Source: an optimization exercise on an open RTL-to-GDS flow (aim: small area, a short achievable clock period and few clock cycles). Production flows keep margins and buffers that such runs may drop. At most, simulation tests tie the RTL to the original design; equivalence was not proved. The series may have gaps, and a smaller design here may also do less where the tests do not look. Function not checked in runs 1 to 3, 5 and 6: the RTL went through the layout flow alone.

`design.v`:
```
package BasicTypes;
localparam TRUE  = 1'b1;
localparam FALSE = 1'b0;
localparam DATA_WIDTH = 32;
typedef logic [DATA_WIDTH-1:0] DataPath;
endpackage
module PrefixAdder #(
    parameter WIDTH = 32
)(
    input  logic [WIDTH-1:0] a,
    input  logic [WIDTH-1:0] b,
    input  logic cin,
    output logic [WIDTH-1:0] sum,
    output logic cout,
    output logic gAll,       
    output logic pAll        
);
    localparam LEVELS = $clog2(WIDTH);
    logic [WIDTH-1:0] g [LEVELS+1];
    logic [WIDTH-1:0] p [LEVELS+1];
    logic [WIDTH:0] c;
    assign g[0] = a & b;
    assign p[0] = a ^ b;
    for (genvar l = 0; l < LEVELS; l++) begin : level
        for (genvar i = 0; i < WIDTH; i++) begin : bit_
            if ((i >> l) & 1) begin : merge
                assign g[l+1][i] = g[l][i] | (p[l][i] & g[l][((i >> l) << l) - 1]);
                assign p[l+1][i] = p[l][i] & p[l][((i >> l) << l) - 1];
            end
            else begin : pass
                assign g[l+1][i] = g[l][i];
                assign p[l+1][i] = p[l][i];
            end
        end
    end
    assign c = {g[LEVELS] | (p[LEVELS] & {WIDTH{cin}}), cin};
    assign sum = p[0] ^ c[WIDTH-1:0];
    assign cout = c[WIDTH];
    assign gAll = g[LEVELS][WIDTH-1];
    assign pAll = p[LEVELS][WIDTH-1];
endmodule : PrefixAdder
package OpFormatTypes;
typedef enum logic [1:0]     
{
    AC_MUL    = 2'b00,     
    AC_MULH   = 2'b01,     
    AC_MULHSU = 2'b10,     
    AC_MULHU  = 2'b11      
} IntMUL_Code;
typedef enum logic [1:0]     
{
    AC_DIV    = 2'b00,     
    AC_DIVU   = 2'b01,     
    AC_REM    = 2'b10,     
    AC_REMU   = 2'b11      
} IntDIV_Code;
endpackage
module BoothDaddaMul33 (
    input  logic [32:0] x,    
    input  logic [16:0] neg,   
    input  logic [16:0] one,   
    input  logic [16:0] two,   
    output logic [63:0] s,
    output logic [63:0] c
);
    logic [33:0] pp0;
    logic [33:0] pp1;
    logic [33:0] pp2;
    logic [33:0] pp3;
    logic [33:0] pp4;
    logic [33:0] pp5;
    logic [33:0] pp6;
    logic [33:0] pp7;
    logic [33:0] pp8;
    logic [33:0] pp9;
    logic [33:0] pp10;
    logic [33:0] pp11;
    logic [33:0] pp12;
    logic [33:0] pp13;
    logic [33:0] pp14;
    logic [33:0] pp15;
    logic [33:0] pp16;
    logic [34:0] xx;
    assign xx = {x[32], x, 1'b0};    
    always_comb for (int k = 0; k <= 33; k++) pp0[k] = ((one[0] & xx[k+1]) | (two[0] & xx[k])) ^ neg[0];
    always_comb for (int k = 0; k <= 33; k++) pp1[k] = ((one[1] & xx[k+1]) | (two[1] & xx[k])) ^ neg[1];
    always_comb for (int k = 0; k <= 33; k++) pp2[k] = ((one[2] & xx[k+1]) | (two[2] & xx[k])) ^ neg[2];
    always_comb for (int k = 0; k <= 33; k++) pp3[k] = ((one[3] & xx[k+1]) | (two[3] & xx[k])) ^ neg[3];
    always_comb for (int k = 0; k <= 33; k++) pp4[k] = ((one[4] & xx[k+1]) | (two[4] & xx[k])) ^ neg[4];
    always_comb for (int k = 0; k <= 33; k++) pp5[k] = ((one[5] & xx[k+1]) | (two[5] & xx[k])) ^ neg[5];
    always_comb for (int k = 0; k <= 33; k++) pp6[k] = ((one[6] & xx[k+1]) | (two[6] & xx[k])) ^ neg[6];
    always_comb for (int k = 0; k <= 33; k++) pp7[k] = ((one[7] & xx[k+1]) | (two[7] & xx[k])) ^ neg[7];
    always_comb for (int k = 0; k <= 33; k++) pp8[k] = ((one[8] & xx[k+1]) | (two[8] & xx[k])) ^ neg[8];
    always_comb for (int k = 0; k <= 33; k++) pp9[k] = ((one[9] & xx[k+1]) | (two[9] & xx[k])) ^ neg[9];
    always_comb for (int k = 0; k <= 33; k++) pp10[k] = ((one[10] & xx[k+1]) | (two[10] & xx[k])) ^ neg[10];
    always_comb for (int k = 0; k <= 33; k++) pp11[k] = ((one[11] & xx[k+1]) | (two[11] & xx[k])) ^ neg[11];
    always_comb for (int k = 0; k <= 33; k++) pp12[k] = ((one[12] & xx[k+1]) | (two[12] & xx[k])) ^ neg[12];
    always_comb for (int k = 0; k <= 33; k++) pp13[k] = ((one[13] & xx[k+1]) | (two[13] & xx[k])) ^ neg[13];
    always_comb for (int k = 0; k <= 33; k++) pp14[k] = ((one[14] & xx[k+1]) | (two[14] & xx[k])) ^ neg[14];
    always_comb for (int k = 0; k <= 33; k++) pp15[k] = ((one[15] & xx[k+1]) | (two[15] & xx[k])) ^ neg[15];
    always_comb for (int k = 0; k <= 33; k++) pp16[k] = ((one[16] & xx[k+1]) | (two[16] & xx[k])) ^ neg[16];
    logic t1, t2, t3, t4, t5, t6, t7, t8, t9, t10, t11, t12, t13, t14, t15, t16, t17, t18, t19, t20, t21, t22, t23, t24, t25, t26, t27, t28, t29, t30, t31, t32, t33, t34, t35, t36, t37, t38, t39, t40, t41, t42, t43, t44, t45, t46, t47, t48, t49, t50, t51, t52, t53, t54, t55, t56, t57, t58, t59, t60, t61, t62, t63, t64, t65, t66, t67, t68, t69, t70, t71, t72, t73, t74, t75, t76, t77, t78, t79, t80, t81, t82, t83, t84, t85, t86, t87, t88, t89, t90, t91, t92, t93, t94, t95, t96, t97, t98, t99, t100, t101, t102, t103, t104, t105, t106, t107, t108, t109, t110, t111, t112, t113, t114, t115, t116, t117, t118, t119, t120, t121, t122, t123, t124, t125, t126, t127, t128, t129, t130, t131, t132, t133, t134, t135, t136, t137, t138, t139, t140, t141, t142, t143, t144, t145, t146, t147, t148, t149, t150, t151, t152, t153, t154, t155, t156, t157, t158, t159, t160, t161, t162, t163, t164, t165, t166, t167, t168, t169, t170, t171, t172, t173, t174, t175, t176, t177, t178, t179, t180, t181, t182, t183, t184, t185, t186, t187, t188, t189, t190, t191, t192, t193, t194, t195, t196, t197, t198, t199, t200, t201, t202, t203, t204, t205, t206, t207, t208, t209, t210, t211, t212, t213, t214, t215, t216, t217, t218, t219, t220, t221, t222, t223, t224, t225, t226, t227, t228, t229, t230, t231, t232, t233, t234, t235, t236, t237, t238, t239, t240, t241, t242, t243, t244, t245, t246, t247, t248, t249, t250, t251, t252, t253, t254, t255, t256, t257, t258, t259, t260, t261, t262, t263, t264, t265, t266, t267, t268, t269, t270, t271, t272, t273, t274, t275, t276, t277, t278, t279, t280, t281, t282, t283, t284, t285, t286, t287, t288, t289, t290, t291, t292, t293, t294, t295, t296, t297, t298, t299, t300, t301, t302, t303, t304, t305, t306, t307, t308, t309, t310, t311, t312, t313, t314, t315, t316, t317, t318, t319, t320, t321, t322, t323, t324, t325, t326, t327, t328, t329, t330, t331, t332, t333, t334, t335, t336, t337, t338, t339, t340, t341, t342, t343, t344, t345, t346, t347, t348, t349, t350, t351, t352, t353, t354, t355, t356, t357, t358, t359, t360, t361, t362, t363, t364, t365, t366, t367, t368, t369, t370, t371, t372, t373, t374, t375, t376, t377, t378, t379, t380, t381, t382, t383, t384, t385, t386, t387, t388, t389, t390, t391, t392, t393, t394, t395, t396, t397, t398, t399, t400, t401, t402, t403, t404, t405, t406, t407, t408, t409, t410, t411, t412, t413, t414, t415, t416, t417, t418, t419, t420, t421, t422, t423, t424, t425, t426, t427, t428, t429, t430, t431, t432, t433, t434, t435, t436, t437, t438, t439, t440, t441, t442, t443, t444, t445, t446, t447, t448, t449, t450, t451, t452, t453, t454, t455, t456, t457, t458, t459, t460, t461, t462, t463, t464, t465, t466, t467, t468, t469, t470, t471, t472, t473, t474, t475, t476, t477, t478, t479, t480, t481, t482, t483, t484, t485, t486, t487, t488, t489, t490, t491, t492, t493, t494, t495, t496, t497, t498, t499, t500, t501, t502, t503, t504, t505, t506, t507, t508, t509, t510, t511, t512, t513, t514, t515, t516, t517, t518, t519, t520, t521, t522, t523, t524, t525, t526, t527, t528, t529, t530, t531, t532, t533, t534, t535, t536, t537, t538, t539, t540, t541, t542, t543, t544, t545, t546, t547, t548, t549, t550, t551, t552, t553, t554, t555, t556, t557, t558, t559, t560, t561, t562, t563, t564, t565, t566, t567, t568, t569, t570, t571, t572, t573, t574, t575, t576, t577, t578, t579, t580, t581, t582, t583, t584, t585, t586, t587, t588, t589, t590, t591, t592, t593, t594, t595, t596, t597, t598, t599, t600, t601, t602, t603, t604, t605, t606, t607, t608, t609, t610, t611, t612, t613, t614, t615, t616, t617, t618, t619, t620, t621, t622, t623, t624, t625, t626, t627, t628, t629, t630, t631, t632, t633, t634, t635, t636, t637, t638, t639, t640, t641, t642, t643, t644, t645, t646, t647, t648, t649, t650, t651, t652, t653, t654, t655, t656, t657, t658, t659, t660, t661, t662, t663, t664, t665, t666, t667, t668, t669, t670, t671, t672, t673, t674, t675, t676, t677, t678, t679, t680, t681, t682, t683, t684, t685, t686, t687, t688, t689, t690, t691, t692, t693, t694, t695, t696, t697, t698, t699, t700, t701, t702, t703, t704, t705, t706, t707, t708, t709, t710, t711, t712, t713, t714, t715, t716, t717, t718, t719, t720, t721, t722, t723, t724, t725, t726, t727, t728, t729, t730, t731, t732, t733, t734, t735, t736, t737, t738, t739, t740, t741, t742, t743, t744, t745, t746, t747, t748, t749, t750, t751, t752, t753, t754, t755, t756, t757, t758, t759, t760, t761, t762, t763, t764, t765, t766, t767, t768, t769, t770, t771, t772, t773, t774, t775, t776, t777, t778, t779, t780, t781, t782, t783, t784, t785, t786, t787, t788, t789, t790, t791, t792, t793, t794, t795, t796, t797, t798, t799, t800, t801, t802, t803, t804, t805, t806, t807, t808, t809, t810, t811, t812, t813, t814, t815, t816, t817, t818, t819, t820, t821, t822, t823, t824, t825, t826, t827, t828, t829, t830, t831, t832, t833, t834, t835, t836, t837, t838, t839, t840, t841, t842, t843, t844, t845, t846, t847, t848, t849, t850, t851, t852, t853, t854, t855, t856, t857, t858, t859, t860, t861, t862, t863, t864, t865, t866, t867, t868, t869, t870, t871, t872, t873, t874, t875, t876, t877, t878, t879, t880, t881, t882, t883, t884, t885, t886, t887, t888, t889, t890, t891, t892, t893, t894, t895, t896, t897, t898, t899, t900, t901, t902, t903, t904, t905, t906, t907, t908, t909, t910, t911, t912, t913, t914, t915, t916, t917, t918, t919, t920, t921, t922, t923, t924, t925, t926, t927, t928, t929, t930, t931, t932, t933, t934, t935, t936, t937, t938, t939, t940, t941, t942, t943, t944, t945, t946, t947, t948, t949, t950, t951, t952, t953, t954, t955, t956, t957, t958, t959, t960, t961, t962, t963, t964, t965, t966, t967, t968, t969, t970, t971, t972, t973, t974, t975, t976, t977, t978, t979, t980, t981, t982, t983, t984, t985, t986, t987, t988, t989, t990, t991, t992, t993, t994, t995, t996, t997, t998, t999, t1000, t1001, t1002, t1003, t1004, t1005, t1006, t1007, t1008, t1009, t1010, t1011, t1012, t1013, t1014, t1015, t1016, t1017, t1018, t1019, t1020, t1021, t1022, t1023, t1024, t1025, t1026, t1027, t1028, t1029, t1030, t1031, t1032, t1033, t1034, t1035, t1036, t1037, t1038, t1039, t1040, t1041, t1042, t1043, t1044, t1045, t1046, t1047, t1048, t1049, t1050, t1051, t1052, t1053, t1054;
    assign t1 = pp0[24] ^ pp1[22];
    assign t2 = pp0[24] & pp1[22];
    assign t3 = pp0[25] ^ pp1[23];
    assign t4 = pp0[25] & pp1[23];
    assign {t6, t5} = {1'b0, pp0[26]} + {1'b0, pp1[24]} + {1'b0, pp2[22]};
    assign t7 = pp3[20] ^ pp4[18];
    assign t8 = pp3[20] & pp4[18];
    assign {t10, t9} = {1'b0, pp0[27]} + {1'b0, pp1[25]} + {1'b0, pp2[23]};
    assign t11 = pp3[21] ^ pp4[19];
    assign t12 = pp3[21] & pp4[19];
    assign {t14, t13} = {1'b0, pp0[28]} + {1'b0, pp1[26]} + {1'b0, pp2[24]};
    assign {t16, t15} = {1'b0, pp3[22]} + {1'b0, pp4[20]} + {1'b0, pp5[18]};
    assign t17 = pp6[16] ^ pp7[14];
    assign t18 = pp6[16] & pp7[14];
    assign {t20, t19} = {1'b0, pp0[29]} + {1'b0, pp1[27]} + {1'b0, pp2[25]};
    assign {t22, t21} = {1'b0, pp3[23]} + {1'b0, pp4[21]} + {1'b0, pp5[19]};
    assign t23 = pp6[17] ^ pp7[15];
    assign t24 = pp6[17] & pp7[15];
    assign {t26, t25} = {1'b0, pp0[30]} + {1'b0, pp1[28]} + {1'b0, pp2[26]};
    assign {t28, t27} = {1'b0, pp3[24]} + {1'b0, pp4[22]} + {1'b0, pp5[20]};
    assign {t30, t29} = {1'b0, pp6[18]} + {1'b0, pp7[16]} + {1'b0, pp8[14]};
    assign t31 = pp9[12] ^ pp10[10];
    assign t32 = pp9[12] & pp10[10];
    assign {t34, t33} = {1'b0, pp0[31]} + {1'b0, pp1[29]} + {1'b0, pp2[27]};
    assign {t36, t35} = {1'b0, pp3[25]} + {1'b0, pp4[23]} + {1'b0, pp5[21]};
    assign {t38, t37} = {1'b0, pp6[19]} + {1'b0, pp7[17]} + {1'b0, pp8[15]};
    assign t39 = pp9[13] ^ pp10[11];
    assign t40 = pp9[13] & pp10[11];
    assign {t42, t41} = {1'b0, pp0[32]} + {1'b0, pp1[30]} + {1'b0, pp2[28]};
    assign {t44, t43} = {1'b0, pp3[26]} + {1'b0, pp4[24]} + {1'b0, pp5[22]};
    assign {t46, t45} = {1'b0, pp6[20]} + {1'b0, pp7[18]} + {1'b0, pp8[16]};
    assign {t48, t47} = {1'b0, pp9[14]} + {1'b0, pp10[12]} + {1'b0, pp11[10]};
    assign t49 = pp12[8] ^ pp13[6];
    assign t50 = pp12[8] & pp13[6];
    assign {t52, t51} = {1'b0, ~pp0[33]} + {1'b0, pp1[31]} + {1'b0, pp2[29]};
    assign {t54, t53} = {1'b0, pp3[27]} + {1'b0, pp4[25]} + {1'b0, pp5[23]};
    assign {t56, t55} = {1'b0, pp6[21]} + {1'b0, pp7[19]} + {1'b0, pp8[17]};
    assign {t58, t57} = {1'b0, pp9[15]} + {1'b0, pp10[13]} + {1'b0, pp11[11]};
    assign {t60, t59} = {1'b0, pp12[9]} + {1'b0, pp13[7]} + {1'b0, pp14[5]};
    assign {t62, t61} = {1'b0, pp1[32]} + {1'b0, pp2[30]} + {1'b0, pp3[28]};
    assign {t64, t63} = {1'b0, pp4[26]} + {1'b0, pp5[24]} + {1'b0, pp6[22]};
    assign {t66, t65} = {1'b0, pp7[20]} + {1'b0, pp8[18]} + {1'b0, pp9[16]};
    assign {t68, t67} = {1'b0, pp10[14]} + {1'b0, pp11[12]} + {1'b0, pp12[10]};
    assign t69 = pp13[8] ^ pp14[6];
    assign t70 = pp13[8] & pp14[6];
    assign {t72, t71} = {1'b0, ~pp1[33]} + {1'b0, pp2[31]} + {1'b0, pp3[29]};
    assign {t74, t73} = {1'b0, pp4[27]} + {1'b0, pp5[25]} + {1'b0, pp6[23]};
    assign {t76, t75} = {1'b0, pp7[21]} + {1'b0, pp8[19]} + {1'b0, pp9[17]};
    assign {t78, t77} = {1'b0, pp10[15]} + {1'b0, pp11[13]} + {1'b0, pp12[11]};
    assign {t80, t79} = {1'b0, pp2[32]} + {1'b0, pp3[30]} + {1'b0, pp4[28]};
    assign {t82, t81} = {1'b0, pp5[26]} + {1'b0, pp6[24]} + {1'b0, pp7[22]};
    assign {t84, t83} = {1'b0, pp8[20]} + {1'b0, pp9[18]} + {1'b0, pp10[16]};
    assign t85 = pp11[14] ^ pp12[12];
    assign t86 = pp11[14] & pp12[12];
    assign {t88, t87} = {1'b0, ~pp2[33]} + {1'b0, pp3[31]} + {1'b0, pp4[29]};
    assign {t90, t89} = {1'b0, pp5[27]} + {1'b0, pp6[25]} + {1'b0, pp7[23]};
    assign {t92, t91} = {1'b0, pp8[21]} + {1'b0, pp9[19]} + {1'b0, pp10[17]};
    assign {t94, t93} = {1'b0, pp3[32]} + {1'b0, pp4[30]} + {1'b0, pp5[28]};
    assign {t96, t95} = {1'b0, pp6[26]} + {1'b0, pp7[24]} + {1'b0, pp8[22]};
    assign t97 = pp9[20] ^ pp10[18];
    assign t98 = pp9[20] & pp10[18];
    assign {t100, t99} = {1'b0, ~pp3[33]} + {1'b0, pp4[31]} + {1'b0, pp5[29]};
    assign {t102, t101} = {1'b0, pp6[27]} + {1'b0, pp7[25]} + {1'b0, pp8[23]};
    assign {t104, t103} = {1'b0, pp4[32]} + {1'b0, pp5[30]} + {1'b0, pp6[28]};
    assign t105 = pp7[26] ^ pp8[24];
    assign t106 = pp7[26] & pp8[24];
    assign {t108, t107} = {1'b0, ~pp4[33]} + {1'b0, pp5[31]} + {1'b0, pp6[29]};
    assign t109 = pp5[32] ^ pp6[30];
    assign t110 = pp5[32] & pp6[30];
    assign t111 = pp0[16] ^ pp1[14];
    assign t112 = pp0[16] & pp1[14];
    assign t113 = pp0[17] ^ pp1[15];
    assign t114 = pp0[17] & pp1[15];
    assign {t116, t115} = {1'b0, pp0[18]} + {1'b0, pp1[16]} + {1'b0, pp2[14]};
    assign t117 = pp3[12] ^ pp4[10];
    assign t118 = pp3[12] & pp4[10];
    assign {t120, t119} = {1'b0, pp0[19]} + {1'b0, pp1[17]} + {1'b0, pp2[15]};
    assign t121 = pp3[13] ^ pp4[11];
    assign t122 = pp3[13] & pp4[11];
    assign {t124, t123} = {1'b0, pp0[20]} + {1'b0, pp1[18]} + {1'b0, pp2[16]};
    assign {t126, t125} = {1'b0, pp3[14]} + {1'b0, pp4[12]} + {1'b0, pp5[10]};
    assign t127 = pp6[8] ^ pp7[6];
    assign t128 = pp6[8] & pp7[6];
    assign {t130, t129} = {1'b0, pp0[21]} + {1'b0, pp1[19]} + {1'b0, pp2[17]};
    assign {t132, t131} = {1'b0, pp3[15]} + {1'b0, pp4[13]} + {1'b0, pp5[11]};
    assign t133 = pp6[9] ^ pp7[7];
    assign t134 = pp6[9] & pp7[7];
    assign {t136, t135} = {1'b0, pp0[22]} + {1'b0, pp1[20]} + {1'b0, pp2[18]};
    assign {t138, t137} = {1'b0, pp3[16]} + {1'b0, pp4[14]} + {1'b0, pp5[12]};
    assign {t140, t139} = {1'b0, pp6[10]} + {1'b0, pp7[8]} + {1'b0, pp8[6]};
    assign t141 = pp9[4] ^ pp10[2];
    assign t142 = pp9[4] & pp10[2];
    assign {t144, t143} = {1'b0, pp0[23]} + {1'b0, pp1[21]} + {1'b0, pp2[19]};
    assign {t146, t145} = {1'b0, pp3[17]} + {1'b0, pp4[15]} + {1'b0, pp5[13]};
    assign {t148, t147} = {1'b0, pp6[11]} + {1'b0, pp7[9]} + {1'b0, pp8[7]};
    assign t149 = pp9[5] ^ pp10[3];
    assign t150 = pp9[5] & pp10[3];
    assign {t152, t151} = {1'b0, t1} + {1'b0, pp2[20]} + {1'b0, pp3[18]};
    assign {t154, t153} = {1'b0, pp4[16]} + {1'b0, pp5[14]} + {1'b0, pp6[12]};
    assign {t156, t155} = {1'b0, pp7[10]} + {1'b0, pp8[8]} + {1'b0, pp9[6]};
    assign {t158, t157} = {1'b0, pp10[4]} + {1'b0, pp11[2]} + {1'b0, pp12[0]};
    assign {t160, t159} = {1'b0, t2} + {1'b0, t3} + {1'b0, pp2[21]};
    assign {t162, t161} = {1'b0, pp3[19]} + {1'b0, pp4[17]} + {1'b0, pp5[15]};
    assign {t164, t163} = {1'b0, pp6[13]} + {1'b0, pp7[11]} + {1'b0, pp8[9]};
    assign {t166, t165} = {1'b0, pp9[7]} + {1'b0, pp10[5]} + {1'b0, pp11[3]};
    assign {t168, t167} = {1'b0, t4} + {1'b0, t5} + {1'b0, t7};
    assign {t170, t169} = {1'b0, pp5[16]} + {1'b0, pp6[14]} + {1'b0, pp7[12]};
    assign {t172, t171} = {1'b0, pp8[10]} + {1'b0, pp9[8]} + {1'b0, pp10[6]};
    assign {t174, t173} = {1'b0, pp11[4]} + {1'b0, pp12[2]} + {1'b0, pp13[0]};
    assign {t176, t175} = {1'b0, t6} + {1'b0, t8} + {1'b0, t9};
    assign {t178, t177} = {1'b0, t11} + {1'b0, pp5[17]} + {1'b0, pp6[15]};
    assign {t180, t179} = {1'b0, pp7[13]} + {1'b0, pp8[11]} + {1'b0, pp9[9]};
    assign {t182, t181} = {1'b0, pp10[7]} + {1'b0, pp11[5]} + {1'b0, pp12[3]};
    assign {t184, t183} = {1'b0, t10} + {1'b0, t12} + {1'b0, t13};
    assign {t186, t185} = {1'b0, t15} + {1'b0, t17} + {1'b0, pp8[12]};
    assign {t188, t187} = {1'b0, pp9[10]} + {1'b0, pp10[8]} + {1'b0, pp11[6]};
    assign {t190, t189} = {1'b0, pp12[4]} + {1'b0, pp13[2]} + {1'b0, pp14[0]};
    assign {t192, t191} = {1'b0, t14} + {1'b0, t16} + {1'b0, t18};
    assign {t194, t193} = {1'b0, t19} + {1'b0, t21} + {1'b0, t23};
    assign {t196, t195} = {1'b0, pp8[13]} + {1'b0, pp9[11]} + {1'b0, pp10[9]};
    assign {t198, t197} = {1'b0, pp11[7]} + {1'b0, pp12[5]} + {1'b0, pp13[3]};
    assign {t200, t199} = {1'b0, t20} + {1'b0, t22} + {1'b0, t24};
    assign {t202, t201} = {1'b0, t25} + {1'b0, t27} + {1'b0, t29};
    assign {t204, t203} = {1'b0, t31} + {1'b0, pp11[8]} + {1'b0, pp12[6]};
    assign {t206, t205} = {1'b0, pp13[4]} + {1'b0, pp14[2]} + {1'b0, pp15[0]};
    assign {t208, t207} = {1'b0, t26} + {1'b0, t28} + {1'b0, t30};
    assign {t210, t209} = {1'b0, t32} + {1'b0, t33} + {1'b0, t35};
    assign {t212, t211} = {1'b0, t37} + {1'b0, t39} + {1'b0, pp11[9]};
    assign {t214, t213} = {1'b0, pp12[7]} + {1'b0, pp13[5]} + {1'b0, pp14[3]};
    assign {t216, t215} = {1'b0, t34} + {1'b0, t36} + {1'b0, t38};
    assign {t218, t217} = {1'b0, t40} + {1'b0, t41} + {1'b0, t43};
    assign {t220, t219} = {1'b0, t45} + {1'b0, t47} + {1'b0, t49};
    assign {t222, t221} = {1'b0, pp14[4]} + {1'b0, pp15[2]} + {1'b0, pp16[0]};
    assign {t224, t223} = {1'b0, t42} + {1'b0, t44} + {1'b0, t46};
    assign {t226, t225} = {1'b0, t48} + {1'b0, t50} + {1'b0, t51};
    assign {t228, t227} = {1'b0, t53} + {1'b0, t55} + {1'b0, t57};
    assign {t230, t229} = {1'b0, t59} + {1'b0, pp15[3]} + {1'b0, pp16[1]};
    assign {t232, t231} = {1'b0, t52} + {1'b0, t54} + {1'b0, t56};
    assign {t234, t233} = {1'b0, t58} + {1'b0, t60} + {1'b0, t61};
    assign {t236, t235} = {1'b0, t63} + {1'b0, t65} + {1'b0, t67};
    assign {t238, t237} = {1'b0, t69} + {1'b0, pp15[4]} + {1'b0, pp16[2]};
    assign {t240, t239} = {1'b0, t62} + {1'b0, t64} + {1'b0, t66};
    assign {t242, t241} = {1'b0, t68} + {1'b0, t70} + {1'b0, t71};
    assign {t244, t243} = {1'b0, t73} + {1'b0, t75} + {1'b0, t77};
    assign {t246, t245} = {1'b0, pp13[9]} + {1'b0, pp14[7]} + {1'b0, pp15[5]};
    assign {t248, t247} = {1'b0, t72} + {1'b0, t74} + {1'b0, t76};
    assign {t250, t249} = {1'b0, t78} + {1'b0, t79} + {1'b0, t81};
    assign {t252, t251} = {1'b0, t83} + {1'b0, t85} + {1'b0, pp13[10]};
    assign {t254, t253} = {1'b0, pp14[8]} + {1'b0, pp15[6]} + {1'b0, pp16[4]};
    assign {t256, t255} = {1'b0, t80} + {1'b0, t82} + {1'b0, t84};
    assign {t258, t257} = {1'b0, t86} + {1'b0, t87} + {1'b0, t89};
    assign {t260, t259} = {1'b0, t91} + {1'b0, pp11[15]} + {1'b0, pp12[13]};
    assign {t262, t261} = {1'b0, pp13[11]} + {1'b0, pp14[9]} + {1'b0, pp15[7]};
    assign {t264, t263} = {1'b0, t88} + {1'b0, t90} + {1'b0, t92};
    assign {t266, t265} = {1'b0, t93} + {1'b0, t95} + {1'b0, t97};
    assign {t268, t267} = {1'b0, pp11[16]} + {1'b0, pp12[14]} + {1'b0, pp13[12]};
    assign {t270, t269} = {1'b0, pp14[10]} + {1'b0, pp15[8]} + {1'b0, pp16[6]};
    assign {t272, t271} = {1'b0, t94} + {1'b0, t96} + {1'b0, t98};
    assign {t274, t273} = {1'b0, t99} + {1'b0, t101} + {1'b0, pp9[21]};
    assign {t276, t275} = {1'b0, pp10[19]} + {1'b0, pp11[17]} + {1'b0, pp12[15]};
    assign {t278, t277} = {1'b0, pp13[13]} + {1'b0, pp14[11]} + {1'b0, pp15[9]};
    assign {t280, t279} = {1'b0, t100} + {1'b0, t102} + {1'b0, t103};
    assign {t282, t281} = {1'b0, t105} + {1'b0, pp9[22]} + {1'b0, pp10[20]};
    assign {t284, t283} = {1'b0, pp11[18]} + {1'b0, pp12[16]} + {1'b0, pp13[14]};
    assign {t286, t285} = {1'b0, pp14[12]} + {1'b0, pp15[10]} + {1'b0, pp16[8]};
    assign {t288, t287} = {1'b0, t104} + {1'b0, t106} + {1'b0, t107};
    assign {t290, t289} = {1'b0, pp7[27]} + {1'b0, pp8[25]} + {1'b0, pp9[23]};
    assign {t292, t291} = {1'b0, pp10[21]} + {1'b0, pp11[19]} + {1'b0, pp12[17]};
    assign {t294, t293} = {1'b0, pp13[15]} + {1'b0, pp14[13]} + {1'b0, pp15[11]};
    assign {t296, t295} = {1'b0, t108} + {1'b0, t109} + {1'b0, pp7[28]};
    assign {t298, t297} = {1'b0, pp8[26]} + {1'b0, pp9[24]} + {1'b0, pp10[22]};
    assign {t300, t299} = {1'b0, pp11[20]} + {1'b0, pp12[18]} + {1'b0, pp13[16]};
    assign {t302, t301} = {1'b0, pp14[14]} + {1'b0, pp15[12]} + {1'b0, pp16[10]};
    assign {t304, t303} = {1'b0, t110} + {1'b0, ~pp5[33]} + {1'b0, pp6[31]};
    assign {t306, t305} = {1'b0, pp7[29]} + {1'b0, pp8[27]} + {1'b0, pp9[25]};
    assign {t308, t307} = {1'b0, pp10[23]} + {1'b0, pp11[21]} + {1'b0, pp12[19]};
    assign {t310, t309} = {1'b0, pp13[17]} + {1'b0, pp14[15]} + {1'b0, pp15[13]};
    assign {t312, t311} = {1'b0, pp6[32]} + {1'b0, pp7[30]} + {1'b0, pp8[28]};
    assign {t314, t313} = {1'b0, pp9[26]} + {1'b0, pp10[24]} + {1'b0, pp11[22]};
    assign {t316, t315} = {1'b0, pp12[20]} + {1'b0, pp13[18]} + {1'b0, pp14[16]};
    assign t317 = pp15[14] ^ pp16[12];
    assign t318 = pp15[14] & pp16[12];
    assign {t320, t319} = {1'b0, ~pp6[33]} + {1'b0, pp7[31]} + {1'b0, pp8[29]};
    assign {t322, t321} = {1'b0, pp9[27]} + {1'b0, pp10[25]} + {1'b0, pp11[23]};
    assign {t324, t323} = {1'b0, pp12[21]} + {1'b0, pp13[19]} + {1'b0, pp14[17]};
    assign {t326, t325} = {1'b0, pp7[32]} + {1'b0, pp8[30]} + {1'b0, pp9[28]};
    assign {t328, t327} = {1'b0, pp10[26]} + {1'b0, pp11[24]} + {1'b0, pp12[22]};
    assign t329 = pp13[20] ^ pp14[18];
    assign t330 = pp13[20] & pp14[18];
    assign {t332, t331} = {1'b0, ~pp7[33]} + {1'b0, pp8[31]} + {1'b0, pp9[29]};
    assign {t334, t333} = {1'b0, pp10[27]} + {1'b0, pp11[25]} + {1'b0, pp12[23]};
    assign {t336, t335} = {1'b0, pp8[32]} + {1'b0, pp9[30]} + {1'b0, pp10[28]};
    assign t337 = pp11[26] ^ pp12[24];
    assign t338 = pp11[26] & pp12[24];
    assign {t340, t339} = {1'b0, ~pp8[33]} + {1'b0, pp9[31]} + {1'b0, pp10[29]};
    assign t341 = pp9[32] ^ pp10[30];
    assign t342 = pp9[32] & pp10[30];
    assign t343 = pp0[10] ^ pp1[8];
    assign t344 = pp0[10] & pp1[8];
    assign t345 = pp0[11] ^ pp1[9];
    assign t346 = pp0[11] & pp1[9];
    assign {t348, t347} = {1'b0, pp0[12]} + {1'b0, pp1[10]} + {1'b0, pp2[8]};
    assign t349 = pp3[6] ^ pp4[4];
    assign t350 = pp3[6] & pp4[4];
    assign {t352, t351} = {1'b0, pp0[13]} + {1'b0, pp1[11]} + {1'b0, pp2[9]};
    assign t353 = pp3[7] ^ pp4[5];
    assign t354 = pp3[7] & pp4[5];
    assign {t356, t355} = {1'b0, pp0[14]} + {1'b0, pp1[12]} + {1'b0, pp2[10]};
    assign {t358, t357} = {1'b0, pp3[8]} + {1'b0, pp4[6]} + {1'b0, pp5[4]};
    assign t359 = pp6[2] ^ pp7[0];
    assign t360 = pp6[2] & pp7[0];
    assign {t362, t361} = {1'b0, pp0[15]} + {1'b0, pp1[13]} + {1'b0, pp2[11]};
    assign {t364, t363} = {1'b0, pp3[9]} + {1'b0, pp4[7]} + {1'b0, pp5[5]};
    assign t365 = pp6[3] ^ pp7[1];
    assign t366 = pp6[3] & pp7[1];
    assign {t368, t367} = {1'b0, t111} + {1'b0, pp2[12]} + {1'b0, pp3[10]};
    assign {t370, t369} = {1'b0, pp4[8]} + {1'b0, pp5[6]} + {1'b0, pp6[4]};
    assign {t372, t371} = {1'b0, pp7[2]} + {1'b0, pp8[0]} + {1'b0, neg[8]};
    assign {t374, t373} = {1'b0, t112} + {1'b0, t113} + {1'b0, pp2[13]};
    assign {t376, t375} = {1'b0, pp3[11]} + {1'b0, pp4[9]} + {1'b0, pp5[7]};
    assign {t378, t377} = {1'b0, pp6[5]} + {1'b0, pp7[3]} + {1'b0, pp8[1]};
    assign {t380, t379} = {1'b0, t114} + {1'b0, t115} + {1'b0, t117};
    assign {t382, t381} = {1'b0, pp5[8]} + {1'b0, pp6[6]} + {1'b0, pp7[4]};
    assign {t384, t383} = {1'b0, pp8[2]} + {1'b0, pp9[0]} + {1'b0, neg[9]};
    assign {t386, t385} = {1'b0, t116} + {1'b0, t118} + {1'b0, t119};
    assign {t388, t387} = {1'b0, t121} + {1'b0, pp5[9]} + {1'b0, pp6[7]};
    assign {t390, t389} = {1'b0, pp7[5]} + {1'b0, pp8[3]} + {1'b0, pp9[1]};
    assign {t392, t391} = {1'b0, t120} + {1'b0, t122} + {1'b0, t123};
    assign {t394, t393} = {1'b0, t125} + {1'b0, t127} + {1'b0, pp8[4]};
    assign {t396, t395} = {1'b0, pp9[2]} + {1'b0, pp10[0]} + {1'b0, neg[10]};
    assign {t398, t397} = {1'b0, t124} + {1'b0, t126} + {1'b0, t128};
    assign {t400, t399} = {1'b0, t129} + {1'b0, t131} + {1'b0, t133};
    assign {t402, t401} = {1'b0, pp8[5]} + {1'b0, pp9[3]} + {1'b0, pp10[1]};
    assign {t404, t403} = {1'b0, t130} + {1'b0, t132} + {1'b0, t134};
    assign {t406, t405} = {1'b0, t135} + {1'b0, t137} + {1'b0, t139};
    assign {t408, t407} = {1'b0, t141} + {1'b0, pp11[0]} + {1'b0, neg[11]};
    assign {t410, t409} = {1'b0, t136} + {1'b0, t138} + {1'b0, t140};
    assign {t412, t411} = {1'b0, t142} + {1'b0, t143} + {1'b0, t145};
    assign {t414, t413} = {1'b0, t147} + {1'b0, t149} + {1'b0, pp11[1]};
    assign {t416, t415} = {1'b0, t144} + {1'b0, t146} + {1'b0, t148};
    assign {t418, t417} = {1'b0, t150} + {1'b0, t151} + {1'b0, t153};
    assign {t420, t419} = {1'b0, t155} + {1'b0, t157} + {1'b0, neg[12]};
    assign {t422, t421} = {1'b0, t152} + {1'b0, t154} + {1'b0, t156};
    assign {t424, t423} = {1'b0, t158} + {1'b0, t159} + {1'b0, t161};
    assign {t426, t425} = {1'b0, t163} + {1'b0, t165} + {1'b0, pp12[1]};
    assign {t428, t427} = {1'b0, t160} + {1'b0, t162} + {1'b0, t164};
    assign {t430, t429} = {1'b0, t166} + {1'b0, t167} + {1'b0, t169};
    assign {t432, t431} = {1'b0, t171} + {1'b0, t173} + {1'b0, neg[13]};
    assign {t434, t433} = {1'b0, t168} + {1'b0, t170} + {1'b0, t172};
    assign {t436, t435} = {1'b0, t174} + {1'b0, t175} + {1'b0, t177};
    assign {t438, t437} = {1'b0, t179} + {1'b0, t181} + {1'b0, pp13[1]};
    assign {t440, t439} = {1'b0, t176} + {1'b0, t178} + {1'b0, t180};
    assign {t442, t441} = {1'b0, t182} + {1'b0, t183} + {1'b0, t185};
    assign {t444, t443} = {1'b0, t187} + {1'b0, t189} + {1'b0, neg[14]};
    assign {t446, t445} = {1'b0, t184} + {1'b0, t186} + {1'b0, t188};
    assign {t448, t447} = {1'b0, t190} + {1'b0, t191} + {1'b0, t193};
    assign {t450, t449} = {1'b0, t195} + {1'b0, t197} + {1'b0, pp14[1]};
    assign {t452, t451} = {1'b0, t192} + {1'b0, t194} + {1'b0, t196};
    assign {t454, t453} = {1'b0, t198} + {1'b0, t199} + {1'b0, t201};
    assign {t456, t455} = {1'b0, t203} + {1'b0, t205} + {1'b0, neg[15]};
    assign {t458, t457} = {1'b0, t200} + {1'b0, t202} + {1'b0, t204};
    assign {t460, t459} = {1'b0, t206} + {1'b0, t207} + {1'b0, t209};
    assign {t462, t461} = {1'b0, t211} + {1'b0, t213} + {1'b0, pp15[1]};
    assign {t464, t463} = {1'b0, t208} + {1'b0, t210} + {1'b0, t212};
    assign {t466, t465} = {1'b0, t214} + {1'b0, t215} + {1'b0, t217};
    assign {t468, t467} = {1'b0, t219} + {1'b0, t221} + {1'b0, neg[16]};
    assign {t470, t469} = {1'b0, t216} + {1'b0, t218} + {1'b0, t220};
    assign {t472, t471} = {1'b0, t222} + {1'b0, t223} + {1'b0, t225};
    assign {t474, t473} = {1'b0, t227} + {1'b0, t229} + {1'b0, 1'b1};
    assign {t476, t475} = {1'b0, t224} + {1'b0, t226} + {1'b0, t228};
    assign {t478, t477} = {1'b0, t230} + {1'b0, t231} + {1'b0, t233};
    assign {t480, t479} = {1'b0, t235} + {1'b0, t237} + {1'b0, 1'b1};
    assign {t482, t481} = {1'b0, t232} + {1'b0, t234} + {1'b0, t236};
    assign {t484, t483} = {1'b0, t238} + {1'b0, t239} + {1'b0, t241};
    assign {t486, t485} = {1'b0, t243} + {1'b0, t245} + {1'b0, pp16[3]};
    assign {t488, t487} = {1'b0, t240} + {1'b0, t242} + {1'b0, t244};
    assign {t490, t489} = {1'b0, t246} + {1'b0, t247} + {1'b0, t249};
    assign {t492, t491} = {1'b0, t251} + {1'b0, t253} + {1'b0, 1'b1};
    assign {t494, t493} = {1'b0, t248} + {1'b0, t250} + {1'b0, t252};
    assign {t496, t495} = {1'b0, t254} + {1'b0, t255} + {1'b0, t257};
    assign {t498, t497} = {1'b0, t259} + {1'b0, t261} + {1'b0, pp16[5]};
    assign {t500, t499} = {1'b0, t256} + {1'b0, t258} + {1'b0, t260};
    assign {t502, t501} = {1'b0, t262} + {1'b0, t263} + {1'b0, t265};
    assign {t504, t503} = {1'b0, t267} + {1'b0, t269} + {1'b0, 1'b1};
    assign {t506, t505} = {1'b0, t264} + {1'b0, t266} + {1'b0, t268};
    assign {t508, t507} = {1'b0, t270} + {1'b0, t271} + {1'b0, t273};
    assign {t510, t509} = {1'b0, t275} + {1'b0, t277} + {1'b0, pp16[7]};
    assign {t512, t511} = {1'b0, t272} + {1'b0, t274} + {1'b0, t276};
    assign {t514, t513} = {1'b0, t278} + {1'b0, t279} + {1'b0, t281};
    assign {t516, t515} = {1'b0, t283} + {1'b0, t285} + {1'b0, 1'b1};
    assign {t518, t517} = {1'b0, t280} + {1'b0, t282} + {1'b0, t284};
    assign {t520, t519} = {1'b0, t286} + {1'b0, t287} + {1'b0, t289};
    assign {t522, t521} = {1'b0, t291} + {1'b0, t293} + {1'b0, pp16[9]};
    assign {t524, t523} = {1'b0, t288} + {1'b0, t290} + {1'b0, t292};
    assign {t526, t525} = {1'b0, t294} + {1'b0, t295} + {1'b0, t297};
    assign {t528, t527} = {1'b0, t299} + {1'b0, t301} + {1'b0, 1'b1};
    assign {t530, t529} = {1'b0, t296} + {1'b0, t298} + {1'b0, t300};
    assign {t532, t531} = {1'b0, t302} + {1'b0, t303} + {1'b0, t305};
    assign {t534, t533} = {1'b0, t307} + {1'b0, t309} + {1'b0, pp16[11]};
    assign {t536, t535} = {1'b0, t304} + {1'b0, t306} + {1'b0, t308};
    assign {t538, t537} = {1'b0, t310} + {1'b0, t311} + {1'b0, t313};
    assign {t540, t539} = {1'b0, t315} + {1'b0, t317} + {1'b0, 1'b1};
    assign {t542, t541} = {1'b0, t312} + {1'b0, t314} + {1'b0, t316};
    assign {t544, t543} = {1'b0, t318} + {1'b0, t319} + {1'b0, t321};
    assign {t546, t545} = {1'b0, t323} + {1'b0, pp15[15]} + {1'b0, pp16[13]};
    assign {t548, t547} = {1'b0, t320} + {1'b0, t322} + {1'b0, t324};
    assign {t550, t549} = {1'b0, t325} + {1'b0, t327} + {1'b0, t329};
    assign {t552, t551} = {1'b0, pp15[16]} + {1'b0, pp16[14]} + {1'b0, 1'b1};
    assign {t554, t553} = {1'b0, t326} + {1'b0, t328} + {1'b0, t330};
    assign {t556, t555} = {1'b0, t331} + {1'b0, t333} + {1'b0, pp13[21]};
    assign {t558, t557} = {1'b0, pp14[19]} + {1'b0, pp15[17]} + {1'b0, pp16[15]};
    assign {t560, t559} = {1'b0, t332} + {1'b0, t334} + {1'b0, t335};
    assign {t562, t561} = {1'b0, t337} + {1'b0, pp13[22]} + {1'b0, pp14[20]};
    assign {t564, t563} = {1'b0, pp15[18]} + {1'b0, pp16[16]} + {1'b0, 1'b1};
    assign {t566, t565} = {1'b0, t336} + {1'b0, t338} + {1'b0, t339};
    assign {t568, t567} = {1'b0, pp11[27]} + {1'b0, pp12[25]} + {1'b0, pp13[23]};
    assign {t570, t569} = {1'b0, pp14[21]} + {1'b0, pp15[19]} + {1'b0, pp16[17]};
    assign {t572, t571} = {1'b0, t340} + {1'b0, t341} + {1'b0, pp11[28]};
    assign {t574, t573} = {1'b0, pp12[26]} + {1'b0, pp13[24]} + {1'b0, pp14[22]};
    assign {t576, t575} = {1'b0, pp15[20]} + {1'b0, pp16[18]} + {1'b0, 1'b1};
    assign {t578, t577} = {1'b0, t342} + {1'b0, ~pp9[33]} + {1'b0, pp10[31]};
    assign {t580, t579} = {1'b0, pp11[29]} + {1'b0, pp12[27]} + {1'b0, pp13[25]};
    assign {t582, t581} = {1'b0, pp14[23]} + {1'b0, pp15[21]} + {1'b0, pp16[19]};
    assign {t584, t583} = {1'b0, pp10[32]} + {1'b0, pp11[30]} + {1'b0, pp12[28]};
    assign {t586, t585} = {1'b0, pp13[26]} + {1'b0, pp14[24]} + {1'b0, pp15[22]};
    assign t587 = pp16[20] ^ 1'b1;
    assign t588 = pp16[20] & 1'b1;
    assign {t590, t589} = {1'b0, ~pp10[33]} + {1'b0, pp11[31]} + {1'b0, pp12[29]};
    assign {t592, t591} = {1'b0, pp13[27]} + {1'b0, pp14[25]} + {1'b0, pp15[23]};
    assign {t594, t593} = {1'b0, pp11[32]} + {1'b0, pp12[30]} + {1'b0, pp13[28]};
    assign t595 = pp14[26] ^ pp15[24];
    assign t596 = pp14[26] & pp15[24];
    assign {t598, t597} = {1'b0, ~pp11[33]} + {1'b0, pp12[31]} + {1'b0, pp13[29]};
    assign t599 = pp12[32] ^ pp13[30];
    assign t600 = pp12[32] & pp13[30];
    assign t601 = pp0[6] ^ pp1[4];
    assign t602 = pp0[6] & pp1[4];
    assign t603 = pp0[7] ^ pp1[5];
    assign t604 = pp0[7] & pp1[5];
    assign {t606, t605} = {1'b0, pp0[8]} + {1'b0, pp1[6]} + {1'b0, pp2[4]};
    assign t607 = pp3[2] ^ pp4[0];
    assign t608 = pp3[2] & pp4[0];
    assign {t610, t609} = {1'b0, pp0[9]} + {1'b0, pp1[7]} + {1'b0, pp2[5]};
    assign t611 = pp3[3] ^ pp4[1];
    assign t612 = pp3[3] & pp4[1];
    assign {t614, t613} = {1'b0, t343} + {1'b0, pp2[6]} + {1'b0, pp3[4]};
    assign {t616, t615} = {1'b0, pp4[2]} + {1'b0, pp5[0]} + {1'b0, neg[5]};
    assign {t618, t617} = {1'b0, t344} + {1'b0, t345} + {1'b0, pp2[7]};
    assign {t620, t619} = {1'b0, pp3[5]} + {1'b0, pp4[3]} + {1'b0, pp5[1]};
    assign {t622, t621} = {1'b0, t346} + {1'b0, t347} + {1'b0, t349};
    assign {t624, t623} = {1'b0, pp5[2]} + {1'b0, pp6[0]} + {1'b0, neg[6]};
    assign {t626, t625} = {1'b0, t348} + {1'b0, t350} + {1'b0, t351};
    assign {t628, t627} = {1'b0, t353} + {1'b0, pp5[3]} + {1'b0, pp6[1]};
    assign {t630, t629} = {1'b0, t352} + {1'b0, t354} + {1'b0, t355};
    assign {t632, t631} = {1'b0, t357} + {1'b0, t359} + {1'b0, neg[7]};
    assign {t634, t633} = {1'b0, t356} + {1'b0, t358} + {1'b0, t360};
    assign {t636, t635} = {1'b0, t361} + {1'b0, t363} + {1'b0, t365};
    assign {t638, t637} = {1'b0, t362} + {1'b0, t364} + {1'b0, t366};
    assign {t640, t639} = {1'b0, t367} + {1'b0, t369} + {1'b0, t371};
    assign {t642, t641} = {1'b0, t368} + {1'b0, t370} + {1'b0, t372};
    assign {t644, t643} = {1'b0, t373} + {1'b0, t375} + {1'b0, t377};
    assign {t646, t645} = {1'b0, t374} + {1'b0, t376} + {1'b0, t378};
    assign {t648, t647} = {1'b0, t379} + {1'b0, t381} + {1'b0, t383};
    assign {t650, t649} = {1'b0, t380} + {1'b0, t382} + {1'b0, t384};
    assign {t652, t651} = {1'b0, t385} + {1'b0, t387} + {1'b0, t389};
    assign {t654, t653} = {1'b0, t386} + {1'b0, t388} + {1'b0, t390};
    assign {t656, t655} = {1'b0, t391} + {1'b0, t393} + {1'b0, t395};
    assign {t658, t657} = {1'b0, t392} + {1'b0, t394} + {1'b0, t396};
    assign {t660, t659} = {1'b0, t397} + {1'b0, t399} + {1'b0, t401};
    assign {t662, t661} = {1'b0, t398} + {1'b0, t400} + {1'b0, t402};
    assign {t664, t663} = {1'b0, t403} + {1'b0, t405} + {1'b0, t407};
    assign {t666, t665} = {1'b0, t404} + {1'b0, t406} + {1'b0, t408};
    assign {t668, t667} = {1'b0, t409} + {1'b0, t411} + {1'b0, t413};
    assign {t670, t669} = {1'b0, t410} + {1'b0, t412} + {1'b0, t414};
    assign {t672, t671} = {1'b0, t415} + {1'b0, t417} + {1'b0, t419};
    assign {t674, t673} = {1'b0, t416} + {1'b0, t418} + {1'b0, t420};
    assign {t676, t675} = {1'b0, t421} + {1'b0, t423} + {1'b0, t425};
    assign {t678, t677} = {1'b0, t422} + {1'b0, t424} + {1'b0, t426};
    assign {t680, t679} = {1'b0, t427} + {1'b0, t429} + {1'b0, t431};
    assign {t682, t681} = {1'b0, t428} + {1'b0, t430} + {1'b0, t432};
    assign {t684, t683} = {1'b0, t433} + {1'b0, t435} + {1'b0, t437};
    assign {t686, t685} = {1'b0, t434} + {1'b0, t436} + {1'b0, t438};
    assign {t688, t687} = {1'b0, t439} + {1'b0, t441} + {1'b0, t443};
    assign {t690, t689} = {1'b0, t440} + {1'b0, t442} + {1'b0, t444};
    assign {t692, t691} = {1'b0, t445} + {1'b0, t447} + {1'b0, t449};
    assign {t694, t693} = {1'b0, t446} + {1'b0, t448} + {1'b0, t450};
    assign {t696, t695} = {1'b0, t451} + {1'b0, t453} + {1'b0, t455};
    assign {t698, t697} = {1'b0, t452} + {1'b0, t454} + {1'b0, t456};
    assign {t700, t699} = {1'b0, t457} + {1'b0, t459} + {1'b0, t461};
    assign {t702, t701} = {1'b0, t458} + {1'b0, t460} + {1'b0, t462};
    assign {t704, t703} = {1'b0, t463} + {1'b0, t465} + {1'b0, t467};
    assign {t706, t705} = {1'b0, t464} + {1'b0, t466} + {1'b0, t468};
    assign {t708, t707} = {1'b0, t469} + {1'b0, t471} + {1'b0, t473};
    assign {t710, t709} = {1'b0, t470} + {1'b0, t472} + {1'b0, t474};
    assign {t712, t711} = {1'b0, t475} + {1'b0, t477} + {1'b0, t479};
    assign {t714, t713} = {1'b0, t476} + {1'b0, t478} + {1'b0, t480};
    assign {t716, t715} = {1'b0, t481} + {1'b0, t483} + {1'b0, t485};
    assign {t718, t717} = {1'b0, t482} + {1'b0, t484} + {1'b0, t486};
    assign {t720, t719} = {1'b0, t487} + {1'b0, t489} + {1'b0, t491};
    assign {t722, t721} = {1'b0, t488} + {1'b0, t490} + {1'b0, t492};
    assign {t724, t723} = {1'b0, t493} + {1'b0, t495} + {1'b0, t497};
    assign {t726, t725} = {1'b0, t494} + {1'b0, t496} + {1'b0, t498};
    assign {t728, t727} = {1'b0, t499} + {1'b0, t501} + {1'b0, t503};
    assign {t730, t729} = {1'b0, t500} + {1'b0, t502} + {1'b0, t504};
    assign {t732, t731} = {1'b0, t505} + {1'b0, t507} + {1'b0, t509};
    assign {t734, t733} = {1'b0, t506} + {1'b0, t508} + {1'b0, t510};
    assign {t736, t735} = {1'b0, t511} + {1'b0, t513} + {1'b0, t515};
    assign {t738, t737} = {1'b0, t512} + {1'b0, t514} + {1'b0, t516};
    assign {t740, t739} = {1'b0, t517} + {1'b0, t519} + {1'b0, t521};
    assign {t742, t741} = {1'b0, t518} + {1'b0, t520} + {1'b0, t522};
    assign {t744, t743} = {1'b0, t523} + {1'b0, t525} + {1'b0, t527};
    assign {t746, t745} = {1'b0, t524} + {1'b0, t526} + {1'b0, t528};
    assign {t748, t747} = {1'b0, t529} + {1'b0, t531} + {1'b0, t533};
    assign {t750, t749} = {1'b0, t530} + {1'b0, t532} + {1'b0, t534};
    assign {t752, t751} = {1'b0, t535} + {1'b0, t537} + {1'b0, t539};
    assign {t754, t753} = {1'b0, t536} + {1'b0, t538} + {1'b0, t540};
    assign {t756, t755} = {1'b0, t541} + {1'b0, t543} + {1'b0, t545};
    assign {t758, t757} = {1'b0, t542} + {1'b0, t544} + {1'b0, t546};
    assign {t760, t759} = {1'b0, t547} + {1'b0, t549} + {1'b0, t551};
    assign {t762, t761} = {1'b0, t548} + {1'b0, t550} + {1'b0, t552};
    assign {t764, t763} = {1'b0, t553} + {1'b0, t555} + {1'b0, t557};
    assign {t766, t765} = {1'b0, t554} + {1'b0, t556} + {1'b0, t558};
    assign {t768, t767} = {1'b0, t559} + {1'b0, t561} + {1'b0, t563};
    assign {t770, t769} = {1'b0, t560} + {1'b0, t562} + {1'b0, t564};
    assign {t772, t771} = {1'b0, t565} + {1'b0, t567} + {1'b0, t569};
    assign {t774, t773} = {1'b0, t566} + {1'b0, t568} + {1'b0, t570};
    assign {t776, t775} = {1'b0, t571} + {1'b0, t573} + {1'b0, t575};
    assign {t778, t777} = {1'b0, t572} + {1'b0, t574} + {1'b0, t576};
    assign {t780, t779} = {1'b0, t577} + {1'b0, t579} + {1'b0, t581};
    assign {t782, t781} = {1'b0, t578} + {1'b0, t580} + {1'b0, t582};
    assign {t784, t783} = {1'b0, t583} + {1'b0, t585} + {1'b0, t587};
    assign {t786, t785} = {1'b0, t584} + {1'b0, t586} + {1'b0, t588};
    assign {t788, t787} = {1'b0, t589} + {1'b0, t591} + {1'b0, pp16[21]};
    assign {t790, t789} = {1'b0, t590} + {1'b0, t592} + {1'b0, t593};
    assign {t792, t791} = {1'b0, t595} + {1'b0, pp16[22]} + {1'b0, 1'b1};
    assign {t794, t793} = {1'b0, t594} + {1'b0, t596} + {1'b0, t597};
    assign {t796, t795} = {1'b0, pp14[27]} + {1'b0, pp15[25]} + {1'b0, pp16[23]};
    assign {t798, t797} = {1'b0, t598} + {1'b0, t599} + {1'b0, pp14[28]};
    assign {t800, t799} = {1'b0, pp15[26]} + {1'b0, pp16[24]} + {1'b0, 1'b1};
    assign {t802, t801} = {1'b0, t600} + {1'b0, ~pp12[33]} + {1'b0, pp13[31]};
    assign {t804, t803} = {1'b0, pp14[29]} + {1'b0, pp15[27]} + {1'b0, pp16[25]};
    assign {t806, t805} = {1'b0, pp13[32]} + {1'b0, pp14[30]} + {1'b0, pp15[28]};
    assign t807 = pp16[26] ^ 1'b1;
    assign t808 = pp16[26] & 1'b1;
    assign {t810, t809} = {1'b0, ~pp13[33]} + {1'b0, pp14[31]} + {1'b0, pp15[29]};
    assign t811 = pp14[32] ^ pp15[30];
    assign t812 = pp14[32] & pp15[30];
    assign t813 = pp0[4] ^ pp1[2];
    assign t814 = pp0[4] & pp1[2];
    assign t815 = pp0[5] ^ pp1[3];
    assign t816 = pp0[5] & pp1[3];
    assign {t818, t817} = {1'b0, t601} + {1'b0, pp2[2]} + {1'b0, pp3[0]};
    assign {t820, t819} = {1'b0, t602} + {1'b0, t603} + {1'b0, pp2[3]};
    assign {t822, t821} = {1'b0, t604} + {1'b0, t605} + {1'b0, t607};
    assign {t824, t823} = {1'b0, t606} + {1'b0, t608} + {1'b0, t609};
    assign {t826, t825} = {1'b0, t610} + {1'b0, t612} + {1'b0, t613};
    assign {t828, t827} = {1'b0, t614} + {1'b0, t616} + {1'b0, t617};
    assign {t830, t829} = {1'b0, t618} + {1'b0, t620} + {1'b0, t621};
    assign {t832, t831} = {1'b0, t622} + {1'b0, t624} + {1'b0, t625};
    assign {t834, t833} = {1'b0, t626} + {1'b0, t628} + {1'b0, t629};
    assign {t836, t835} = {1'b0, t630} + {1'b0, t632} + {1'b0, t633};
    assign {t838, t837} = {1'b0, t634} + {1'b0, t636} + {1'b0, t637};
    assign {t840, t839} = {1'b0, t638} + {1'b0, t640} + {1'b0, t641};
    assign {t842, t841} = {1'b0, t642} + {1'b0, t644} + {1'b0, t645};
    assign {t844, t843} = {1'b0, t646} + {1'b0, t648} + {1'b0, t649};
    assign {t846, t845} = {1'b0, t650} + {1'b0, t652} + {1'b0, t653};
    assign {t848, t847} = {1'b0, t654} + {1'b0, t656} + {1'b0, t657};
    assign {t850, t849} = {1'b0, t658} + {1'b0, t660} + {1'b0, t661};
    assign {t852, t851} = {1'b0, t662} + {1'b0, t664} + {1'b0, t665};
    assign {t854, t853} = {1'b0, t666} + {1'b0, t668} + {1'b0, t669};
    assign {t856, t855} = {1'b0, t670} + {1'b0, t672} + {1'b0, t673};
    assign {t858, t857} = {1'b0, t674} + {1'b0, t676} + {1'b0, t677};
    assign {t860, t859} = {1'b0, t678} + {1'b0, t680} + {1'b0, t681};
    assign {t862, t861} = {1'b0, t682} + {1'b0, t684} + {1'b0, t685};
    assign {t864, t863} = {1'b0, t686} + {1'b0, t688} + {1'b0, t689};
    assign {t866, t865} = {1'b0, t690} + {1'b0, t692} + {1'b0, t693};
    assign {t868, t867} = {1'b0, t694} + {1'b0, t696} + {1'b0, t697};
    assign {t870, t869} = {1'b0, t698} + {1'b0, t700} + {1'b0, t701};
    assign {t872, t871} = {1'b0, t702} + {1'b0, t704} + {1'b0, t705};
    assign {t874, t873} = {1'b0, t706} + {1'b0, t708} + {1'b0, t709};
    assign {t876, t875} = {1'b0, t710} + {1'b0, t712} + {1'b0, t713};
    assign {t878, t877} = {1'b0, t714} + {1'b0, t716} + {1'b0, t717};
    assign {t880, t879} = {1'b0, t718} + {1'b0, t720} + {1'b0, t721};
    assign {t882, t881} = {1'b0, t722} + {1'b0, t724} + {1'b0, t725};
    assign {t884, t883} = {1'b0, t726} + {1'b0, t728} + {1'b0, t729};
    assign {t886, t885} = {1'b0, t730} + {1'b0, t732} + {1'b0, t733};
    assign {t888, t887} = {1'b0, t734} + {1'b0, t736} + {1'b0, t737};
    assign {t890, t889} = {1'b0, t738} + {1'b0, t740} + {1'b0, t741};
    assign {t892, t891} = {1'b0, t742} + {1'b0, t744} + {1'b0, t745};
    assign {t894, t893} = {1'b0, t746} + {1'b0, t748} + {1'b0, t749};
    assign {t896, t895} = {1'b0, t750} + {1'b0, t752} + {1'b0, t753};
    assign {t898, t897} = {1'b0, t754} + {1'b0, t756} + {1'b0, t757};
    assign {t900, t899} = {1'b0, t758} + {1'b0, t760} + {1'b0, t761};
    assign {t902, t901} = {1'b0, t762} + {1'b0, t764} + {1'b0, t765};
    assign {t904, t903} = {1'b0, t766} + {1'b0, t768} + {1'b0, t769};
    assign {t906, t905} = {1'b0, t770} + {1'b0, t772} + {1'b0, t773};
    assign {t908, t907} = {1'b0, t774} + {1'b0, t776} + {1'b0, t777};
    assign {t910, t909} = {1'b0, t778} + {1'b0, t780} + {1'b0, t781};
    assign {t912, t911} = {1'b0, t782} + {1'b0, t784} + {1'b0, t785};
    assign {t914, t913} = {1'b0, t786} + {1'b0, t788} + {1'b0, t789};
    assign {t916, t915} = {1'b0, t790} + {1'b0, t792} + {1'b0, t793};
    assign {t918, t917} = {1'b0, t794} + {1'b0, t796} + {1'b0, t797};
    assign {t920, t919} = {1'b0, t798} + {1'b0, t800} + {1'b0, t801};
    assign {t922, t921} = {1'b0, t802} + {1'b0, t804} + {1'b0, t805};
    assign {t924, t923} = {1'b0, t806} + {1'b0, t808} + {1'b0, t809};
    assign {t926, t925} = {1'b0, t810} + {1'b0, t811} + {1'b0, pp16[28]};
    assign {t928, t927} = {1'b0, t812} + {1'b0, ~pp14[33]} + {1'b0, pp15[31]};
    assign t929 = pp15[32] ^ pp16[30];
    assign t930 = pp15[32] & pp16[30];
    assign t931 = pp0[2] ^ pp1[0];
    assign t932 = pp0[2] & pp1[0];
    assign t933 = pp0[3] ^ pp1[1];
    assign t934 = pp0[3] & pp1[1];
    assign {t936, t935} = {1'b0, t813} + {1'b0, pp2[0]} + {1'b0, neg[2]};
    assign {t938, t937} = {1'b0, t814} + {1'b0, t815} + {1'b0, pp2[1]};
    assign {t940, t939} = {1'b0, t816} + {1'b0, t817} + {1'b0, neg[3]};
    assign {t942, t941} = {1'b0, t818} + {1'b0, t819} + {1'b0, pp3[1]};
    assign {t944, t943} = {1'b0, t820} + {1'b0, t821} + {1'b0, neg[4]};
    assign {t946, t945} = {1'b0, t822} + {1'b0, t823} + {1'b0, t611};
    assign {t948, t947} = {1'b0, t824} + {1'b0, t825} + {1'b0, t615};
    assign {t950, t949} = {1'b0, t826} + {1'b0, t827} + {1'b0, t619};
    assign {t952, t951} = {1'b0, t828} + {1'b0, t829} + {1'b0, t623};
    assign {t954, t953} = {1'b0, t830} + {1'b0, t831} + {1'b0, t627};
    assign {t956, t955} = {1'b0, t832} + {1'b0, t833} + {1'b0, t631};
    assign {t958, t957} = {1'b0, t834} + {1'b0, t835} + {1'b0, t635};
    assign {t960, t959} = {1'b0, t836} + {1'b0, t837} + {1'b0, t639};
    assign {t962, t961} = {1'b0, t838} + {1'b0, t839} + {1'b0, t643};
    assign {t964, t963} = {1'b0, t840} + {1'b0, t841} + {1'b0, t647};
    assign {t966, t965} = {1'b0, t842} + {1'b0, t843} + {1'b0, t651};
    assign {t968, t967} = {1'b0, t844} + {1'b0, t845} + {1'b0, t655};
    assign {t970, t969} = {1'b0, t846} + {1'b0, t847} + {1'b0, t659};
    assign {t972, t971} = {1'b0, t848} + {1'b0, t849} + {1'b0, t663};
    assign {t974, t973} = {1'b0, t850} + {1'b0, t851} + {1'b0, t667};
    assign {t976, t975} = {1'b0, t852} + {1'b0, t853} + {1'b0, t671};
    assign {t978, t977} = {1'b0, t854} + {1'b0, t855} + {1'b0, t675};
    assign {t980, t979} = {1'b0, t856} + {1'b0, t857} + {1'b0, t679};
    assign {t982, t981} = {1'b0, t858} + {1'b0, t859} + {1'b0, t683};
    assign {t984, t983} = {1'b0, t860} + {1'b0, t861} + {1'b0, t687};
    assign {t986, t985} = {1'b0, t862} + {1'b0, t863} + {1'b0, t691};
    assign {t988, t987} = {1'b0, t864} + {1'b0, t865} + {1'b0, t695};
    assign {t990, t989} = {1'b0, t866} + {1'b0, t867} + {1'b0, t699};
    assign {t992, t991} = {1'b0, t868} + {1'b0, t869} + {1'b0, t703};
    assign {t994, t993} = {1'b0, t870} + {1'b0, t871} + {1'b0, t707};
    assign {t996, t995} = {1'b0, t872} + {1'b0, t873} + {1'b0, t711};
    assign {t998, t997} = {1'b0, t874} + {1'b0, t875} + {1'b0, t715};
    assign {t1000, t999} = {1'b0, t876} + {1'b0, t877} + {1'b0, t719};
    assign {t1002, t1001} = {1'b0, t878} + {1'b0, t879} + {1'b0, t723};
    assign {t1004, t1003} = {1'b0, t880} + {1'b0, t881} + {1'b0, t727};
    assign {t1006, t1005} = {1'b0, t882} + {1'b0, t883} + {1'b0, t731};
    assign {t1008, t1007} = {1'b0, t884} + {1'b0, t885} + {1'b0, t735};
    assign {t1010, t1009} = {1'b0, t886} + {1'b0, t887} + {1'b0, t739};
    assign {t1012, t1011} = {1'b0, t888} + {1'b0, t889} + {1'b0, t743};
    assign {t1014, t1013} = {1'b0, t890} + {1'b0, t891} + {1'b0, t747};
    assign {t1016, t1015} = {1'b0, t892} + {1'b0, t893} + {1'b0, t751};
    assign {t1018, t1017} = {1'b0, t894} + {1'b0, t895} + {1'b0, t755};
    assign {t1020, t1019} = {1'b0, t896} + {1'b0, t897} + {1'b0, t759};
    assign {t1022, t1021} = {1'b0, t898} + {1'b0, t899} + {1'b0, t763};
    assign {t1024, t1023} = {1'b0, t900} + {1'b0, t901} + {1'b0, t767};
    assign {t1026, t1025} = {1'b0, t902} + {1'b0, t903} + {1'b0, t771};
    assign {t1028, t1027} = {1'b0, t904} + {1'b0, t905} + {1'b0, t775};
    assign {t1030, t1029} = {1'b0, t906} + {1'b0, t907} + {1'b0, t779};
    assign {t1032, t1031} = {1'b0, t908} + {1'b0, t909} + {1'b0, t783};
    assign {t1034, t1033} = {1'b0, t910} + {1'b0, t911} + {1'b0, t787};
    assign {t1036, t1035} = {1'b0, t912} + {1'b0, t913} + {1'b0, t791};
    assign {t1038, t1037} = {1'b0, t914} + {1'b0, t915} + {1'b0, t795};
    assign {t1040, t1039} = {1'b0, t916} + {1'b0, t917} + {1'b0, t799};
    assign {t1042, t1041} = {1'b0, t918} + {1'b0, t919} + {1'b0, t803};
    assign {t1044, t1043} = {1'b0, t920} + {1'b0, t921} + {1'b0, t807};
    assign {t1046, t1045} = {1'b0, t922} + {1'b0, t923} + {1'b0, pp16[27]};
    assign {t1048, t1047} = {1'b0, t924} + {1'b0, t925} + {1'b0, 1'b1};
    assign {t1050, t1049} = {1'b0, t926} + {1'b0, t927} + {1'b0, pp16[29]};
    assign {t1052, t1051} = {1'b0, t928} + {1'b0, t929} + {1'b0, 1'b1};
    assign {t1054, t1053} = {1'b0, t930} + {1'b0, ~pp15[33]} + {1'b0, pp16[31]};
    assign s[0] = pp0[0];
    assign c[0] = neg[0];
    assign s[1] = pp0[1];
    assign c[1] = 1'b0;
    assign s[2] = t931;
    assign c[2] = neg[1];
    assign s[3] = t932;
    assign c[3] = t933;
    assign s[4] = t934;
    assign c[4] = t935;
    assign s[5] = t936;
    assign c[5] = t937;
    assign s[6] = t938;
    assign c[6] = t939;
    assign s[7] = t940;
    assign c[7] = t941;
    assign s[8] = t942;
    assign c[8] = t943;
    assign s[9] = t944;
    assign c[9] = t945;
    assign s[10] = t946;
    assign c[10] = t947;
    assign s[11] = t948;
    assign c[11] = t949;
    assign s[12] = t950;
    assign c[12] = t951;
    assign s[13] = t952;
    assign c[13] = t953;
    assign s[14] = t954;
    assign c[14] = t955;
    assign s[15] = t956;
    assign c[15] = t957;
    assign s[16] = t958;
    assign c[16] = t959;
    assign s[17] = t960;
    assign c[17] = t961;
    assign s[18] = t962;
    assign c[18] = t963;
    assign s[19] = t964;
    assign c[19] = t965;
    assign s[20] = t966;
    assign c[20] = t967;
    assign s[21] = t968;
    assign c[21] = t969;
    assign s[22] = t970;
    assign c[22] = t971;
    assign s[23] = t972;
    assign c[23] = t973;
    assign s[24] = t974;
    assign c[24] = t975;
    assign s[25] = t976;
    assign c[25] = t977;
    assign s[26] = t978;
    assign c[26] = t979;
    assign s[27] = t980;
    assign c[27] = t981;
    assign s[28] = t982;
    assign c[28] = t983;
    assign s[29] = t984;
    assign c[29] = t985;
    assign s[30] = t986;
    assign c[30] = t987;
    assign s[31] = t988;
    assign c[31] = t989;
    assign s[32] = t990;
    assign c[32] = t991;
    assign s[33] = t992;
    assign c[33] = t993;
    assign s[34] = t994;
    assign c[34] = t995;
    assign s[35] = t996;
    assign c[35] = t997;
    assign s[36] = t998;
    assign c[36] = t999;
    assign s[37] = t1000;
    assign c[37] = t1001;
    assign s[38] = t1002;
    assign c[38] = t1003;
    assign s[39] = t1004;
    assign c[39] = t1005;
    assign s[40] = t1006;
    assign c[40] = t1007;
    assign s[41] = t1008;
    assign c[41] = t1009;
    assign s[42] = t1010;
    assign c[42] = t1011;
    assign s[43] = t1012;
    assign c[43] = t1013;
    assign s[44] = t1014;
    assign c[44] = t1015;
    assign s[45] = t1016;
    assign c[45] = t1017;
    assign s[46] = t1018;
    assign c[46] = t1019;
    assign s[47] = t1020;
    assign c[47] = t1021;
    assign s[48] = t1022;
    assign c[48] = t1023;
    assign s[49] = t1024;
    assign c[49] = t1025;
    assign s[50] = t1026;
    assign c[50] = t1027;
    assign s[51] = t1028;
    assign c[51] = t1029;
    assign s[52] = t1030;
    assign c[52] = t1031;
    assign s[53] = t1032;
    assign c[53] = t1033;
    assign s[54] = t1034;
    assign c[54] = t1035;
    assign s[55] = t1036;
    assign c[55] = t1037;
    assign s[56] = t1038;
    assign c[56] = t1039;
    assign s[57] = t1040;
    assign c[57] = t1041;
    assign s[58] = t1042;
    assign c[58] = t1043;
    assign s[59] = t1044;
    assign c[59] = t1045;
    assign s[60] = t1046;
    assign c[60] = t1047;
    assign s[61] = t1048;
    assign c[61] = t1049;
    assign s[62] = t1050;
    assign c[62] = t1051;
    assign s[63] = t1052;
    assign c[63] = t1053;
endmodule : BoothDaddaMul33
import BasicTypes::*;
import OpFormatTypes::*;
module PipelinedMultiplierUnit #(
    parameter BIT_WIDTH = 32,
    parameter PIPELINE_DEPTH = 3
)(
    input logic clk, stall,
    input BasicTypes::DataPath fuOpA_In,
    input BasicTypes::DataPath fuOpB_In,
    input logic getUpper,  
    input OpFormatTypes::IntMUL_Code mulCode,
    output BasicTypes::DataPath dataOut
);
    localparam GROUPS = DATA_WIDTH / 4;
    localparam DIGITS = (DATA_WIDTH + 2) / 2;
    logic [DATA_WIDTH:0] exSrcA_Reg;
    logic [DIGITS-1:0] boothNegReg, boothOneReg, boothTwoReg;
    logic getUpperReg;
    BasicTypes::DataPath sumReg, carryReg;
    logic [GROUPS-1:0] lowerGenReg, lowerPropReg;
    logic upperReg;
    logic signA, signB;
    logic [DATA_WIDTH+2:0] exSrcB;     
    logic [DIGITS-1:0] boothNeg, boothOne, boothTwo;
    logic [2*DATA_WIDTH-1:0] prodS, prodC;
    logic [DATA_WIDTH-1:0] lowG, lowP;
    logic [GROUPS-1:0] groupG, groupP;
    logic lowerCarry;
    always_comb begin
        signA = (mulCode != AC_MULHU);
        signB = (mulCode == AC_MUL) || (mulCode == AC_MULH);
        exSrcB = {{2{signB & fuOpB_In[DATA_WIDTH-1]}}, fuOpB_In, 1'b0};
        for (int j = 0; j < DIGITS; j++) begin
            boothNeg[j] = exSrcB[2*j+2];
            boothOne[j] = exSrcB[2*j+1] ^ exSrcB[2*j];
            boothTwo[j] = (exSrcB[2*j+2] & ~exSrcB[2*j+1] & ~exSrcB[2*j]) |
                          (~exSrcB[2*j+2] & exSrcB[2*j+1] & exSrcB[2*j]);
        end
    end
    BoothDaddaMul33 mul (
        .x(exSrcA_Reg),
        .neg(boothNegReg),
        .one(boothOneReg),
        .two(boothTwoReg),
        .s(prodS),
        .c(prodC)
    );
    always_comb begin
        lowG = prodS[DATA_WIDTH-1:0] & prodC[DATA_WIDTH-1:0];
        lowP = prodS[DATA_WIDTH-1:0] ^ prodC[DATA_WIDTH-1:0];
        for (int k = 0; k < GROUPS; k++) begin
            groupG[k] = lowG[4*k+3] |
                        (lowP[4*k+3] & lowG[4*k+2]) |
                        (lowP[4*k+3] & lowP[4*k+2] & lowG[4*k+1]) |
                        (lowP[4*k+3] & lowP[4*k+2] & lowP[4*k+1] & lowG[4*k]);
            groupP[k] = lowP[4*k+3] & lowP[4*k+2] & lowP[4*k+1] & lowP[4*k];
        end
    end
    always_ff @(posedge clk) begin
        if (!stall) begin
            exSrcA_Reg <= {signA & fuOpA_In[DATA_WIDTH-1], fuOpA_In};
            boothNegReg <= boothNeg;
            boothOneReg <= boothOne;
            boothTwoReg <= boothTwo;
            getUpperReg <= getUpper;
            upperReg <= getUpperReg;
            lowerGenReg <= groupG;
            lowerPropReg <= groupP;
            if (getUpperReg) begin
                sumReg <= prodS[2*DATA_WIDTH-1:DATA_WIDTH];
                carryReg <= prodC[2*DATA_WIDTH-1:DATA_WIDTH];
            end
            else begin
                sumReg <= prodS[DATA_WIDTH-1:0];
                carryReg <= prodC[DATA_WIDTH-1:0];
            end
        end
    end
    logic [GROUPS-1:0] treeG [$clog2(GROUPS)+1];
    logic [GROUPS-1:0] treeP [$clog2(GROUPS)+1];
    always_comb begin
        treeG[0] = lowerGenReg;
        treeP[0] = lowerPropReg;
        for (int l = 0; l < $clog2(GROUPS); l++) begin
            treeG[l+1] = '0;
            treeP[l+1] = '0;
            for (int k = 0; k < (GROUPS >> (l+1)); k++) begin
                treeG[l+1][k] = treeG[l][2*k+1] | (treeP[l][2*k+1] & treeG[l][2*k]);
                treeP[l+1][k] = treeP[l][2*k+1] & treeP[l][2*k];
            end
        end
        lowerCarry = treeG[$clog2(GROUPS)][0];
    end
    PrefixAdder #(.WIDTH(DATA_WIDTH)) finalAdder (
        .a(sumReg),
        .b(carryReg),
        .cin(upperReg & lowerCarry),
        .sum(dataOut),
        .cout(),
        .gAll(),
        .pAll()
    );
endmodule : PipelinedMultiplierUnit
import BasicTypes::*;
module QuickDivider(
    input logic clk,
    input logic req,               
    input logic busy,              
    input BasicTypes::DataPath dividend,
    input BasicTypes::DataPath divisor,
    input logic isSigned,
    output logic doneAtReq,        
    output logic doneNext,         
    output BasicTypes::DataPath quotient,
    output BasicTypes::DataPath remainder
);
    localparam SHIFT_WIDTH = $clog2(DATA_WIDTH) + 1;    
    localparam POS_WIDTH = $clog2(DATA_WIDTH);
    function automatic logic [POS_WIDTH-1:0] MsbPosition(
        input BasicTypes::DataPath value
    );
        logic [DATA_WIDTH-1:0] any;
        logic [DATA_WIDTH-1:0][POS_WIDTH-1:0] pos;
        any = value;
        pos = '0;
        for (int l = 0; l < POS_WIDTH; l++) begin
            for (int k = 0; k < (DATA_WIDTH >> (l+1)); k++) begin
                pos[k] = any[2*k+1] ? pos[2*k+1] : pos[2*k];
                pos[k][l] = any[2*k+1];
                any[k] = any[2*k+1] | any[2*k];
            end
        end
        MsbPosition = pos[0];
    endfunction
    function automatic logic LowOnes(
        input BasicTypes::DataPath value
    );
        LowOnes = !(|(value[DATA_WIDTH-1:1] & ~value[DATA_WIDTH-2:0]));
    endfunction
    BasicTypes::DataPath regR, regQ, regD;
    logic [SHIFT_WIDTH-2:0] regHalfShift;   
    logic [SHIFT_WIDTH-2:0] regCount;      
    logic regFirst;                        
    logic signA, signB;
    BasicTypes::DataPath onesA, onesB;     
    BasicTypes::DataPath absA, absB;
    logic divisorIsZero, lessThan, lessEqual, nextTo, dividendIsSmaller;
    BasicTypes::DataPath diffBits;
    logic [POS_WIDTH-1:0] posA, posB;
    logic upA, upB;
    logic [POS_WIDTH:0] distance;
    logic [SHIFT_WIDTH-2:0] halfShift;
    logic [DATA_WIDTH:0] shiftedD;         
    logic [DATA_WIDTH:0] shiftedFine;
    BasicTypes::DataPath alignedD;
    logic [DATA_WIDTH:0] diff1;
    BasicTypes::DataPath diffA;
    logic [DATA_WIDTH+2:0] diffB;
    logic [DATA_WIDTH+2:0] csaX, csaY, csaZ, csaS, csaC;
    logic carry1, carryA;
    logic ge1, ge2, geB;
    BasicTypes::DataPath r2;
    PrefixAdder #(.WIDTH(DATA_WIDTH+1)) sub1 (
        .a({1'b0, regR}),
        .b(~{alignedD, 1'b0}),
        .cin(1'b1),
        .sum(diff1),
        .cout(carry1),
        .gAll(),
        .pAll()
    );
    PrefixAdder #(.WIDTH(DATA_WIDTH)) subA (
        .a(regR),
        .b(~alignedD),
        .cin(1'b1),
        .sum(diffA),
        .cout(carryA),
        .gAll(),
        .pAll()
    );
    always_comb begin
        csaX = {3'b0, regR};
        csaY = ~{3'b0, alignedD};
        csaZ = ~{2'b0, alignedD, 1'b0};
        csaS = csaX ^ csaY ^ csaZ;
        csaC = {(csaX[DATA_WIDTH+1:0] & csaY[DATA_WIDTH+1:0]) |
                (csaX[DATA_WIDTH+1:0] & csaZ[DATA_WIDTH+1:0]) |
                (csaY[DATA_WIDTH+1:0] & csaZ[DATA_WIDTH+1:0]), 1'b1};
    end
    PrefixAdder #(.WIDTH(DATA_WIDTH+3)) subB (
        .a(csaS),
        .b(csaC),
        .cin(1'b1),
        .sum(diffB),
        .cout(),
        .gAll(),
        .pAll()
    );
    logic cmpG, cmpP;
    PrefixAdder #(.WIDTH(DATA_WIDTH)) cmp (
        .a(onesA),
        .b(~onesB),
        .cin(1'b0),
        .sum(),
        .cout(),
        .gAll(cmpG),
        .pAll(cmpP)
    );
    always_comb begin
        signA = isSigned && dividend[DATA_WIDTH-1];
        signB = isSigned && divisor[DATA_WIDTH-1];
        onesA = signA ? ~dividend : dividend;
        onesB = signB ? ~divisor : divisor;
        absA = onesA + {{(DATA_WIDTH-1){1'b0}}, signA};
        absB = onesB + {{(DATA_WIDTH-1){1'b0}}, signB};
        divisorIsZero = (divisor == '0);
        lessThan = !(cmpG || cmpP);
        lessEqual = !cmpG;
        diffBits = onesA ^ onesB;
        nextTo = LowOnes(diffBits) && (diffBits != '0) &&
                 ((onesB & diffBits) == (diffBits & ~(diffBits >> 1)));
        if (signA == signB) begin
            dividendIsSmaller = lessThan;
        end
        else if (signB) begin
            dividendIsSmaller = lessEqual;
        end
        else begin
            dividendIsSmaller = lessThan && !nextTo;
        end
        doneAtReq = divisorIsZero || dividendIsSmaller;
        posA = MsbPosition(onesA);
        posB = MsbPosition(onesB);
        upA = signA && LowOnes(onesA) && (onesA != '0);
        upB = signB && LowOnes(onesB) && (onesB != '0);
        distance = {1'b0, posA} + {1'b0, ~posB} + {{POS_WIDTH{1'b0}}, upA} + {{POS_WIDTH{1'b0}}, !upB};
        halfShift = {1'b0, distance[POS_WIDTH-1:1]};
        shiftedFine = '0;
        for (int v = 0; v < 4; v++) begin
            if (regHalfShift[1:0] == v) begin
                shiftedFine = shiftedFine | ({1'b0, regD} << (2*v));
            end
        end
        shiftedD = '0;
        for (int u = 0; u <= (DATA_WIDTH / 8); u++) begin
            if (regHalfShift[SHIFT_WIDTH-2:2] == u) begin
                shiftedD = shiftedD | (shiftedFine << (8*u));
            end
        end
        alignedD = shiftedD[DATA_WIDTH-1:0];
        ge1 = carry1;                        
        geB = !diffB[DATA_WIDTH+2];          
        ge2 = ge1 ? geB : carryA;
        if (ge1) begin
            r2 = geB ? diffB[DATA_WIDTH-1:0] : diff1[DATA_WIDTH-1:0];
        end
        else begin
            r2 = carryA ? diffA : regR;
        end
        doneNext = regFirst ? (regHalfShift == '0) : (regCount == 1);
        quotient = regQ;
        remainder = regR;
    end
    always_ff @(posedge clk) begin
        if (req) begin
            regR <= absA;
            regQ <= divisorIsZero ? '1 : '0;
        end
        else if (busy) begin
            regR <= r2;
            regQ <= {regQ[DATA_WIDTH-3:0], ge1, ge2};
        end
    end
    always_ff @(posedge clk) begin
        regFirst <= req;
        if (req) begin
            regD <= absB;
            regHalfShift <= halfShift;
        end
        else begin
            regD <= {2'b0, shiftedD[DATA_WIDTH-1:2]};
            regHalfShift <= '0;
        end
        regCount <= regFirst ? regHalfShift : regCount - 1;
    end
endmodule : QuickDivider
import BasicTypes::*;
import OpFormatTypes::*;
module DividerUnit (
    input logic clk,
    input logic req,
    input logic busy,
    input BasicTypes::DataPath fuOpA_In,
    input BasicTypes::DataPath fuOpB_In,
    input OpFormatTypes::IntDIV_Code divCode,
    output logic doneAtReq,
    output logic doneNext,
    output BasicTypes::DataPath dataOut
);
    localparam LEVELS = $clog2(DATA_WIDTH);
    logic isSigned, isRem, signA, signB;
    BasicTypes::DataPath quotient, remainder, result;
    logic regNegate, regIsRem;
    BasicTypes::DataPath lowOr [LEVELS+1];
    QuickDivider div (
        .clk(clk),
        .req(req),
        .busy(busy),
        .dividend(fuOpA_In),
        .divisor(fuOpB_In),
        .isSigned(isSigned),
        .doneAtReq(doneAtReq),
        .doneNext(doneNext),
        .quotient(quotient),
        .remainder(remainder)
    );
    always_comb begin
        isSigned = (divCode == AC_DIV) || (divCode == AC_REM);
        isRem = (divCode == AC_REM) || (divCode == AC_REMU);
        signA = isSigned && fuOpA_In[DATA_WIDTH-1];
        signB = isSigned && fuOpB_In[DATA_WIDTH-1];
        result = regIsRem ? remainder : quotient;
        lowOr[0] = {result[DATA_WIDTH-2:0], 1'b0};
        for (int l = 0; l < LEVELS; l++) begin
            lowOr[l+1] = lowOr[l] | (lowOr[l] << (1 << l));
        end
        dataOut = result ^ ({DATA_WIDTH{regNegate}} & lowOr[LEVELS]);
    end
    always_ff @(posedge clk) begin
        if (req) begin
            regIsRem <= isRem;
            if (isRem) begin
                regNegate <= signA;
            end
            else begin
                regNegate <= (signA ^ signB) && (fuOpB_In != '0);
            end
        end
    end
endmodule : DividerUnit
import BasicTypes::*;
import OpFormatTypes::*;
module MulDivUnit (
    input logic clk,
    input logic rst,
    input logic stall,
    input logic [DATA_WIDTH-1:0] dataInA,
    input logic [DATA_WIDTH-1:0] dataInB,
    input logic mulGetUpper,
    input logic [1:0] mulCode,
    input logic [1:0] divCode,
    input logic divReset,
    input logic divResetFromCI_Stage,
    input logic divReq,
    input logic divAcquire,
    input logic divRelease,
    output logic [DATA_WIDTH-1:0] mulDataOut,
    output logic [DATA_WIDTH-1:0] divDataOut,
    output logic divFinished,
    output logic divBusy,
    output logic divReserved,
    output logic divFree
);
    localparam MULDIV_STAGE_DEPTH = 3;
    PipelinedMultiplierUnit #(
        .BIT_WIDTH(DATA_WIDTH),
        .PIPELINE_DEPTH(MULDIV_STAGE_DEPTH)
    ) mulUnit (
        .clk(clk),
        .stall(stall),
        .fuOpA_In(dataInA),
        .fuOpB_In(dataInB),
        .getUpper(mulGetUpper),
        .mulCode(mulCode),
        .dataOut(mulDataOut)
    );
    typedef enum logic[1:0]
    {
        DIVIDER_PHASE_FREE       = 0,   
        DIVIDER_PHASE_RESERVED   = 1,   
        DIVIDER_PHASE_PROCESSING = 2,   
        DIVIDER_PHASE_WAITING    = 3    
    } DividerPhase;
    DividerPhase regPhase;
    DividerPhase nextPhase;
    logic divStart, doneAtReq, doneNext, flush;
    assign divStart = (regPhase == DIVIDER_PHASE_RESERVED) && divReq;
    DividerUnit divUnit(
        .clk(clk),
        .req(divStart),
        .busy(regPhase == DIVIDER_PHASE_PROCESSING),
        .fuOpA_In(dataInA),
        .fuOpB_In(dataInB),
        .divCode(divCode),
        .doneAtReq(doneAtReq),
        .doneNext(doneNext),
        .dataOut(divDataOut)
    );
    always_ff @(posedge clk) begin
        if (rst) begin
            regPhase <= DIVIDER_PHASE_FREE;
        end
        else begin
            regPhase <= nextPhase;
        end
    end
    always_comb begin
        nextPhase = regPhase;
        case (regPhase)
        default: begin
            nextPhase = DIVIDER_PHASE_FREE;
        end
        DIVIDER_PHASE_FREE: begin
            if (divAcquire) begin
                nextPhase = DIVIDER_PHASE_RESERVED;
            end
        end
        DIVIDER_PHASE_RESERVED: begin
            if (divReq) begin
                nextPhase = doneAtReq ? DIVIDER_PHASE_WAITING : DIVIDER_PHASE_PROCESSING;
            end
        end
        DIVIDER_PHASE_PROCESSING: begin
            if (doneNext) begin
                nextPhase = DIVIDER_PHASE_WAITING;
            end
        end
        DIVIDER_PHASE_WAITING: begin
            if (divRelease) begin
                nextPhase = DIVIDER_PHASE_FREE;
            end
        end
        endcase  
        flush = divReset || divResetFromCI_Stage;
        if (flush) begin
            nextPhase = DIVIDER_PHASE_FREE;
        end
        divFree     = flush ||
                      (regPhase == DIVIDER_PHASE_FREE && !divAcquire) ||
                      (regPhase == DIVIDER_PHASE_WAITING && divRelease);
        divFinished = regPhase == DIVIDER_PHASE_WAITING ? TRUE : FALSE;
        divBusy     = regPhase == DIVIDER_PHASE_PROCESSING ? TRUE : FALSE;
        divReserved = regPhase == DIVIDER_PHASE_RESERVED ? TRUE : FALSE;
    end  
endmodule
```
`run.sh`:
```
#!/bin/bash
# synth_recipe.tcl (not shown) runs the flow's synth.tcl, then flattens the netlist and writes it again
# the make line also repeats each setting of config.mk as NAME=value (left out here)
make -C /OpenROAD-flow-scripts/flow DESIGN_CONFIG=/design/flow/config.mk WORK_HOME=/design/flow/orfs CLKGATE_MAP_FILE= SYNTH_SCRIPT=/design/flow/synth_recipe.tcl finish
```
`config.mk`:
```
export PLATFORM = sky130hd
export DESIGN_NAME = MulDivUnit
export DESIGN_NICKNAME = MulDivUnit
export VERILOG_FILES = /design/flow/design.v
export SDC_FILE = /design/flow/constraint.sdc
export NUM_CORES = 4
export LEC_CHECK = 0
export ABC_AREA = 1
export CAP_MARGIN = 20
export CORE_MARGIN = 2
export CORE_UTILIZATION = 40
export SETUP_SLACK_MARGIN = 5.0
export SLEW_MARGIN = 20
export TNS_END_PERCENT = 1
```
`constraint.sdc`:
```
create_clock -name core_clock -period 10.0 [get_ports {clk}]
set_input_delay 2.0000 -clock core_clock [delete_from_list [all_inputs] [get_ports {clk}]]
set_output_delay 2.0000 -clock core_clock [all_outputs]
set_load 0.01 [all_outputs]
```
==> results.ini, run 1 <==
[floorplan]
die_w_um = 350
die_h_um = 350
start_util_pct = 40.2
rows = 127
ios = 145

[timing]
rsz0062_at_grt = true
setup_tns_ns = 0
fmax_mhz = 186
relSlewSlack_pct = 32.3
maxSlewViolCount = 0
clock_skew_ns = 0.0347
tightest_slew_ns = 1.00

[synth]
ys_ff_latch = 274
synth_xor_area_share_pct = 15.4
syn-mean-instance-area_um2 = 7.95
synth_edf_count = 230
synth_flop_cell = edfxtp_1
synth-simple-area-share_pct = 16.3
synth_cell_types = 61
synth-compound-area-share_pct = 14.3
synth_top_family_by_area = adder cells

[setup_path]
arrival_ns = 5.87
critPathMaxStageDelay_ns = 0.72
cp-start-kind = primary input
cp_num_buf_inv = 4
cp.required_ns = 10.50
crit_type = in -> reg
cp_top_family = simple AND/OR/NAND/NOR gates
crit_fanout = 7
cpMaxStageDelayCell = clkdlybuf4s50_1
worstSetupEndpointType = flop

[grt]
grt_pass1_vias = 44138
grt_pass1_wl_mm = 291
antenna_found_initial = 9
grt-ovfl-total = 0
grt_max_degree = 94

[clocking]
clk_path_buf_depth = 3
clkTransAtPathRegs_ns = 0.06
cts_hold_buffers = 0
cts_tree = done

[outcome]
status = finished clean

[drt]
wl_met3_mm = 19.7
vias = 45763
wl_per_cell_um = 25.8
drc = 0

[place]
io_buffers = 144
post-place-cells = 7570
dp_hpwl_mm = 147

[final_layout]
layout.nets = 7002
fin_cells = 7774
drive_gt1_share_pct = 9.94
mostFrequentLayoutCells = 993 x nand2_1, 747 x inv_1, 692 x xor2_1

[hold_path]
hp-class = reg -> reg

run 1: kinds of logic (layout without fill, tap and decap cells):
kind of cell | count (synthesis) | in the layout
AND/OR/NAND/NOR | 1849 | 1854
AO/OA/AOI/OAI | 1165 | 1165
buffers and inverters | 1149 | 1262
XOR/XNOR | 803 | 803
adder cells (fa/ha/maj) | 795 | 795
flip-flops | 274 | 274
multiplexers | 3 | 3
other | 0 | 6
run 1: stage by stage:
step | instance area, um2 | hold WS [ns]
6_report | 55100 | 0.517
5_1_grt | 55100 | 0.556
4_1_cts | 54300 | 0.515
3_5_place_dp | 50900 | 0.503
3_3_place_gp | 50900 | 0.494
2_1_floorplan | 48000 | 0.465
run 1: synthesized netlist by cell type, types with 4 or more instances:
cell / instances / area share, %
xnor2_2: 11 / 0.37
nand4_1: 68 / 0.89
or2_2: 11 / 0.14
nand3b_1: 25 / 0.39
nand3_1: 256 / 2.7
inv_1: 784 / 6.1
a221oi_1: 13 / 0.24
nor2_1: 371 / 2.9
buf_6: 4 / 0.094
buf_2: 16 / 0.17
a21oi_1: 209 / 2.2
inv_2: 22 / 0.17
fa_1: 493 / 21
nor4_2: 4 / 0.10
dfxtp_1: 44 / 1.8
o211ai_1: 18 / 0.28
xor2_2: 20 / 0.68
xnor2_1: 54 / 0.99
o21bai_1: 22 / 0.34
a21o_1: 20 / 0.31
o2111ai_1: 6 / 0.11
o22ai_1: 557 / 7.3
ha_1: 302 / 7.9
xor2_4: 4 / 0.23
a211oi_1: 9 / 0.14
a31oi_1: 6 / 0.078
o21ai_0: 271 / 2.8
nand2_1: 1014 / 7.9
nor3_1: 62 / 0.65
edfxtp_1: 230 / 14
o31ai_1: 7 / 0.11
o21ai_1: 8 / 0.083
nor4_1: 11 / 0.14
clkbuf_1: 280 / 2.2
xor2_1: 711 / 13
o21a_1: 11 / 0.17
nor3_2: 7 / 0.15
buf_1: 36 / 0.28
run 1: repair_timing:
item / CTS / global route
endpoints found under the setup margin: 192 / 173
gates resized for setup: 298 / 133
buffers inserted: 77 / 45
gates cloned: 10 / 3
endpoints found under the hold margin: 0 / 0
pin swaps: 34 / 44
run 1: layer usage:
metal	track usage (%)	vias up
li1	-	20173
met1	39.1	22169
met2	50.5	2664
met3	7.46	747
met4	21.6	10
met5	0	-
run 1: worst register-to-register path, cell delays in order (launching register included):
cell and delay [ns]:
edfxtp_1 0.62, clkinvlp_4 0.32, buf_12 0.21, buf_12 0.13
buf_4 0.16, o22ai_1 0.18, xor2_1 0.20, fa_1 0.47
fa_1 0.50, fa_1 0.42, fa_1 0.47, fa_1 0.57
fa_1 0.48, o21ai_0 0.36
run 1: area by class of cell:
class                           count  area, um2
Clock buffer                       45        965
Clock inverter                     18        235
Timing Repair inverter              2       12.5
Inverter                          807       3150
Tap cell                         1612       2020
Multi-Input combinational cell   4620      37300
Sequential cell                   274       7790
Fill cell                       11837      64400
Timing Repair Buffer              390       3670
Antenna cell                        6       15.0
run 1: final timing paths:
| check | start | to | slack [ns] | cells past startpoint |
|---|---|---|---|---|
| setup / recovery | dataInB[3] | regPhase[0] | 4.62 | 18 |
| hold / removal | divUnit.div.regCount[0] | divUnit.div.regCount[0] | 0.52 | 1 |
| setup reg to reg | mulUnit.boothOneReg[4] | mulUnit.carryReg[0] | 4.67 | 13 |
| hold reg to reg | divUnit.div.regCount[0] | divUnit.div.regCount[0] | 0.52 | 1 |
run 1: sequential cells by signal, indices dropped and copies added (netlist names), 17 cells and up:
| register | cells |
|---|---|
| divUnit.div.regR | 32 |
| mulUnit.carryReg | 32 |
| mulUnit.exSrcA_Reg | 33 |
| divUnit.div.regD | 32 |
| mulUnit.sumReg | 32 |
| mulUnit.boothNegReg | 17 |
| divUnit.div.regQ | 32 |
| mulUnit.boothOneReg | 17 |
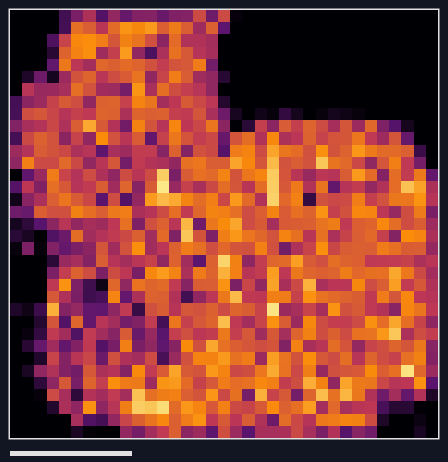
**Above:** run 1 (local utilization).
The bar under the picture is 100 um long. 35 x 35 tiles, from black (low) to pale yellow (high), 0 to 100% covered.
mean over tiles	43%
emptiest ninth of the die	top right
nearly empty tiles	19%

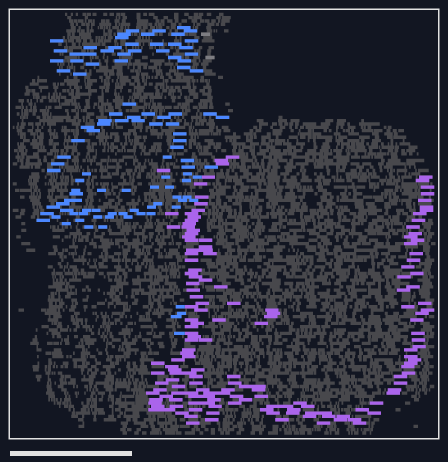
**Above:** run 1 (hierarchy map of the flops).
The bar under the picture is 100 um long. Other sequential cells in the stronger gray, the rest of the logic in the fainter gray.
scope	color	flops
`mulUnit`	purple	164
`divUnit`	blue	108
not colored	2

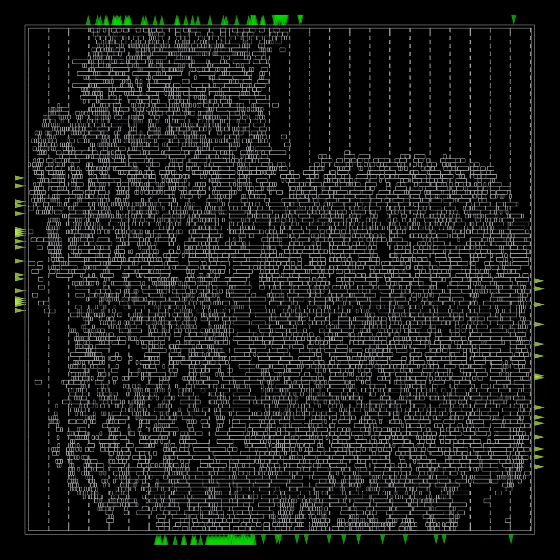
**Above:** run 1 (placement view).
core area: 119000 um2
Post-Route Utilization: 46.1%
Fillers: 11837
Seq area share: 14.1%

## Run 2: large edit since run 1, in outline
design.v: 1249 -> 2210 lines; modules unchanged: 3
  BoothDaddaMul33: edited, 747 -> 1709 lines
  QuickDivider: edited, 182 -> 183 lines
  DividerUnit: edited, 52 -> 50 lines
==> module DividerUnit as of run 2 <==
module DividerUnit (
    input logic clk,
    input logic req,
    input logic busy,
    input BasicTypes::DataPath fuOpA_In,
    input BasicTypes::DataPath fuOpB_In,
    input OpFormatTypes::IntDIV_Code divCode,
    output logic doneAtReq,
    output logic doneNext,
    output BasicTypes::DataPath dataOut
);
    localparam LEVELS = $clog2(DATA_WIDTH);
    logic isSigned, isRem, signA, signB;
    BasicTypes::DataPath result;
    logic regNegate;
    BasicTypes::DataPath lowOr [LEVELS+1];
    QuickDivider div (
        .clk(clk),
        .req(req),
        .busy(busy),
        .dividend(fuOpA_In),
        .divisor(fuOpB_In),
        .isSigned(isSigned),
        .wantRemainder(isRem),
        .doneAtReq(doneAtReq),
        .doneNext(doneNext),
        .result(result)
    );
    always_comb begin
        isSigned = (divCode == AC_DIV) || (divCode == AC_REM);
        isRem = (divCode == AC_REM) || (divCode == AC_REMU);
        signA = isSigned && fuOpA_In[DATA_WIDTH-1];
        signB = isSigned && fuOpB_In[DATA_WIDTH-1];
        lowOr[0] = {result[DATA_WIDTH-2:0], 1'b0};
        for (int l = 0; l < LEVELS; l++) begin
            lowOr[l+1] = lowOr[l] | (lowOr[l] << (1 << l));
        end
        dataOut = result ^ ({DATA_WIDTH{regNegate}} & lowOr[LEVELS]);
    end
    always_ff @(posedge clk) begin
        if (req) begin
            if (isRem) begin
                regNegate <= signA;
            end
            else begin
                regNegate <= (signA ^ signB) && (fuOpB_In != '0);
            end
        end
    end
endmodule : DividerUnit
==> module QuickDivider as of run 2 <==
module QuickDivider(
    input logic clk,
    input logic req,               
    input logic busy,              
    input BasicTypes::DataPath dividend,
    input BasicTypes::DataPath divisor,
    input logic isSigned,
    input logic wantRemainder,     
    output logic doneAtReq,        
    output logic doneNext,         
    output BasicTypes::DataPath result     
);
    localparam SHIFT_WIDTH = $clog2(DATA_WIDTH) + 1;    
    localparam POS_WIDTH = $clog2(DATA_WIDTH);
    function automatic logic [POS_WIDTH-1:0] MsbPosition(
        input BasicTypes::DataPath value
    );
        logic [DATA_WIDTH-1:0] any;
        logic [DATA_WIDTH-1:0][POS_WIDTH-1:0] pos;
        any = value;
        pos = '0;
        for (int l = 0; l < POS_WIDTH; l++) begin
            for (int k = 0; k < (DATA_WIDTH >> (l+1)); k++) begin
                pos[k] = any[2*k+1] ? pos[2*k+1] : pos[2*k];
                pos[k][l] = any[2*k+1];
                any[k] = any[2*k+1] | any[2*k];
            end
        end
        MsbPosition = pos[0];
    endfunction
    function automatic logic LowOnes(
        input BasicTypes::DataPath value
    );
        LowOnes = !(|(value[DATA_WIDTH-1:1] & ~value[DATA_WIDTH-2:0]));
    endfunction
    BasicTypes::DataPath regR, regQ, regD;
    logic [SHIFT_WIDTH-2:0] regHalfShift;   
    logic [SHIFT_WIDTH-2:0] regCount;      
    logic regFirst;                        
    logic signA, signB;
    BasicTypes::DataPath onesA, onesB;     
    BasicTypes::DataPath absA, absB;
    logic divisorIsZero, lessThan, lessEqual, nextTo, dividendIsSmaller;
    BasicTypes::DataPath diffBits;
    logic [POS_WIDTH-1:0] posA, posB;
    logic upA, upB;
    logic [POS_WIDTH:0] distance;
    logic [SHIFT_WIDTH-2:0] halfShift;
    logic [DATA_WIDTH:0] shiftedD;         
    logic [DATA_WIDTH:0] shiftedFine;
    BasicTypes::DataPath alignedD;
    logic [DATA_WIDTH:0] diff1;
    BasicTypes::DataPath diffA;
    logic [DATA_WIDTH+2:0] diffB;
    logic [DATA_WIDTH+2:0] csaX, csaY, csaZ, csaS, csaC;
    logic carry1, carryA;
    logic ge1, ge2, geB;
    BasicTypes::DataPath r2;
    PrefixAdder #(.WIDTH(DATA_WIDTH+1)) sub1 (
        .a({1'b0, regR}),
        .b(~{alignedD, 1'b0}),
        .cin(1'b1),
        .sum(diff1),
        .cout(carry1),
        .gAll(),
        .pAll()
    );
    PrefixAdder #(.WIDTH(DATA_WIDTH)) subA (
        .a(regR),
        .b(~alignedD),
        .cin(1'b1),
        .sum(diffA),
        .cout(carryA),
        .gAll(),
        .pAll()
    );
    always_comb begin
        csaX = {3'b0, regR};
        csaY = ~{3'b0, alignedD};
        csaZ = ~{2'b0, alignedD, 1'b0};
        csaS = csaX ^ csaY ^ csaZ;
        csaC = {(csaX[DATA_WIDTH+1:0] & csaY[DATA_WIDTH+1:0]) |
                (csaX[DATA_WIDTH+1:0] & csaZ[DATA_WIDTH+1:0]) |
                (csaY[DATA_WIDTH+1:0] & csaZ[DATA_WIDTH+1:0]), 1'b1};
    end
    PrefixAdder #(.WIDTH(DATA_WIDTH+3)) subB (
        .a(csaS),
        .b(csaC),
        .cin(1'b1),
        .sum(diffB),
        .cout(),
        .gAll(),
        .pAll()
    );
    logic cmpG, cmpP;
    PrefixAdder #(.WIDTH(DATA_WIDTH)) cmp (
        .a(onesA),
        .b(~onesB),
        .cin(1'b0),
        .sum(),
        .cout(),
        .gAll(cmpG),
        .pAll(cmpP)
    );
    always_comb begin
        signA = isSigned && dividend[DATA_WIDTH-1];
        signB = isSigned && divisor[DATA_WIDTH-1];
        onesA = signA ? ~dividend : dividend;
        onesB = signB ? ~divisor : divisor;
        absA = onesA + {{(DATA_WIDTH-1){1'b0}}, signA};
        absB = onesB + {{(DATA_WIDTH-1){1'b0}}, signB};
        divisorIsZero = (divisor == '0);
        lessThan = !(cmpG || cmpP);
        lessEqual = !cmpG;
        diffBits = onesA ^ onesB;
        nextTo = LowOnes(diffBits) && (diffBits != '0) &&
                 ((onesB & diffBits) == (diffBits & ~(diffBits >> 1)));
        if (signA == signB) begin
            dividendIsSmaller = lessThan;
        end
        else if (signB) begin
            dividendIsSmaller = lessEqual;
        end
        else begin
            dividendIsSmaller = lessThan && !nextTo;
        end
        doneAtReq = divisorIsZero || dividendIsSmaller;
        posA = MsbPosition(onesA);
        posB = MsbPosition(onesB);
        upA = signA && LowOnes(onesA) && (onesA != '0);
        upB = signB && LowOnes(onesB) && (onesB != '0);
        distance = {1'b0, posA} + {1'b0, ~posB} + {{POS_WIDTH{1'b0}}, upA} + {{POS_WIDTH{1'b0}}, !upB};
        halfShift = {1'b0, distance[POS_WIDTH-1:1]};
        shiftedFine = '0;
        for (int v = 0; v < 4; v++) begin
            if (regHalfShift[1:0] == v) begin
                shiftedFine = shiftedFine | ({1'b0, regD} << (2*v));
            end
        end
        shiftedD = '0;
        for (int u = 0; u <= (DATA_WIDTH / 8); u++) begin
            if (regHalfShift[SHIFT_WIDTH-2:2] == u) begin
                shiftedD = shiftedD | (shiftedFine << (8*u));
            end
        end
        alignedD = shiftedD[DATA_WIDTH-1:0];
        ge1 = carry1;                        
        geB = !diffB[DATA_WIDTH+2];          
        ge2 = ge1 ? geB : carryA;
        if (ge1) begin
            r2 = geB ? diffB[DATA_WIDTH-1:0] : diff1[DATA_WIDTH-1:0];
        end
        else begin
            r2 = carryA ? diffA : regR;
        end
        doneNext = regFirst ? (regHalfShift == '0) : (regCount == 1);
        result = regR;
    end
    logic regWantRemainder;
    always_ff @(posedge clk) begin
        if (req) begin
            regWantRemainder <= wantRemainder;
            regR <= (doneAtReq && !wantRemainder) ? (divisorIsZero ? '1 : '0) : absA;
            regQ <= '0;
        end
        else if (busy) begin
            regR <= (doneNext && !regWantRemainder) ? {regQ[DATA_WIDTH-3:0], ge1, ge2} : r2;
            regQ <= {regQ[DATA_WIDTH-3:0], ge1, ge2};
        end
    end
    always_ff @(posedge clk) begin
        regFirst <= req;
        if (req) begin
            regD <= absB;
            regHalfShift <= halfShift;
        end
        else begin
            regD <= {2'b0, shiftedD[DATA_WIDTH-1:2]};
            regHalfShift <= '0;
        end
        regCount <= regFirst ? regHalfShift : regCount - 1;
    end
endmodule : QuickDivider
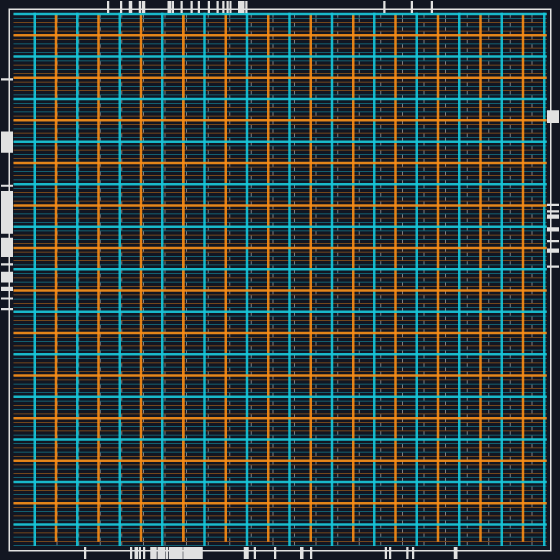
**Above:** run 2 (supply network).
Pins as bars on the die edge. Tap cells in gray.
net	color
VSS	cyan
VDD	orange
met4 straps	25
met1 rails	126
signal pins	145
tap cells	1524
rows	125
die width: 345 um
core area: 116000 um2
Die Span Y: 345 um

==> run 2 against run 1 <==
Still clean on timing, DRC and antenna. Critical path depth down 3. Clock-buffer cell count down 4. Clock skew down 0.00063 ns. Maximum frequency about the same. Die area down 2.9%. Routed wire length down 4.6%. Area after synthesis down 2.9%. Critical path type is now reg -> out. Largest cell class unchanged.
==> results.ini, run 2 <==
[outcome]
status = finished clean

[setup_path]
cp-start-kind = flop
worstSetupEndpointType = output port
reg2reg_depth = 13  ; unchanged
crit_fanout = 3  ; -4
cp.required_ns = 8.00  ; -2.50 ns
crit_type = reg -> out
cpMaxStageDelayCell = clkdlybuf4s50_1
worstPathCellList = a21oi_2, o21ai_1, buf_4, nand3_1, and2_4, o21ai_2, nand2_2, buf_12, clkinvlp_4, buf_6, buf_8, nand2_1, nand2_1, xor2_1, clkdlybuf4s50_1
crit-reg2reg-capture = mulUnit.lowerGenReg[7]
critPathMaxStageDelay_ns = 0.57  ; -0.15 ns
crit_path_frequent_cell = nand2_1
arrival_ns = 3.37  ; -2.50 ns
reg2reg_from = mulUnit.exSrcA_Reg[31]
r2r_slack_ns = 4.63  ; -0.04 ns

[timing]
clock_skew_ns = 0.0340  ; -0.000634 ns
setup_violations = 0
setup_tns_ns = 0  ; unchanged
tightest_slew_ns = 1.05  ; +0.0499 ns
finalCritPeriodShare_pct = 53.7
relSlewSlack_pct = 29.7  ; -2.6 points
fmax_mhz = 186  ; about the same
rsz0062_at_grt = true
fin_crit_ns = 5.37
maxSlewViolCount = 0  ; unchanged
finalHoldViolations = 0

[final_layout]
fillCellCount = 11414  ; -3.6%
drive_gt1_share_pct = 9.99  ; +0.052 points
layout_commonest_cell = inv_1
largest_reg_flops = 33  ; unchanged
layout.nets = 6640  ; -5.2%
fin_cells = 7329  ; -5.7%
top_register = mulUnit.exSrcA_Reg
mostFrequentLayoutCells = 737 x inv_1, 715 x xor2_1, 703 x nand2_1
syn_to_final_growth_pct = 13.5

[grt]
grt_max_degree = 110  ; +17%
grt_util_all_layers_pct = 31.4
grt-ovfl-total = 0  ; unchanged
grt_pass1_vias = 42611  ; -3.5%
antenna_found_initial = 5  ; -4
grt_pass1_wl_mm = 281  ; -3.2%

[drt]
wl_mm = 191
antenna_left = 0
vias = 42977  ; -6.1%
drtIter0Drc = 5340
via_per_inst = 5.86
dr.pass1.iters = 9
wl_per_cell_um = 26.1  ; +1.2%
drc = 0  ; unchanged

[place]
dp_hpwl_mm = 141  ; -4.1%
post-place-cells = 7166  ; -5.3%
io_buffers = 144  ; unchanged
gp_congestion = 1.01

[hold_path]
worstHoldPathCells = 1  ; unchanged
min_from = divUnit.div.regCount[0]
hp-class = reg -> reg
whs_endpoint = divUnit.div.regCount[0]

[clocking]
clock_sinks = 272
cts_buffers = 35
cts_max_level = 2
insertion_delay_ns = 0.60
root_buffer = clkbuf_16
clk_path_buf_depth = 3  ; unchanged
cts_tree = done
cts_hold_buffers = 0  ; unchanged
clkTransAtPathRegs_ns = 0.06  ; about the same

[synth]
syn-mean-instance-area_um2 = 8.16  ; +2.7%
syn_inst = 5708
yosysWarnings = 17
synth_edf_count = 198  ; -14%
synth-async-reset-ratio_pct = 0
ys_ff_latch = 272  ; -0.73%
yosysMostFrequentCell = inv_1
synth_top_cell_by_area = fa_1
synthTopCellsByCount = 766 x inv_1, 730 x xor2_1, 726 x nand2_1
synth_cell_types = 65  ; +6.6%
synth_top_cell_area_share_pct = 21.1  ; +0.53 points
synth_area_um2 = 46600
ys_seq_area_share_pct = 15.9
syn_nets = 6569
synth_flop_cell = edfxtp_1
synth_area_leaders = fa_1 21%, xor2_1 14%, edfxtp_1 13%

[floorplan]
rows = 125  ; -1.6%
die-area_um2 = 119000
ios = 145  ; unchanged

[job]
drv_cap = 0

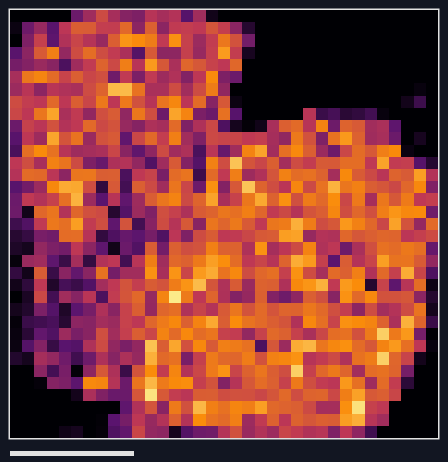
**Above:** run 2 (local utilization).
The bar under the picture is 100 um long. 35 x 35 tiles, from black (low) to pale yellow (high), 0 to 100% covered.
emptiest ninth of the die	top right
nearly empty tiles	17%
mean over tiles	43%
fullest tile	96%
tiles over 75% full	6.5%
Post-Route Utilization: 45.6%
Starting Density: 40.2%

run 2: critical path: cells and delay by family, from the launching register on:
kind	cells	cell delay (ns)
buffers and inverters	6	1.27
AND/OR/NAND/NOR	5	0.49
flip-flops	1	0.44
AO/OA/AOI/OAI	3	0.43
XOR/XNOR	1	0.15
run 2: cell families after synthesis:
logic type,after synthesis,synth area share (%)
DFF,272,15.9
AOI/OAI and AO/OA,1195,15.0
muxes,7,0.169
buffers and inverters,1147,9.50
and+or+nand+nor,1473,13.8
xor gates and xnor gates,830,16.7
adders and majority gates,784,29.0
run 2: stage by stage:
stage	util, %	setup slack, ns	area [um2]	hold WS, ns
after global placement	42.7	3.06	49500	0.477
after global routing	45.6	4.49	52900	0.521
after detailed placement	42.7	3.01	49500	0.491
final	45.6	4.63	52900	0.495
after CTS	45.1	4.61	52200	0.501
after floorplan	-	4.50	46600	0.455
run 2: layer usage:
metal	global-route usage [%]	routed length, um	vias to the layer above	part of all wire, %
li1	-	-	19020	-
met1	40.4	74200	20800	39
met2	49.0	84700	2539	44
met3	6.88	19100	614	10
met4	17.6	13000	4	6.8
met5	0	31	-	0.016
run 2: cell type report:
type | count | area, um2 | area share, %
sequential | 272 | 7430 | 14.1
tap | 1524 | 1910 | 3.61
clock buffer | 41 | 898 | 1.70
multi-input combinational | 4292 | 35900 | 67.9
timing repair inverter | 2 | 15.0 | 0.0284
timing repair buffer | 369 | 3440 | 6.51
inverter | 807 | 3080 | 5.82
antenna | 1 | 2.50 | 0.00473
clock inverter | 21 | 175 | 0.331
run 2: repair_timing:
item,CTS,global route
resized for setup,274,115
pin swaps,32,29
buffers inserted,60,33
cloned,6,1
hold endpoints to repair,0,0
endpoints found under the setup margin,190,181
run 2: worst max-delay path by stage:
stage | cells past startpoint | slack (ns) | from | to
floorplan | 25 | 4.50 | divCode[0] | divUnit.div.regHalfShift[3]
global placement | 24 | 3.06 | divCode[0] | divUnit.div.regR[0]
detailed placement | 22 | 3.01 | divCode[0] | divUnit.div.regHalfShift[3]
CTS | 18 | 4.61 | divUnit.div.regR[1] | divDataOut[27]
global route | 15 | 4.49 | mulUnit.sumReg[1] | mulDataOut[31]
finish | 15 | 4.63 | mulUnit.lowerPropReg[3] | mulDataOut[4]
## Run 3: what changed since run 2
--- a/design.v
+++ b/design.v
@@ -1877,6 +1877,6 @@
     input logic isSigned,
-    input logic wantRemainder,     
     output logic doneAtReq,        
     output logic doneNext,         
-    output BasicTypes::DataPath result     
+    output BasicTypes::DataPath quotient,
+    output BasicTypes::DataPath remainder
 );
@@ -2026,13 +2026,12 @@
         doneNext = regFirst ? (regHalfShift == '0) : (regCount == 1);
-        result = regR;
+        quotient = regQ;
+        remainder = regR;
     end
-    logic regWantRemainder;
     always_ff @(posedge clk) begin
         if (req) begin
-            regWantRemainder <= wantRemainder;
-            regR <= (doneAtReq && !wantRemainder) ? (divisorIsZero ? '1 : '0) : absA;
-            regQ <= '0;
+            regR <= absA;
+            regQ <= divisorIsZero ? '1 : '0;
         end
         else if (busy) begin
-            regR <= (doneNext && !regWantRemainder) ? {regQ[DATA_WIDTH-3:0], ge1, ge2} : r2;
+            regR <= r2;
             regQ <= {regQ[DATA_WIDTH-3:0], ge1, ge2};
@@ -2068,4 +2067,4 @@
     logic isSigned, isRem, signA, signB;
-    BasicTypes::DataPath result;
-    logic regNegate;
+    BasicTypes::DataPath quotient, remainder, result;
+    logic regNegate, regIsRem;
     BasicTypes::DataPath lowOr [LEVELS+1];
@@ -2078,6 +2077,6 @@
         .isSigned(isSigned),
-        .wantRemainder(isRem),
         .doneAtReq(doneAtReq),
         .doneNext(doneNext),
-        .result(result)
+        .quotient(quotient),
+        .remainder(remainder)
     );
@@ -2088,2 +2087,3 @@
         signB = isSigned && fuOpB_In[DATA_WIDTH-1];
+        result = regIsRem ? remainder : quotient;
         lowOr[0] = {result[DATA_WIDTH-2:0], 1'b0};
@@ -2096,2 +2096,3 @@
         if (req) begin
+            regIsRem <= isRem;
             if (isRem) begin
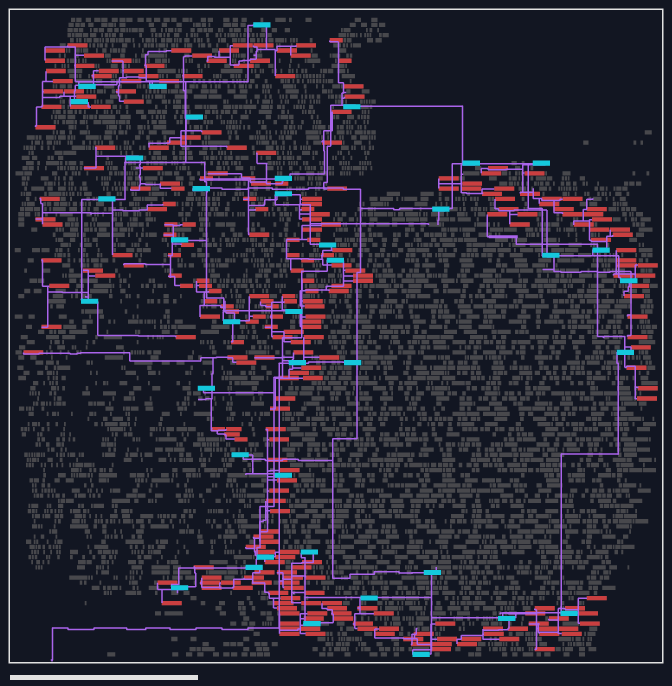
**Above:** run 3 (clock network drawn from the DEF).
The bar under the picture is 100 um long.
[flip-flops] red | count: 274
[cells driving clock nets] cyan | count: 39
[clock wires] purple | length: 5700 um
flops lie	widely spread
routed clock nets	40

==> run 3 against run 2 <==
Critical path type is now in -> reg. Design area grew 0.46%. Routed wire length grew 0.12%. Largest cell class unchanged. Still clean.
==> results.ini, run 3 <==
[drt]
dr.pass1.iters = 5  ; -4
vias = 42702  ; -0.64%
drc = 0  ; unchanged
drtIter0Drc = 4717  ; -12%
wl_per_cell_um = 26.2  ; +0.31%

[timing]
holdWs_ns = 0.475  ; -0.0201 ns
fmax_mhz = 183  ; -1.6%
maxSlewViolCount = 0  ; unchanged
relSlewSlack_pct = 22.4  ; -7.3 points
finalCritPeriodShare_pct = 54.6  ; +0.87 points
fin_crit_ns = 5.46  ; +0.0874 ns
clock_skew_ns = 0.0456  ; +0.0116 ns
finalHoldViolations = 0  ; unchanged
setup_tns_ns = 0  ; unchanged

[place]
place_area_um2 = 49800  ; +0.47%
gp_congestion = 0.990  ; -1.6%
dp_hpwl_mm = 140  ; -0.84%
post-place-cells = 7134  ; -0.45%

[floorplan]
start_util_pct = 40.3  ; +0.14 points
rows = 125  ; unchanged

[synth]
synth_area_leaders = fa_1 21%, edfxtp_1 15%, xor2_1 14%
syn_inst = 5685  ; -0.40%
synth_top_cell_by_area = fa_1
ys_seq_area_share_pct = 16.6  ; +0.65 points
synth_top_cell_area_share_pct = 20.9  ; -0.16 points
synth_cell_types = 69  ; +6.2%
yosysMostFrequentCell = inv_1
syn-mean-instance-area_um2 = 8.26  ; +1.2%
synth_edf_count = 230  ; +16%
yosysWarnings = 17  ; unchanged

[grt]
grt_pass1_vias = 42213  ; -0.93%
antenna_found_initial = 6  ; +1
grt_pass1_wl_mm = 281  ; -0.22%
grt_max_degree = 165  ; +50%
grt_util_all_layers_pct = 31.3  ; -0.090 points
grt-ovfl-total = 0  ; unchanged

[outcome]
status = finished clean

[setup_path]
arrival_ns = 5.98  ; +2.61 ns
cp.required_ns = 10.52  ; +2.52 ns
reg2reg_from = mulUnit.boothOneReg[8]
cpMaxStageDelayCell = clkdlybuf4s50_1
critPathMaxStageDelay_ns = 0.82  ; +0.25 ns
crit_type = in -> reg
crit-reg2reg-capture = mulUnit.lowerGenReg[7]
worstSetupEndpointType = flop

[clocking]
cts_hold_buffers = 0  ; unchanged
cts_tree = done
insertion_delay_ns = 0.66  ; +0.06 ns
root_buffer = clkbuf_16
cts_max_level = 2  ; unchanged
clkTransAtPathRegs_ns = 0.08  ; +0.02 ns

[hold_path]
min_from = divUnit.div.regCount[4]
worstHoldPathCells = 2  ; +1
hp-class = reg -> reg

[final_layout]
top_register = mulUnit.exSrcA_Reg
final_cell_area_um2 = 53100  ; +0.46%
largest_reg_flops = 33  ; unchanged
seq_area_um2 = 7790  ; +4.8%
fillCellCount = 11593  ; +1.6%
syn_to_final_growth_pct = 13.1
layout.nets = 6618  ; -0.33%
mostFrequentLayoutCells = 780 x inv_1, 724 x xor2_1, 723 x nand2_1
layout_commonest_cell = inv_1

[job]
drv_cap = 0  ; unchanged

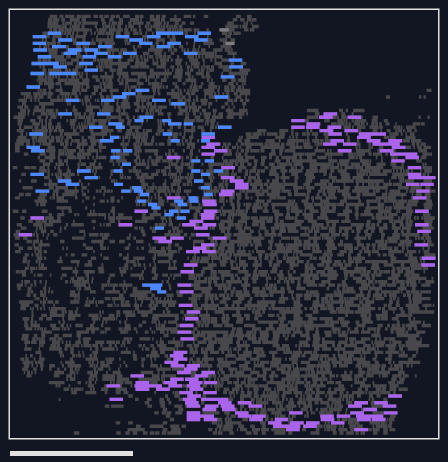
**Above:** run 3 (hierarchy map of the flops).
The bar under the picture is 100 um long. Other sequential cells in the stronger gray, the rest of the logic in the fainter gray.
fin cells: 7315
Post-Route Utilization: 45.6%
Die Area: 120000 um2

## run 3: cell families after synthesis
| group | synth area share (%) |
|---|---|
| fa+ha+maj | 28.7 |
| compound gates | 14.7 |
| xor+xnor | 16.6 |
| mux | 0.421 |
| simple gates | 13.4 |
| flops | 16.6 |
| buf+inv | 9.56 |
## run 3: final cells by class
type / instances / area share (%)
Clock inverter: 23 / 0.450
Antenna cell: 3 / 0.0141
Clock buffer: 49 / 2.13
Multi-Input combinational cell: 4255 / 66.9
Tap cell: 1524 / 3.59
Timing Repair Buffer: 358 / 6.28
Sequential cell: 274 / 14.7
Timing Repair inverter: 2 / 0.0283
Inverter: 827 / 5.96
## run 3: critical path, delay by kind of cell
kind                       cells  cell delay, ns
and+or+nand+nor                6            0.91
buffers and inverters          3            1.02
adders and majority gates      2            0.91
xor gates and xnor gates       1            0.36
AOI/OAI and AO/OA              4            0.78
## run 3: how the worst max path moves through the flow
stage / end / cells after the start / startpoint / slack [ns]
after floorplan: divUnit.div.regHalfShift[3] / 18 / divCode[0] / 4.65
after global placement: divUnit.div.regHalfShift[3] / 16 / divCode[0] / 2.85
after detailed placement: divUnit.div.regHalfShift[3] / 16 / divCode[0] / 2.82
after CTS: divDataOut[27] / 15 / divUnit.regIsRem / 4.56
after global routing: divDataOut[27] / 16 / divUnit.regIsRem / 4.42
final: divUnit.div.regHalfShift[3] / 16 / dataInA[27] / 4.54
## run 3: what timing repair did
action / 4_1_cts / 5_1_grt
setup buffers: 62 / 36
endpoints found under the setup margin: 223 / 213
resized for setup: 227 / 85
pin swaps: 23 / 18
gates cloned: 7 / 1
## run 3: per-layer routing
layer | global-route usage [%] | part of all wire (%) | vias to the layer above
met5 | 0 | 0.028 | -
met4 | 14.9 | 6.0 | 8
met3 | 6.88 | 9.6 | 545
met2 | 49.2 | 44 | 2246
met1 | 41.0 | 40 | 20879
li1 | - | - | 19024
## run 3: through the flow
step	setup slack [ns]	util, %
6_report	4.54	45.6
5_1_grt	4.42	45.6
4_1_cts	4.56	45.1
3_5_place_dp	2.82	42.8
3_3_place_gp	2.85	42.8
2_1_floorplan	4.65	-
--- run 4: outline of the changes from run 3 ---
design.v: 2211 -> 1542 lines; modules unchanged: 1
  BoothDaddaMul33: edited, 1709 -> 1236 lines
  PipelinedMultiplierUnit: edited, 101 -> 48 lines
  QuickDivider: edited, 182 -> 79 lines
  DividerUnit: edited, 52 -> 47 lines
  removed: PrefixAdder
==> module QuickDivider as of run 4 <==
module QuickDivider(
    input logic clk,
    input logic req,               
    input logic busy,              
    input BasicTypes::DataPath dividend,   
    input BasicTypes::DataPath divisor,    
    output logic doneAtReq,        
    output logic doneNext,         
    output BasicTypes::DataPath quotient,
    output BasicTypes::DataPath remainder
);
    localparam SHIFT_WIDTH = $clog2(DATA_WIDTH) + 1;
    function automatic logic [$clog2(DATA_WIDTH)-1:0] LeadingZeros(
        input BasicTypes::DataPath value
    );
        LeadingZeros = DATA_WIDTH - 1;
        for (int i = 0; i < DATA_WIDTH; ++i) begin
            if (value[i]) begin
                LeadingZeros = DATA_WIDTH - 1 - i;
            end
        end
    endfunction
    BasicTypes::DataPath regR, regQ, regD;
    logic [$clog2(DATA_WIDTH)-1:0] regLzA, regLzB;
    logic [SHIFT_WIDTH-2:0] regCount;      
    logic regFirst;                        
    logic divisorIsZero, dividendIsSmaller;
    logic [$clog2(DATA_WIDTH)-1:0] shift;
    logic [SHIFT_WIDTH-1:0] shiftEven;
    logic [DATA_WIDTH:0] shiftedD;         
    logic [DATA_WIDTH:0] stepD;
    logic [DATA_WIDTH+1:0] diff1;
    logic [DATA_WIDTH:0] diff2;
    logic ge1, ge2;
    BasicTypes::DataPath r1, r2;
    always_comb begin
        divisorIsZero = (divisor == '0);
        dividendIsSmaller = (dividend < divisor);
        doneAtReq = divisorIsZero || dividendIsSmaller;
        shift = regLzB - regLzA;
        shiftEven = {1'b0, shift} + {{(SHIFT_WIDTH-1){1'b0}}, shift[0]};
        shiftedD = {1'b0, regD} << shiftEven;
        stepD = regFirst ? shiftedD : {1'b0, regD};
        diff1 = {2'b0, regR} - {1'b0, stepD};
        ge1 = !diff1[DATA_WIDTH+1];
        r1 = ge1 ? diff1[DATA_WIDTH-1:0] : regR;
        diff2 = {1'b0, r1} - {2'b0, regD[DATA_WIDTH-1:1]};
        ge2 = !diff2[DATA_WIDTH];
        r2 = ge2 ? diff2[DATA_WIDTH-1:0] : r1;
        doneNext = regFirst ? (shiftEven == '0) : (regCount == 1);
        quotient = regQ;
        remainder = regR;
    end
    always_ff @(posedge clk) begin
        if (req) begin
            regR <= dividend;
            regQ <= divisorIsZero ? '1 : '0;
            regD <= divisor;
            regLzA <= LeadingZeros(dividend);
            regLzB <= LeadingZeros(divisor);
            regFirst <= 1'b1;
        end
        else if (busy) begin
            regFirst <= 1'b0;
            if (regFirst) begin
                regR <= r1;
                regQ <= {regQ[DATA_WIDTH-2:0], ge1};
                regD <= shiftedD[DATA_WIDTH:1];
                regCount <= shiftEven[SHIFT_WIDTH-1:1];
            end
            else begin
                regR <= r2;
                regQ <= {regQ[DATA_WIDTH-3:0], ge1, ge2};
                regD <= {2'b0, regD[DATA_WIDTH-1:2]};
                regCount <= regCount - 1;
            end
        end
    end
endmodule : QuickDivider
==> module DividerUnit as of run 4 <==
module DividerUnit (
    input logic clk,
    input logic req,
    input logic busy,
    input BasicTypes::DataPath fuOpA_In,
    input BasicTypes::DataPath fuOpB_In,
    input OpFormatTypes::IntDIV_Code divCode,
    output logic doneAtReq,
    output logic doneNext,
    output BasicTypes::DataPath dataOut
);
    logic isSigned, signA, signB;
    BasicTypes::DataPath absA, absB;
    BasicTypes::DataPath quotient, remainder, result;
    logic regNegate, regIsRem;
    QuickDivider div (
        .clk(clk),
        .req(req),
        .busy(busy),
        .dividend(absA),
        .divisor(absB),
        .doneAtReq(doneAtReq),
        .doneNext(doneNext),
        .quotient(quotient),
        .remainder(remainder)
    );
    always_comb begin
        isSigned = (divCode == AC_DIV) || (divCode == AC_REM);
        signA = isSigned && fuOpA_In[DATA_WIDTH-1];
        signB = isSigned && fuOpB_In[DATA_WIDTH-1];
        absA = signA ? -fuOpA_In : fuOpA_In;
        absB = signB ? -fuOpB_In : fuOpB_In;
        result = regIsRem ? remainder : quotient;
        dataOut = regNegate ? -result : result;
    end
    always_ff @(posedge clk) begin
        if (req) begin
            regIsRem <= (divCode == AC_REM) || (divCode == AC_REMU);
            if ((divCode == AC_REM) || (divCode == AC_REMU)) begin
                regNegate <= signA;
            end
            else begin
                regNegate <= (signA ^ signB) && (fuOpB_In != '0);
            end
        end
    end
endmodule : DividerUnit
==> module PipelinedMultiplierUnit as of run 4 <==
module PipelinedMultiplierUnit #(
    parameter BIT_WIDTH = 32,
    parameter PIPELINE_DEPTH = 3
)(
    input logic clk, stall,
    input BasicTypes::DataPath fuOpA_In,
    input BasicTypes::DataPath fuOpB_In,
    input logic getUpper,  
    input OpFormatTypes::IntMUL_Code mulCode,
    output BasicTypes::DataPath dataOut
);
    logic [DATA_WIDTH:0] exSrcA_Reg, exSrcB_Reg;
    logic getUpperReg;
    BasicTypes::DataPath sumReg, carryReg;
    logic carryInReg;
    logic signA, signB;
    logic [2*DATA_WIDTH-1:0] prodS, prodC;
    logic [DATA_WIDTH:0] lowerSum;
    always_comb begin
        signA = (mulCode != AC_MULHU);
        signB = (mulCode == AC_MUL) || (mulCode == AC_MULH);
    end
    BoothDaddaMul33 mul (
        .x(exSrcA_Reg),
        .y(exSrcB_Reg),
        .s(prodS),
        .c(prodC)
    );
    assign lowerSum = {1'b0, prodS[DATA_WIDTH-1:0]} + {1'b0, prodC[DATA_WIDTH-1:0]};
    always_ff @(posedge clk) begin
        if (!stall) begin
            exSrcA_Reg <= {signA & fuOpA_In[DATA_WIDTH-1], fuOpA_In};
            exSrcB_Reg <= {signB & fuOpB_In[DATA_WIDTH-1], fuOpB_In};
            getUpperReg <= getUpper;
            if (getUpperReg) begin
                sumReg <= prodS[2*DATA_WIDTH-1:DATA_WIDTH];
                carryReg <= prodC[2*DATA_WIDTH-1:DATA_WIDTH];
                carryInReg <= lowerSum[DATA_WIDTH];
            end
            else begin
                sumReg <= prodS[DATA_WIDTH-1:0];
                carryReg <= prodC[DATA_WIDTH-1:0];
                carryInReg <= 1'b0;
            end
        end
    end
    assign dataOut = sumReg + carryReg + {{(DATA_WIDTH-1){1'b0}}, carryInReg};
endmodule : PipelinedMultiplierUnit
--- a/config.mk
+++ b/config.mk
@@ -12,3 +12,3 @@
 export SETUP_SLACK_MARGIN = 5.0
 export SLEW_MARGIN = 20
-export TNS_END_PERCENT = 1
+export TNS_END_PERCENT = 100
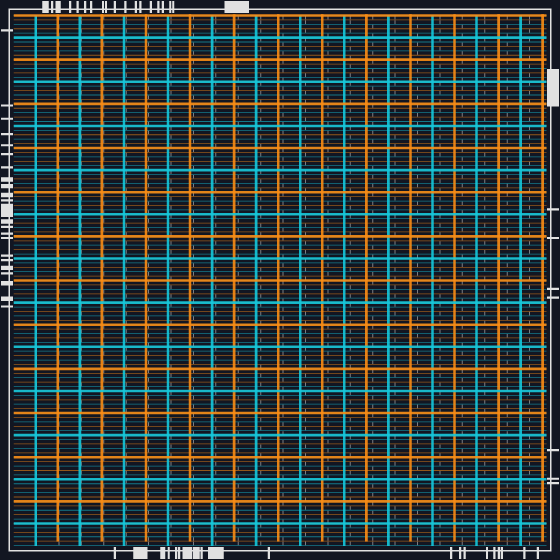
**Above:** run 4 (supply network).
Pins as bars on the die edge. Tap cells in gray.
net	color
VDD	orange
VSS	cyan
tap cells	1403
met5 straps	24
rows	120
Die Span Y: 333 um
core area: 107000 um2
die width: 333 um

==> run 4 against run 3 <==
Die area shrank 8.0%. Design area grew 5.5%. Cell count shrank 0.40%. Via count grew 0.98%. Register-to-register slack lost 2.4 ns.
==> results.ini, run 4 <==
[synth]
synth_edf_count = 245  ; +6.5%
ys_seq_area_share_pct = 17.2  ; +0.59 points
syn-mean-instance-area_um2 = 7.95  ; -3.7%
synth_cell_types = 69  ; unchanged
synth_top_cell_by_area = fa_1
synth_top_cell_area_share_pct = 21.5  ; +0.58 points
synth_area_leaders = fa_1 22%, edfxtp_1 17%, xor2_1 13%
synth-async-reset-ratio_pct = 0
synth_flop_cell = edfxtp_1
syn_inst = 5431  ; -4.5%
yosysMostFrequentCell = nand2_1
yosysWarnings = 5  ; -12

[timing]
fmax_mhz = 128  ; -30%
finalCritPeriodShare_pct = 78.1  ; +23 points
relSlewSlack_pct = 20.1  ; -2.3 points
clock_skew_ns = 0.0308  ; -0.0148 ns
finalHoldViolations = 0  ; unchanged
maxSlewViolCount = 0  ; unchanged
setup_tns_ns = 0  ; unchanged
fin_crit_ns = 7.81  ; +2.35 ns
post-route-worst-setup-slack_ns = 2.19  ; -2.35 ns

[drt]
drtIter0Drc = 4880  ; +3.5%
vias = 43119  ; +0.98%
drc = 0  ; unchanged
wl_per_cell_um = 25.8  ; -1.5%
dr.pass1.iters = 6  ; +1

[place]
place_area_um2 = 46000  ; -7.5%
gp_congestion = 0.985  ; -0.53%
dp_slack_ns = 0.495  ; -2.33 ns
dp_hpwl_mm = 120  ; -14%

[final_layout]
final_cell_area_um2 = 56000  ; +5.5%
fillCellCount = 9787  ; -16%
layout.nets = 6624  ; +0.091%
drive_gt1_share_pct = 25.5
mostFrequentLayoutCells = 757 x nand2_1, 741 x inv_1, 604 x xor2_1
layout_commonest_cell = nand2_1
syn_to_final_growth_pct = 29.8

[hold_path]
hp-class = reg -> reg

[setup_path]
crit_type = reg -> reg
reg2reg_from = divUnit.div.regLzB[0]
timing.critical_path.to = divUnit.div.regR[10]
critPathMaxStageDelay_ns = 0.62  ; -0.20 ns
worstSetupEndpointType = flop
cp-start-kind = flop
cpMaxStageDelayCell = fa_2
crit-reg2reg-capture = divUnit.div.regR[10]
arrival_ns = 8.16  ; +2.18 ns
cp.required_ns = 10.35  ; -0.17 ns
crit_start = divUnit.div.regLzB[0]

[clocking]
clkTransAtPathRegs_ns = 0.06  ; -0.02 ns
cts_max_level = 2  ; unchanged
cts_hold_buffers = 0  ; unchanged
insertion_delay_ns = 0.66  ; about the same
root_buffer = clkbuf_16

[grt]
grt_pass1_wl_mm = 270  ; -3.9%
grt_pass1_vias = 42700  ; +1.2%
grt_max_degree = 72  ; -56%
grt_util_all_layers_pct = 32.5  ; +1.2 points
antenna_found_initial = 4  ; -2
grt-ovfl-total = 0  ; unchanged

[floorplan]
start_util_pct = 40.3  ; about the same
rows = 120  ; -4.0%

[outcome]
status = finished clean

[job]
drv_cap = 0  ; unchanged

Testbench counts for the RTL of run 4, summed over its fixed seeds: cycles 9,861.
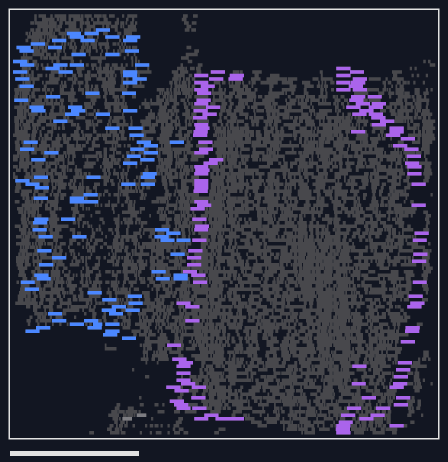
**Above:** run 4 (hierarchy map of the flops).
The bar under the picture is 100 um long. Other sequential cells in the stronger gray, the rest of the logic in the fainter gray.
fin cells: 7286
Post-Route Utilization: 52.3%
Die Area: 111000 um2

## run 4: changes by cell type after synthesis, moves of 27 or more
cell and change:
dfxtp_1 -41, fa_1 -27, ha_1 -65, inv_1 +60, nand2_1 +152, nand3_1 -146, nand4_1 -29, nor2_1 -95
nor3_1 -29, o21ai_0 +63, o21ai_1 +34, o22ai_1 -45, xor2_1 -93
## run 4: critical path, delay by kind of cell (launching register included)
| kind | cells | cell delay (ns) |
|---|---|---|
| AND/OR/NAND/NOR | 10 | 1.17 |
| flip-flops | 1 | 0.35 |
| AO/OA/AOI/OAI | 19 | 3.47 |
| buffers and inverters | 9 | 0.87 |
| adder cells (fa/ha/maj) | 5 | 1.64 |
## run 4: metal layers
layer,global-route usage (%),vias to the layer above,routed length (um)
li1,-,18662,-
met3,10.2,917,22800
met1,37.8,20748,65900
met5,0.0434,-,24
met4,21.0,4,15400
met2,51.9,2788,83500
## run 4: worst min-delay path by stage
stage	startpoint	end	slack, ns	cells past startpoint
2_1_floorplan	regPhase[0]	regPhase[0]	0.52	2
6_report	regPhase[0]	regPhase[0]	0.57	2
4_1_cts	regPhase[0]	regPhase[0]	0.56	2
5_1_grt	regPhase[0]	regPhase[0]	0.59	2
3_3_place_gp	regPhase[0]	regPhase[0]	0.55	2
3_5_place_dp	regPhase[0]	regPhase[0]	0.55	2
## run 4: logic make-up after synthesis
logic type	Yosys count	share of synthesized area, %
DFF	248	17.2
AOI/OAI and AO/OA	1258	17.0
adders and majority gates	692	28.1
xor gates and xnor gates	701	14.3
muxes	3	0.0754
and+or+nand+nor	1292	12.4
buffers and inverters	1237	10.9
## run 4: what timing repair did
| action | 4_1_cts | 5_1_grt |
|---|---|---|
| gates cloned | 36 | 6 |
| gates resized for setup | 873 | 639 |
| buffers inserted | 284 | 162 |
| endpoints found under the setup margin | 192 | 169 |
| pin swaps | 186 | 301 |
## run 4: final cells by class
class	count	area (um2)	share of cell area, %
Antenna cell	1	2.50	0.00447
Clock buffer	42	923	1.65
Clock inverter	23	308	0.549
Inverter	880	3490	6.23
Multi-Input combinational cell	3959	34600	61.8
Sequential cell	248	7420	13.2
Tap cell	1403	1760	3.13
Timing Repair Buffer	727	7500	13.4
Timing Repair inverter	3	23.8	0.0424
## run 4: stage by stage
step                hold slack [ns]  std cells
floorplan                     0.515       5431
global placement              0.550       6732
detailed placement            0.554       6732
CTS                           0.564       7117
global route                  0.587       7286
finish                        0.565       7286
## Run 5: what changed since run 4
--- a/design.v
+++ b/design.v
@@ -6,2 +6,33 @@
 endpackage
+module PrefixAdder #(
+    parameter WIDTH = 32
+)(
+    input  logic [WIDTH-1:0] a,
+    input  logic [WIDTH-1:0] b,
+    input  logic cin,
+    output logic [WIDTH-1:0] sum,
+    output logic cout
+);
+    localparam LEVELS = $clog2(WIDTH);
+    logic [WIDTH-1:0] g [LEVELS+1];
+    logic [WIDTH-1:0] p [LEVELS+1];
+    logic [WIDTH:0] c;
+    assign g[0] = a & b;
+    assign p[0] = a ^ b;
+    for (genvar l = 0; l < LEVELS; l++) begin : level
+        for (genvar i = 0; i < WIDTH; i++) begin : bit_
+            if ((i >> l) & 1) begin : merge
+                assign g[l+1][i] = g[l][i] | (p[l][i] & g[l][((i >> l) << l) - 1]);
+                assign p[l+1][i] = p[l][i] & p[l][((i >> l) << l) - 1];
+            end
+            else begin : pass
+                assign g[l+1][i] = g[l][i];
+                assign p[l+1][i] = p[l][i];
+            end
+        end
+    end
+    assign c = {g[LEVELS] | (p[LEVELS] & {WIDTH{cin}}), cin};
+    assign sum = p[0] ^ c[WIDTH-1:0];
+    assign cout = c[WIDTH];
+endmodule : PrefixAdder
 package OpFormatTypes;
@@ -1271,2 +1302,3 @@
 );
+    localparam GROUPS = DATA_WIDTH / 4;
     logic [DATA_WIDTH:0] exSrcA_Reg, exSrcB_Reg;
@@ -1274,6 +1306,9 @@
     BasicTypes::DataPath sumReg, carryReg;
-    logic carryInReg;
+    logic [GROUPS-1:0] lowerGenReg, lowerPropReg;
+    logic upperReg;
     logic signA, signB;
     logic [2*DATA_WIDTH-1:0] prodS, prodC;
-    logic [DATA_WIDTH:0] lowerSum;
+    logic [DATA_WIDTH-1:0] lowG, lowP;
+    logic [GROUPS-1:0] groupG, groupP;
+    logic lowerCarry;
     always_comb begin
@@ -1288,3 +1323,13 @@
     );
-    assign lowerSum = {1'b0, prodS[DATA_WIDTH-1:0]} + {1'b0, prodC[DATA_WIDTH-1:0]};
+    always_comb begin
+        lowG = prodS[DATA_WIDTH-1:0] & prodC[DATA_WIDTH-1:0];
+        lowP = prodS[DATA_WIDTH-1:0] ^ prodC[DATA_WIDTH-1:0];
+        for (int k = 0; k < GROUPS; k++) begin
+            groupG[k] = lowG[4*k+3] |
+                        (lowP[4*k+3] & lowG[4*k+2]) |
+                        (lowP[4*k+3] & lowP[4*k+2] & lowG[4*k+1]) |
+                        (lowP[4*k+3] & lowP[4*k+2] & lowP[4*k+1] & lowG[4*k]);
+            groupP[k] = lowP[4*k+3] & lowP[4*k+2] & lowP[4*k+1] & lowP[4*k];
+        end
+    end
     always_ff @(posedge clk) begin
@@ -1294,2 +1339,5 @@
             getUpperReg <= getUpper;
+            upperReg <= getUpperReg;
+            lowerGenReg <= groupG;
+            lowerPropReg <= groupP;
             if (getUpperReg) begin
@@ -1297,3 +1345,2 @@
                 carryReg <= prodC[2*DATA_WIDTH-1:DATA_WIDTH];
-                carryInReg <= lowerSum[DATA_WIDTH];
             end
@@ -1302,3 +1349,2 @@
                 carryReg <= prodC[DATA_WIDTH-1:0];
-                carryInReg <= 1'b0;
             end
@@ -1306,3 +1352,24 @@
     end
-    assign dataOut = sumReg + carryReg + {{(DATA_WIDTH-1){1'b0}}, carryInReg};
+    logic [GROUPS-1:0] treeG [$clog2(GROUPS)+1];
+    logic [GROUPS-1:0] treeP [$clog2(GROUPS)+1];
+    always_comb begin
+        treeG[0] = lowerGenReg;
+        treeP[0] = lowerPropReg;
+        for (int l = 0; l < $clog2(GROUPS); l++) begin
+            treeG[l+1] = '0;
+            treeP[l+1] = '0;
+            for (int k = 0; k < (GROUPS >> (l+1)); k++) begin
+                treeG[l+1][k] = treeG[l][2*k+1] | (treeP[l][2*k+1] & treeG[l][2*k]);
+                treeP[l+1][k] = treeP[l][2*k+1] & treeP[l][2*k];
+            end
+        end
+        lowerCarry = treeG[$clog2(GROUPS)][0];
+    end
+    PrefixAdder #(.WIDTH(DATA_WIDTH)) finalAdder (
+        .a(sumReg),
+        .b(carryReg),
+        .cin(upperReg & lowerCarry),
+        .sum(dataOut),
+        .cout()
+    );
 endmodule : PipelinedMultiplierUnit
@@ -1313,4 +1380,5 @@
     input logic busy,              
-    input BasicTypes::DataPath dividend,   
-    input BasicTypes::DataPath divisor,    
+    input BasicTypes::DataPath dividend,
+    input BasicTypes::DataPath divisor,
+    input logic isSigned,
     output logic doneAtReq,        
@@ -1320,41 +1388,104 @@
 );
-    localparam SHIFT_WIDTH = $clog2(DATA_WIDTH) + 1;
-    function automatic logic [$clog2(DATA_WIDTH)-1:0] LeadingZeros(
+    localparam SHIFT_WIDTH = $clog2(DATA_WIDTH) + 1;    
+    function automatic BasicTypes::DataPath LeadingOne(
         input BasicTypes::DataPath value
     );
-        LeadingZeros = DATA_WIDTH - 1;
-        for (int i = 0; i < DATA_WIDTH; ++i) begin
-            if (value[i]) begin
-                LeadingZeros = DATA_WIDTH - 1 - i;
+        BasicTypes::DataPath smear;
+        smear = value;
+        for (int l = 1; l < DATA_WIDTH; l = l * 2) begin
+            smear = smear | (smear >> l);
+        end
+        LeadingOne = smear & ~(smear >> 1);
+    endfunction
+    function automatic logic [$clog2(DATA_WIDTH)-1:0] Encode(
+        input BasicTypes::DataPath oneHot
+    );
+        for (int j = 0; j < $clog2(DATA_WIDTH); j++) begin
+            BasicTypes::DataPath mask;
+            for (int i = 0; i < DATA_WIDTH; i++) begin
+                mask[i] = (i >> j) & 1;
             end
+            Encode[j] = |(oneHot & mask);
         end
     endfunction
+    function automatic logic LowOnes(
+        input BasicTypes::DataPath value
+    );
+        LowOnes = !(|(value[DATA_WIDTH-1:1] & ~value[DATA_WIDTH-2:0]));
+    endfunction
     BasicTypes::DataPath regR, regQ, regD;
-    logic [$clog2(DATA_WIDTH)-1:0] regLzA, regLzB;
+    logic [SHIFT_WIDTH-2:0] regHalfShift;   
     logic [SHIFT_WIDTH-2:0] regCount;      
     logic regFirst;                        
-    logic divisorIsZero, dividendIsSmaller;
-    logic [$clog2(DATA_WIDTH)-1:0] shift;
-    logic [SHIFT_WIDTH-1:0] shiftEven;
+    logic signA, signB;
+    BasicTypes::DataPath onesA, onesB;     
+    BasicTypes::DataPath absA, absB;
+    logic divisorIsZero, lessThan, lessEqual, nextTo, dividendIsSmaller;
+    BasicTypes::DataPath diffBits;
+    BasicTypes::DataPath leadA, leadB;
+    logic [$clog2(DATA_WIDTH)-1:0] posA, posB;
+    logic [SHIFT_WIDTH-2:0] halfShift;
     logic [DATA_WIDTH:0] shiftedD;         
     logic [DATA_WIDTH:0] stepD;
-    logic [DATA_WIDTH+1:0] diff1;
-    logic [DATA_WIDTH:0] diff2;
+    logic [DATA_WIDTH:0] diff1;
+    BasicTypes::DataPath diff2;
+    logic carry1, carry2;
     logic ge1, ge2;
     BasicTypes::DataPath r1, r2;
+    PrefixAdder #(.WIDTH(DATA_WIDTH+1)) sub1 (
+        .a({1'b0, regR}),
+        .b(~stepD),
+        .cin(1'b1),
+        .sum(diff1),
+        .cout(carry1)
+    );
+    PrefixAdder #(.WIDTH(DATA_WIDTH)) sub2 (
+        .a(r1),
+        .b(~{1'b0, regD[DATA_WIDTH-1:1]}),
+        .cin(1'b1),
+        .sum(diff2),
+        .cout(carry2)
+    );
     always_comb begin
+        signA = isSigned && dividend[DATA_WIDTH-1];
+        signB = isSigned && divisor[DATA_WIDTH-1];
+        onesA = signA ? ~dividend : dividend;
+        onesB = signB ? ~divisor : divisor;
+        absA = onesA + {{(DATA_WIDTH-1){1'b0}}, signA};
+        absB = onesB + {{(DATA_WIDTH-1){1'b0}}, signB};
         divisorIsZero = (divisor == '0);
-        dividendIsSmaller = (dividend < divisor);
+        lessThan = (onesA < onesB);
+        lessEqual = (onesA <= onesB);
+        diffBits = onesA ^ onesB;
+        nextTo = LowOnes(diffBits) && (diffBits != '0) &&
+                 ((onesB & diffBits) == (diffBits & ~(diffBits >> 1)));
+        if (signA == signB) begin
+            dividendIsSmaller = lessThan;
+        end
+        else if (signB) begin
+            dividendIsSmaller = lessEqual;
+        end
+        else begin
+            dividendIsSmaller = lessThan && !nextTo;
+        end
         doneAtReq = divisorIsZero || dividendIsSmaller;
-        shift = regLzB - regLzA;
-        shiftEven = {1'b0, shift} + {{(SHIFT_WIDTH-1){1'b0}}, shift[0]};
-        shiftedD = {1'b0, regD} << shiftEven;
+        leadA = LeadingOne(onesA);
+        leadB = LeadingOne(onesB);
+        if (signA && LowOnes(onesA)) begin
+            leadA = {leadA[DATA_WIDTH-2:0], onesA == '0};
+        end
+        if (signB && LowOnes(onesB)) begin
+            leadB = {leadB[DATA_WIDTH-2:0], onesB == '0};
+        end
+        posA = Encode(leadA);
+        posB = Encode(leadB);
+        halfShift = {1'b0, posA[$clog2(DATA_WIDTH)-1:1]} - {1'b0, posB[$clog2(DATA_WIDTH)-1:1]} +
+                    {{($clog2(DATA_WIDTH)-1){1'b0}}, posA[0] && !posB[0]};
+        shiftedD = {1'b0, regD} << {regHalfShift, 1'b0};
         stepD = regFirst ? shiftedD : {1'b0, regD};
-        diff1 = {2'b0, regR} - {1'b0, stepD};
-        ge1 = !diff1[DATA_WIDTH+1];
+        ge1 = carry1;
         r1 = ge1 ? diff1[DATA_WIDTH-1:0] : regR;
-        diff2 = {1'b0, r1} - {2'b0, regD[DATA_WIDTH-1:1]};
-        ge2 = !diff2[DATA_WIDTH];
-        r2 = ge2 ? diff2[DATA_WIDTH-1:0] : r1;
-        doneNext = regFirst ? (shiftEven == '0) : (regCount == 1);
+        ge2 = carry2;
+        r2 = ge2 ? diff2 : r1;
+        doneNext = regFirst ? (regHalfShift == '0) : (regCount == 1);
         quotient = regQ;
@@ -1364,7 +1495,6 @@
         if (req) begin
-            regR <= dividend;
+            regR <= absA;
             regQ <= divisorIsZero ? '1 : '0;
-            regD <= divisor;
-            regLzA <= LeadingZeros(dividend);
-            regLzB <= LeadingZeros(divisor);
+            regD <= absB;
+            regHalfShift <= halfShift;
             regFirst <= 1'b1;
@@ -1377,3 +1507,3 @@
                 regD <= shiftedD[DATA_WIDTH:1];
-                regCount <= shiftEven[SHIFT_WIDTH-1:1];
+                regCount <= regHalfShift;
             end
@@ -1401,6 +1531,7 @@
 );
-    logic isSigned, signA, signB;
-    BasicTypes::DataPath absA, absB;
+    localparam LEVELS = $clog2(DATA_WIDTH);
+    logic isSigned, isRem, signA, signB;
     BasicTypes::DataPath quotient, remainder, result;
     logic regNegate, regIsRem;
+    BasicTypes::DataPath lowOr [LEVELS+1];
     QuickDivider div (
@@ -1409,4 +1540,5 @@
         .busy(busy),
-        .dividend(absA),
-        .divisor(absB),
+        .dividend(fuOpA_In),
+        .divisor(fuOpB_In),
+        .isSigned(isSigned),
         .doneAtReq(doneAtReq),
@@ -1418,8 +1550,11 @@
         isSigned = (divCode == AC_DIV) || (divCode == AC_REM);
+        isRem = (divCode == AC_REM) || (divCode == AC_REMU);
         signA = isSigned && fuOpA_In[DATA_WIDTH-1];
         signB = isSigned && fuOpB_In[DATA_WIDTH-1];
-        absA = signA ? -fuOpA_In : fuOpA_In;
-        absB = signB ? -fuOpB_In : fuOpB_In;
         result = regIsRem ? remainder : quotient;
-        dataOut = regNegate ? -result : result;
+        lowOr[0] = {result[DATA_WIDTH-2:0], 1'b0};
+        for (int l = 0; l < LEVELS; l++) begin
+            lowOr[l+1] = lowOr[l] | (lowOr[l] << (1 << l));
+        end
+        dataOut = result ^ ({DATA_WIDTH{regNegate}} & lowOr[LEVELS]);
     end
@@ -1427,4 +1562,4 @@
         if (req) begin
-            regIsRem <= (divCode == AC_REM) || (divCode == AC_REMU);
-            if ((divCode == AC_REM) || (divCode == AC_REMU)) begin
+            regIsRem <= isRem;
+            if (isRem) begin
                 regNegate <= signA;
--- a/config.mk
+++ b/config.mk
@@ -11,3 +11,3 @@
 export CORE_UTILIZATION = 40
-export SETUP_SLACK_MARGIN = 5.0
+export SETUP_SLACK_MARGIN = 4.8
 export SLEW_MARGIN = 20
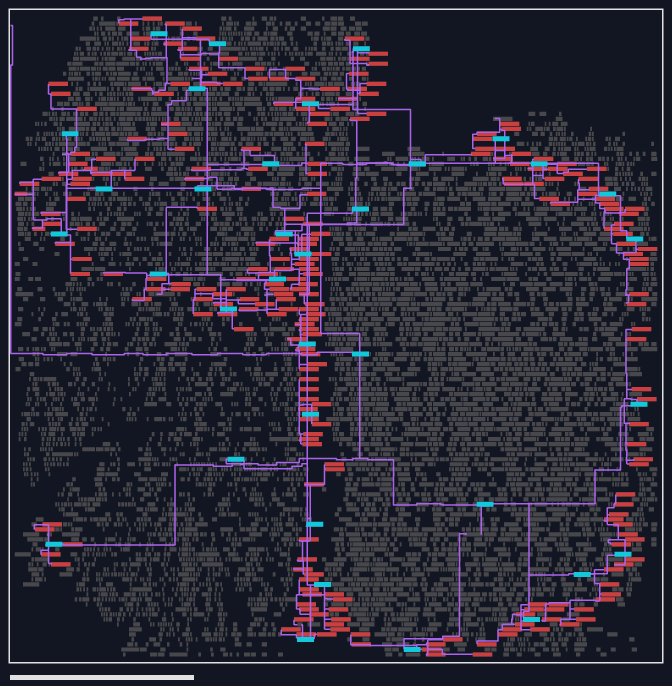
**Above:** run 5 (clock network drawn from the DEF).
The bar under the picture is 100 um long.
[cells driving clock nets] cyan | count: 35
[clock wires] purple | length: 5490 um
[flip-flops] red | count: 258
flops lie	widely spread
routed clock nets	36
clock latency (worst-skew pair): 0.65 ns
Final Skew: 0.0361 ns

==> run 5 against run 4 <==
Non-clock buffer count is 7 higher. Design area up 14%. Via count is 25% higher. Register-to-register slack better by 2.1 ns. Sequential share of layout area down 1.2 points. Largest cell class unchanged.
==> results.ini, run 5 <==
[drt]
dr.pass1.iters = 10  ; +4
via_per_inst = 6.03
antenna_left = 0
drtIter0Drc = 7131  ; +46%
wl_mm = 239
wl_per_cell_um = 26.8  ; +4.2%
vias = 53722  ; +25%
drc = 0  ; unchanged

[clocking]
root_buffer = clkbuf_16
cts_buffers = 35
clock_sinks = 258
clkTransAtPathRegs_ns = 0.07  ; about the same
cts_max_level = 2  ; unchanged
cts_tree = done
clk_path_buf_depth = 3

[grt]
grt-ovfl-total = 0  ; unchanged
grt_pass1_wl_mm = 336  ; +25%
grt_pass1_vias = 51251  ; +20%
grt_util_all_layers_pct = 35.9  ; +3.3 points
antenna_found_initial = 15  ; +11
grt_max_degree = 71  ; -1.4%

[setup_path]
cpMaxStageDelayCell = edfxtp_1
arrival_ns = 6.04  ; -2.12 ns
cp.required_ns = 10.38  ; +0.03 ns
crit-reg2reg-capture = divUnit.div.regR[0]
r2r_slack_ns = 4.34
crit_type = reg -> reg
worstSetupEndpointType = flop
cp-start-kind = flop
reg2reg_depth = 33
reg2reg_from = divUnit.div.regHalfShift[0]
crit_fanout = 8
critPathMaxStageDelay_ns = 0.41  ; -0.21 ns
crit_start = divUnit.div.regHalfShift[0]
crit_path_frequent_cell = buf_12

[synth]
synth_area_leaders = fa_1 19%, edfxtp_1 16%, nand2_1 12%
synth_area_um2 = 49100
ys_seq_area_share_pct = 15.7  ; -1.5 points
synth-async-reset-ratio_pct = 0  ; unchanged
synth_top_cell_by_area = fa_1
synthTopCellsByCount = 1585 x nand2_1, 979 x inv_1, 621 x xor2_1
syn_nets = 7643
syn_inst = 6838  ; +26%
ys_ff_latch = 258
synth_flop_cell = edfxtp_1
synth_cell_types = 50  ; -28%
synth_edf_count = 255  ; +4.1%
synth_top_cell_area_share_pct = 18.8  ; -2.7 points
yosysMostFrequentCell = nand2_1
yosysWarnings = 14  ; +9
syn-mean-instance-area_um2 = 7.18  ; -9.7%

[timing]
fmax_mhz = 177  ; +38%
maxSlewViolCount = 0  ; unchanged
relSlewSlack_pct = 23.3  ; +3.1 points
rsz0062_at_grt = true
finalHoldViolations = 0  ; unchanged
fin_crit_ns = 5.66  ; -2.14 ns
tightest_slew_ns = 1.14
setup_violations = 0
setup_tns_ns = 0  ; unchanged
finalCritPeriodShare_pct = 56.6  ; -21 points

[final_layout]
reg_top3 = mulUnit.exSrcA_Reg x33, mulUnit.exSrcB_Reg x33
final_cell_area_um2 = 63900  ; +14%
mostFrequentLayoutCells = 1311 x nand2_1, 897 x inv_1, 611 x xor2_1
fillCellCount = 11547  ; +18%
layout.nets = 8049  ; +22%
drive_gt1_share_pct = 22.1  ; -3.4 points
syn_to_final_growth_pct = 30.2
layout_commonest_cell = nand2_1

[hold_path]
min_from = regPhase[0]
worstHoldPathCells = 2  ; unchanged
hp-class = reg -> reg
whs_endpoint = regPhase[0]

[place]
dp_hpwl_mm = 156  ; +29%
post-place-cells = 8344  ; +24%
gp_congestion = 1.02  ; +3.6%
io_buffers = 144
place_area_um2 = 52100  ; +13%

[job]
drv_cap = 0  ; unchanged

[floorplan]
rows = 128  ; +6.7%
start_util_pct = 40.3  ; about the same
coreArea_um2 = 122000  ; +14%
die_w_um = 354  ; +6.5%
die_h_um = 354  ; +6.5%
ios = 145

[outcome]
status = finished clean

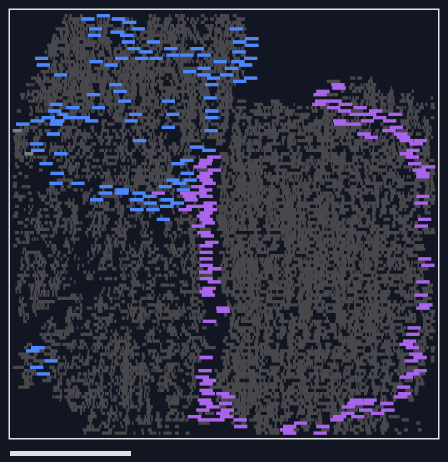
**Above:** run 5 (hierarchy map of the flops).
The bar under the picture is 100 um long. Other sequential cells in the stronger gray, the rest of the logic in the fainter gray.
fin cells: 8902
Post-Route Utilization: 52.5%
Die Area: 125000 um2

==> run 5: final cells by class <==
type                            instances  area, um2  area share, %
Sequential cell                       258       7720           12.1
Antenna cell                            7       17.5         0.0274
Multi-Input combinational cell       5211      40700           63.7
Tap cell                             1625       2030           3.18
Timing Repair inverter                  6       56.3         0.0881
Inverter                              998       3970           6.21
Clock inverter                         24        299          0.468
Timing Repair Buffer                  734       8190           12.8
Clock buffer                           39        911           1.43
==> run 5: worst max path at each step <==
stage / to / slack, ns / cells after the start
after global routing: divUnit.div.regR[1] / 4.11 / 35
after detailed placement: divUnit.div.regHalfShift[4] / 1.74 / 27
final: divUnit.div.regR[0] / 4.34 / 33
after floorplan: divUnit.div.regHalfShift[4] / 4.59 / 29
after CTS: divUnit.div.regR[5] / 4.47 / 38
after global placement: divUnit.div.regHalfShift[4] / 1.76 / 27
==> run 5: critical path: cells and delay by family, from the launching register on <==
kind / cells / cell delay, ns
adders and majority gates: 2 / 0.66
AOI/OAI and AO/OA: 11 / 1.91
DFF: 1 / 0.41
and+or+nand+nor: 13 / 1.38
muxes: 1 / 0.12
buffers and inverters: 6 / 0.88
==> run 5: cell families after synthesis <==
kind of cell | after synthesis | share of synthesized area (%)
AND/OR/NAND/NOR | 2633 | 22.0
AO/OA/AOI/OAI | 1161 | 14.0
buffers and inverters | 1390 | 10.8
multiplexers | 13 | 0.268
XOR/XNOR | 655 | 11.7
adder cells (fa/ha/maj) | 728 | 25.6
flip-flops | 258 | 15.7
==> run 5: layer usage <==
metal | routed length, um | GRT usage (%)
met1 | 87100 | 43.4
met3 | 26800 | 9.48
met5 | 241 | 0.604
met4 | 22300 | 25.5
met2 | 102000 | 55.3
==> run 5: what timing repair did <==
action / in CTS / in global routing
hold buffers: 0 / 0
cloned: 59 / 15
resized for setup: 1104 / 647
setup endpoints to repair: 198 / 121
setup buffers: 251 / 163
pin swaps: 204 / 291
==> run 5: per-stage QoR <==
stage / hold WS (ns) / worst slack, ns / utilization [%]
final: 0.529 / 4.34 / 52.5
after CTS: 0.528 / 4.47 / 49.4
after floorplan: 0.478 / 4.59 / -
after detailed placement: 0.519 / 1.74 / 42.8
after global placement: 0.519 / 1.76 / 42.8
after global routing: 0.560 / 4.11 / 52.5
## Run 6: what changed since run 5
--- a/design.v
+++ b/design.v
@@ -13,3 +13,5 @@
     output logic [WIDTH-1:0] sum,
-    output logic cout
+    output logic cout,
+    output logic gAll,       
+    output logic pAll        
 );
@@ -36,2 +38,4 @@
     assign cout = c[WIDTH];
+    assign gAll = g[LEVELS][WIDTH-1];
+    assign pAll = p[LEVELS][WIDTH-1];
 endmodule : PrefixAdder
@@ -1372,3 +1376,5 @@
         .sum(dataOut),
-        .cout()
+        .cout(),
+        .gAll(),
+        .pAll()
     );
@@ -1428,2 +1434,3 @@
     logic [DATA_WIDTH:0] shiftedD;         
+    logic [DATA_WIDTH:0] shiftedFine;
     logic [DATA_WIDTH:0] stepD;
@@ -1439,3 +1446,5 @@
         .sum(diff1),
-        .cout(carry1)
+        .cout(carry1),
+        .gAll(),
+        .pAll()
     );
@@ -1443,6 +1452,18 @@
         .a(r1),
-        .b(~{1'b0, regD[DATA_WIDTH-1:1]}),
+        .b(~shiftedD[DATA_WIDTH-1:0]),
         .cin(1'b1),
         .sum(diff2),
-        .cout(carry2)
+        .cout(carry2),
+        .gAll(),
+        .pAll()
+    );
+    logic cmpG, cmpP;
+    PrefixAdder #(.WIDTH(DATA_WIDTH)) cmp (
+        .a(onesA),
+        .b(~onesB),
+        .cin(1'b0),
+        .sum(),
+        .cout(),
+        .gAll(cmpG),
+        .pAll(cmpP)
     );
@@ -1456,4 +1477,4 @@
         divisorIsZero = (divisor == '0);
-        lessThan = (onesA < onesB);
-        lessEqual = (onesA <= onesB);
+        lessThan = !(cmpG || cmpP);
+        lessEqual = !cmpG;
         diffBits = onesA ^ onesB;
@@ -1481,6 +1502,17 @@
         posB = Encode(leadB);
-        halfShift = {1'b0, posA[$clog2(DATA_WIDTH)-1:1]} - {1'b0, posB[$clog2(DATA_WIDTH)-1:1]} +
-                    {{($clog2(DATA_WIDTH)-1){1'b0}}, posA[0] && !posB[0]};
-        shiftedD = {1'b0, regD} << {regHalfShift, 1'b0};
-        stepD = regFirst ? shiftedD : {1'b0, regD};
+        halfShift = {1'b0, posA[$clog2(DATA_WIDTH)-1:1]} - {1'b0, posB[$clog2(DATA_WIDTH)-1:1]} -
+                    {{($clog2(DATA_WIDTH)-1){1'b0}}, !posA[0] && posB[0]};
+        shiftedFine = '0;
+        for (int v = 0; v < 4; v++) begin
+            if (regHalfShift[1:0] == v) begin
+                shiftedFine = shiftedFine | ({1'b0, regD} << (2*v));
+            end
+        end
+        shiftedD = '0;
+        for (int u = 0; u <= (DATA_WIDTH / 8); u++) begin
+            if (regHalfShift[SHIFT_WIDTH-2:2] == u) begin
+                shiftedD = shiftedD | (shiftedFine << (8*u));
+            end
+        end
+        stepD = {shiftedD[DATA_WIDTH-1:0], 1'b0};
         ge1 = carry1;
@@ -1503,14 +1535,7 @@
             regFirst <= 1'b0;
-            if (regFirst) begin
-                regR <= r1;
-                regQ <= {regQ[DATA_WIDTH-2:0], ge1};
-                regD <= shiftedD[DATA_WIDTH:1];
-                regCount <= regHalfShift;
-            end
-            else begin
-                regR <= r2;
-                regQ <= {regQ[DATA_WIDTH-3:0], ge1, ge2};
-                regD <= {2'b0, regD[DATA_WIDTH-1:2]};
-                regCount <= regCount - 1;
-            end
+            regHalfShift <= '0;
+            regR <= r2;
+            regQ <= {regQ[DATA_WIDTH-3:0], ge1, ge2};
+            regD <= {2'b0, shiftedD[DATA_WIDTH-1:2]};
+            regCount <= regFirst ? regHalfShift : regCount - 1;
         end
--- a/config.mk
+++ b/config.mk
@@ -11,3 +11,3 @@
 export CORE_UTILIZATION = 40
-export SETUP_SLACK_MARGIN = 4.8
+export SETUP_SLACK_MARGIN = 4.3
 export SLEW_MARGIN = 20
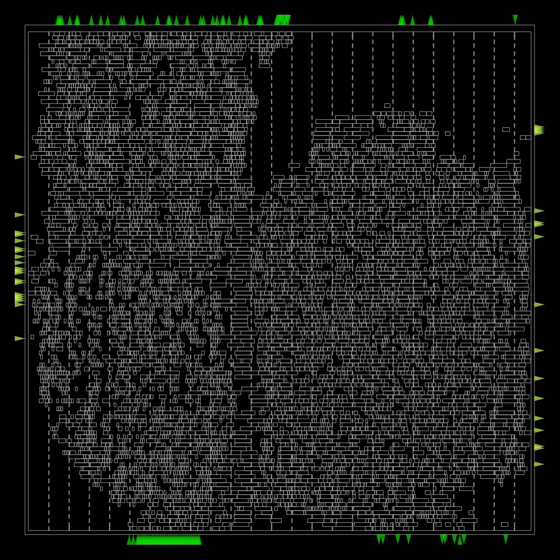
**Above:** run 6 (placement view).
row cnt: 125
fin cells: 7978
n_taps: 1524
Fillers: 11199

==> run 6 against run 5 <==
Sequential share of layout area up 1.3 points. Critical path type unchanged. Highest routed layer unchanged. Non-clock buffer count down 217. Hold slack better by 0.013 ns. Clock skew down 0.0022 ns.
==> results.ini, run 6 <==
[synth]
yosysWarnings = 14  ; unchanged
syn-mean-instance-area_um2 = 7.60  ; +5.9%
yosysMostFrequentCell = nand2_1
ys_seq_area_share_pct = 16.4  ; +0.64 points
syn_inst = 6208  ; -9.2%
synth_cell_types = 65  ; +30%
synth_flop_cell = edfxtp_1
synth_area_leaders = fa_1 20%, edfxtp_1 16%, xor2_1 12%
synth-async-reset-ratio_pct = 0  ; unchanged
ys_ff_latch = 258  ; unchanged
synthTopCellsByCount = 1217 x nand2_1, 904 x inv_1, 645 x xor2_1
synth_top_cell_area_share_pct = 19.6  ; +0.80 points
syn_nets = 7009  ; -8.3%
synth_edf_count = 255  ; unchanged
synth_top_cell_by_area = fa_1
synth_area_um2 = 47200  ; -3.9%

[setup_path]
cp-start-kind = flop
crit_type = reg -> reg
crit_fanout = 7  ; -1
reg2reg_depth = 36  ; +9.1%
crit_path_frequent_cell = buf_12
r2r_slack_ns = 4.08  ; -0.25 ns
cpMaxStageDelayCell = edfxtp_1
cp_num_buf_inv = 12  ; +6
cp.required_ns = 10.39  ; about the same
worstSetupEndpointType = flop
critPathMaxStageDelay_ns = 0.45  ; +0.04 ns
arrival_ns = 6.30  ; +0.26 ns
crit-reg2reg-capture = divUnit.div.regR[14]
reg2reg_from = divUnit.div.regHalfShift[1]
cp_top_family = buffers and inverters

[clocking]
clock_sinks = 258  ; unchanged
cts_buffers = 35  ; unchanged
clk_path_buf_depth = 3  ; unchanged
insertion_delay_ns = 0.63  ; -0.02 ns
cts_max_level = 2  ; unchanged
cts_hold_buffers = 0  ; unchanged
cts_tree = done
clkTransAtPathRegs_ns = 0.07  ; about the same

[timing]
finalCritPeriodShare_pct = 59.2  ; +2.5 points
setup_tns_ns = 0  ; unchanged
relSlewSlack_pct = 19.8  ; -3.5 points
maxSlewViolCount = 0  ; unchanged
setup_violations = 0  ; unchanged
holdWs_ns = 0.542  ; +0.0133 ns
finalHoldViolations = 0  ; unchanged
fmax_mhz = 169  ; -4.2%
post-route-worst-setup-slack_ns = 4.08  ; -0.250 ns
rsz0062_at_grt = true
clock_skew_ns = 0.0339  ; -0.00220 ns
fin_crit_ns = 5.92  ; +0.250 ns
tightest_slew_ns = 1.20  ; +0.0600 ns

[drt]
drtIter0Drc = 5903  ; -17%
wl_per_cell_um = 26.1  ; -2.8%
antenna_left = 0  ; unchanged
dr.pass1.iters = 8  ; -2
vias = 47611  ; -11%
drc = 0  ; unchanged
wl_mm = 208  ; -13%
via_per_inst = 5.97  ; -1.1%

[final_layout]
syn_to_final_growth_pct = 22.2
multi_input_area_um2 = 37600  ; -7.6%
reg_top3 = mulUnit.exSrcA_Reg x33, mulUnit.exSrcB_Reg x33
layout_commonest_cell = nand2_1
layout.nets = 7226  ; -10%
seq_area_um2 = 7720  ; about the same
drive_gt1_share_pct = 15.3  ; -6.8 points
mostFrequentLayoutCells = 1119 x nand2_1, 857 x inv_1, 641 x xor2_1

[floorplan]
coreArea_um2 = 117000  ; -4.3%
die_h_um = 347  ; -1.9%
ios = 145  ; unchanged
start_util_pct = 40.5  ; +0.16 points
die_w_um = 347  ; -1.9%
die-area_um2 = 121000  ; -3.9%

[grt]
grt_max_degree = 90  ; +27%
grt_pass1_vias = 45424  ; -11%
grt-ovfl-total = 0  ; unchanged
grt_pass1_wl_mm = 294  ; -12%
antenna_found_initial = 6  ; -9
grt_util_all_layers_pct = 32.6  ; -3.2 points

[job]
drv_cap = 0  ; unchanged

[place]
dp_hpwl_mm = 143  ; -8.4%
io_buffers = 144  ; unchanged
dp_slack_ns = 1.99  ; +0.244 ns
gp_congestion = 1.02  ; +0.47%

[hold_path]
min_from = divUnit.div.regQ[26]
worstHoldPathCells = 2  ; unchanged
whs_endpoint = divUnit.div.regQ[28]
hp-class = reg -> reg

[outcome]
status = finished clean

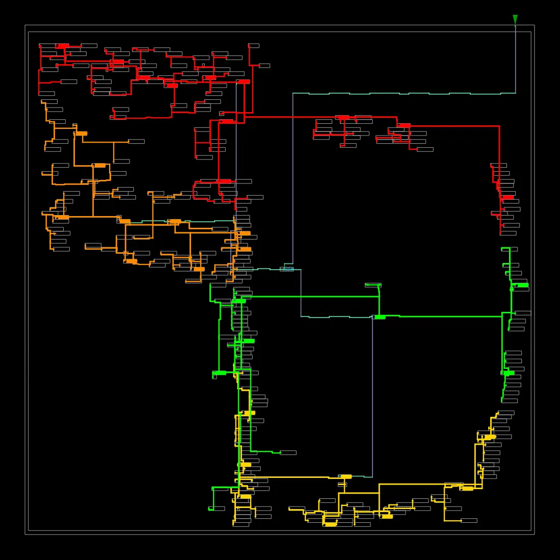
**Above:** run 6 (the clock tree on the layout).
CTS root buf: clkbuf_16
FF+latch count: 258

==> run 6: final cells by class <==
class / count / area share (%)
Antenna cell: 2 / 0.00868
Inverter: 931 / 6.33
Clock inverter: 28 / 0.593
Tap cell: 1524 / 3.31
Timing Repair inverter: 4 / 0.0651
Clock buffer: 36 / 1.53
Multi-Input combinational cell: 4678 / 65.3
Timing Repair Buffer: 517 / 9.51
Sequential cell: 258 / 13.4
==> run 6: worst max path at each step <==
stage	cells after the start	startpoint	endpoint
5_1_grt	38	divUnit.div.regHalfShift[1]	divUnit.div.regR[14]
3_3_place_gp	25	divCode[0]	divUnit.div.regHalfShift[4]
4_1_cts	19	divUnit.regIsRem	divDataOut[25]
2_1_floorplan	37	divUnit.div.regHalfShift[0]	divUnit.div.regR[10]
3_5_place_dp	24	dataInA[31]	divUnit.div.regHalfShift[4]
6_report	36	divUnit.div.regHalfShift[1]	divUnit.div.regR[14]
==> run 6: per-stage QoR <==
| step | std cells | utilization, % | area [um2] |
|---|---|---|---|
| 2_1_floorplan | 6208 | - | 47200 |
| 3_3_place_gp | 7648 | 43.1 | 50200 |
| 3_5_place_dp | 7648 | 43.1 | 50200 |
| 4_1_cts | 7802 | 46.1 | 53800 |
| 5_1_grt | 7976 | 49.5 | 57600 |
| 6_report | 7978 | 49.5 | 57600 |
==> run 6: timing repair <==
item / 4_1_cts / 5_1_grt
buffers inserted: 70 / 149
setup endpoints to repair: 136 / 83
pin swaps: 44 / 108
gates resized for setup: 373 / 543
cloned: 20 / 25
==> run 6: tightest hold or removal path: cells and delay by family (launching register included) <==
kind	cells	cell delay [ns]
DFF	1	0.34
and+or+nand+nor	2	0.10
==> run 6: kinds of logic (layout without fill, tap and decap cells) <==
logic type | after synthesis | count (layout) | share of synthesized area [%]
buffers and inverters | 1287 | 1516 | 10.4
and+or+nand+nor | 2064 | 2079 | 18.2
adders and majority gates | 724 | 724 | 26.6
muxes | 6 | 6 | 0.130
other | 0 | 2 | 0
DFF | 258 | 258 | 16.4
AOI/OAI and AO/OA | 1145 | 1145 | 14.5
xor gates and xnor gates | 724 | 724 | 13.8
==> run 6: per-layer routing <==
layer | track usage (%) | wire length, um
met1 | 39.8 | 76600
met2 | 50.9 | 90800
met3 | 7.06 | 21900
met4 | 24.0 | 18900
met5 | 0 | 17
## Run 7: what changed since run 6
--- a/design.v
+++ b/design.v
@@ -59,3 +59,5 @@
     input  logic [32:0] x,    
-    input  logic [32:0] y,    
+    input  logic [16:0] neg,   
+    input  logic [16:0] one,   
+    input  logic [16:0] two,   
     output logic [63:0] s,
@@ -63,3 +65,2 @@
 );
-    logic [16:0] neg, one, two;
     logic [33:0] pp0;
@@ -81,13 +82,4 @@
     logic [33:0] pp16;
-    logic [34:0] yy;
     logic [34:0] xx;
-    assign yy = {y[32], y, 1'b0};    
     assign xx = {x[32], x, 1'b0};    
-    always_comb begin
-        for (int j = 0; j < 17; j++) begin
-            neg[j] = yy[2*j+2];
-            one[j] = yy[2*j+1] ^ yy[2*j];
-            two[j] = (yy[2*j+2] & ~yy[2*j+1] & ~yy[2*j]) | (~yy[2*j+2] & yy[2*j+1] & yy[2*j]);
-        end
-    end
     always_comb for (int k = 0; k <= 33; k++) pp0[k] = ((one[0] & xx[k+1]) | (two[0] & xx[k])) ^ neg[0];
@@ -1307,3 +1299,5 @@
     localparam GROUPS = DATA_WIDTH / 4;
-    logic [DATA_WIDTH:0] exSrcA_Reg, exSrcB_Reg;
+    localparam DIGITS = (DATA_WIDTH + 2) / 2;
+    logic [DATA_WIDTH:0] exSrcA_Reg;
+    logic [DIGITS-1:0] boothNegReg, boothOneReg, boothTwoReg;
     logic getUpperReg;
@@ -1313,2 +1307,4 @@
     logic signA, signB;
+    logic [DATA_WIDTH+2:0] exSrcB;     
+    logic [DIGITS-1:0] boothNeg, boothOne, boothTwo;
     logic [2*DATA_WIDTH-1:0] prodS, prodC;
@@ -1320,2 +1316,9 @@
         signB = (mulCode == AC_MUL) || (mulCode == AC_MULH);
+        exSrcB = {{2{signB & fuOpB_In[DATA_WIDTH-1]}}, fuOpB_In, 1'b0};
+        for (int j = 0; j < DIGITS; j++) begin
+            boothNeg[j] = exSrcB[2*j+2];
+            boothOne[j] = exSrcB[2*j+1] ^ exSrcB[2*j];
+            boothTwo[j] = (exSrcB[2*j+2] & ~exSrcB[2*j+1] & ~exSrcB[2*j]) |
+                          (~exSrcB[2*j+2] & exSrcB[2*j+1] & exSrcB[2*j]);
+        end
     end
@@ -1323,3 +1326,5 @@
         .x(exSrcA_Reg),
-        .y(exSrcB_Reg),
+        .neg(boothNegReg),
+        .one(boothOneReg),
+        .two(boothTwoReg),
         .s(prodS),
@@ -1341,3 +1346,5 @@
             exSrcA_Reg <= {signA & fuOpA_In[DATA_WIDTH-1], fuOpA_In};
-            exSrcB_Reg <= {signB & fuOpB_In[DATA_WIDTH-1], fuOpB_In};
+            boothNegReg <= boothNeg;
+            boothOneReg <= boothOne;
+            boothTwoReg <= boothTwo;
             getUpperReg <= getUpper;
@@ -1435,11 +1442,13 @@
     logic [DATA_WIDTH:0] shiftedFine;
-    logic [DATA_WIDTH:0] stepD;
+    BasicTypes::DataPath alignedD;
     logic [DATA_WIDTH:0] diff1;
-    BasicTypes::DataPath diff2;
-    logic carry1, carry2;
-    logic ge1, ge2;
-    BasicTypes::DataPath r1, r2;
+    BasicTypes::DataPath diffA;
+    logic [DATA_WIDTH+2:0] diffB;
+    logic [DATA_WIDTH+2:0] csaX, csaY, csaZ, csaS, csaC;
+    logic carry1, carryA;
+    logic ge1, ge2, geB;
+    BasicTypes::DataPath r2;
     PrefixAdder #(.WIDTH(DATA_WIDTH+1)) sub1 (
         .a({1'b0, regR}),
-        .b(~stepD),
+        .b(~{alignedD, 1'b0}),
         .cin(1'b1),
@@ -1450,8 +1459,26 @@
     );
-    PrefixAdder #(.WIDTH(DATA_WIDTH)) sub2 (
-        .a(r1),
-        .b(~shiftedD[DATA_WIDTH-1:0]),
+    PrefixAdder #(.WIDTH(DATA_WIDTH)) subA (
+        .a(regR),
+        .b(~alignedD),
         .cin(1'b1),
-        .sum(diff2),
-        .cout(carry2),
+        .sum(diffA),
+        .cout(carryA),
+        .gAll(),
+        .pAll()
+    );
+    always_comb begin
+        csaX = {3'b0, regR};
+        csaY = ~{3'b0, alignedD};
+        csaZ = ~{2'b0, alignedD, 1'b0};
+        csaS = csaX ^ csaY ^ csaZ;
+        csaC = {(csaX[DATA_WIDTH+1:0] & csaY[DATA_WIDTH+1:0]) |
+                (csaX[DATA_WIDTH+1:0] & csaZ[DATA_WIDTH+1:0]) |
+                (csaY[DATA_WIDTH+1:0] & csaZ[DATA_WIDTH+1:0]), 1'b1};
+    end
+    PrefixAdder #(.WIDTH(DATA_WIDTH+3)) subB (
+        .a(csaS),
+        .b(csaC),
+        .cin(1'b1),
+        .sum(diffB),
+        .cout(),
         .gAll(),
@@ -1516,7 +1543,12 @@
         end
-        stepD = {shiftedD[DATA_WIDTH-1:0], 1'b0};
-        ge1 = carry1;
-        r1 = ge1 ? diff1[DATA_WIDTH-1:0] : regR;
-        ge2 = carry2;
-        r2 = ge2 ? diff2 : r1;
+        alignedD = shiftedD[DATA_WIDTH-1:0];
+        ge1 = carry1;                        
+        geB = !diffB[DATA_WIDTH+2];          
+        ge2 = ge1 ? geB : carryA;
+        if (ge1) begin
+            r2 = geB ? diffB[DATA_WIDTH-1:0] : diff1[DATA_WIDTH-1:0];
+        end
+        else begin
+            r2 = carryA ? diffA : regR;
+        end
         doneNext = regFirst ? (regHalfShift == '0) : (regCount == 1);
@@ -1529,14 +1561,19 @@
             regQ <= divisorIsZero ? '1 : '0;
-            regD <= absB;
-            regHalfShift <= halfShift;
-            regFirst <= 1'b1;
         end
         else if (busy) begin
-            regFirst <= 1'b0;
-            regHalfShift <= '0;
             regR <= r2;
             regQ <= {regQ[DATA_WIDTH-3:0], ge1, ge2};
+        end
+    end
+    always_ff @(posedge clk) begin
+        regFirst <= req;
+        if (req) begin
+            regD <= absB;
+            regHalfShift <= halfShift;
+        end
+        else begin
             regD <= {2'b0, shiftedD[DATA_WIDTH-1:2]};
-            regCount <= regFirst ? regHalfShift : regCount - 1;
+            regHalfShift <= '0;
         end
+        regCount <= regFirst ? regHalfShift : regCount - 1;
     end
--- a/config.mk
+++ b/config.mk
@@ -11,4 +11,4 @@
 export CORE_UTILIZATION = 40
-export SETUP_SLACK_MARGIN = 4.3
+export SETUP_SLACK_MARGIN = 4.8
 export SLEW_MARGIN = 20
-export TNS_END_PERCENT = 100
+export TNS_END_PERCENT = 20
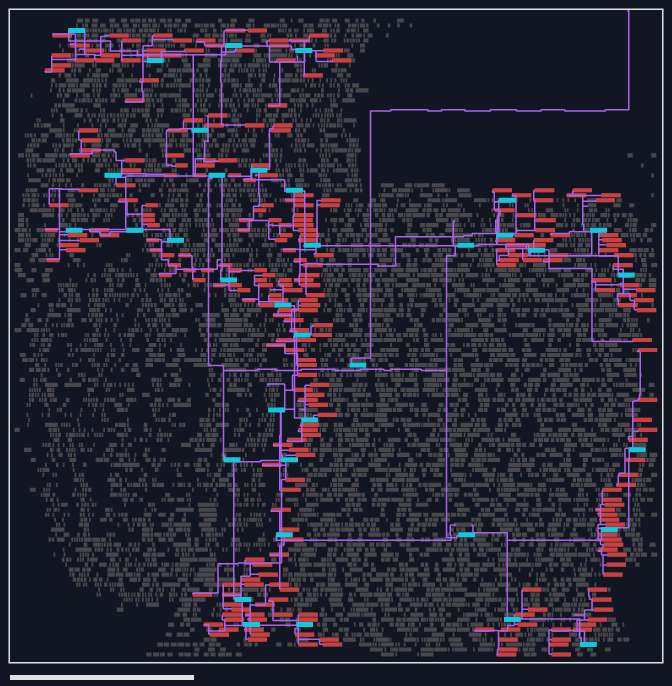
**Above:** run 7 (clock network drawn from the DEF).
The bar under the picture is 100 um long.
[clock wires] purple | length: 5250 um
[cells driving clock nets] cyan | count: 36
[flip-flops] red | count: 275
routed clock nets	37
flops lie	widely spread

==> run 7 against run 6 <==
Critical path depth is 20 lower. Non-clock buffer count is 125 lower. Register-to-register slack better by 0.48 ns. Die area is 4.6% higher. Via count is 1.6% lower. Hold slack worse by 0.031 ns. Largest cell class unchanged.
==> results.ini, run 7 <==
[grt]
grt_max_degree = 81  ; -10%
grt-ovfl-total = 0  ; unchanged
grt_pass1_vias = 46314  ; +2.0%
grt_pass1_wl_mm = 295  ; +0.25%
grt_util_all_layers_pct = 31.1  ; -1.6 points
antenna_found_initial = 5  ; -1

[synth]
synth_edf_count = 230  ; -9.8%
ys_seq_area_share_pct = 15.8  ; -0.55 points
synth_area_leaders = fa_1 20%, edfxtp_1 14%, xor2_1 13%
synth_cell_types = 69  ; +6.2%
synth_flop_cell = edfxtp_1
syn_nets = 7273  ; +3.8%
ys_ff_latch = 275  ; +6.6%
yosysMostFrequentCell = nand2_1
yosysWarnings = 17  ; +3
syn-mean-instance-area_um2 = 7.69  ; +1.3%
synth-async-reset-ratio_pct = 0  ; unchanged
synth_top_cell_area_share_pct = 19.9  ; +0.30 points
synth_area_um2 = 49400  ; +4.7%
syn_inst = 6414  ; +3.3%
synth_top_cell_by_area = fa_1
synthTopCellsByCount = 1208 x nand2_1, 980 x inv_1, 709 x xor2_1

[final_layout]
fillCellCount = 12191  ; +8.9%
final_cell_area_um2 = 56000  ; -2.8%
largest_reg_flops = 33
layout.nets = 7355  ; +1.8%
top_register = mulUnit.exSrcA_Reg
layout_commonest_cell = nand2_1
syn_to_final_growth_pct = 13.5
drive_gt1_share_pct = 10.5  ; -4.8 points
mostFrequentLayoutCells = 1139 x nand2_1, 950 x inv_1, 704 x xor2_1

[drt]
wl_per_cell_um = 24.5  ; -6.2%
dr.pass1.iters = 7  ; -1
via_per_inst = 5.75  ; -3.7%
antenna_left = 0  ; unchanged
wl_mm = 200  ; -4.2%
drc = 0  ; unchanged
drtIter0Drc = 5157  ; -13%
vias = 46860  ; -1.6%

[clocking]
cts_hold_buffers = 0  ; unchanged
cts_tree = done
clk_path_buf_depth = 3  ; unchanged
root_buffer = clkbuf_16
clkTransAtPathRegs_ns = 0.08  ; about the same
insertion_delay_ns = 0.62  ; about the same

[place]
dp_slack_ns = 2.52  ; +0.534 ns
gp_congestion = 1.02  ; -0.27%
place_area_um2 = 52300  ; +4.2%
dp_hpwl_mm = 146  ; +2.3%
io_buffers = 144  ; unchanged

[floorplan]
die-area_um2 = 126000  ; +4.6%
die_w_um = 355  ; +2.3%
die_h_um = 355  ; +2.3%
start_util_pct = 40.4  ; about the same
rows = 128  ; +2.4%
coreArea_um2 = 122000  ; +4.7%
ios = 145  ; unchanged

[setup_path]
worstSetupEndpointType = flop
cp-start-kind = flop
arrival_ns = 5.80  ; -0.50 ns
cp.required_ns = 10.36  ; -0.03 ns
crit_fanout = 32  ; +25
reg2reg_depth = 16  ; -56%
crit_type = reg -> reg

[hold_path]
worstHoldPathCells = 2  ; unchanged
hp-class = reg -> reg

[timing]
relSlewSlack_pct = 16.6  ; -3.2 points
maxSlewViolCount = 0  ; unchanged
holdWs_ns = 0.511  ; -0.0311 ns
finalHoldViolations = 0  ; unchanged
clock_skew_ns = 0.0306  ; -0.00331 ns
post-route-worst-setup-slack_ns = 4.56  ; +0.479 ns
tightest_slew_ns = 1.24  ; +0.0397 ns
setup_tns_ns = 0  ; unchanged
fmax_mhz = 184  ; +8.8%
rsz0062_at_grt = true
finalCritPeriodShare_pct = 54.4  ; -4.8 points
setup_violations = 0  ; unchanged
fin_crit_ns = 5.44  ; -0.479 ns

[outcome]
status = finished clean

[job]
drv_cap = 0  ; unchanged

Testbench counts for the RTL of run 7, summed over its fixed seeds: cycles 9,452.
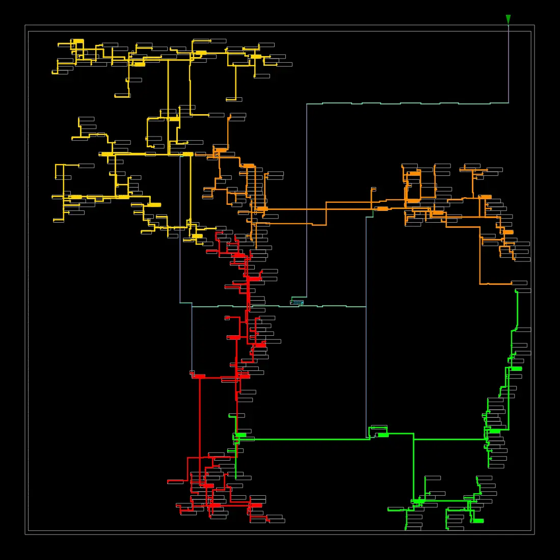
**Above:** run 7 (the clock tree on the layout).
# H-tree levels: 2
sink count of the clock tree: 275
Num CTS Buffers: 36
FF+latch count: 275

## run 7: cell count changes after synthesis, sizes merged, moves of 15 or more
| cell | delta |
|---|---|
| edfxtp | -25 |
| ha | +29 |
| o21ai | -63 |
| fa | +29 |
| xor2 | +68 |
| a21oi | +34 |
| nand3 | +15 |
| and2 | -16 |
| nor2 | +15 |
| inv | +85 |
| dfxtp | +42 |
## run 7: critical path, stage by stage, from the launching register on
cell	delay, ns
edfxtp_1	0.38
inv_1	0.07
buf_4	0.46
o22ai_1	0.20
xor2_1	0.27
fa_1	0.48
fa_1	0.52
inv_1	0.06
fa_1	0.48
inv_1	0.05
fa_1	0.41
fa_1	0.51
fa_2	0.64
inv_1	0.07
ha_1	0.33
a21oi_1	0.16
nand3_1	0.08
## run 7: layout make-up
type                            instances  area, um2  area share (%)
Timing Repair inverter                  2       15.0          0.0268
Multi-Input combinational cell       4779      37500            66.9
Antenna cell                            1       2.50         0.00447
Tap cell                             1625       2030            3.63
Inverter                             1010       3850            6.87
Clock inverter                         21        265           0.474
Timing Repair Buffer                  392       3600            6.43
Clock buffer                           45        965            1.72
Sequential cell                       275       7820            14.0
## run 7: stage by stage
step           std cells  util [%]
4_1_cts             8103      45.2
3_3_place_gp        7945      42.8
3_5_place_dp        7946      42.8
6_report            8150      45.9
5_1_grt             8149      45.9
2_1_floorplan       6414         -
## run 7: per-layer routing
layer / track usage [%] / routed length [um]
met5: 0 / 46
met4: 20.4 / 15700
met2: 48.1 / 87000
met1: 38.7 / 76300
met3: 7.42 / 20500
## run 7: what timing repair did
item / 4_1_cts / 5_1_grt
gates cloned: 12 / 1
buffers inserted: 79 / 44
setup endpoints to repair: 159 / 158
resized for setup: 406 / 137
pin swaps: 50 / 35
## run 7: worst paths after layout
kind | from | endpoint | slack [ns]
max | mulUnit.exSrcA_Reg[13] | mulUnit.lowerGenReg[7] | 4.56
min | divUnit.div.regHalfShift[4] | divUnit.div.regCount[4] | 0.51
max reg2reg | mulUnit.exSrcA_Reg[13] | mulUnit.lowerGenReg[7] | 4.56
min reg2reg | divUnit.div.regHalfShift[4] | divUnit.div.regCount[4] | 0.51
## run 7: cells by family (layout without fill, tap and decap cells)
| family | Yosys count | after routing | synth area share (%) |
|---|---|---|---|
| other | 0 | 1 | 0 |
| flip-flops | 275 | 275 | 15.8 |
| AO/OA/AOI/OAI | 1093 | 1093 | 13.2 |
| buffers and inverters | 1366 | 1470 | 10.6 |
| AND/OR/NAND/NOR | 2089 | 2095 | 17.7 |
| adder cells (fa/ha/maj) | 782 | 782 | 27.3 |
| multiplexers | 22 | 22 | 0.459 |
| XOR/XNOR | 787 | 787 | 14.8 |
## Run 8: what changed since run 7
--- a/config.mk
+++ b/config.mk
@@ -13,2 +13,2 @@
 export SLEW_MARGIN = 20
-export TNS_END_PERCENT = 20
+export TNS_END_PERCENT = 100
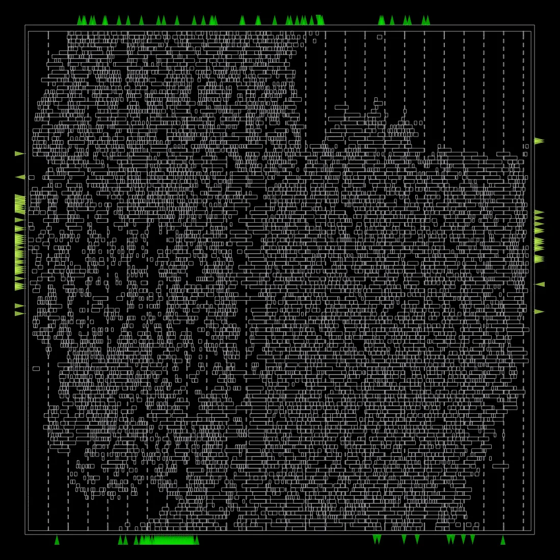
**Above:** run 8 (placement view).
Seq area share: 13.4%
n_taps: 1625
row cnt: 128
core area: 122000 um2
Post-Route Utilization: 47.9%

==> run 8 against run 7 <==
Synthesized cell count stayed put. First-iteration DRC count up 4.5%. Critical path depth is the same. Hold slack better by 0.0042 ns. Routed wire length rose by 7.5%. Utilization grew 2.0 points. Flip-flop and latch count stayed put. Global-route usage rose by 1.7 points.
==> results.ini, run 8 <==
[floorplan]
ios = 145  ; unchanged
die-area_um2 = 126000  ; unchanged
die_w_um = 355  ; unchanged
die_h_um = 355  ; unchanged
start_util_pct = 40.4  ; unchanged

[drt]
vias = 48204  ; +2.9%
via_per_inst = 5.82  ; +1.1%
maxUsedRoutingLayer = met5
wl_met3_mm = 21.4  ; +4.5%
drtIter0Drc = 5389  ; +4.5%
wl_per_cell_um = 25.9  ; +5.7%
antenna_left = 0  ; unchanged
wl_met1_mm = 79.7  ; +4.5%
dr.pass1.iters = 11  ; +4
met2WireLength_mm = 93.4  ; +7.4%
wl_mm = 214  ; +7.5%
drc = 0  ; unchanged

[timing]
post-route-worst-setup-slack_ns = 4.53  ; -0.0315 ns
maxSlewViolCount = 0  ; unchanged
setup_tns_ns = 0  ; unchanged
finalCritPeriodShare_pct = 54.7  ; +0.32 points
setup_violations = 0  ; unchanged
fmax_mhz = 183  ; -0.58%
holdWs_ns = 0.515  ; +0.00425 ns
rsz0062_at_grt = true
finalHoldViolations = 0  ; unchanged
tightest_slew_ns = 1.18  ; -0.0540 ns
clock_skew_ns = 0.0485  ; +0.0179 ns
fin_crit_ns = 5.47  ; +0.0315 ns
relSlewSlack_pct = 20.9  ; +4.4 points

[place]
io_buffers = 144  ; unchanged
gp_congestion = 1.01  ; -0.94%
dp_slack_ns = 2.16  ; -0.365 ns
dp_hpwl_mm = 154  ; +5.7%

[setup_path]
worstPathCellList = clkbuf_16, o21ai_4, nand2_2, nor2_4, nand4_1, nor2_2, nand2_2, nor2_4, nand4_1, nor2_2, nand2_2, nor2_4, buf_4, a21oi_2, xnor2_1, buf_2
cp.required_ns = 8.00  ; -2.36 ns
cpMaxStageDelayCell = edfxtp_1
critPathMaxStageDelay_ns = 0.51  ; -0.13 ns
worstSetupEndpointType = output port
cp-start-kind = flop
r2r_slack_ns = 4.91  ; +0.35 ns
crit-reg2reg-capture = mulUnit.carryReg[6]
crit_type = reg -> out
crit_fanout = 5  ; -84%
arrival_ns = 3.47  ; -2.33 ns
reg2reg_from = mulUnit.boothOneReg[10]
cp_num_buf_inv = 3  ; -2
cp_top_family = simple AND/OR/NAND/NOR gates
reg2reg_depth = 15  ; -1

[synth]
syn_inst = 6414  ; unchanged
synth_area_leaders = fa_1 20%, edfxtp_1 14%, xor2_1 13%
synth-async-reset-ratio_pct = 0  ; unchanged
synthTopCellsByCount = 1208 x nand2_1, 980 x inv_1, 709 x xor2_1
synth_top_cell_area_share_pct = 19.9  ; unchanged
ys_seq_area_share_pct = 15.8  ; unchanged
synth_top_cell_by_area = fa_1
synth_cell_types = 69  ; unchanged
syn_nets = 7273  ; unchanged
synth_edf_count = 230  ; unchanged
ys_ff_latch = 275  ; unchanged
synth_area_um2 = 49400  ; unchanged
syn-mean-instance-area_um2 = 7.69  ; unchanged
synth_flop_cell = edfxtp_1
yosysWarnings = 17  ; unchanged
yosysMostFrequentCell = nand2_1

[hold_path]
whs_endpoint = divUnit.div.regCount[0]
worstHoldPathCells = 1  ; -1
min_from = divUnit.div.regCount[0]
hp-class = reg -> reg

[final_layout]
syn_to_final_growth_pct = 18.4
top_register = mulUnit.exSrcA_Reg
mostFrequentLayoutCells = 1089 x nand2_1, 920 x inv_1, 703 x xor2_1
drive_gt1_share_pct = 14.7  ; +4.2 points
largest_reg_flops = 33  ; unchanged
layout.nets = 7491  ; +1.8%
layout_commonest_cell = nand2_1

[grt]
antenna_found_initial = 5  ; unchanged
grt_util_all_layers_pct = 32.7  ; +1.7 points
grt_pass1_wl_mm = 307  ; +4.1%
grt_max_degree = 68  ; -16%
grt-ovfl-total = 0  ; unchanged
grt_pass1_vias = 46913  ; +1.3%

[clocking]
root_buffer = clkbuf_16
clock_sinks = 275  ; unchanged
clkTransAtPathRegs_ns = 0.06  ; -0.02 ns
cts_buffers = 37  ; +2.8%
cts_tree = done
insertion_delay_ns = 0.65  ; +0.03 ns
clk_path_buf_depth = 3  ; unchanged
cts_max_level = 2  ; unchanged

[job]
drv_cap = 0  ; unchanged

[outcome]
status = finished clean

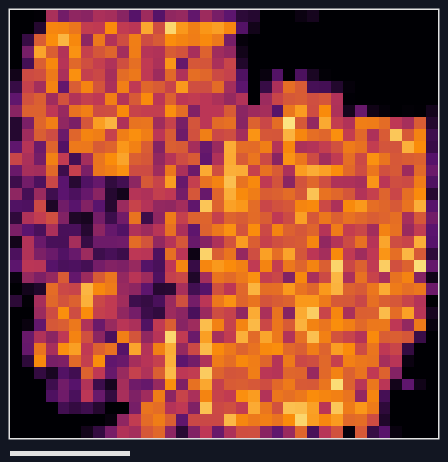
**Above:** run 8 (local utilization).
The bar under the picture is 100 um long. 36 x 36 tiles, from black (low) to pale yellow (high), 0 to 100% covered.
emptiest ninth of the die	top right
nearly empty tiles	14%
tiles over 75% full	9.5%

[run 8: cell counts after synthesis]
Identical to the previous run, type by type.
[run 8: area by class of cell]
type	count	area (um2)
Timing Repair Buffer	521	5120
Multi-Input combinational cell	4782	38200
Antenna cell	3	7.51
Clock inverter	22	223
Tap cell	1625	2030
Clock buffer	46	990
Timing Repair inverter	5	35.0
Fill cell	12070	63600
Inverter	1010	4010
Sequential cell	275	7820
[run 8: per-layer routing]
metal  vias up  GRT usage [%]
li1      21329              -
met1     23104           39.8
met2      2919           51.2
met3       848           7.70
met4         4           23.0
met5         -          0.226
[run 8: how the worst max path moves through the flow]
stage | from | end | depth (start not counted) | slack (ns)
6_report | divUnit.regIsRem | divDataOut[25] | 16 | 4.53
5_1_grt | divUnit.regIsRem | divDataOut[24] | 16 | 4.34
3_3_place_gp | dataInA[31] | divUnit.div.regHalfShift[4] | 25 | 2.22
4_1_cts | divUnit.regIsRem | divDataOut[24] | 16 | 4.45
3_5_place_dp | dataInA[31] | divUnit.div.regHalfShift[4] | 25 | 2.16
2_1_floorplan | divCode[0] | divUnit.div.regHalfShift[4] | 23 | 4.76
[run 8: cell families after synthesis]
logic type	count (synthesis)	synth area share [%]
adders and majority gates	782	27.3
DFF	275	15.8
xor gates and xnor gates	787	14.8
AOI/OAI and AO/OA	1093	13.2
buffers and inverters	1366	10.6
and+or+nand+nor	2089	17.7
muxes	22	0.459
[run 8: repair_timing]
item                                    in CTS  in global routing
resized for setup                          583                359
pin swaps                                   60                132
gates cloned                                17                 15
setup buffers                               95                161
endpoints found under the setup margin     185                141
hold buffers                                 0                  0
[run 8: worst register-to-register path: stages, from the launching register on]
cell and delay (ns):
edfxtp_1 0.53, inv_1 0.17, buf_6 0.37, o22ai_2 0.15
xor2_2 0.18, fa_1 0.53, fa_1 0.59, inv_1 0.07
fa_1 0.42, inv_1 0.08, fa_2 0.43, fa_1 0.52
inv_1 0.06, fa_1 0.46, nand2_1 0.11, o21ai_0 0.12
[run 8: stage by stage]
stage	instance area (um2)	util, %	cells
after detailed placement	52200	42.8	7930
after CTS	55800	45.8	8110
after global routing	58400	47.9	8286
final	58400	47.9	8289
after global placement	52200	42.7	7929
after floorplan	49400	-	6414
## Run 9: what changed since run 8
--- a/design.v
+++ b/design.v
@@ -1402,22 +1402,18 @@
     localparam SHIFT_WIDTH = $clog2(DATA_WIDTH) + 1;    
-    function automatic BasicTypes::DataPath LeadingOne(
+    localparam POS_WIDTH = $clog2(DATA_WIDTH);
+    function automatic logic [POS_WIDTH-1:0] MsbPosition(
         input BasicTypes::DataPath value
     );
-        BasicTypes::DataPath smear;
-        smear = value;
-        for (int l = 1; l < DATA_WIDTH; l = l * 2) begin
-            smear = smear | (smear >> l);
-        end
-        LeadingOne = smear & ~(smear >> 1);
-    endfunction
-    function automatic logic [$clog2(DATA_WIDTH)-1:0] Encode(
-        input BasicTypes::DataPath oneHot
-    );
-        for (int j = 0; j < $clog2(DATA_WIDTH); j++) begin
-            BasicTypes::DataPath mask;
-            for (int i = 0; i < DATA_WIDTH; i++) begin
-                mask[i] = (i >> j) & 1;
+        logic [DATA_WIDTH-1:0] any;
+        logic [DATA_WIDTH-1:0][POS_WIDTH-1:0] pos;
+        any = value;
+        pos = '0;
+        for (int l = 0; l < POS_WIDTH; l++) begin
+            for (int k = 0; k < (DATA_WIDTH >> (l+1)); k++) begin
+                pos[k] = any[2*k+1] ? pos[2*k+1] : pos[2*k];
+                pos[k][l] = any[2*k+1];
+                any[k] = any[2*k+1] | any[2*k];
             end
-            Encode[j] = |(oneHot & mask);
         end
+        MsbPosition = pos[0];
     endfunction
@@ -1437,4 +1433,5 @@
     BasicTypes::DataPath diffBits;
-    BasicTypes::DataPath leadA, leadB;
-    logic [$clog2(DATA_WIDTH)-1:0] posA, posB;
+    logic [POS_WIDTH-1:0] posA, posB;
+    logic upA, upB;
+    logic [POS_WIDTH:0] distance;
     logic [SHIFT_WIDTH-2:0] halfShift;
@@ -1519,14 +1516,8 @@
         doneAtReq = divisorIsZero || dividendIsSmaller;
-        leadA = LeadingOne(onesA);
-        leadB = LeadingOne(onesB);
-        if (signA && LowOnes(onesA)) begin
-            leadA = {leadA[DATA_WIDTH-2:0], onesA == '0};
-        end
-        if (signB && LowOnes(onesB)) begin
-            leadB = {leadB[DATA_WIDTH-2:0], onesB == '0};
-        end
-        posA = Encode(leadA);
-        posB = Encode(leadB);
-        halfShift = {1'b0, posA[$clog2(DATA_WIDTH)-1:1]} - {1'b0, posB[$clog2(DATA_WIDTH)-1:1]} -
-                    {{($clog2(DATA_WIDTH)-1){1'b0}}, !posA[0] && posB[0]};
+        posA = MsbPosition(onesA);
+        posB = MsbPosition(onesB);
+        upA = signA && LowOnes(onesA) && (onesA != '0);
+        upB = signB && LowOnes(onesB) && (onesB != '0);
+        distance = {1'b0, posA} + {1'b0, ~posB} + {{POS_WIDTH{1'b0}}, upA} + {{POS_WIDTH{1'b0}}, !upB};
+        halfShift = {1'b0, distance[POS_WIDTH-1:1]};
         shiftedFine = '0;
--- a/config.mk
+++ b/config.mk
@@ -13,2 +13,2 @@
 export SLEW_MARGIN = 20
-export TNS_END_PERCENT = 100
+export TNS_END_PERCENT = 20
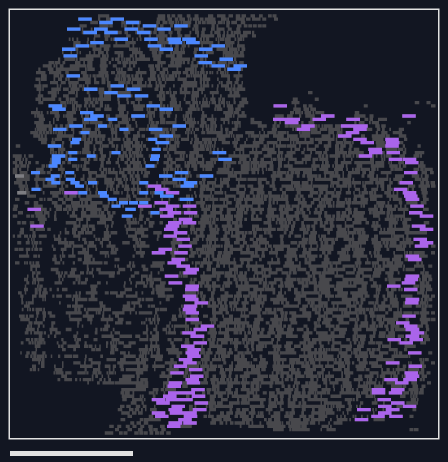
**Above:** run 9 (hierarchy map of the flops).
The bar under the picture is 100 um long. Other sequential cells in the stronger gray, the rest of the logic in the fainter gray.
Die Area: 122000 um2
Post-Route Utilization: 45.4%
fin cells: 7526

==> run 9 against run 8 <==
Sequential share of layout area rose by 1.2 points. Clock-buffer cell count fell by 4. Critical path type is now reg -> reg. Synthesized cell count fell by 7.9%. Area after synthesis fell by 3.6%. Highest routed layer unchanged. Utilization fell by 2.5 points.
==> results.ini, run 9 <==
[grt]
grt_pass1_vias = 43099  ; -8.1%
antenna_found_initial = 6  ; +1
grt-ovfl-total = 0  ; unchanged
grt_max_degree = 150  ; +120%
grt_pass1_wl_mm = 285  ; -7.1%
grt_util_all_layers_pct = 31.5  ; -1.2 points

[clocking]
root_buffer = clkbuf_16
clock_sinks = 274  ; -0.36%
cts_tree = done
insertion_delay_ns = 0.62  ; -0.03 ns
cts_max_level = 2  ; unchanged
clk_path_buf_depth = 3  ; unchanged
clkTransAtPathRegs_ns = 0.06  ; about the same
cts_buffers = 36  ; -2.7%

[setup_path]
cpMaxStageDelayCell = edfxtp_1
worstSetupEndpointType = flop
cp_num_buf_inv = 5  ; +2
worstPathCellList = inv_2, buf_6, o22ai_1, xor2_1, fa_1, fa_1, inv_1, fa_1, inv_1, fa_1, fa_1, fa_1, inv_1, ha_1, a21oi_1, nand3_1
crit_path_frequent_cell = fa_1
cp_top_family = adder cells
crit_type = reg -> reg
critPathMaxStageDelay_ns = 0.55  ; +0.04 ns
cp-start-kind = flop
arrival_ns = 5.76  ; +2.29 ns
crit_fanout = 25  ; +20
cp.required_ns = 10.33  ; +2.33 ns

[synth]
syn-mean-instance-area_um2 = 8.05  ; +4.6%
synth-async-reset-ratio_pct = 0  ; unchanged
synth_area_leaders = fa_1 21%, edfxtp_1 15%, xor2_1 13%
syn_inst = 5909  ; -7.9%
synth_flop_cell = edfxtp_1
synth_top_cell_area_share_pct = 20.7  ; +0.75 points
synth_area_um2 = 47600  ; -3.6%
syn_nets = 6770  ; -6.9%
synthTopCellsByCount = 954 x inv_1, 917 x nand2_1, 725 x xor2_1
ys_seq_area_share_pct = 16.4  ; +0.55 points
synth_cell_types = 66  ; -4.3%
yosysMostFrequentCell = inv_1
synth_edf_count = 230  ; unchanged
yosysWarnings = 17  ; unchanged
ys_ff_latch = 274  ; -0.36%
synth_top_cell_by_area = fa_1

[drt]
wl_mm = 194  ; -9.6%
via_per_inst = 5.83  ; +0.23%
vias = 43867  ; -9.0%
wl_per_cell_um = 25.7  ; -0.47%
dr.pass1.iters = 9  ; -2
drtIter0Drc = 5206  ; -3.4%
antenna_left = 0  ; unchanged
drc = 0  ; unchanged

[timing]
relSlewSlack_pct = 28.8  ; +7.8 points
finalCritPeriodShare_pct = 54.3  ; -0.39 points
rsz0062_at_grt = true
maxSlewViolCount = 0  ; unchanged
holdWs_ns = 0.536  ; +0.0214 ns
fmax_mhz = 184  ; +0.71%
clock_skew_ns = 0.0384  ; -0.0101 ns
setup_violations = 0  ; unchanged
fin_crit_ns = 5.43  ; -0.0388 ns
setup_tns_ns = 0  ; unchanged
finalHoldViolations = 0  ; unchanged
tightest_slew_ns = 1.07  ; -0.116 ns

[final_layout]
largest_reg_flops = 33  ; unchanged
multi_input_area_um2 = 35800  ; -6.3%
final_cell_area_um2 = 53600  ; -8.2%
seq_area_um2 = 7790  ; -0.26%
drive_gt1_share_pct = 9.37  ; -5.4 points
mostFrequentLayoutCells = 920 x inv_1, 906 x nand2_1, 708 x xor2_1
top_register = mulUnit.exSrcA_Reg
layout.nets = 6824  ; -8.9%
syn_to_final_growth_pct = 12.8
layout_commonest_cell = inv_1
fillCellCount = 11662  ; -3.4%

[floorplan]
rows = 126  ; -1.6%
ios = 145  ; unchanged
start_util_pct = 40.3  ; -0.16 points

[hold_path]
hp-class = reg -> reg

[place]
post-place-cells = 7375  ; -7.0%
gp_congestion = 0.974  ; -3.8%
io_buffers = 144  ; unchanged
place_area_um2 = 50400  ; -3.3%
dp_hpwl_mm = 144  ; -6.7%

[job]
drv_cap = 0  ; unchanged

[outcome]
status = finished clean

Testbench counts for the RTL of run 9, summed over its fixed seeds: cycles 9,452.
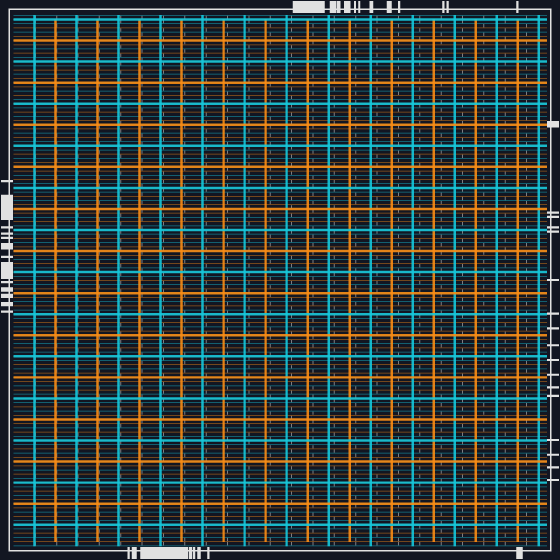
**Above:** run 9 (supply network).
Pins as bars on the die edge. Tap cells in gray.
net	color
VSS	cyan
VDD	orange
met5 straps	25
rows	126
Die Span Y: 349 um
die width: 349 um
core area: 118000 um2

[run 9: cells by family (layout without fill, tap and decap cells)]
group           count (synthesis)  after routing  synth area share, %
buf+inv                      1320           1394                 10.7
xor+xnor                      820            820                 15.9
mux                            20             20                0.434
compound gates               1112           1112                 13.8
simple gates                 1579           1584                 14.3
flops                         274            274                 16.4
other cells                     0              2                    0
fa+ha+maj                     784            784                 28.4
[run 9: what timing repair did]
item / in CTS / in global routing
endpoints found under the setup margin: 183 / 151
hold buffers: 0 / 0
resized for setup: 284 / 89
cloned: 7 / 2
pin swaps: 32 / 19
buffers inserted: 44 / 33
[run 9: worst register-to-register path, cell delays in order, from the launching register on]
cell and delay, ns:
edfxtp_1 0.55, inv_2 0.23, buf_6 0.32, o22ai_1 0.14, xor2_1 0.19, fa_1 0.53
fa_1 0.53, inv_1 0.05, fa_1 0.47, inv_1 0.05, fa_1 0.41, fa_1 0.50
fa_1 0.55, inv_1 0.06, ha_1 0.32, a21oi_1 0.18, nand3_1 0.09
[run 9: final cells by class]
class,instances,area share (%)
Tap cell,1536,3.58
Antenna cell,2,0.00933
Multi-Input combinational cell,4320,66.7
Inverter,987,7.06
Sequential cell,274,14.5
Timing Repair Buffer,344,5.97
Clock buffer,42,1.72
Clock inverter,21,0.385
[run 9: path summary, 6_finish.rpt]
check / from / to / slack, ns / cells past startpoint
worst max-delay path: mulUnit.boothOneReg[3] / mulUnit.lowerGenReg[7] / 4.57 / 16
worst min-delay path: divUnit.div.regCount[4] / divUnit.div.regCount[4] / 0.54 / 2
worst max register to register: mulUnit.boothOneReg[3] / mulUnit.lowerGenReg[7] / 4.57 / 16
worst min register to register: divUnit.div.regCount[4] / divUnit.div.regCount[4] / 0.54 / 2
[run 9: stage by stage]
step           worst slack, ns
6_report                  4.57
5_1_grt                   4.47
4_1_cts                   4.52
3_5_place_dp              2.83
3_3_place_gp              2.80
2_1_floorplan             4.66
[run 9: layer usage]
layer  vias to the layer above  track usage (%)  share of wire [%]
met4                         4             13.6                5.5
met5                         -                0              0.014
met1                     21372             40.9                 39
met2                      2563             50.1                 45
met3                       566             7.42                 10
li1                      19362                -                  -
## Run 10: what changed since run 9
--- a/config.mk
+++ b/config.mk
@@ -11,4 +11,4 @@
 export CORE_UTILIZATION = 40
-export SETUP_SLACK_MARGIN = 4.8
+export SETUP_SLACK_MARGIN = 5.0
 export SLEW_MARGIN = 20
-export TNS_END_PERCENT = 20
+export TNS_END_PERCENT = 5
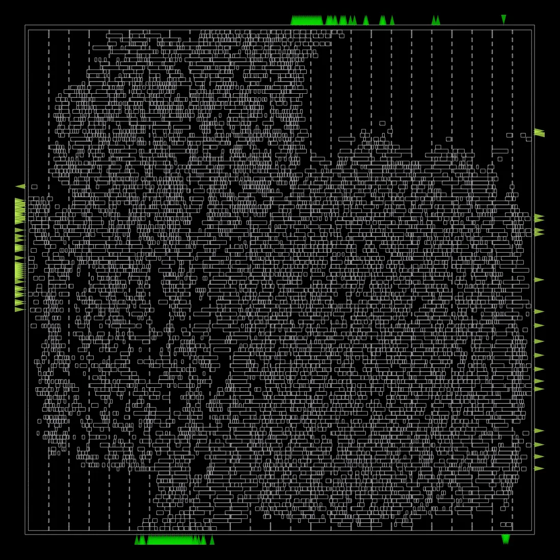
**Above:** run 10 (placement view).
Fillers: 11609
FF+latch count: 274

==> run 10 against run 9 <==
Design area rose by 0.51%. Utilization rose by 0.23 points. Hold slack barely moved.
==> results.ini, run 10 <==
[drt]
via_per_inst = 5.83  ; about the same
wl_per_cell_um = 25.7  ; -0.16%
wl_met3_mm = 19.8  ; +0.51%
wl_met1_mm = 76.5  ; about the same
met2WireLength_mm = 87.0  ; +0.19%
maxUsedRoutingLayer = met5
wl_mm = 194  ; +0.10%
drc = 0  ; unchanged
dr.pass1.iters = 7  ; -2
vias = 43980  ; +0.26%
drtIter0Drc = 5229  ; +0.44%
antenna_left = 0  ; unchanged

[synth]
synth_flop_cell = edfxtp_1
synth_top_cell_area_share_pct = 20.7  ; unchanged
yosysWarnings = 17  ; unchanged
synth_edf_count = 230  ; unchanged
syn_inst = 5909  ; unchanged
syn-mean-instance-area_um2 = 8.05  ; unchanged
yosysMostFrequentCell = inv_1
synthTopCellsByCount = 954 x inv_1, 917 x nand2_1, 725 x xor2_1
synth_top_cell_by_area = fa_1
ys_ff_latch = 274  ; unchanged
syn_nets = 6770  ; unchanged
synth_area_leaders = fa_1 21%, edfxtp_1 15%, xor2_1 13%
ys_seq_area_share_pct = 16.4  ; unchanged
synth_area_um2 = 47600  ; unchanged
synth_cell_types = 66  ; unchanged
synth-async-reset-ratio_pct = 0  ; unchanged

[grt]
grt_pass1_vias = 43212  ; +0.26%
antenna_found_initial = 5  ; -1
grt-ovfl-total = 0  ; unchanged
grt_max_degree = 150  ; unchanged
grt_pass1_wl_mm = 286  ; +0.10%
grt_util_all_layers_pct = 31.5  ; about the same

[setup_path]
arrival_ns = 5.80  ; +0.04 ns
critPathMaxStageDelay_ns = 0.76  ; +0.21 ns
crit_fanout = 5  ; -80%
crit_type = in -> reg
worstPathCellList = clkdlybuf4s50_1, inv_1, xor2_4, ha_1, inv_1, nor2_2, nand2_1, nor2_2, nand4_2, nor2_2, nand2_2, nor2_1, a21oi_1, nor3_1
crit_path_frequent_cell = nor2_2
cp-start-kind = primary input
r2r_slack_ns = 4.66  ; +0.09 ns
worstSetupEndpointType = flop
cp.required_ns = 10.43  ; +0.10 ns
cpMaxStageDelayCell = clkdlybuf4s50_1

[timing]
relSlewSlack_pct = 29.1  ; +0.34 points
holdWs_ns = 0.536  ; -0.0000580 ns
setup_tns_ns = 0  ; unchanged
rsz0062_at_grt = true
fin_crit_ns = 5.37  ; -0.0584 ns
tightest_slew_ns = 1.06  ; -0.00509 ns
setup_violations = 0  ; unchanged
finalHoldViolations = 0  ; unchanged
maxSlewViolCount = 0  ; unchanged
finalCritPeriodShare_pct = 53.7  ; -0.58 points
fmax_mhz = 186  ; +1.1%

[outcome]
status = finished clean

[floorplan]
coreArea_um2 = 118000  ; unchanged
ios = 145  ; unchanged
die_h_um = 349  ; unchanged
die_w_um = 349  ; unchanged
start_util_pct = 40.3  ; unchanged
die-area_um2 = 122000  ; unchanged
rows = 126  ; unchanged

[place]
io_buffers = 144  ; unchanged
dp_hpwl_mm = 144  ; unchanged
gp_congestion = 0.974  ; unchanged
place_area_um2 = 50400  ; unchanged

[final_layout]
layout_commonest_cell = inv_1
layout.nets = 6841  ; +0.25%
syn_to_final_growth_pct = 13.3
final_util_pct = 45.7  ; +0.23 points
drive_gt1_share_pct = 9.91  ; +0.54 points
top_register = mulUnit.exSrcA_Reg
final_cell_area_um2 = 53900  ; +0.51%
largest_reg_flops = 33  ; unchanged
mostFrequentLayoutCells = 918 x inv_1, 904 x nand2_1, 706 x xor2_1
multi_input_area_um2 = 35900  ; +0.26%
seq_area_um2 = 7800  ; about the same

[clocking]
root_buffer = clkbuf_16
clk_path_buf_depth = 3  ; unchanged
clock_sinks = 274  ; unchanged
cts_max_level = 2  ; unchanged
cts_buffers = 36  ; unchanged
cts_hold_buffers = 0  ; unchanged
cts_tree = done
clkTransAtPathRegs_ns = 0.06  ; about the same

[job]
drv_cap = 0  ; unchanged

[hold_path]
hp-class = reg -> reg

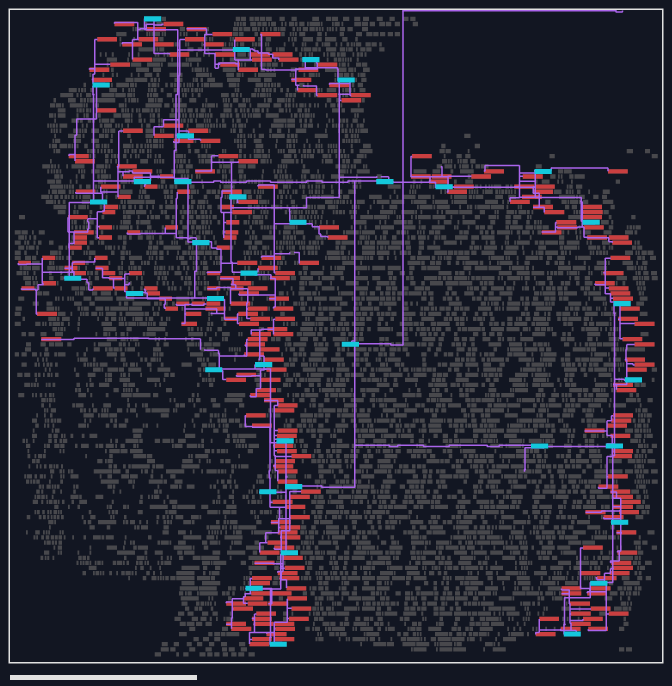
**Above:** run 10 (clock network drawn from the DEF).
The bar under the picture is 100 um long.
Final Skew: 0.0357 ns
clock latency (worst-skew pair): 0.61 ns

run 10: path summary, 6_finish.rpt:
path	depth (start not counted)	from	to
max reg2reg	16	mulUnit.boothOneReg[3]	mulUnit.lowerGenReg[7]
min reg2reg	2	divUnit.div.regCount[4]	divUnit.div.regCount[4]
min	2	divUnit.div.regCount[4]	divUnit.div.regCount[4]
max	14	dataInB[1]	divUnit.div.regD[30]
run 10: cell type report:
class | count | share of cell area [%]
Clock inverter | 21 | 0.383
Clock buffer | 42 | 1.71
Timing Repair inverter | 1 | 0.00928
Multi-Input combinational cell | 4320 | 66.6
Antenna cell | 5 | 0.0232
Timing Repair Buffer | 360 | 6.24
Tap cell | 1536 | 3.56
Sequential cell | 274 | 14.5
Inverter | 987 | 7.04
run 10: through the flow:
| step | instances | setup slack, ns |
|---|---|---|
| after detailed placement | 7375 | 2.83 |
| after floorplan | 5909 | 4.66 |
| after CTS | 7506 | 4.70 |
| final | 7546 | 4.63 |
| after global placement | 7375 | 2.80 |
| after global routing | 7541 | 4.54 |
run 10: cells by family after synthesis:
group	after synthesis	synth area share, %
AO/OA/AOI/OAI	1112	13.8
multiplexers	20	0.434
buffers and inverters	1320	10.7
AND/OR/NAND/NOR	1579	14.3
flip-flops	274	16.4
XOR/XNOR	820	15.9
adder cells (fa/ha/maj)	784	28.4
run 10: layer usage:
layer	vias up	track usage (%)
met5	-	0
met4	2	13.6
met3	567	7.59
met2	2547	50.2
met1	21478	40.8
li1	19386	-
run 10: worst max-delay path, delay by kind of cell:
family | cells | cell delay [ns]
adders and majority gates | 1 | 0.25
xor gates and xnor gates | 1 | 0.34
AOI/OAI and AO/OA | 1 | 0.10
and+or+nand+nor | 8 | 1.99
buffers and inverters | 3 | 1.10
run 10: what timing repair did:
action / in CTS / in global routing
cloned: 7 / 3
pin swaps: 36 / 15
resized for setup: 350 / 77
setup buffers: 61 / 32
setup endpoints to repair: 209 / 187
## Run 11: what changed since run 10
--- a/config.mk
+++ b/config.mk
@@ -11,2 +11,3 @@
 export CORE_UTILIZATION = 40
+export PLACE_DENSITY = 0.72
 export SETUP_SLACK_MARGIN = 5.0
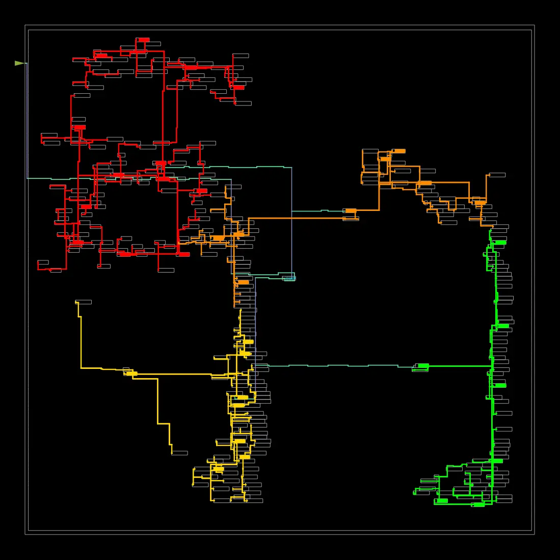
**Above:** run 11 (the clock tree on the layout).
Num CTS Buffers: 37
sink count of the clock tree: 274

==> run 11 against run 10 <==
Still clean on timing, DRC and antenna. Worst setup slack worse by 0.11 ns. Cell count down 0.17%. Hold slack got worse by 0.019 ns. Sequential share of layout area about the same. Utilization hardly changed. Critical path type is now reg -> reg. Critical endpoint is now mulUnit.carryReg[10].
==> results.ini, run 11 <==
[outcome]
status = finished clean

[synth]
synth_area_um2 = 47600  ; unchanged
yosysWarnings = 17  ; unchanged
synth_edf_count = 230  ; unchanged
synthAdderAreaFrac_pct = 28.4  ; unchanged
synth-async-reset-ratio_pct = 0  ; unchanged
synth-compound-area-share_pct = 13.8  ; unchanged
ys_seq_area_share_pct = 16.4  ; unchanged
synth_top_cell_area_share_pct = 20.7  ; unchanged
yosysMostFrequentCell = inv_1
synth_xor_area_share_pct = 15.9  ; unchanged
ys_ff_latch = 274  ; unchanged
syn-mean-instance-area_um2 = 8.05  ; unchanged
syn_inst = 5909  ; unchanged
synth_top_family_by_area = adder cells
syn_nets = 6770  ; unchanged
synthMuxAreaShare_pct = 0.434  ; unchanged
synthTopCellsByCount = 954 x inv_1, 917 x nand2_1, 725 x xor2_1
synth_flop_cell = edfxtp_1
synth_cell_types = 66  ; unchanged
synth_top_cell_by_area = fa_1
synth-simple-area-share_pct = 14.3  ; unchanged
synth_area_leaders = fa_1 21%, edfxtp_1 15%, xor2_1 13%

[place]
dp_hpwl_mm = 136  ; -5.3%
post-place-cells = 7370  ; -0.068%
io_buffers = 144  ; unchanged
gp_congestion = 0.999  ; +2.5%

[drt]
wl_per_cell_um = 24.8  ; -3.6%
drtIter0Drc = 6041  ; +16%
dr.pass1.iters = 7  ; unchanged
wl_mm = 187  ; -3.7%
antenna_left = 0  ; unchanged
vias = 44593  ; +1.4%
drc = 0  ; unchanged
via_per_inst = 5.92  ; +1.6%

[grt]
grt_max_degree = 82  ; -45%
grt_pass1_vias = 43986  ; +1.8%
grt_pass1_wl_mm = 275  ; -3.9%
antenna_found_initial = 8  ; +3
grt-ovfl-total = 0  ; unchanged
grt_util_all_layers_pct = 30.0  ; -1.6 points

[setup_path]
worstPathCellList = buf_4, inv_1, o22ai_1, xor2_1, fa_1, fa_1, inv_1, fa_1, inv_1, fa_1, fa_1, inv_1, fa_1, nand2_1, nand2_1
crit_path_frequent_cell = fa_1
arrival_ns = 5.83  ; +0.03 ns
crit-reg2reg-capture = mulUnit.carryReg[10]
crit_fanout = 17  ; +12
r2r_slack_ns = 4.52  ; -0.14 ns
reg2reg_depth = 15  ; -1
worstSetupEndpointType = flop
cp-start-kind = flop
cp.required_ns = 10.35  ; -0.08 ns
crit_type = reg -> reg
critPathMaxStageDelay_ns = 0.77  ; about the same
reg2reg_from = mulUnit.exSrcA_Reg[32]
cpMaxStageDelayCell = inv_1

[timing]
holdWs_ns = 0.517  ; -0.0189 ns
setup_violations = 0  ; unchanged
clock_skew_ns = 0.0461  ; +0.0104 ns
rsz0062_at_grt = true
tightest_slew_ns = 1.05  ; -0.0111 ns
finalHoldViolations = 0  ; unchanged
finalCritPeriodShare_pct = 54.8  ; +1.1 points
maxSlewViolCount = 0  ; unchanged
fin_crit_ns = 5.48  ; +0.112 ns
setup_tns_ns = 0  ; unchanged
fmax_mhz = 182  ; -2.0%
relSlewSlack_pct = 29.8  ; +0.74 points

[final_layout]
layout.nets = 6827  ; -0.20%
fin_cells = 7533  ; -0.17%
layout_commonest_cell = inv_1
syn_to_final_growth_pct = 13.3  ; about the same
largest_reg_flops = 33  ; unchanged
drive_gt1_share_pct = 9.52  ; -0.38 points
mostFrequentLayoutCells = 929 x inv_1, 905 x nand2_1, 710 x xor2_1
top_register = mulUnit.exSrcA_Reg
final_util_pct = 45.7  ; about the same
fillCellCount = 11347  ; -2.3%

[hold_path]
worstHoldPathCells = 2  ; unchanged
hp-class = reg -> reg
whs_endpoint = divUnit.div.regCount[4]
min_from = divUnit.div.regCount[4]

[floorplan]
die_h_um = 349  ; unchanged
rows = 126  ; unchanged
die-area_um2 = 122000  ; unchanged
ios = 145  ; unchanged
coreArea_um2 = 118000  ; unchanged
die_w_um = 349  ; unchanged
start_util_pct = 40.3  ; unchanged

[clocking]
cts_max_level = 2  ; unchanged
root_buffer = clkbuf_16
cts_hold_buffers = 0  ; unchanged
cts_tree = done
clk_path_buf_depth = 3  ; unchanged
clkTransAtPathRegs_ns = 0.06  ; about the same
insertion_delay_ns = 0.65  ; +0.04 ns

[job]
drv_cap = 0  ; unchanged

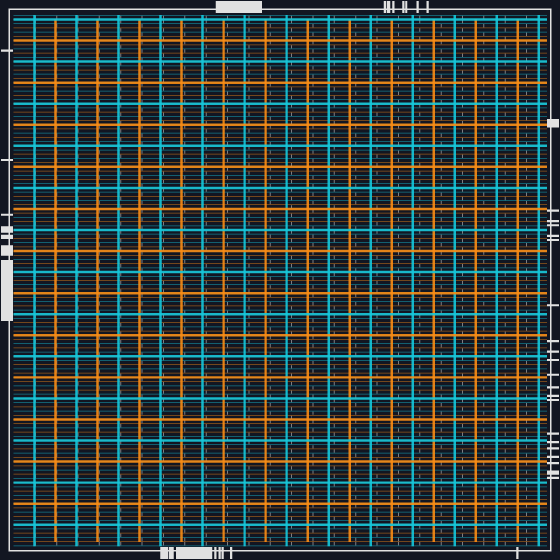
**Above:** run 11 (supply network).
Pins as bars on the die edge. Tap cells in gray.
net	color
VSS	cyan
VDD	orange
signal pins	145
rows	126
met5 straps	25
met1 rails	127

run 11: cell count changes in the layout (fill, tap and decap cells not counted), moves of 6 or more:
cell | previous run | this run
dlymetal6s2s_1 | 4 | 10
clkdlybuf4s50_1 | 75 | 96
dlygate4sd2_1 | 47 | 19
buf_4 | 174 | 163
inv_1 | 918 | 929
run 11: repair_timing:
action,CTS,global route
setup endpoints to repair,192,182
pin swaps,29,24
gates cloned,8,1
resized for setup,269,113
setup buffers,50,33
run 11: metrics by stage:
stage	cell area (um2)	setup slack, ns
2_1_floorplan	47600	4.66
3_3_place_gp	50400	2.61
3_5_place_dp	50400	2.69
4_1_cts	53200	4.59
5_1_grt	53900	4.48
6_report	53900	4.52
run 11: how the worst max path moves through the flow:
stage | end | slack (ns) | start | cells after the start
CTS | divDataOut[31] | 4.59 | divUnit.regIsRem | 14
global placement | divUnit.div.regHalfShift[3] | 2.61 | dataInB[31] | 20
floorplan | divUnit.div.regHalfShift[3] | 4.66 | divCode[0] | 19
finish | mulUnit.carryReg[10] | 4.52 | mulUnit.exSrcA_Reg[32] | 15
global route | divUnit.div.regR[10] | 4.48 | divUnit.div.regHalfShift[0] | 28
detailed placement | divUnit.div.regHalfShift[3] | 2.69 | dataInB[31] | 20
run 11: per-layer routing:
| metal | global-route usage [%] | part of all wire, % |
|---|---|---|
| met5 | 0 | 0.091 |
| met4 | 15.8 | 7.1 |
| met3 | 9.40 | 12 |
| met2 | 47.6 | 44 |
| met1 | 36.3 | 36 |
run 11: logic make-up (layout without fill, tap and decap cells):
family	Yosys count	after routing
compound gates	1112	1112
xor+xnor	820	820
fa+ha+maj	784	784
buf+inv	1320	1402
flops	274	274
mux	20	20
other cells	0	2
simple gates	1579	1583
run 11: worst max-delay path: cells and delay by family (launching register included):
kind / cells / cell delay, ns
xor gates and xnor gates: 1 / 0.20
and+or+nand+nor: 2 / 0.19
adders and majority gates: 6 / 3.00
DFF: 1 / 0.35
buffers and inverters: 5 / 1.25
AOI/OAI and AO/OA: 1 / 0.21
run 11: area by class of cell:
class                   instances  area (um2)  area share [%]
clock buffers                  49        1070            1.99
inverters                     987        3760            6.98
multi-input cells            4319       35900            66.5
clock inverters                19         213           0.394
flip-flops and latches        274        7790            14.5
diodes                          2        5.00         0.00928
well taps                    1536        1920            3.56
repair buffers                347        3280            6.08
## Run 12: what changed since run 11
--- a/config.mk
+++ b/config.mk
@@ -10,4 +10,3 @@
 export CORE_MARGIN = 2
-export CORE_UTILIZATION = 40
-export PLACE_DENSITY = 0.72
+export CORE_UTILIZATION = 50
 export SETUP_SLACK_MARGIN = 5.0
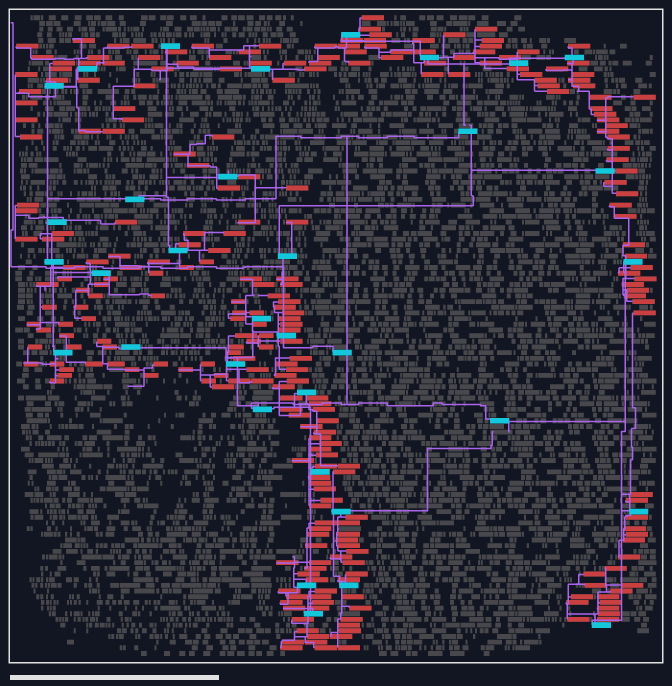
**Above:** run 12 (clock network drawn from the DEF).
The bar under the picture is 100 um long.
[clock wires] purple | length: 4840 um
[cells driving clock nets] cyan | count: 34
[flip-flops] red | count: 274
flops lie	widely spread

==> run 12 against run 11 <==
Still clean. Hold slack gained 0.0031 ns. Sequential share of layout area shrank 0.087 points. Flip-flop and latch count is the same. Critical path depth grew 1. Synthesized cell count is the same. Highest routed layer unchanged.
==> results.ini, run 12 <==
[setup_path]
critPathMaxStageDelay_ns = 0.59  ; -0.18 ns
crit_path_frequent_cell = fa_1
reg2reg_from = mulUnit.boothOneReg[8]
cp_num_buf_inv = 5  ; unchanged
crit-reg2reg-capture = mulUnit.lowerGenReg[7]
cp_top_family = adder cells
cp.required_ns = 10.36  ; about the same
crit_type = reg -> reg
cp-start-kind = flop
crit_fanout = 32  ; +15
cpMaxStageDelayCell = fa_1
r2r_slack_ns = 4.61  ; +0.09 ns
arrival_ns = 5.75  ; -0.08 ns
worstPathCellList = inv_1, buf_6, o22ai_1, xor2_1, fa_1, fa_1, inv_1, fa_1, inv_1, fa_1, fa_1, fa_1, inv_1, ha_1, a21oi_1, nand3_1
worstSetupEndpointType = flop
reg2reg_depth = 16  ; +1

[place]
io_buffers = 144  ; unchanged
dp_slack_ns = 2.86  ; +0.165 ns
gp_congestion = 1.01  ; +0.86%
place_area_um2 = 50100  ; -0.55%
dp_hpwl_mm = 140  ; +3.0%

[clocking]
insertion_delay_ns = 0.63  ; -0.02 ns
clock_sinks = 274  ; unchanged
cts_max_level = 2  ; unchanged
clk_path_buf_depth = 3  ; unchanged
clkTransAtPathRegs_ns = 0.06  ; about the same
cts_buffers = 34  ; -8.1%
cts_tree = done
root_buffer = clkbuf_16

[timing]
fin_crit_ns = 5.39  ; -0.0930 ns
tightest_slew_ns = 1.06  ; +0.00508 ns
setup_violations = 0  ; unchanged
fmax_mhz = 186  ; +1.7%
post-route-worst-setup-slack_ns = 4.61  ; +0.0930 ns
holdWs_ns = 0.521  ; +0.00312 ns
clock_skew_ns = 0.0393  ; -0.00683 ns
relSlewSlack_pct = 28.9  ; -0.99 points
finalHoldViolations = 0  ; unchanged
setup_tns_ns = 0  ; unchanged
finalCritPeriodShare_pct = 53.9  ; -0.93 points
rsz0062_at_grt = true
maxSlewViolCount = 0  ; unchanged

[final_layout]
final_cell_area_um2 = 54200  ; +0.60%
layout_commonest_cell = inv_1
top_register = mulUnit.exSrcA_Reg
largest_reg_flops = 33  ; unchanged
syn_to_final_growth_pct = 14.0
fillCellCount = 8767  ; -23%
drive_gt1_share_pct = 11.0  ; +1.5 points
mostFrequentLayoutCells = 915 x inv_1, 899 x nand2_1, 704 x xor2_1
layout.nets = 6883  ; +0.82%

[synth]
synth_area_um2 = 47600  ; unchanged
syn_nets = 6770  ; unchanged
syn-mean-instance-area_um2 = 8.05  ; unchanged
synth_top_cell_area_share_pct = 20.7  ; unchanged
synth_cell_types = 66  ; unchanged
ys_seq_area_share_pct = 16.4  ; unchanged
synth_edf_count = 230  ; unchanged
syn_inst = 5909  ; unchanged
synthTopCellsByCount = 954 x inv_1, 917 x nand2_1, 725 x xor2_1
synth-async-reset-ratio_pct = 0  ; unchanged
ys_ff_latch = 274  ; unchanged
yosysWarnings = 17  ; unchanged
synth_area_leaders = fa_1 21%, edfxtp_1 15%, xor2_1 13%
yosysMostFrequentCell = inv_1
synth_flop_cell = edfxtp_1
synth_top_cell_by_area = fa_1

[hold_path]
min_from = divUnit.div.regHalfShift[3]
worstHoldPathCells = 2  ; unchanged
hp-class = reg -> reg
whs_endpoint = divUnit.div.regCount[3]

[drt]
antenna_left = 0  ; unchanged
dr.pass1.iters = 8  ; +1
via_per_inst = 6.05  ; +2.2%
drtIter0Drc = 5085  ; -16%
drc = 0  ; unchanged
vias = 44247  ; -0.78%
wl_per_cell_um = 26.5  ; +7.1%
wl_mm = 194  ; +4.0%

[grt]
grt_pass1_vias = 43862  ; -0.28%
grt_util_all_layers_pct = 39.3  ; +9.3 points
grt-ovfl-total = 0  ; unchanged
antenna_found_initial = 2  ; -6
grt_max_degree = 77  ; -6.1%
grt_pass1_wl_mm = 285  ; +3.8%

[floorplan]
coreArea_um2 = 94600  ; -20%
ios = 145  ; unchanged
start_util_pct = 50.3  ; +10 points
die_w_um = 312  ; -10%
die-area_um2 = 97600  ; -20%
die_h_um = 312  ; -10%

[job]
drv_cap = 0  ; unchanged

[outcome]
status = finished clean

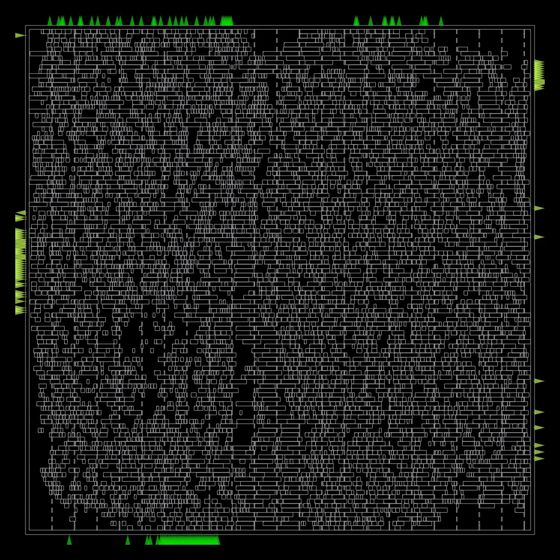
**Above:** run 12 (placement view).
Post-Route Utilization: 57.3%
row cnt: 113
fin cells: 7313
n_taps: 1265

-- run 12: per-layer routing --
layer	track usage, %	wire length [um]	vias to the layer above
met3	9.58	20200	830
met5	0	57	-
met4	27.5	17700	4
met1	46.9	70100	21149
met2	62.5	86100	2779
li1	-	-	19485
-- run 12: area by class of cell --
type | instances | area [um2] | area share (%)
diodes | 2 | 5.00 | 0.00923
clock buffers | 44 | 938 | 1.73
clock inverters | 16 | 186 | 0.344
inverters | 987 | 3770 | 6.95
multi-input cells | 4322 | 36100 | 66.6
flip-flops and latches | 274 | 7790 | 14.4
well taps | 1265 | 1580 | 2.92
repair buffers | 402 | 3850 | 7.09
repair inverters | 1 | 6.26 | 0.0115
-- run 12: worst max-delay path by stage --
stage	to	cells after the start	slack [ns]	start
2_1_floorplan	divUnit.div.regHalfShift[3]	19	4.66	divCode[0]
3_3_place_gp	divUnit.div.regHalfShift[3]	19	2.88	dataInB[31]
3_5_place_dp	divUnit.div.regHalfShift[3]	19	2.86	dataInB[31]
4_1_cts	divDataOut[31]	14	4.60	divUnit.regIsRem
5_1_grt	mulDataOut[18]	13	4.50	mulUnit.carryReg[4]
6_report	mulUnit.lowerGenReg[7]	16	4.61	mulUnit.boothOneReg[8]
-- run 12: cell families (layout without fill, tap and decap cells) --
logic type | count (synthesis) | in the layout | share of synthesized area, %
multiplexers | 20 | 20 | 0.434
other | 0 | 2 | 0
AND/OR/NAND/NOR | 1579 | 1586 | 14.3
adder cells (fa/ha/maj) | 784 | 784 | 28.4
AO/OA/AOI/OAI | 1112 | 1112 | 13.8
flip-flops | 274 | 274 | 16.4
XOR/XNOR | 820 | 820 | 15.9
buffers and inverters | 1320 | 1450 | 10.7
-- run 12: tightest hold or removal path, stage by stage, from the launching register on --
cell and delay [ns]:
dfxtp_1 0.34, nand2_1 0.06, o21ai_0 0.06
-- run 12: metrics by stage --
step	util, %	instances
finish	57.3	7313
global route	57.3	7311
CTS	56.3	7270
detailed placement	53.0	7107
global placement	53.0	7106
floorplan	-	5909
-- run 12: what timing repair did --
item / CTS / global route
hold endpoints to repair: 0 / 0
gates cloned: 11 / 5
pin swaps: 54 / 24
setup endpoints to repair: 197 / 183
gates resized for setup: 360 / 164
buffers inserted: 92 / 36
hold buffers: 0 / 0
## Run 13: what changed since run 12
--- a/config.mk
+++ b/config.mk
@@ -10,5 +10,5 @@
 export CORE_MARGIN = 2
-export CORE_UTILIZATION = 50
+export CORE_UTILIZATION = 40
 export SETUP_SLACK_MARGIN = 5.0
 export SLEW_MARGIN = 20
-export TNS_END_PERCENT = 5
+export TNS_END_PERCENT = 1
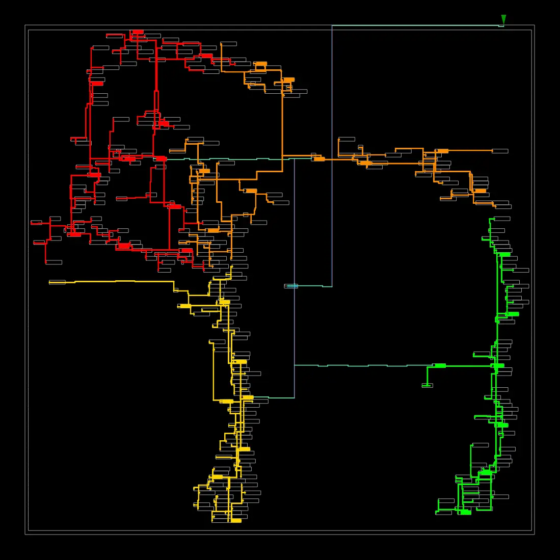
**Above:** run 13 (the clock tree on the layout).
Num CTS Buffers: 36

==> run 13 against run 12 <==
Critical path depth down 7. Routed wire length down 0.49%. Maximum frequency up 0.12%. Critical endpoint is now divDataOut[15]. Flip-flop and latch count unchanged. First-iteration DRC count up 2.1%. Hold slack better by 0.014 ns. Clock-buffer cell count down 2. Via count down 0.96%. Largest cell class unchanged.
==> results.ini, run 13 <==
[place]
dp_hpwl_mm = 144  ; +2.6%
gp_congestion = 0.974  ; -3.3%
post-place-cells = 7375  ; +3.8%
io_buffers = 144  ; unchanged

[synth]
synth_area_um2 = 47600  ; unchanged
synth_top_cell_by_area = fa_1
synth_area_leaders = fa_1 21%, edfxtp_1 15%, xor2_1 13%
synth-async-reset-ratio_pct = 0  ; unchanged
syn_inst = 5909  ; unchanged
synthTopCellsByCount = 954 x inv_1, 917 x nand2_1, 725 x xor2_1
synth_top_cell_area_share_pct = 20.7  ; unchanged
ys_ff_latch = 274  ; unchanged
yosysMostFrequentCell = inv_1
synth_cell_types = 66  ; unchanged
synth_flop_cell = edfxtp_1
syn-mean-instance-area_um2 = 8.05  ; unchanged
syn_nets = 6770  ; unchanged
synth_edf_count = 230  ; unchanged
yosysWarnings = 17  ; unchanged
ys_seq_area_share_pct = 16.4  ; unchanged

[final_layout]
fin_cells = 7526  ; +2.9%
layout.nets = 6824  ; -0.86%
syn_to_final_growth_pct = 12.8
layout_commonest_cell = inv_1
largest_reg_flops = 33  ; unchanged
drive_gt1_share_pct = 9.32  ; -1.7 points
mostFrequentLayoutCells = 921 x inv_1, 907 x nand2_1, 706 x xor2_1
final_util_pct = 45.4  ; -12 points
top_register = mulUnit.exSrcA_Reg

[job]
drv_cap = 0  ; unchanged

[grt]
grt_max_degree = 150  ; +95%
grt-ovfl-total = 0  ; unchanged
antenna_found_initial = 5  ; +3
grt_util_all_layers_pct = 31.5  ; -7.8 points
grt_pass1_wl_mm = 286  ; +0.23%
grt_pass1_vias = 43212  ; -1.5%

[setup_path]
crit_type = reg -> out
crit_fanout = 7  ; -78%
cp.depth = 9  ; -7
crit_start = divUnit.regIsRem
reg2reg_from = mulUnit.boothTwoReg[7]
arrival_ns = 3.38  ; -2.37 ns
worstSetupEndpointType = output port
crit-reg2reg-capture = mulUnit.lowerGenReg[7]
crit_path_frequent_cell = o21ai_0
cp-start-kind = flop
worstPathCellList = buf_6, buf_16, o21ai_0, inv_1, nor2_4, nand3_4, o21ai_0, xor2_1, dlygate4sd2_1
timing.critical_path.to = divDataOut[15]
cpMaxStageDelayCell = o21ai_0
cp.required_ns = 8.00  ; -2.36 ns
cp_num_buf_inv = 4  ; -1
cp_top_family = buffers and inverters
critPathMaxStageDelay_ns = 0.63  ; +0.04 ns
reg2reg_depth = 16  ; unchanged
r2r_slack_ns = 4.66  ; +0.05 ns

[drt]
wl_per_cell_um = 25.7  ; -3.3%
via_per_inst = 5.82  ; -3.8%
wl_mm = 193  ; -0.49%
drtIter0Drc = 5190  ; +2.1%
dr.pass1.iters = 7  ; -1
antenna_left = 0  ; unchanged
vias = 43824  ; -0.96%
drc = 0  ; unchanged

[hold_path]
hp-class = reg -> reg

[timing]
finalHoldViolations = 0  ; unchanged
setup_violations = 0  ; unchanged
fmax_mhz = 186  ; +0.12%
relSlewSlack_pct = 29.3  ; +0.48 points
fin_crit_ns = 5.38  ; -0.00666 ns
finalCritPeriodShare_pct = 53.8  ; -0.067 points
clock_skew_ns = 0.0348  ; -0.00450 ns
tightest_slew_ns = 1.06  ; +0.00254 ns
setup_tns_ns = 0  ; unchanged
rsz0062_at_grt = true
maxSlewViolCount = 0  ; unchanged

[floorplan]
die_w_um = 349  ; +12%
die_h_um = 349  ; +12%
start_util_pct = 40.3  ; -10 points
die-area_um2 = 122000  ; +25%
rows = 126  ; +12%
coreArea_um2 = 118000  ; +25%
ios = 145  ; unchanged

[clocking]
clock_sinks = 274  ; unchanged
clk_path_buf_depth = 3  ; unchanged
insertion_delay_ns = 0.61  ; -0.02 ns
cts_tree = done
root_buffer = clkbuf_16
clkTransAtPathRegs_ns = 0.06  ; about the same
cts_max_level = 2  ; unchanged

[outcome]
status = finished clean

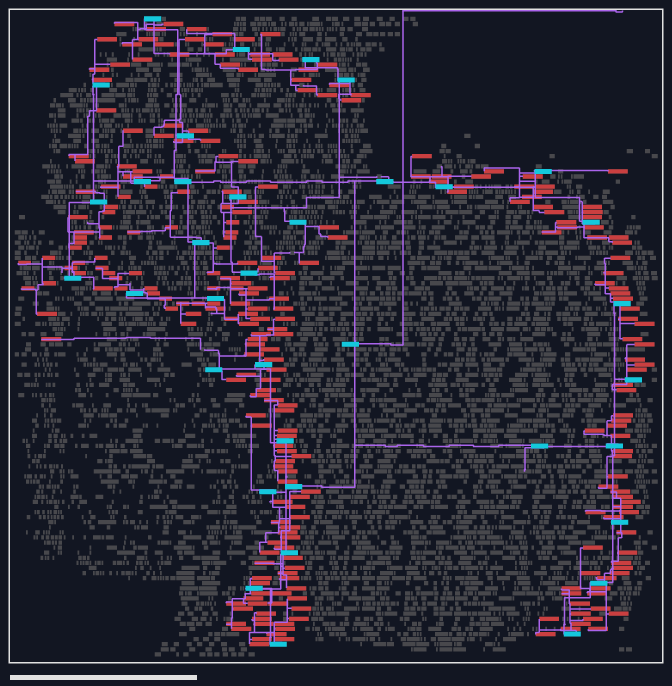
**Above:** run 13 (clock network drawn from the DEF).
The bar under the picture is 100 um long.
[cells driving clock nets] cyan | count: 36
[clock wires] purple | length: 4870 um
[flip-flops] red | count: 274
flops lie	widely spread
routed clock nets	37

-- run 13: cell counts after synthesis --
Identical to the previous run, type by type.
-- run 13: area by class of cell --
cell class                 instances  area (um2)
multi-input combinational       4319       35800
timing repair buffer             345        3240
sequential                       274        7790
antenna                            2        5.00
tap                             1536        1920
clock inverter                    21         206
inverter                         987        3780
fill                           11637       64400
clock buffer                      42         923
-- run 13: how the worst min path moves through the flow --
stage / end / depth (start not counted) / slack (ns) / start
global route: divUnit.div.regCount[4] / 2 / 0.56 / divUnit.div.regCount[4]
floorplan: mulUnit.upperReg / 0 / 0.42 / mulUnit.getUpperReg
CTS: divUnit.div.regCount[0] / 1 / 0.54 / divUnit.div.regCount[0]
global placement: divUnit.div.regCount[0] / 1 / 0.51 / divUnit.div.regCount[0]
finish: divUnit.div.regCount[4] / 2 / 0.53 / divUnit.div.regCount[4]
detailed placement: divUnit.div.regCount[0] / 1 / 0.50 / divUnit.div.regCount[0]
-- run 13: kinds of logic after synthesis --
group | after synthesis | share of synthesized area, %
buffers and inverters | 1320 | 10.7
flip-flops | 274 | 16.4
AND/OR/NAND/NOR | 1579 | 14.3
multiplexers | 20 | 0.434
XOR/XNOR | 820 | 15.9
AO/OA/AOI/OAI | 1112 | 13.8
adder cells (fa/ha/maj) | 784 | 28.4
-- run 13: per-stage QoR --
step / cell area [um2] / hold WS [ns] / setup WS (ns)
2_1_floorplan: 47600 / 0.424 / 4.66
3_3_place_gp: 50400 / 0.506 / 2.80
3_5_place_dp: 50400 / 0.503 / 2.83
4_1_cts: 53100 / 0.538 / 4.70
5_1_grt: 53600 / 0.560 / 4.53
6_report: 53600 / 0.534 / 4.62
-- run 13: tightest hold or removal path, delay by kind of cell, from the launching register on --
| kind | cells | cell delay, ns |
|---|---|---|
| AOI/OAI and AO/OA | 1 | 0.12 |
| buffers and inverters | 1 | 0.09 |
| DFF | 1 | 0.29 |
-- run 13: metal layers --
layer / part of all wire [%] / track usage [%] / up-vias / wire [um]
met3: 11 / 7.58 / 569 / 20500
met1: 39 / 40.9 / 21363 / 75600
met2: 45 / 50.2 / 2532 / 86700
li1: - / - / 19358 / -
met5: 0.0067 / 0 / - / 13
met4: 5.4 / 13.4 / 2 / 10400
-- run 13: what timing repair did --
| item | CTS | global route |
|---|---|---|
| gates cloned | 7 | 1 |
| hold endpoints to repair | 0 | 0 |
| endpoints found under the setup margin | 209 | 187 |
| pin swaps | 34 | 12 |
| hold buffers | 0 | 0 |
| resized for setup | 311 | 70 |
| setup buffers | 55 | 23 |
## Run 14: what changed since run 13
--- a/config.mk
+++ b/config.mk
@@ -8,3 +8,3 @@
 export ABC_AREA = 1
-export CAP_MARGIN = 20
+export CAP_MARGIN = 10
 export CORE_MARGIN = 2
@@ -12,3 +12,3 @@
 export SETUP_SLACK_MARGIN = 5.0
-export SLEW_MARGIN = 20
+export SLEW_MARGIN = 10
 export TNS_END_PERCENT = 1
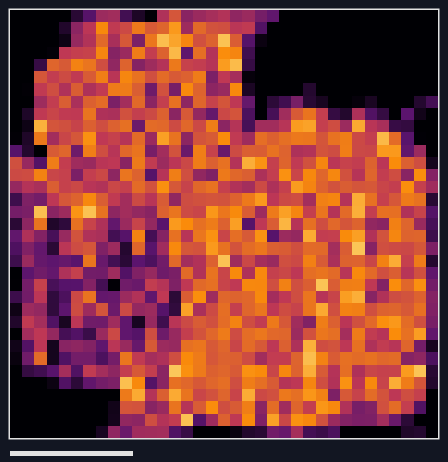
**Above:** run 14 (local utilization).
The bar under the picture is 100 um long. 35 x 35 tiles, from black (low) to pale yellow (high), 0 to 100% covered.
emptiest ninth of the die	top right
mean over tiles	43%
nearly empty tiles	16%
tiles over 75% full	6.0%
fullest tile	88%
Post-Route Utilization: 45.4%
Starting Density: 40.3%

==> run 14 against run 13 <==
Area after synthesis is the same. Highest routed layer unchanged. Utilization is the same. Routed wire length is essentially flat. Global-route usage is the same.
==> results.ini, run 14 <==
[outcome]
status = finished clean

[synth]
syn_inst = 5909  ; unchanged
synth-compound-area-share_pct = 13.8  ; unchanged
synth-simple-area-share_pct = 14.3  ; unchanged
synth_cell_types = 66  ; unchanged
synth_top_family_by_area = adder cells
synth_xor_area_share_pct = 15.9  ; unchanged
synthTopCellsByCount = 954 x inv_1, 917 x nand2_1, 725 x xor2_1
synthMuxAreaShare_pct = 0.434  ; unchanged
syn-mean-instance-area_um2 = 8.05  ; unchanged
yosysWarnings = 17  ; unchanged
syn_nets = 6770  ; unchanged
synth_area_leaders = fa_1 21%, edfxtp_1 15%, xor2_1 13%
ys_ff_latch = 274  ; unchanged
synthAdderAreaFrac_pct = 28.4  ; unchanged
ys_seq_area_share_pct = 16.4  ; unchanged
yosysMostFrequentCell = inv_1
synth_top_cell_by_area = fa_1
synth_edf_count = 230  ; unchanged
synth_top_cell_area_share_pct = 20.7  ; unchanged
synth_area_um2 = 47600  ; unchanged
synth_flop_cell = edfxtp_1
synth-async-reset-ratio_pct = 0  ; unchanged

[setup_path]
crit_path_frequent_cell = o21ai_0
arrival_ns = 3.40  ; +0.02 ns
crit_type = reg -> out
cp-start-kind = flop
critPathMaxStageDelay_ns = 0.63  ; about the same
cp.required_ns = 8.00  ; about the same
worstPathCellList = buf_6, buf_16, o21ai_0, inv_1, nor2_4, nand3_4, o21ai_0, xor2_1, dlygate4sd2_1
worstSetupEndpointType = output port
crit_fanout = 7  ; unchanged
cpMaxStageDelayCell = o21ai_0

[floorplan]
die-area_um2 = 122000  ; unchanged
rows = 126  ; unchanged
coreArea_um2 = 118000  ; unchanged
die_w_um = 349  ; unchanged
ios = 145  ; unchanged
die_h_um = 349  ; unchanged

[drt]
drtIter0Drc = 5214  ; +0.46%
vias = 43750  ; -0.17%
antenna_left = 0  ; unchanged
drc = 0  ; unchanged
dr.pass1.iters = 7  ; unchanged
via_per_inst = 5.81  ; -0.18%
wl_mm = 193  ; about the same
wl_per_cell_um = 25.6  ; about the same

[timing]
tightest_slew_ns = 1.13  ; +0.0721 ns
setup_tns_ns = 0  ; unchanged
fmax_mhz = 185  ; -0.32%
fin_crit_ns = 5.40  ; +0.0171 ns
relSlewSlack_pct = 24.3  ; -5.0 points
setup_violations = 0  ; unchanged
clock_skew_ns = 0.0346  ; -0.000170 ns
finalHoldViolations = 0  ; unchanged
finalCritPeriodShare_pct = 54.0  ; +0.17 points
holdWs_ns = 0.534  ; +0.0000400 ns
maxSlewViolCount = 0  ; unchanged
rsz0062_at_grt = true

[final_layout]
largest_reg_flops = 33  ; unchanged
syn_to_final_growth_pct = 12.8  ; unchanged
drive_gt1_share_pct = 9.30  ; -0.017 points
layout_commonest_cell = inv_1
layout.nets = 6824  ; unchanged
mostFrequentLayoutCells = 921 x inv_1, 908 x nand2_1, 706 x xor2_1
top_register = mulUnit.exSrcA_Reg

[grt]
grt_max_degree = 150  ; unchanged
grt_pass1_wl_mm = 286  ; unchanged
grt_pass1_vias = 43212  ; unchanged
antenna_found_initial = 5  ; unchanged
grt_util_all_layers_pct = 31.5  ; unchanged
grt-ovfl-total = 0  ; unchanged

[clocking]
cts_tree = done
cts_max_level = 2  ; unchanged
cts_hold_buffers = 0  ; unchanged
cts_buffers = 36  ; unchanged
clk_path_buf_depth = 3  ; unchanged
clkTransAtPathRegs_ns = 0.06  ; about the same
root_buffer = clkbuf_16
clock_sinks = 274  ; unchanged
insertion_delay_ns = 0.61  ; about the same

[place]
gp_congestion = 0.974  ; unchanged
io_buffers = 144  ; unchanged
dp_hpwl_mm = 144  ; unchanged

[hold_path]
hp-class = reg -> reg

[job]
drv_cap = 0  ; unchanged

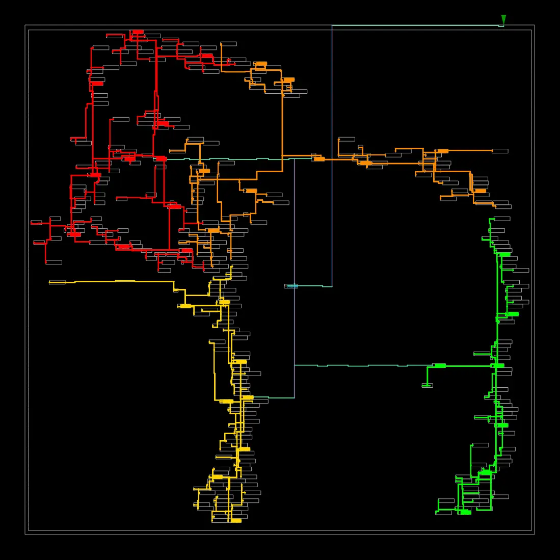
**Above:** run 14 (the clock tree on the layout).

## run 14: cell counts after synthesis
No cell type changed its count.
## run 14: layout make-up
class / instances / area [um2]
antenna: 3 / 7.51
clock buffer: 42 / 923
clock inverter: 21 / 206
fill: 11636 / 64400
inverter: 987 / 3780
multi-input combinational: 4319 / 35800
sequential: 274 / 7790
tap: 1536 / 1920
timing repair buffer: 345 / 3240
## run 14: cell families after synthesis
logic type | after synthesis
simple gates | 1579
xor+xnor | 820
flops | 274
compound gates | 1112
buf+inv | 1320
fa+ha+maj | 784
mux | 20
## run 14: timing repair
| action | in CTS | in global routing |
|---|---|---|
| gates resized for setup | 311 | 70 |
| endpoints found under the hold margin | 0 | 0 |
| pin swaps | 34 | 12 |
| buffers inserted | 55 | 23 |
| setup endpoints to repair | 209 | 189 |
| gates cloned | 7 | 1 |
## run 14: final timing paths
kind / start / end / slack, ns / depth (start not counted)
min reg2reg: divUnit.div.regCount[4] / divUnit.div.regCount[4] / 0.53 / 2
max: divUnit.regIsRem / divDataOut[15] / 4.60 / 9
max reg2reg: mulUnit.boothTwoReg[7] / mulUnit.lowerGenReg[7] / 4.65 / 16
min: divUnit.div.regCount[4] / divUnit.div.regCount[4] / 0.53 / 2
## run 14: worst max-delay path, delay by kind of cell (launching register included)
family	cells	cell delay (ns)
and+or+nand+nor	2	0.32
xor gates and xnor gates	1	0.35
AOI/OAI and AO/OA	2	0.85
buffers and inverters	4	0.87
DFF	1	0.37
## run 14: routing by layer
layer | track usage [%] | share of wire, %
met5 | 0 | 0.0067
met3 | 7.58 | 10
met1 | 40.9 | 39
met4 | 13.4 | 5.2
met2 | 50.2 | 45
## run 14: through the flow
step	util [%]	setup slack [ns]	std cells	area, um2
global placement	42.7	2.80	7375	50400
finish	45.4	4.60	7527	53600
detailed placement	42.7	2.83	7375	50400
floorplan	-	4.66	5909	47600
global route	45.4	4.53	7524	53600
CTS	45.0	4.70	7500	53100
## Run 15: what changed since run 14
==> flow/run.sh (new file) <==
#!/bin/bash
# The standard layout, except that the ports are buffered with buf_2 cells
# (the default picks clkdlybuf4s50_1, a delay cell, for every port buffer).
set -euo pipefail
echo 'export BUFFER_PORTS_ARGS = -buffer_cell sky130_fd_sc_hd__buf_2' >> config.mk
bash standard.sh finish > standard.log 2>&1
==> standard.sh (new file) <==
#!/bin/bash
# synth_recipe.tcl (not shown) runs the flow's synth.tcl, then flattens the netlist and writes it again
# the make line also repeats each setting of config.mk as NAME=value (left out here)
make -C /OpenROAD-flow-scripts/flow DESIGN_CONFIG=/design/flow/config.mk WORK_HOME=/design/flow/orfs CLKGATE_MAP_FILE= SYNTH_SCRIPT=/design/flow/synth_recipe.tcl "${@:-finish}"
--- a/config.mk
+++ b/config.mk
@@ -8,3 +8,3 @@
 export ABC_AREA = 1
-export CAP_MARGIN = 10
+export CAP_MARGIN = 20
 export CORE_MARGIN = 2
@@ -12,3 +12,4 @@
 export SETUP_SLACK_MARGIN = 5.0
-export SLEW_MARGIN = 10
+export SLEW_MARGIN = 20
 export TNS_END_PERCENT = 1
+export BUFFER_PORTS_ARGS = -buffer_cell sky130_fd_sc_hd__buf_2
removed: run.sh
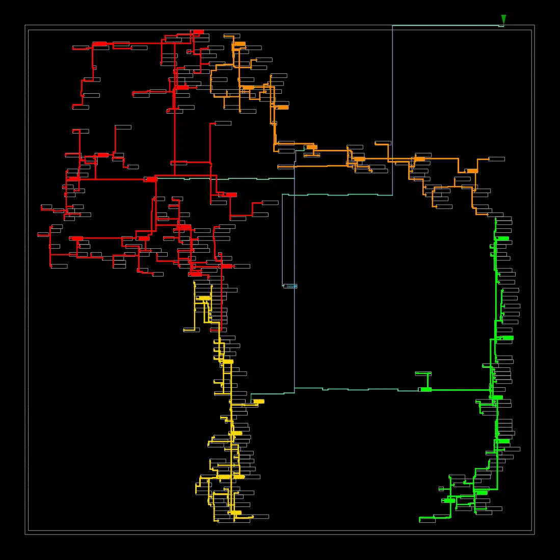
**Above:** run 15 (the clock tree on the layout).
Num CTS Buffers: 34

==> run 15 against run 14 <==
Critical path depth is 5 higher. Routed wire length rose by 0.57%. Die area stayed put. Register-to-register slack got worse by 0.06 ns. Utilization shrank 0.67 points. Area after synthesis unchanged.
==> results.ini, run 15 <==
[clocking]
cts_tree = done
clock_sinks = 274  ; unchanged
root_buffer = clkbuf_16
cts_max_level = 2  ; unchanged
insertion_delay_ns = 0.64  ; +0.03 ns
clkTransAtPathRegs_ns = 0.06  ; about the same
clk_path_buf_depth = 3  ; unchanged

[final_layout]
largest_reg_flops = 33  ; unchanged
top_register = mulUnit.exSrcA_Reg
mostFrequentLayoutCells = 923 x inv_1, 907 x nand2_1, 714 x xor2_1
layout.nets = 6807  ; -0.25%
drive_gt1_share_pct = 11.1  ; +1.8 points
syn_to_final_growth_pct = 11.1
fillCellCount = 11733  ; +0.83%
fin_cells = 7511  ; -0.21%
layout_commonest_cell = inv_1

[synth]
synth-simple-area-share_pct = 14.3  ; unchanged
synth_top_family_by_area = adder cells
synthTopCellsByCount = 954 x inv_1, 917 x nand2_1, 725 x xor2_1
synthAdderAreaFrac_pct = 28.4  ; unchanged
synth_xor_area_share_pct = 15.9  ; unchanged
syn-mean-instance-area_um2 = 8.05  ; unchanged
ys_seq_area_share_pct = 16.4  ; unchanged
yosysWarnings = 17  ; unchanged
synth_top_cell_area_share_pct = 20.7  ; unchanged
yosysMostFrequentCell = inv_1
synthMuxAreaShare_pct = 0.434  ; unchanged
synth_area_um2 = 47600  ; unchanged
syn_nets = 6770  ; unchanged
ys_ff_latch = 274  ; unchanged
synth_cell_types = 66  ; unchanged
syn_inst = 5909  ; unchanged
synth_top_cell_by_area = fa_1
synth_flop_cell = edfxtp_1
synth-async-reset-ratio_pct = 0  ; unchanged
synth-compound-area-share_pct = 13.8  ; unchanged
synth_edf_count = 230  ; unchanged
synth_area_leaders = fa_1 21%, edfxtp_1 15%, xor2_1 13%

[drt]
via_per_inst = 5.83  ; +0.32%
vias = 43795  ; +0.10%
drtIter0Drc = 5179  ; -0.67%
dr.pass1.iters = 8  ; +1
antenna_left = 0  ; unchanged
wl_per_cell_um = 25.8  ; +0.78%
wl_mm = 194  ; +0.57%
drc = 0  ; unchanged

[timing]
clock_skew_ns = 0.0576  ; +0.0230 ns
fmax_mhz = 185  ; -0.13%
post-route-worst-setup-slack_ns = 4.59  ; -0.00723 ns
holdWs_ns = 0.517  ; -0.0173 ns
tightest_slew_ns = 1.06  ; -0.0680 ns
rsz0062_at_grt = true
relSlewSlack_pct = 29.1  ; +4.7 points
maxSlewViolCount = 0  ; unchanged
setup_violations = 0  ; unchanged
setup_tns_ns = 0  ; unchanged
finalCritPeriodShare_pct = 54.1  ; +0.072 points
finalHoldViolations = 0  ; unchanged
fin_crit_ns = 5.41  ; +0.00723 ns

[place]
gp_congestion = 0.989  ; +1.5%
dp_hpwl_mm = 143  ; -0.27%
io_buffers = 144  ; unchanged
dp_slack_ns = 3.31  ; +0.487 ns
post-place-cells = 7370  ; -0.068%

[floorplan]
die_h_um = 349  ; unchanged
ios = 145  ; unchanged
die_w_um = 349  ; unchanged
coreArea_um2 = 118000  ; unchanged
die-area_um2 = 122000  ; unchanged
rows = 126  ; unchanged
start_util_pct = 40.3  ; unchanged

[setup_path]
r2r_slack_ns = 4.59  ; -0.06 ns
arrival_ns = 5.74  ; +2.34 ns
cp.required_ns = 10.33  ; +2.33 ns
crit-reg2reg-capture = mulUnit.lowerGenReg[7]
crit_type = reg -> reg
reg2reg_from = mulUnit.boothNegReg[11]
worstSetupEndpointType = flop
cp-start-kind = flop
reg2reg_depth = 14  ; -2
crit_fanout = 21  ; +14

[grt]
grt_pass1_vias = 43238  ; +0.060%
grt_util_all_layers_pct = 31.6  ; +0.064 points
grt-ovfl-total = 0  ; unchanged
grt_pass1_wl_mm = 287  ; +0.34%
antenna_found_initial = 7  ; +2
grt_max_degree = 89  ; -41%

[hold_path]
worstHoldPathCells = 2  ; unchanged
min_from = divUnit.div.regCount[4]
hp-class = reg -> reg
whs_endpoint = divUnit.div.regCount[4]

[outcome]
status = finished clean

[job]
drv_cap = 0  ; unchanged

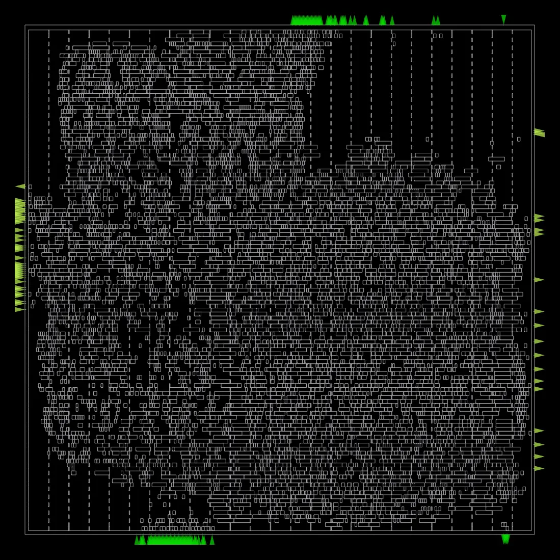
**Above:** run 15 (placement view).
Post-Route Utilization: 44.8%
n_taps: 1536

run 15: metal layers:
layer  global-route usage, %  vias up  share of wire (%)
met5                       0        -              0.022
met4                    15.0        6                6.0
met3                    8.28      622                 11
met2                    49.2     2597                 44
met1                    40.8    21235                 39
li1                        -    19335                  -
run 15: critical path: stages (launching register included):
cell      delay (ns)
edfxtp_1        0.87
inv_2           0.28
buf_4           0.37
xor2_1          0.24
fa_1            0.52
inv_1           0.06
fa_1            0.58
inv_1           0.09
fa_1            0.40
fa_1            0.49
fa_1            0.54
inv_1           0.06
ha_1            0.32
a21oi_1         0.18
nand3_1         0.12
run 15: stage by stage:
stage | cell area (um2) | utilization, %
2_1_floorplan | 47600 | -
3_3_place_gp | 49700 | 42.1
4_1_cts | 52300 | 44.3
6_report | 52900 | 44.8
5_1_grt | 52800 | 44.8
3_5_place_dp | 49700 | 42.1
run 15: cell type report:
cell class,instances,area [um2],share of cell area [%]
multi-input combinational,4316,35600,67.3
sequential,274,7790,14.7
inverter,987,3790,7.17
timing repair buffer,333,2610,4.93
tap,1536,1920,3.64
clock buffer,43,932,1.76
clock inverter,19,228,0.431
antenna,3,7.51,0.0142
run 15: worst max-delay path by stage:
stage	from	end	slack, ns	cells past startpoint
6_report	mulUnit.boothNegReg[11]	mulUnit.lowerGenReg[7]	4.59	14
5_1_grt	divUnit.regIsRem	divDataOut[28]	4.59	16
4_1_cts	divUnit.regIsRem	divDataOut[31]	4.76	13
3_5_place_dp	divCode[0]	divUnit.div.regHalfShift[3]	3.31	20
3_3_place_gp	dataInB[31]	divUnit.div.regHalfShift[3]	3.32	20
2_1_floorplan	divCode[0]	divUnit.div.regHalfShift[3]	4.66	19
run 15: logic make-up (layout without fill, tap and decap cells):
group                    after synthesis  after routing
AND/OR/NAND/NOR                     1579           1580
flip-flops                           274            274
XOR/XNOR                             820            820
buffers and inverters               1320           1382
adder cells (fa/ha/maj)              784            784
AO/OA/AOI/OAI                       1112           1112
other                                  0              3
multiplexers                          20             20
run 15: repair_timing:
action                     in CTS  in global routing
pin swaps                      17                 13
setup buffers                  48                 18
hold buffers                    0                  0
setup endpoints to repair     178                158
gates resized for setup       199                 82
cloned                          8                  2

==> layout pictures side by side <==
Clock network drawn from the DEF.
The bar under the picture is 100 um long.
Plate I
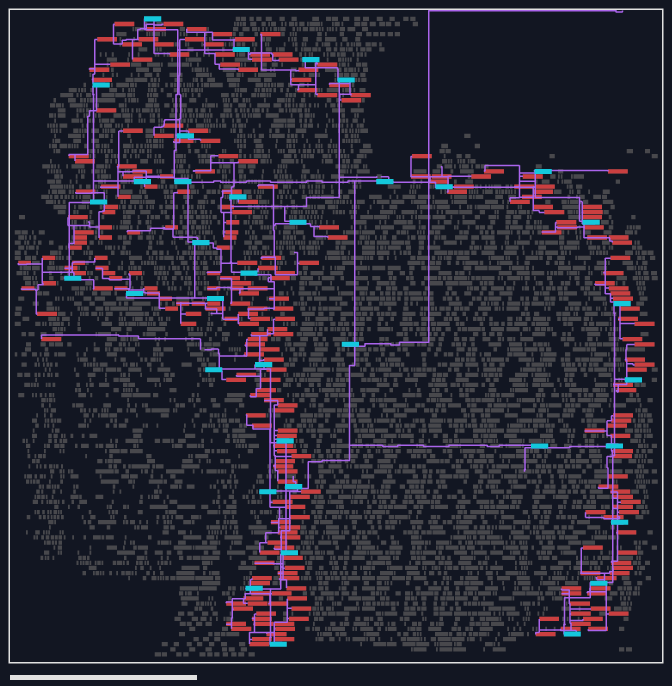
Plate II
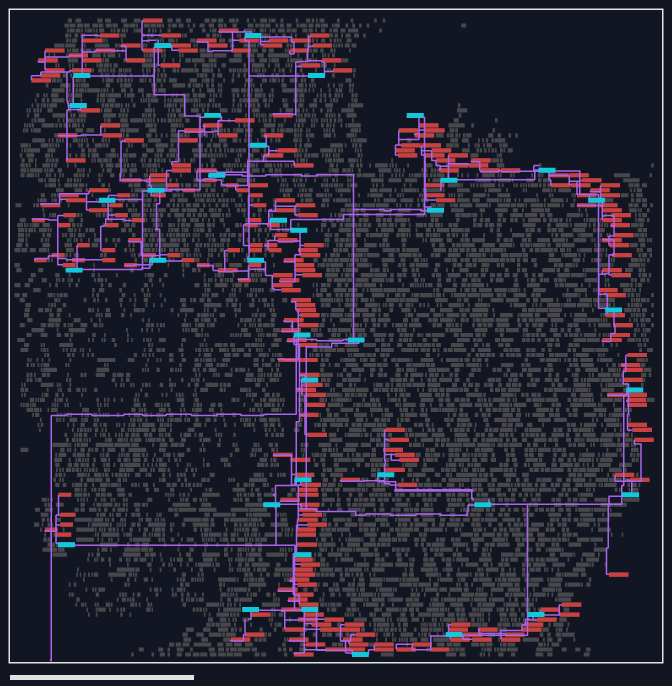
Plate III
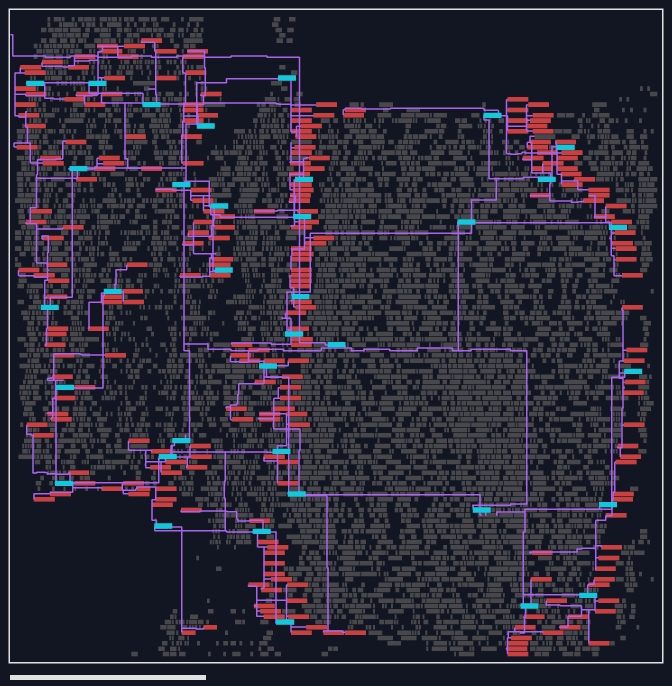
| from | picture |
|---|---|
| run 4 | Plate III |
| run 9 | Plate I |
| run 8 | Plate II |


==> screenshots <==
The clock tree on the layout.
image #1
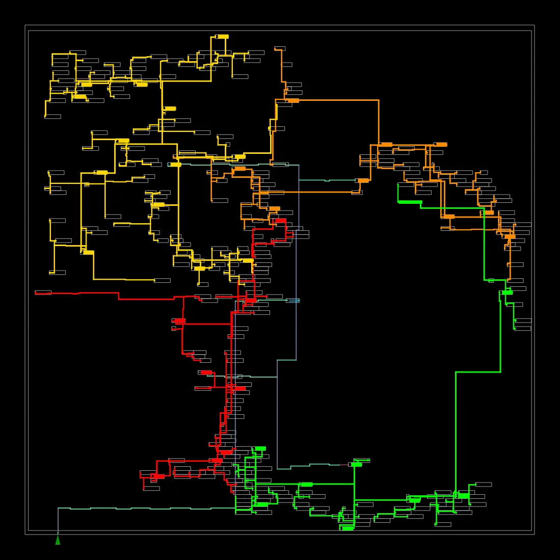
image #2
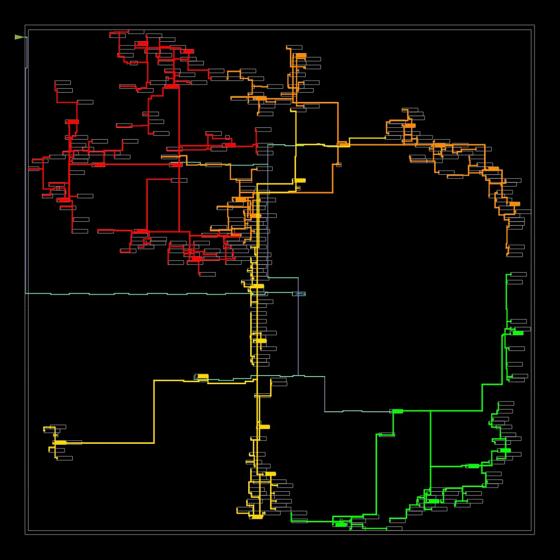
image #3
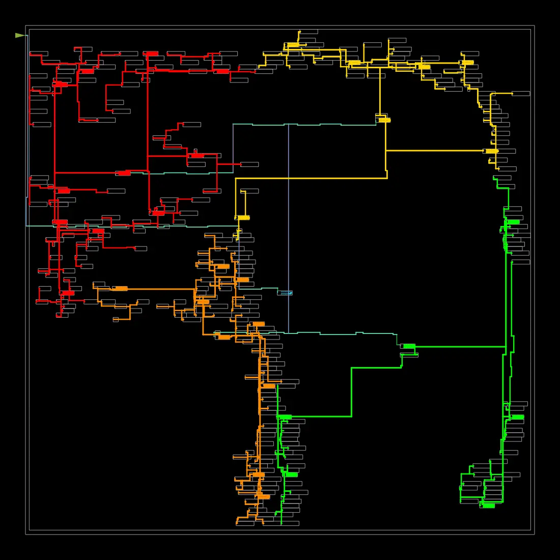
image #4
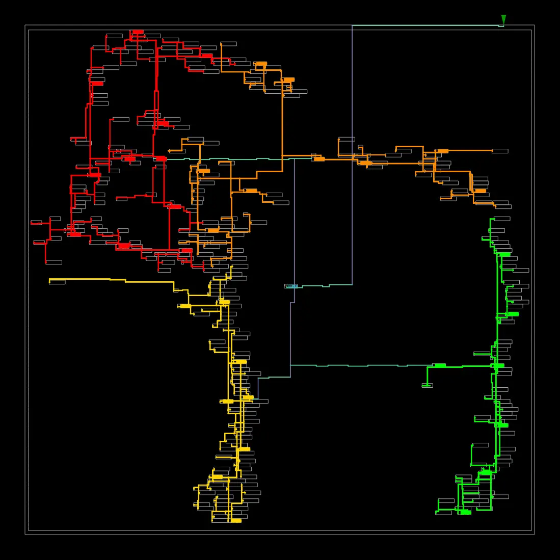
image #5
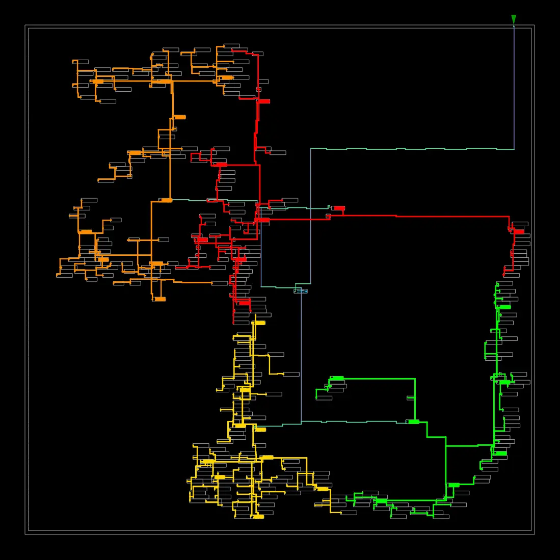
image #6
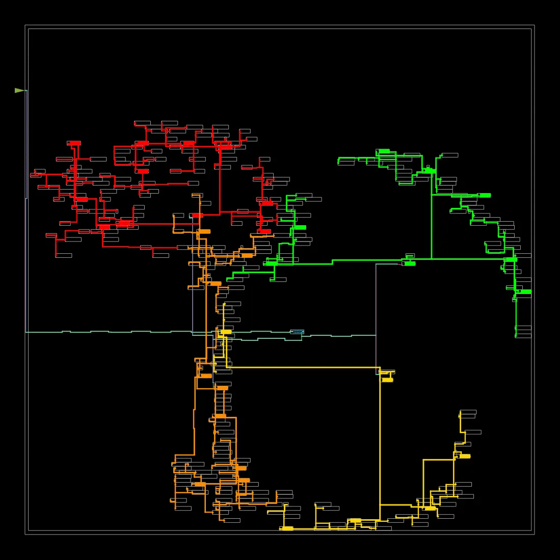
image #6 -> run 2
image #5 -> run 1
image #4 -> run 9
image #2 -> run 5
image #1 -> run 3
image #3 -> run 12

static timing again, ports no longer ideal:
No port has a modelled driver above. Below, the same layouts with a new extraction and two added sets of constraints. Step 1: set_driving_cell puts a clkbuf_16 on clk and a buf_2 on each other input, an assumption about the parent block. Step 2, shift: input delay + t, output delay - t, t = (earliest + latest rising clock arrival at the registers) / 2. This alone moves slack from input paths to output paths. a / b / c = ideal / step 1 / step 2; a / b = the first two.
run	t (ns)	slack for setup (ns)	hold WS [ns]	pins driven straight from the clock port
run 1	0.663	4.624 / 4.665 / 4.002	0.517 / 0.517 / 0.517	1
run 2	0.663	4.625 / 4.549 / 4.017	0.495 / 0.495 / 0.495	1
run 3	0.706	4.538 / 4.536 / 3.881	0.475 / 0.475 / 0.475	1
run 4	0.706	2.191 / 2.191 / 2.191	0.565 / 0.565 / 0.565	1
run 5	0.708	4.335 / 4.335 / 4.106	0.529 / 0.529 / 0.529	1
run 6	0.684	4.085 / 4.085 / 3.627	0.542 / 0.542 / 0.542	1
run 7	0.675	4.564 / 4.514 / 3.926	0.511 / 0.511 / 0.511	1
run 8	0.713	4.533 / 4.449 / 4.110	0.515 / 0.515 / 0.515	1
run 9	0.669	4.571 / 4.561 / 3.986	0.536 / 0.536 / 0.536	1
run 10	0.665	4.630 / 4.604 / 3.996	0.536 / 0.536 / 0.536	1
run 11	0.695	4.518 / 4.518 / 3.990	0.517 / 0.517 / 0.517	1
run 12	0.677	4.611 / 4.611 / 4.184	0.521 / 0.521 / 0.521	1
run 13	0.665	4.618 / 4.547 / 4.032	0.534 / 0.534 / 0.534	1
run 14	0.665	4.601 / 4.530 / 4.017	0.534 / 0.534 / 0.534	1
run 15	0.675	4.594 / 4.594 / 4.074	0.517 / 0.517 / 0.517	1
After both steps setup and hold are still met in every run listed. For run 3, which loses most, drivers alone change the setup slack by -0.002 ns; drivers and shift together by -0.657 ns.
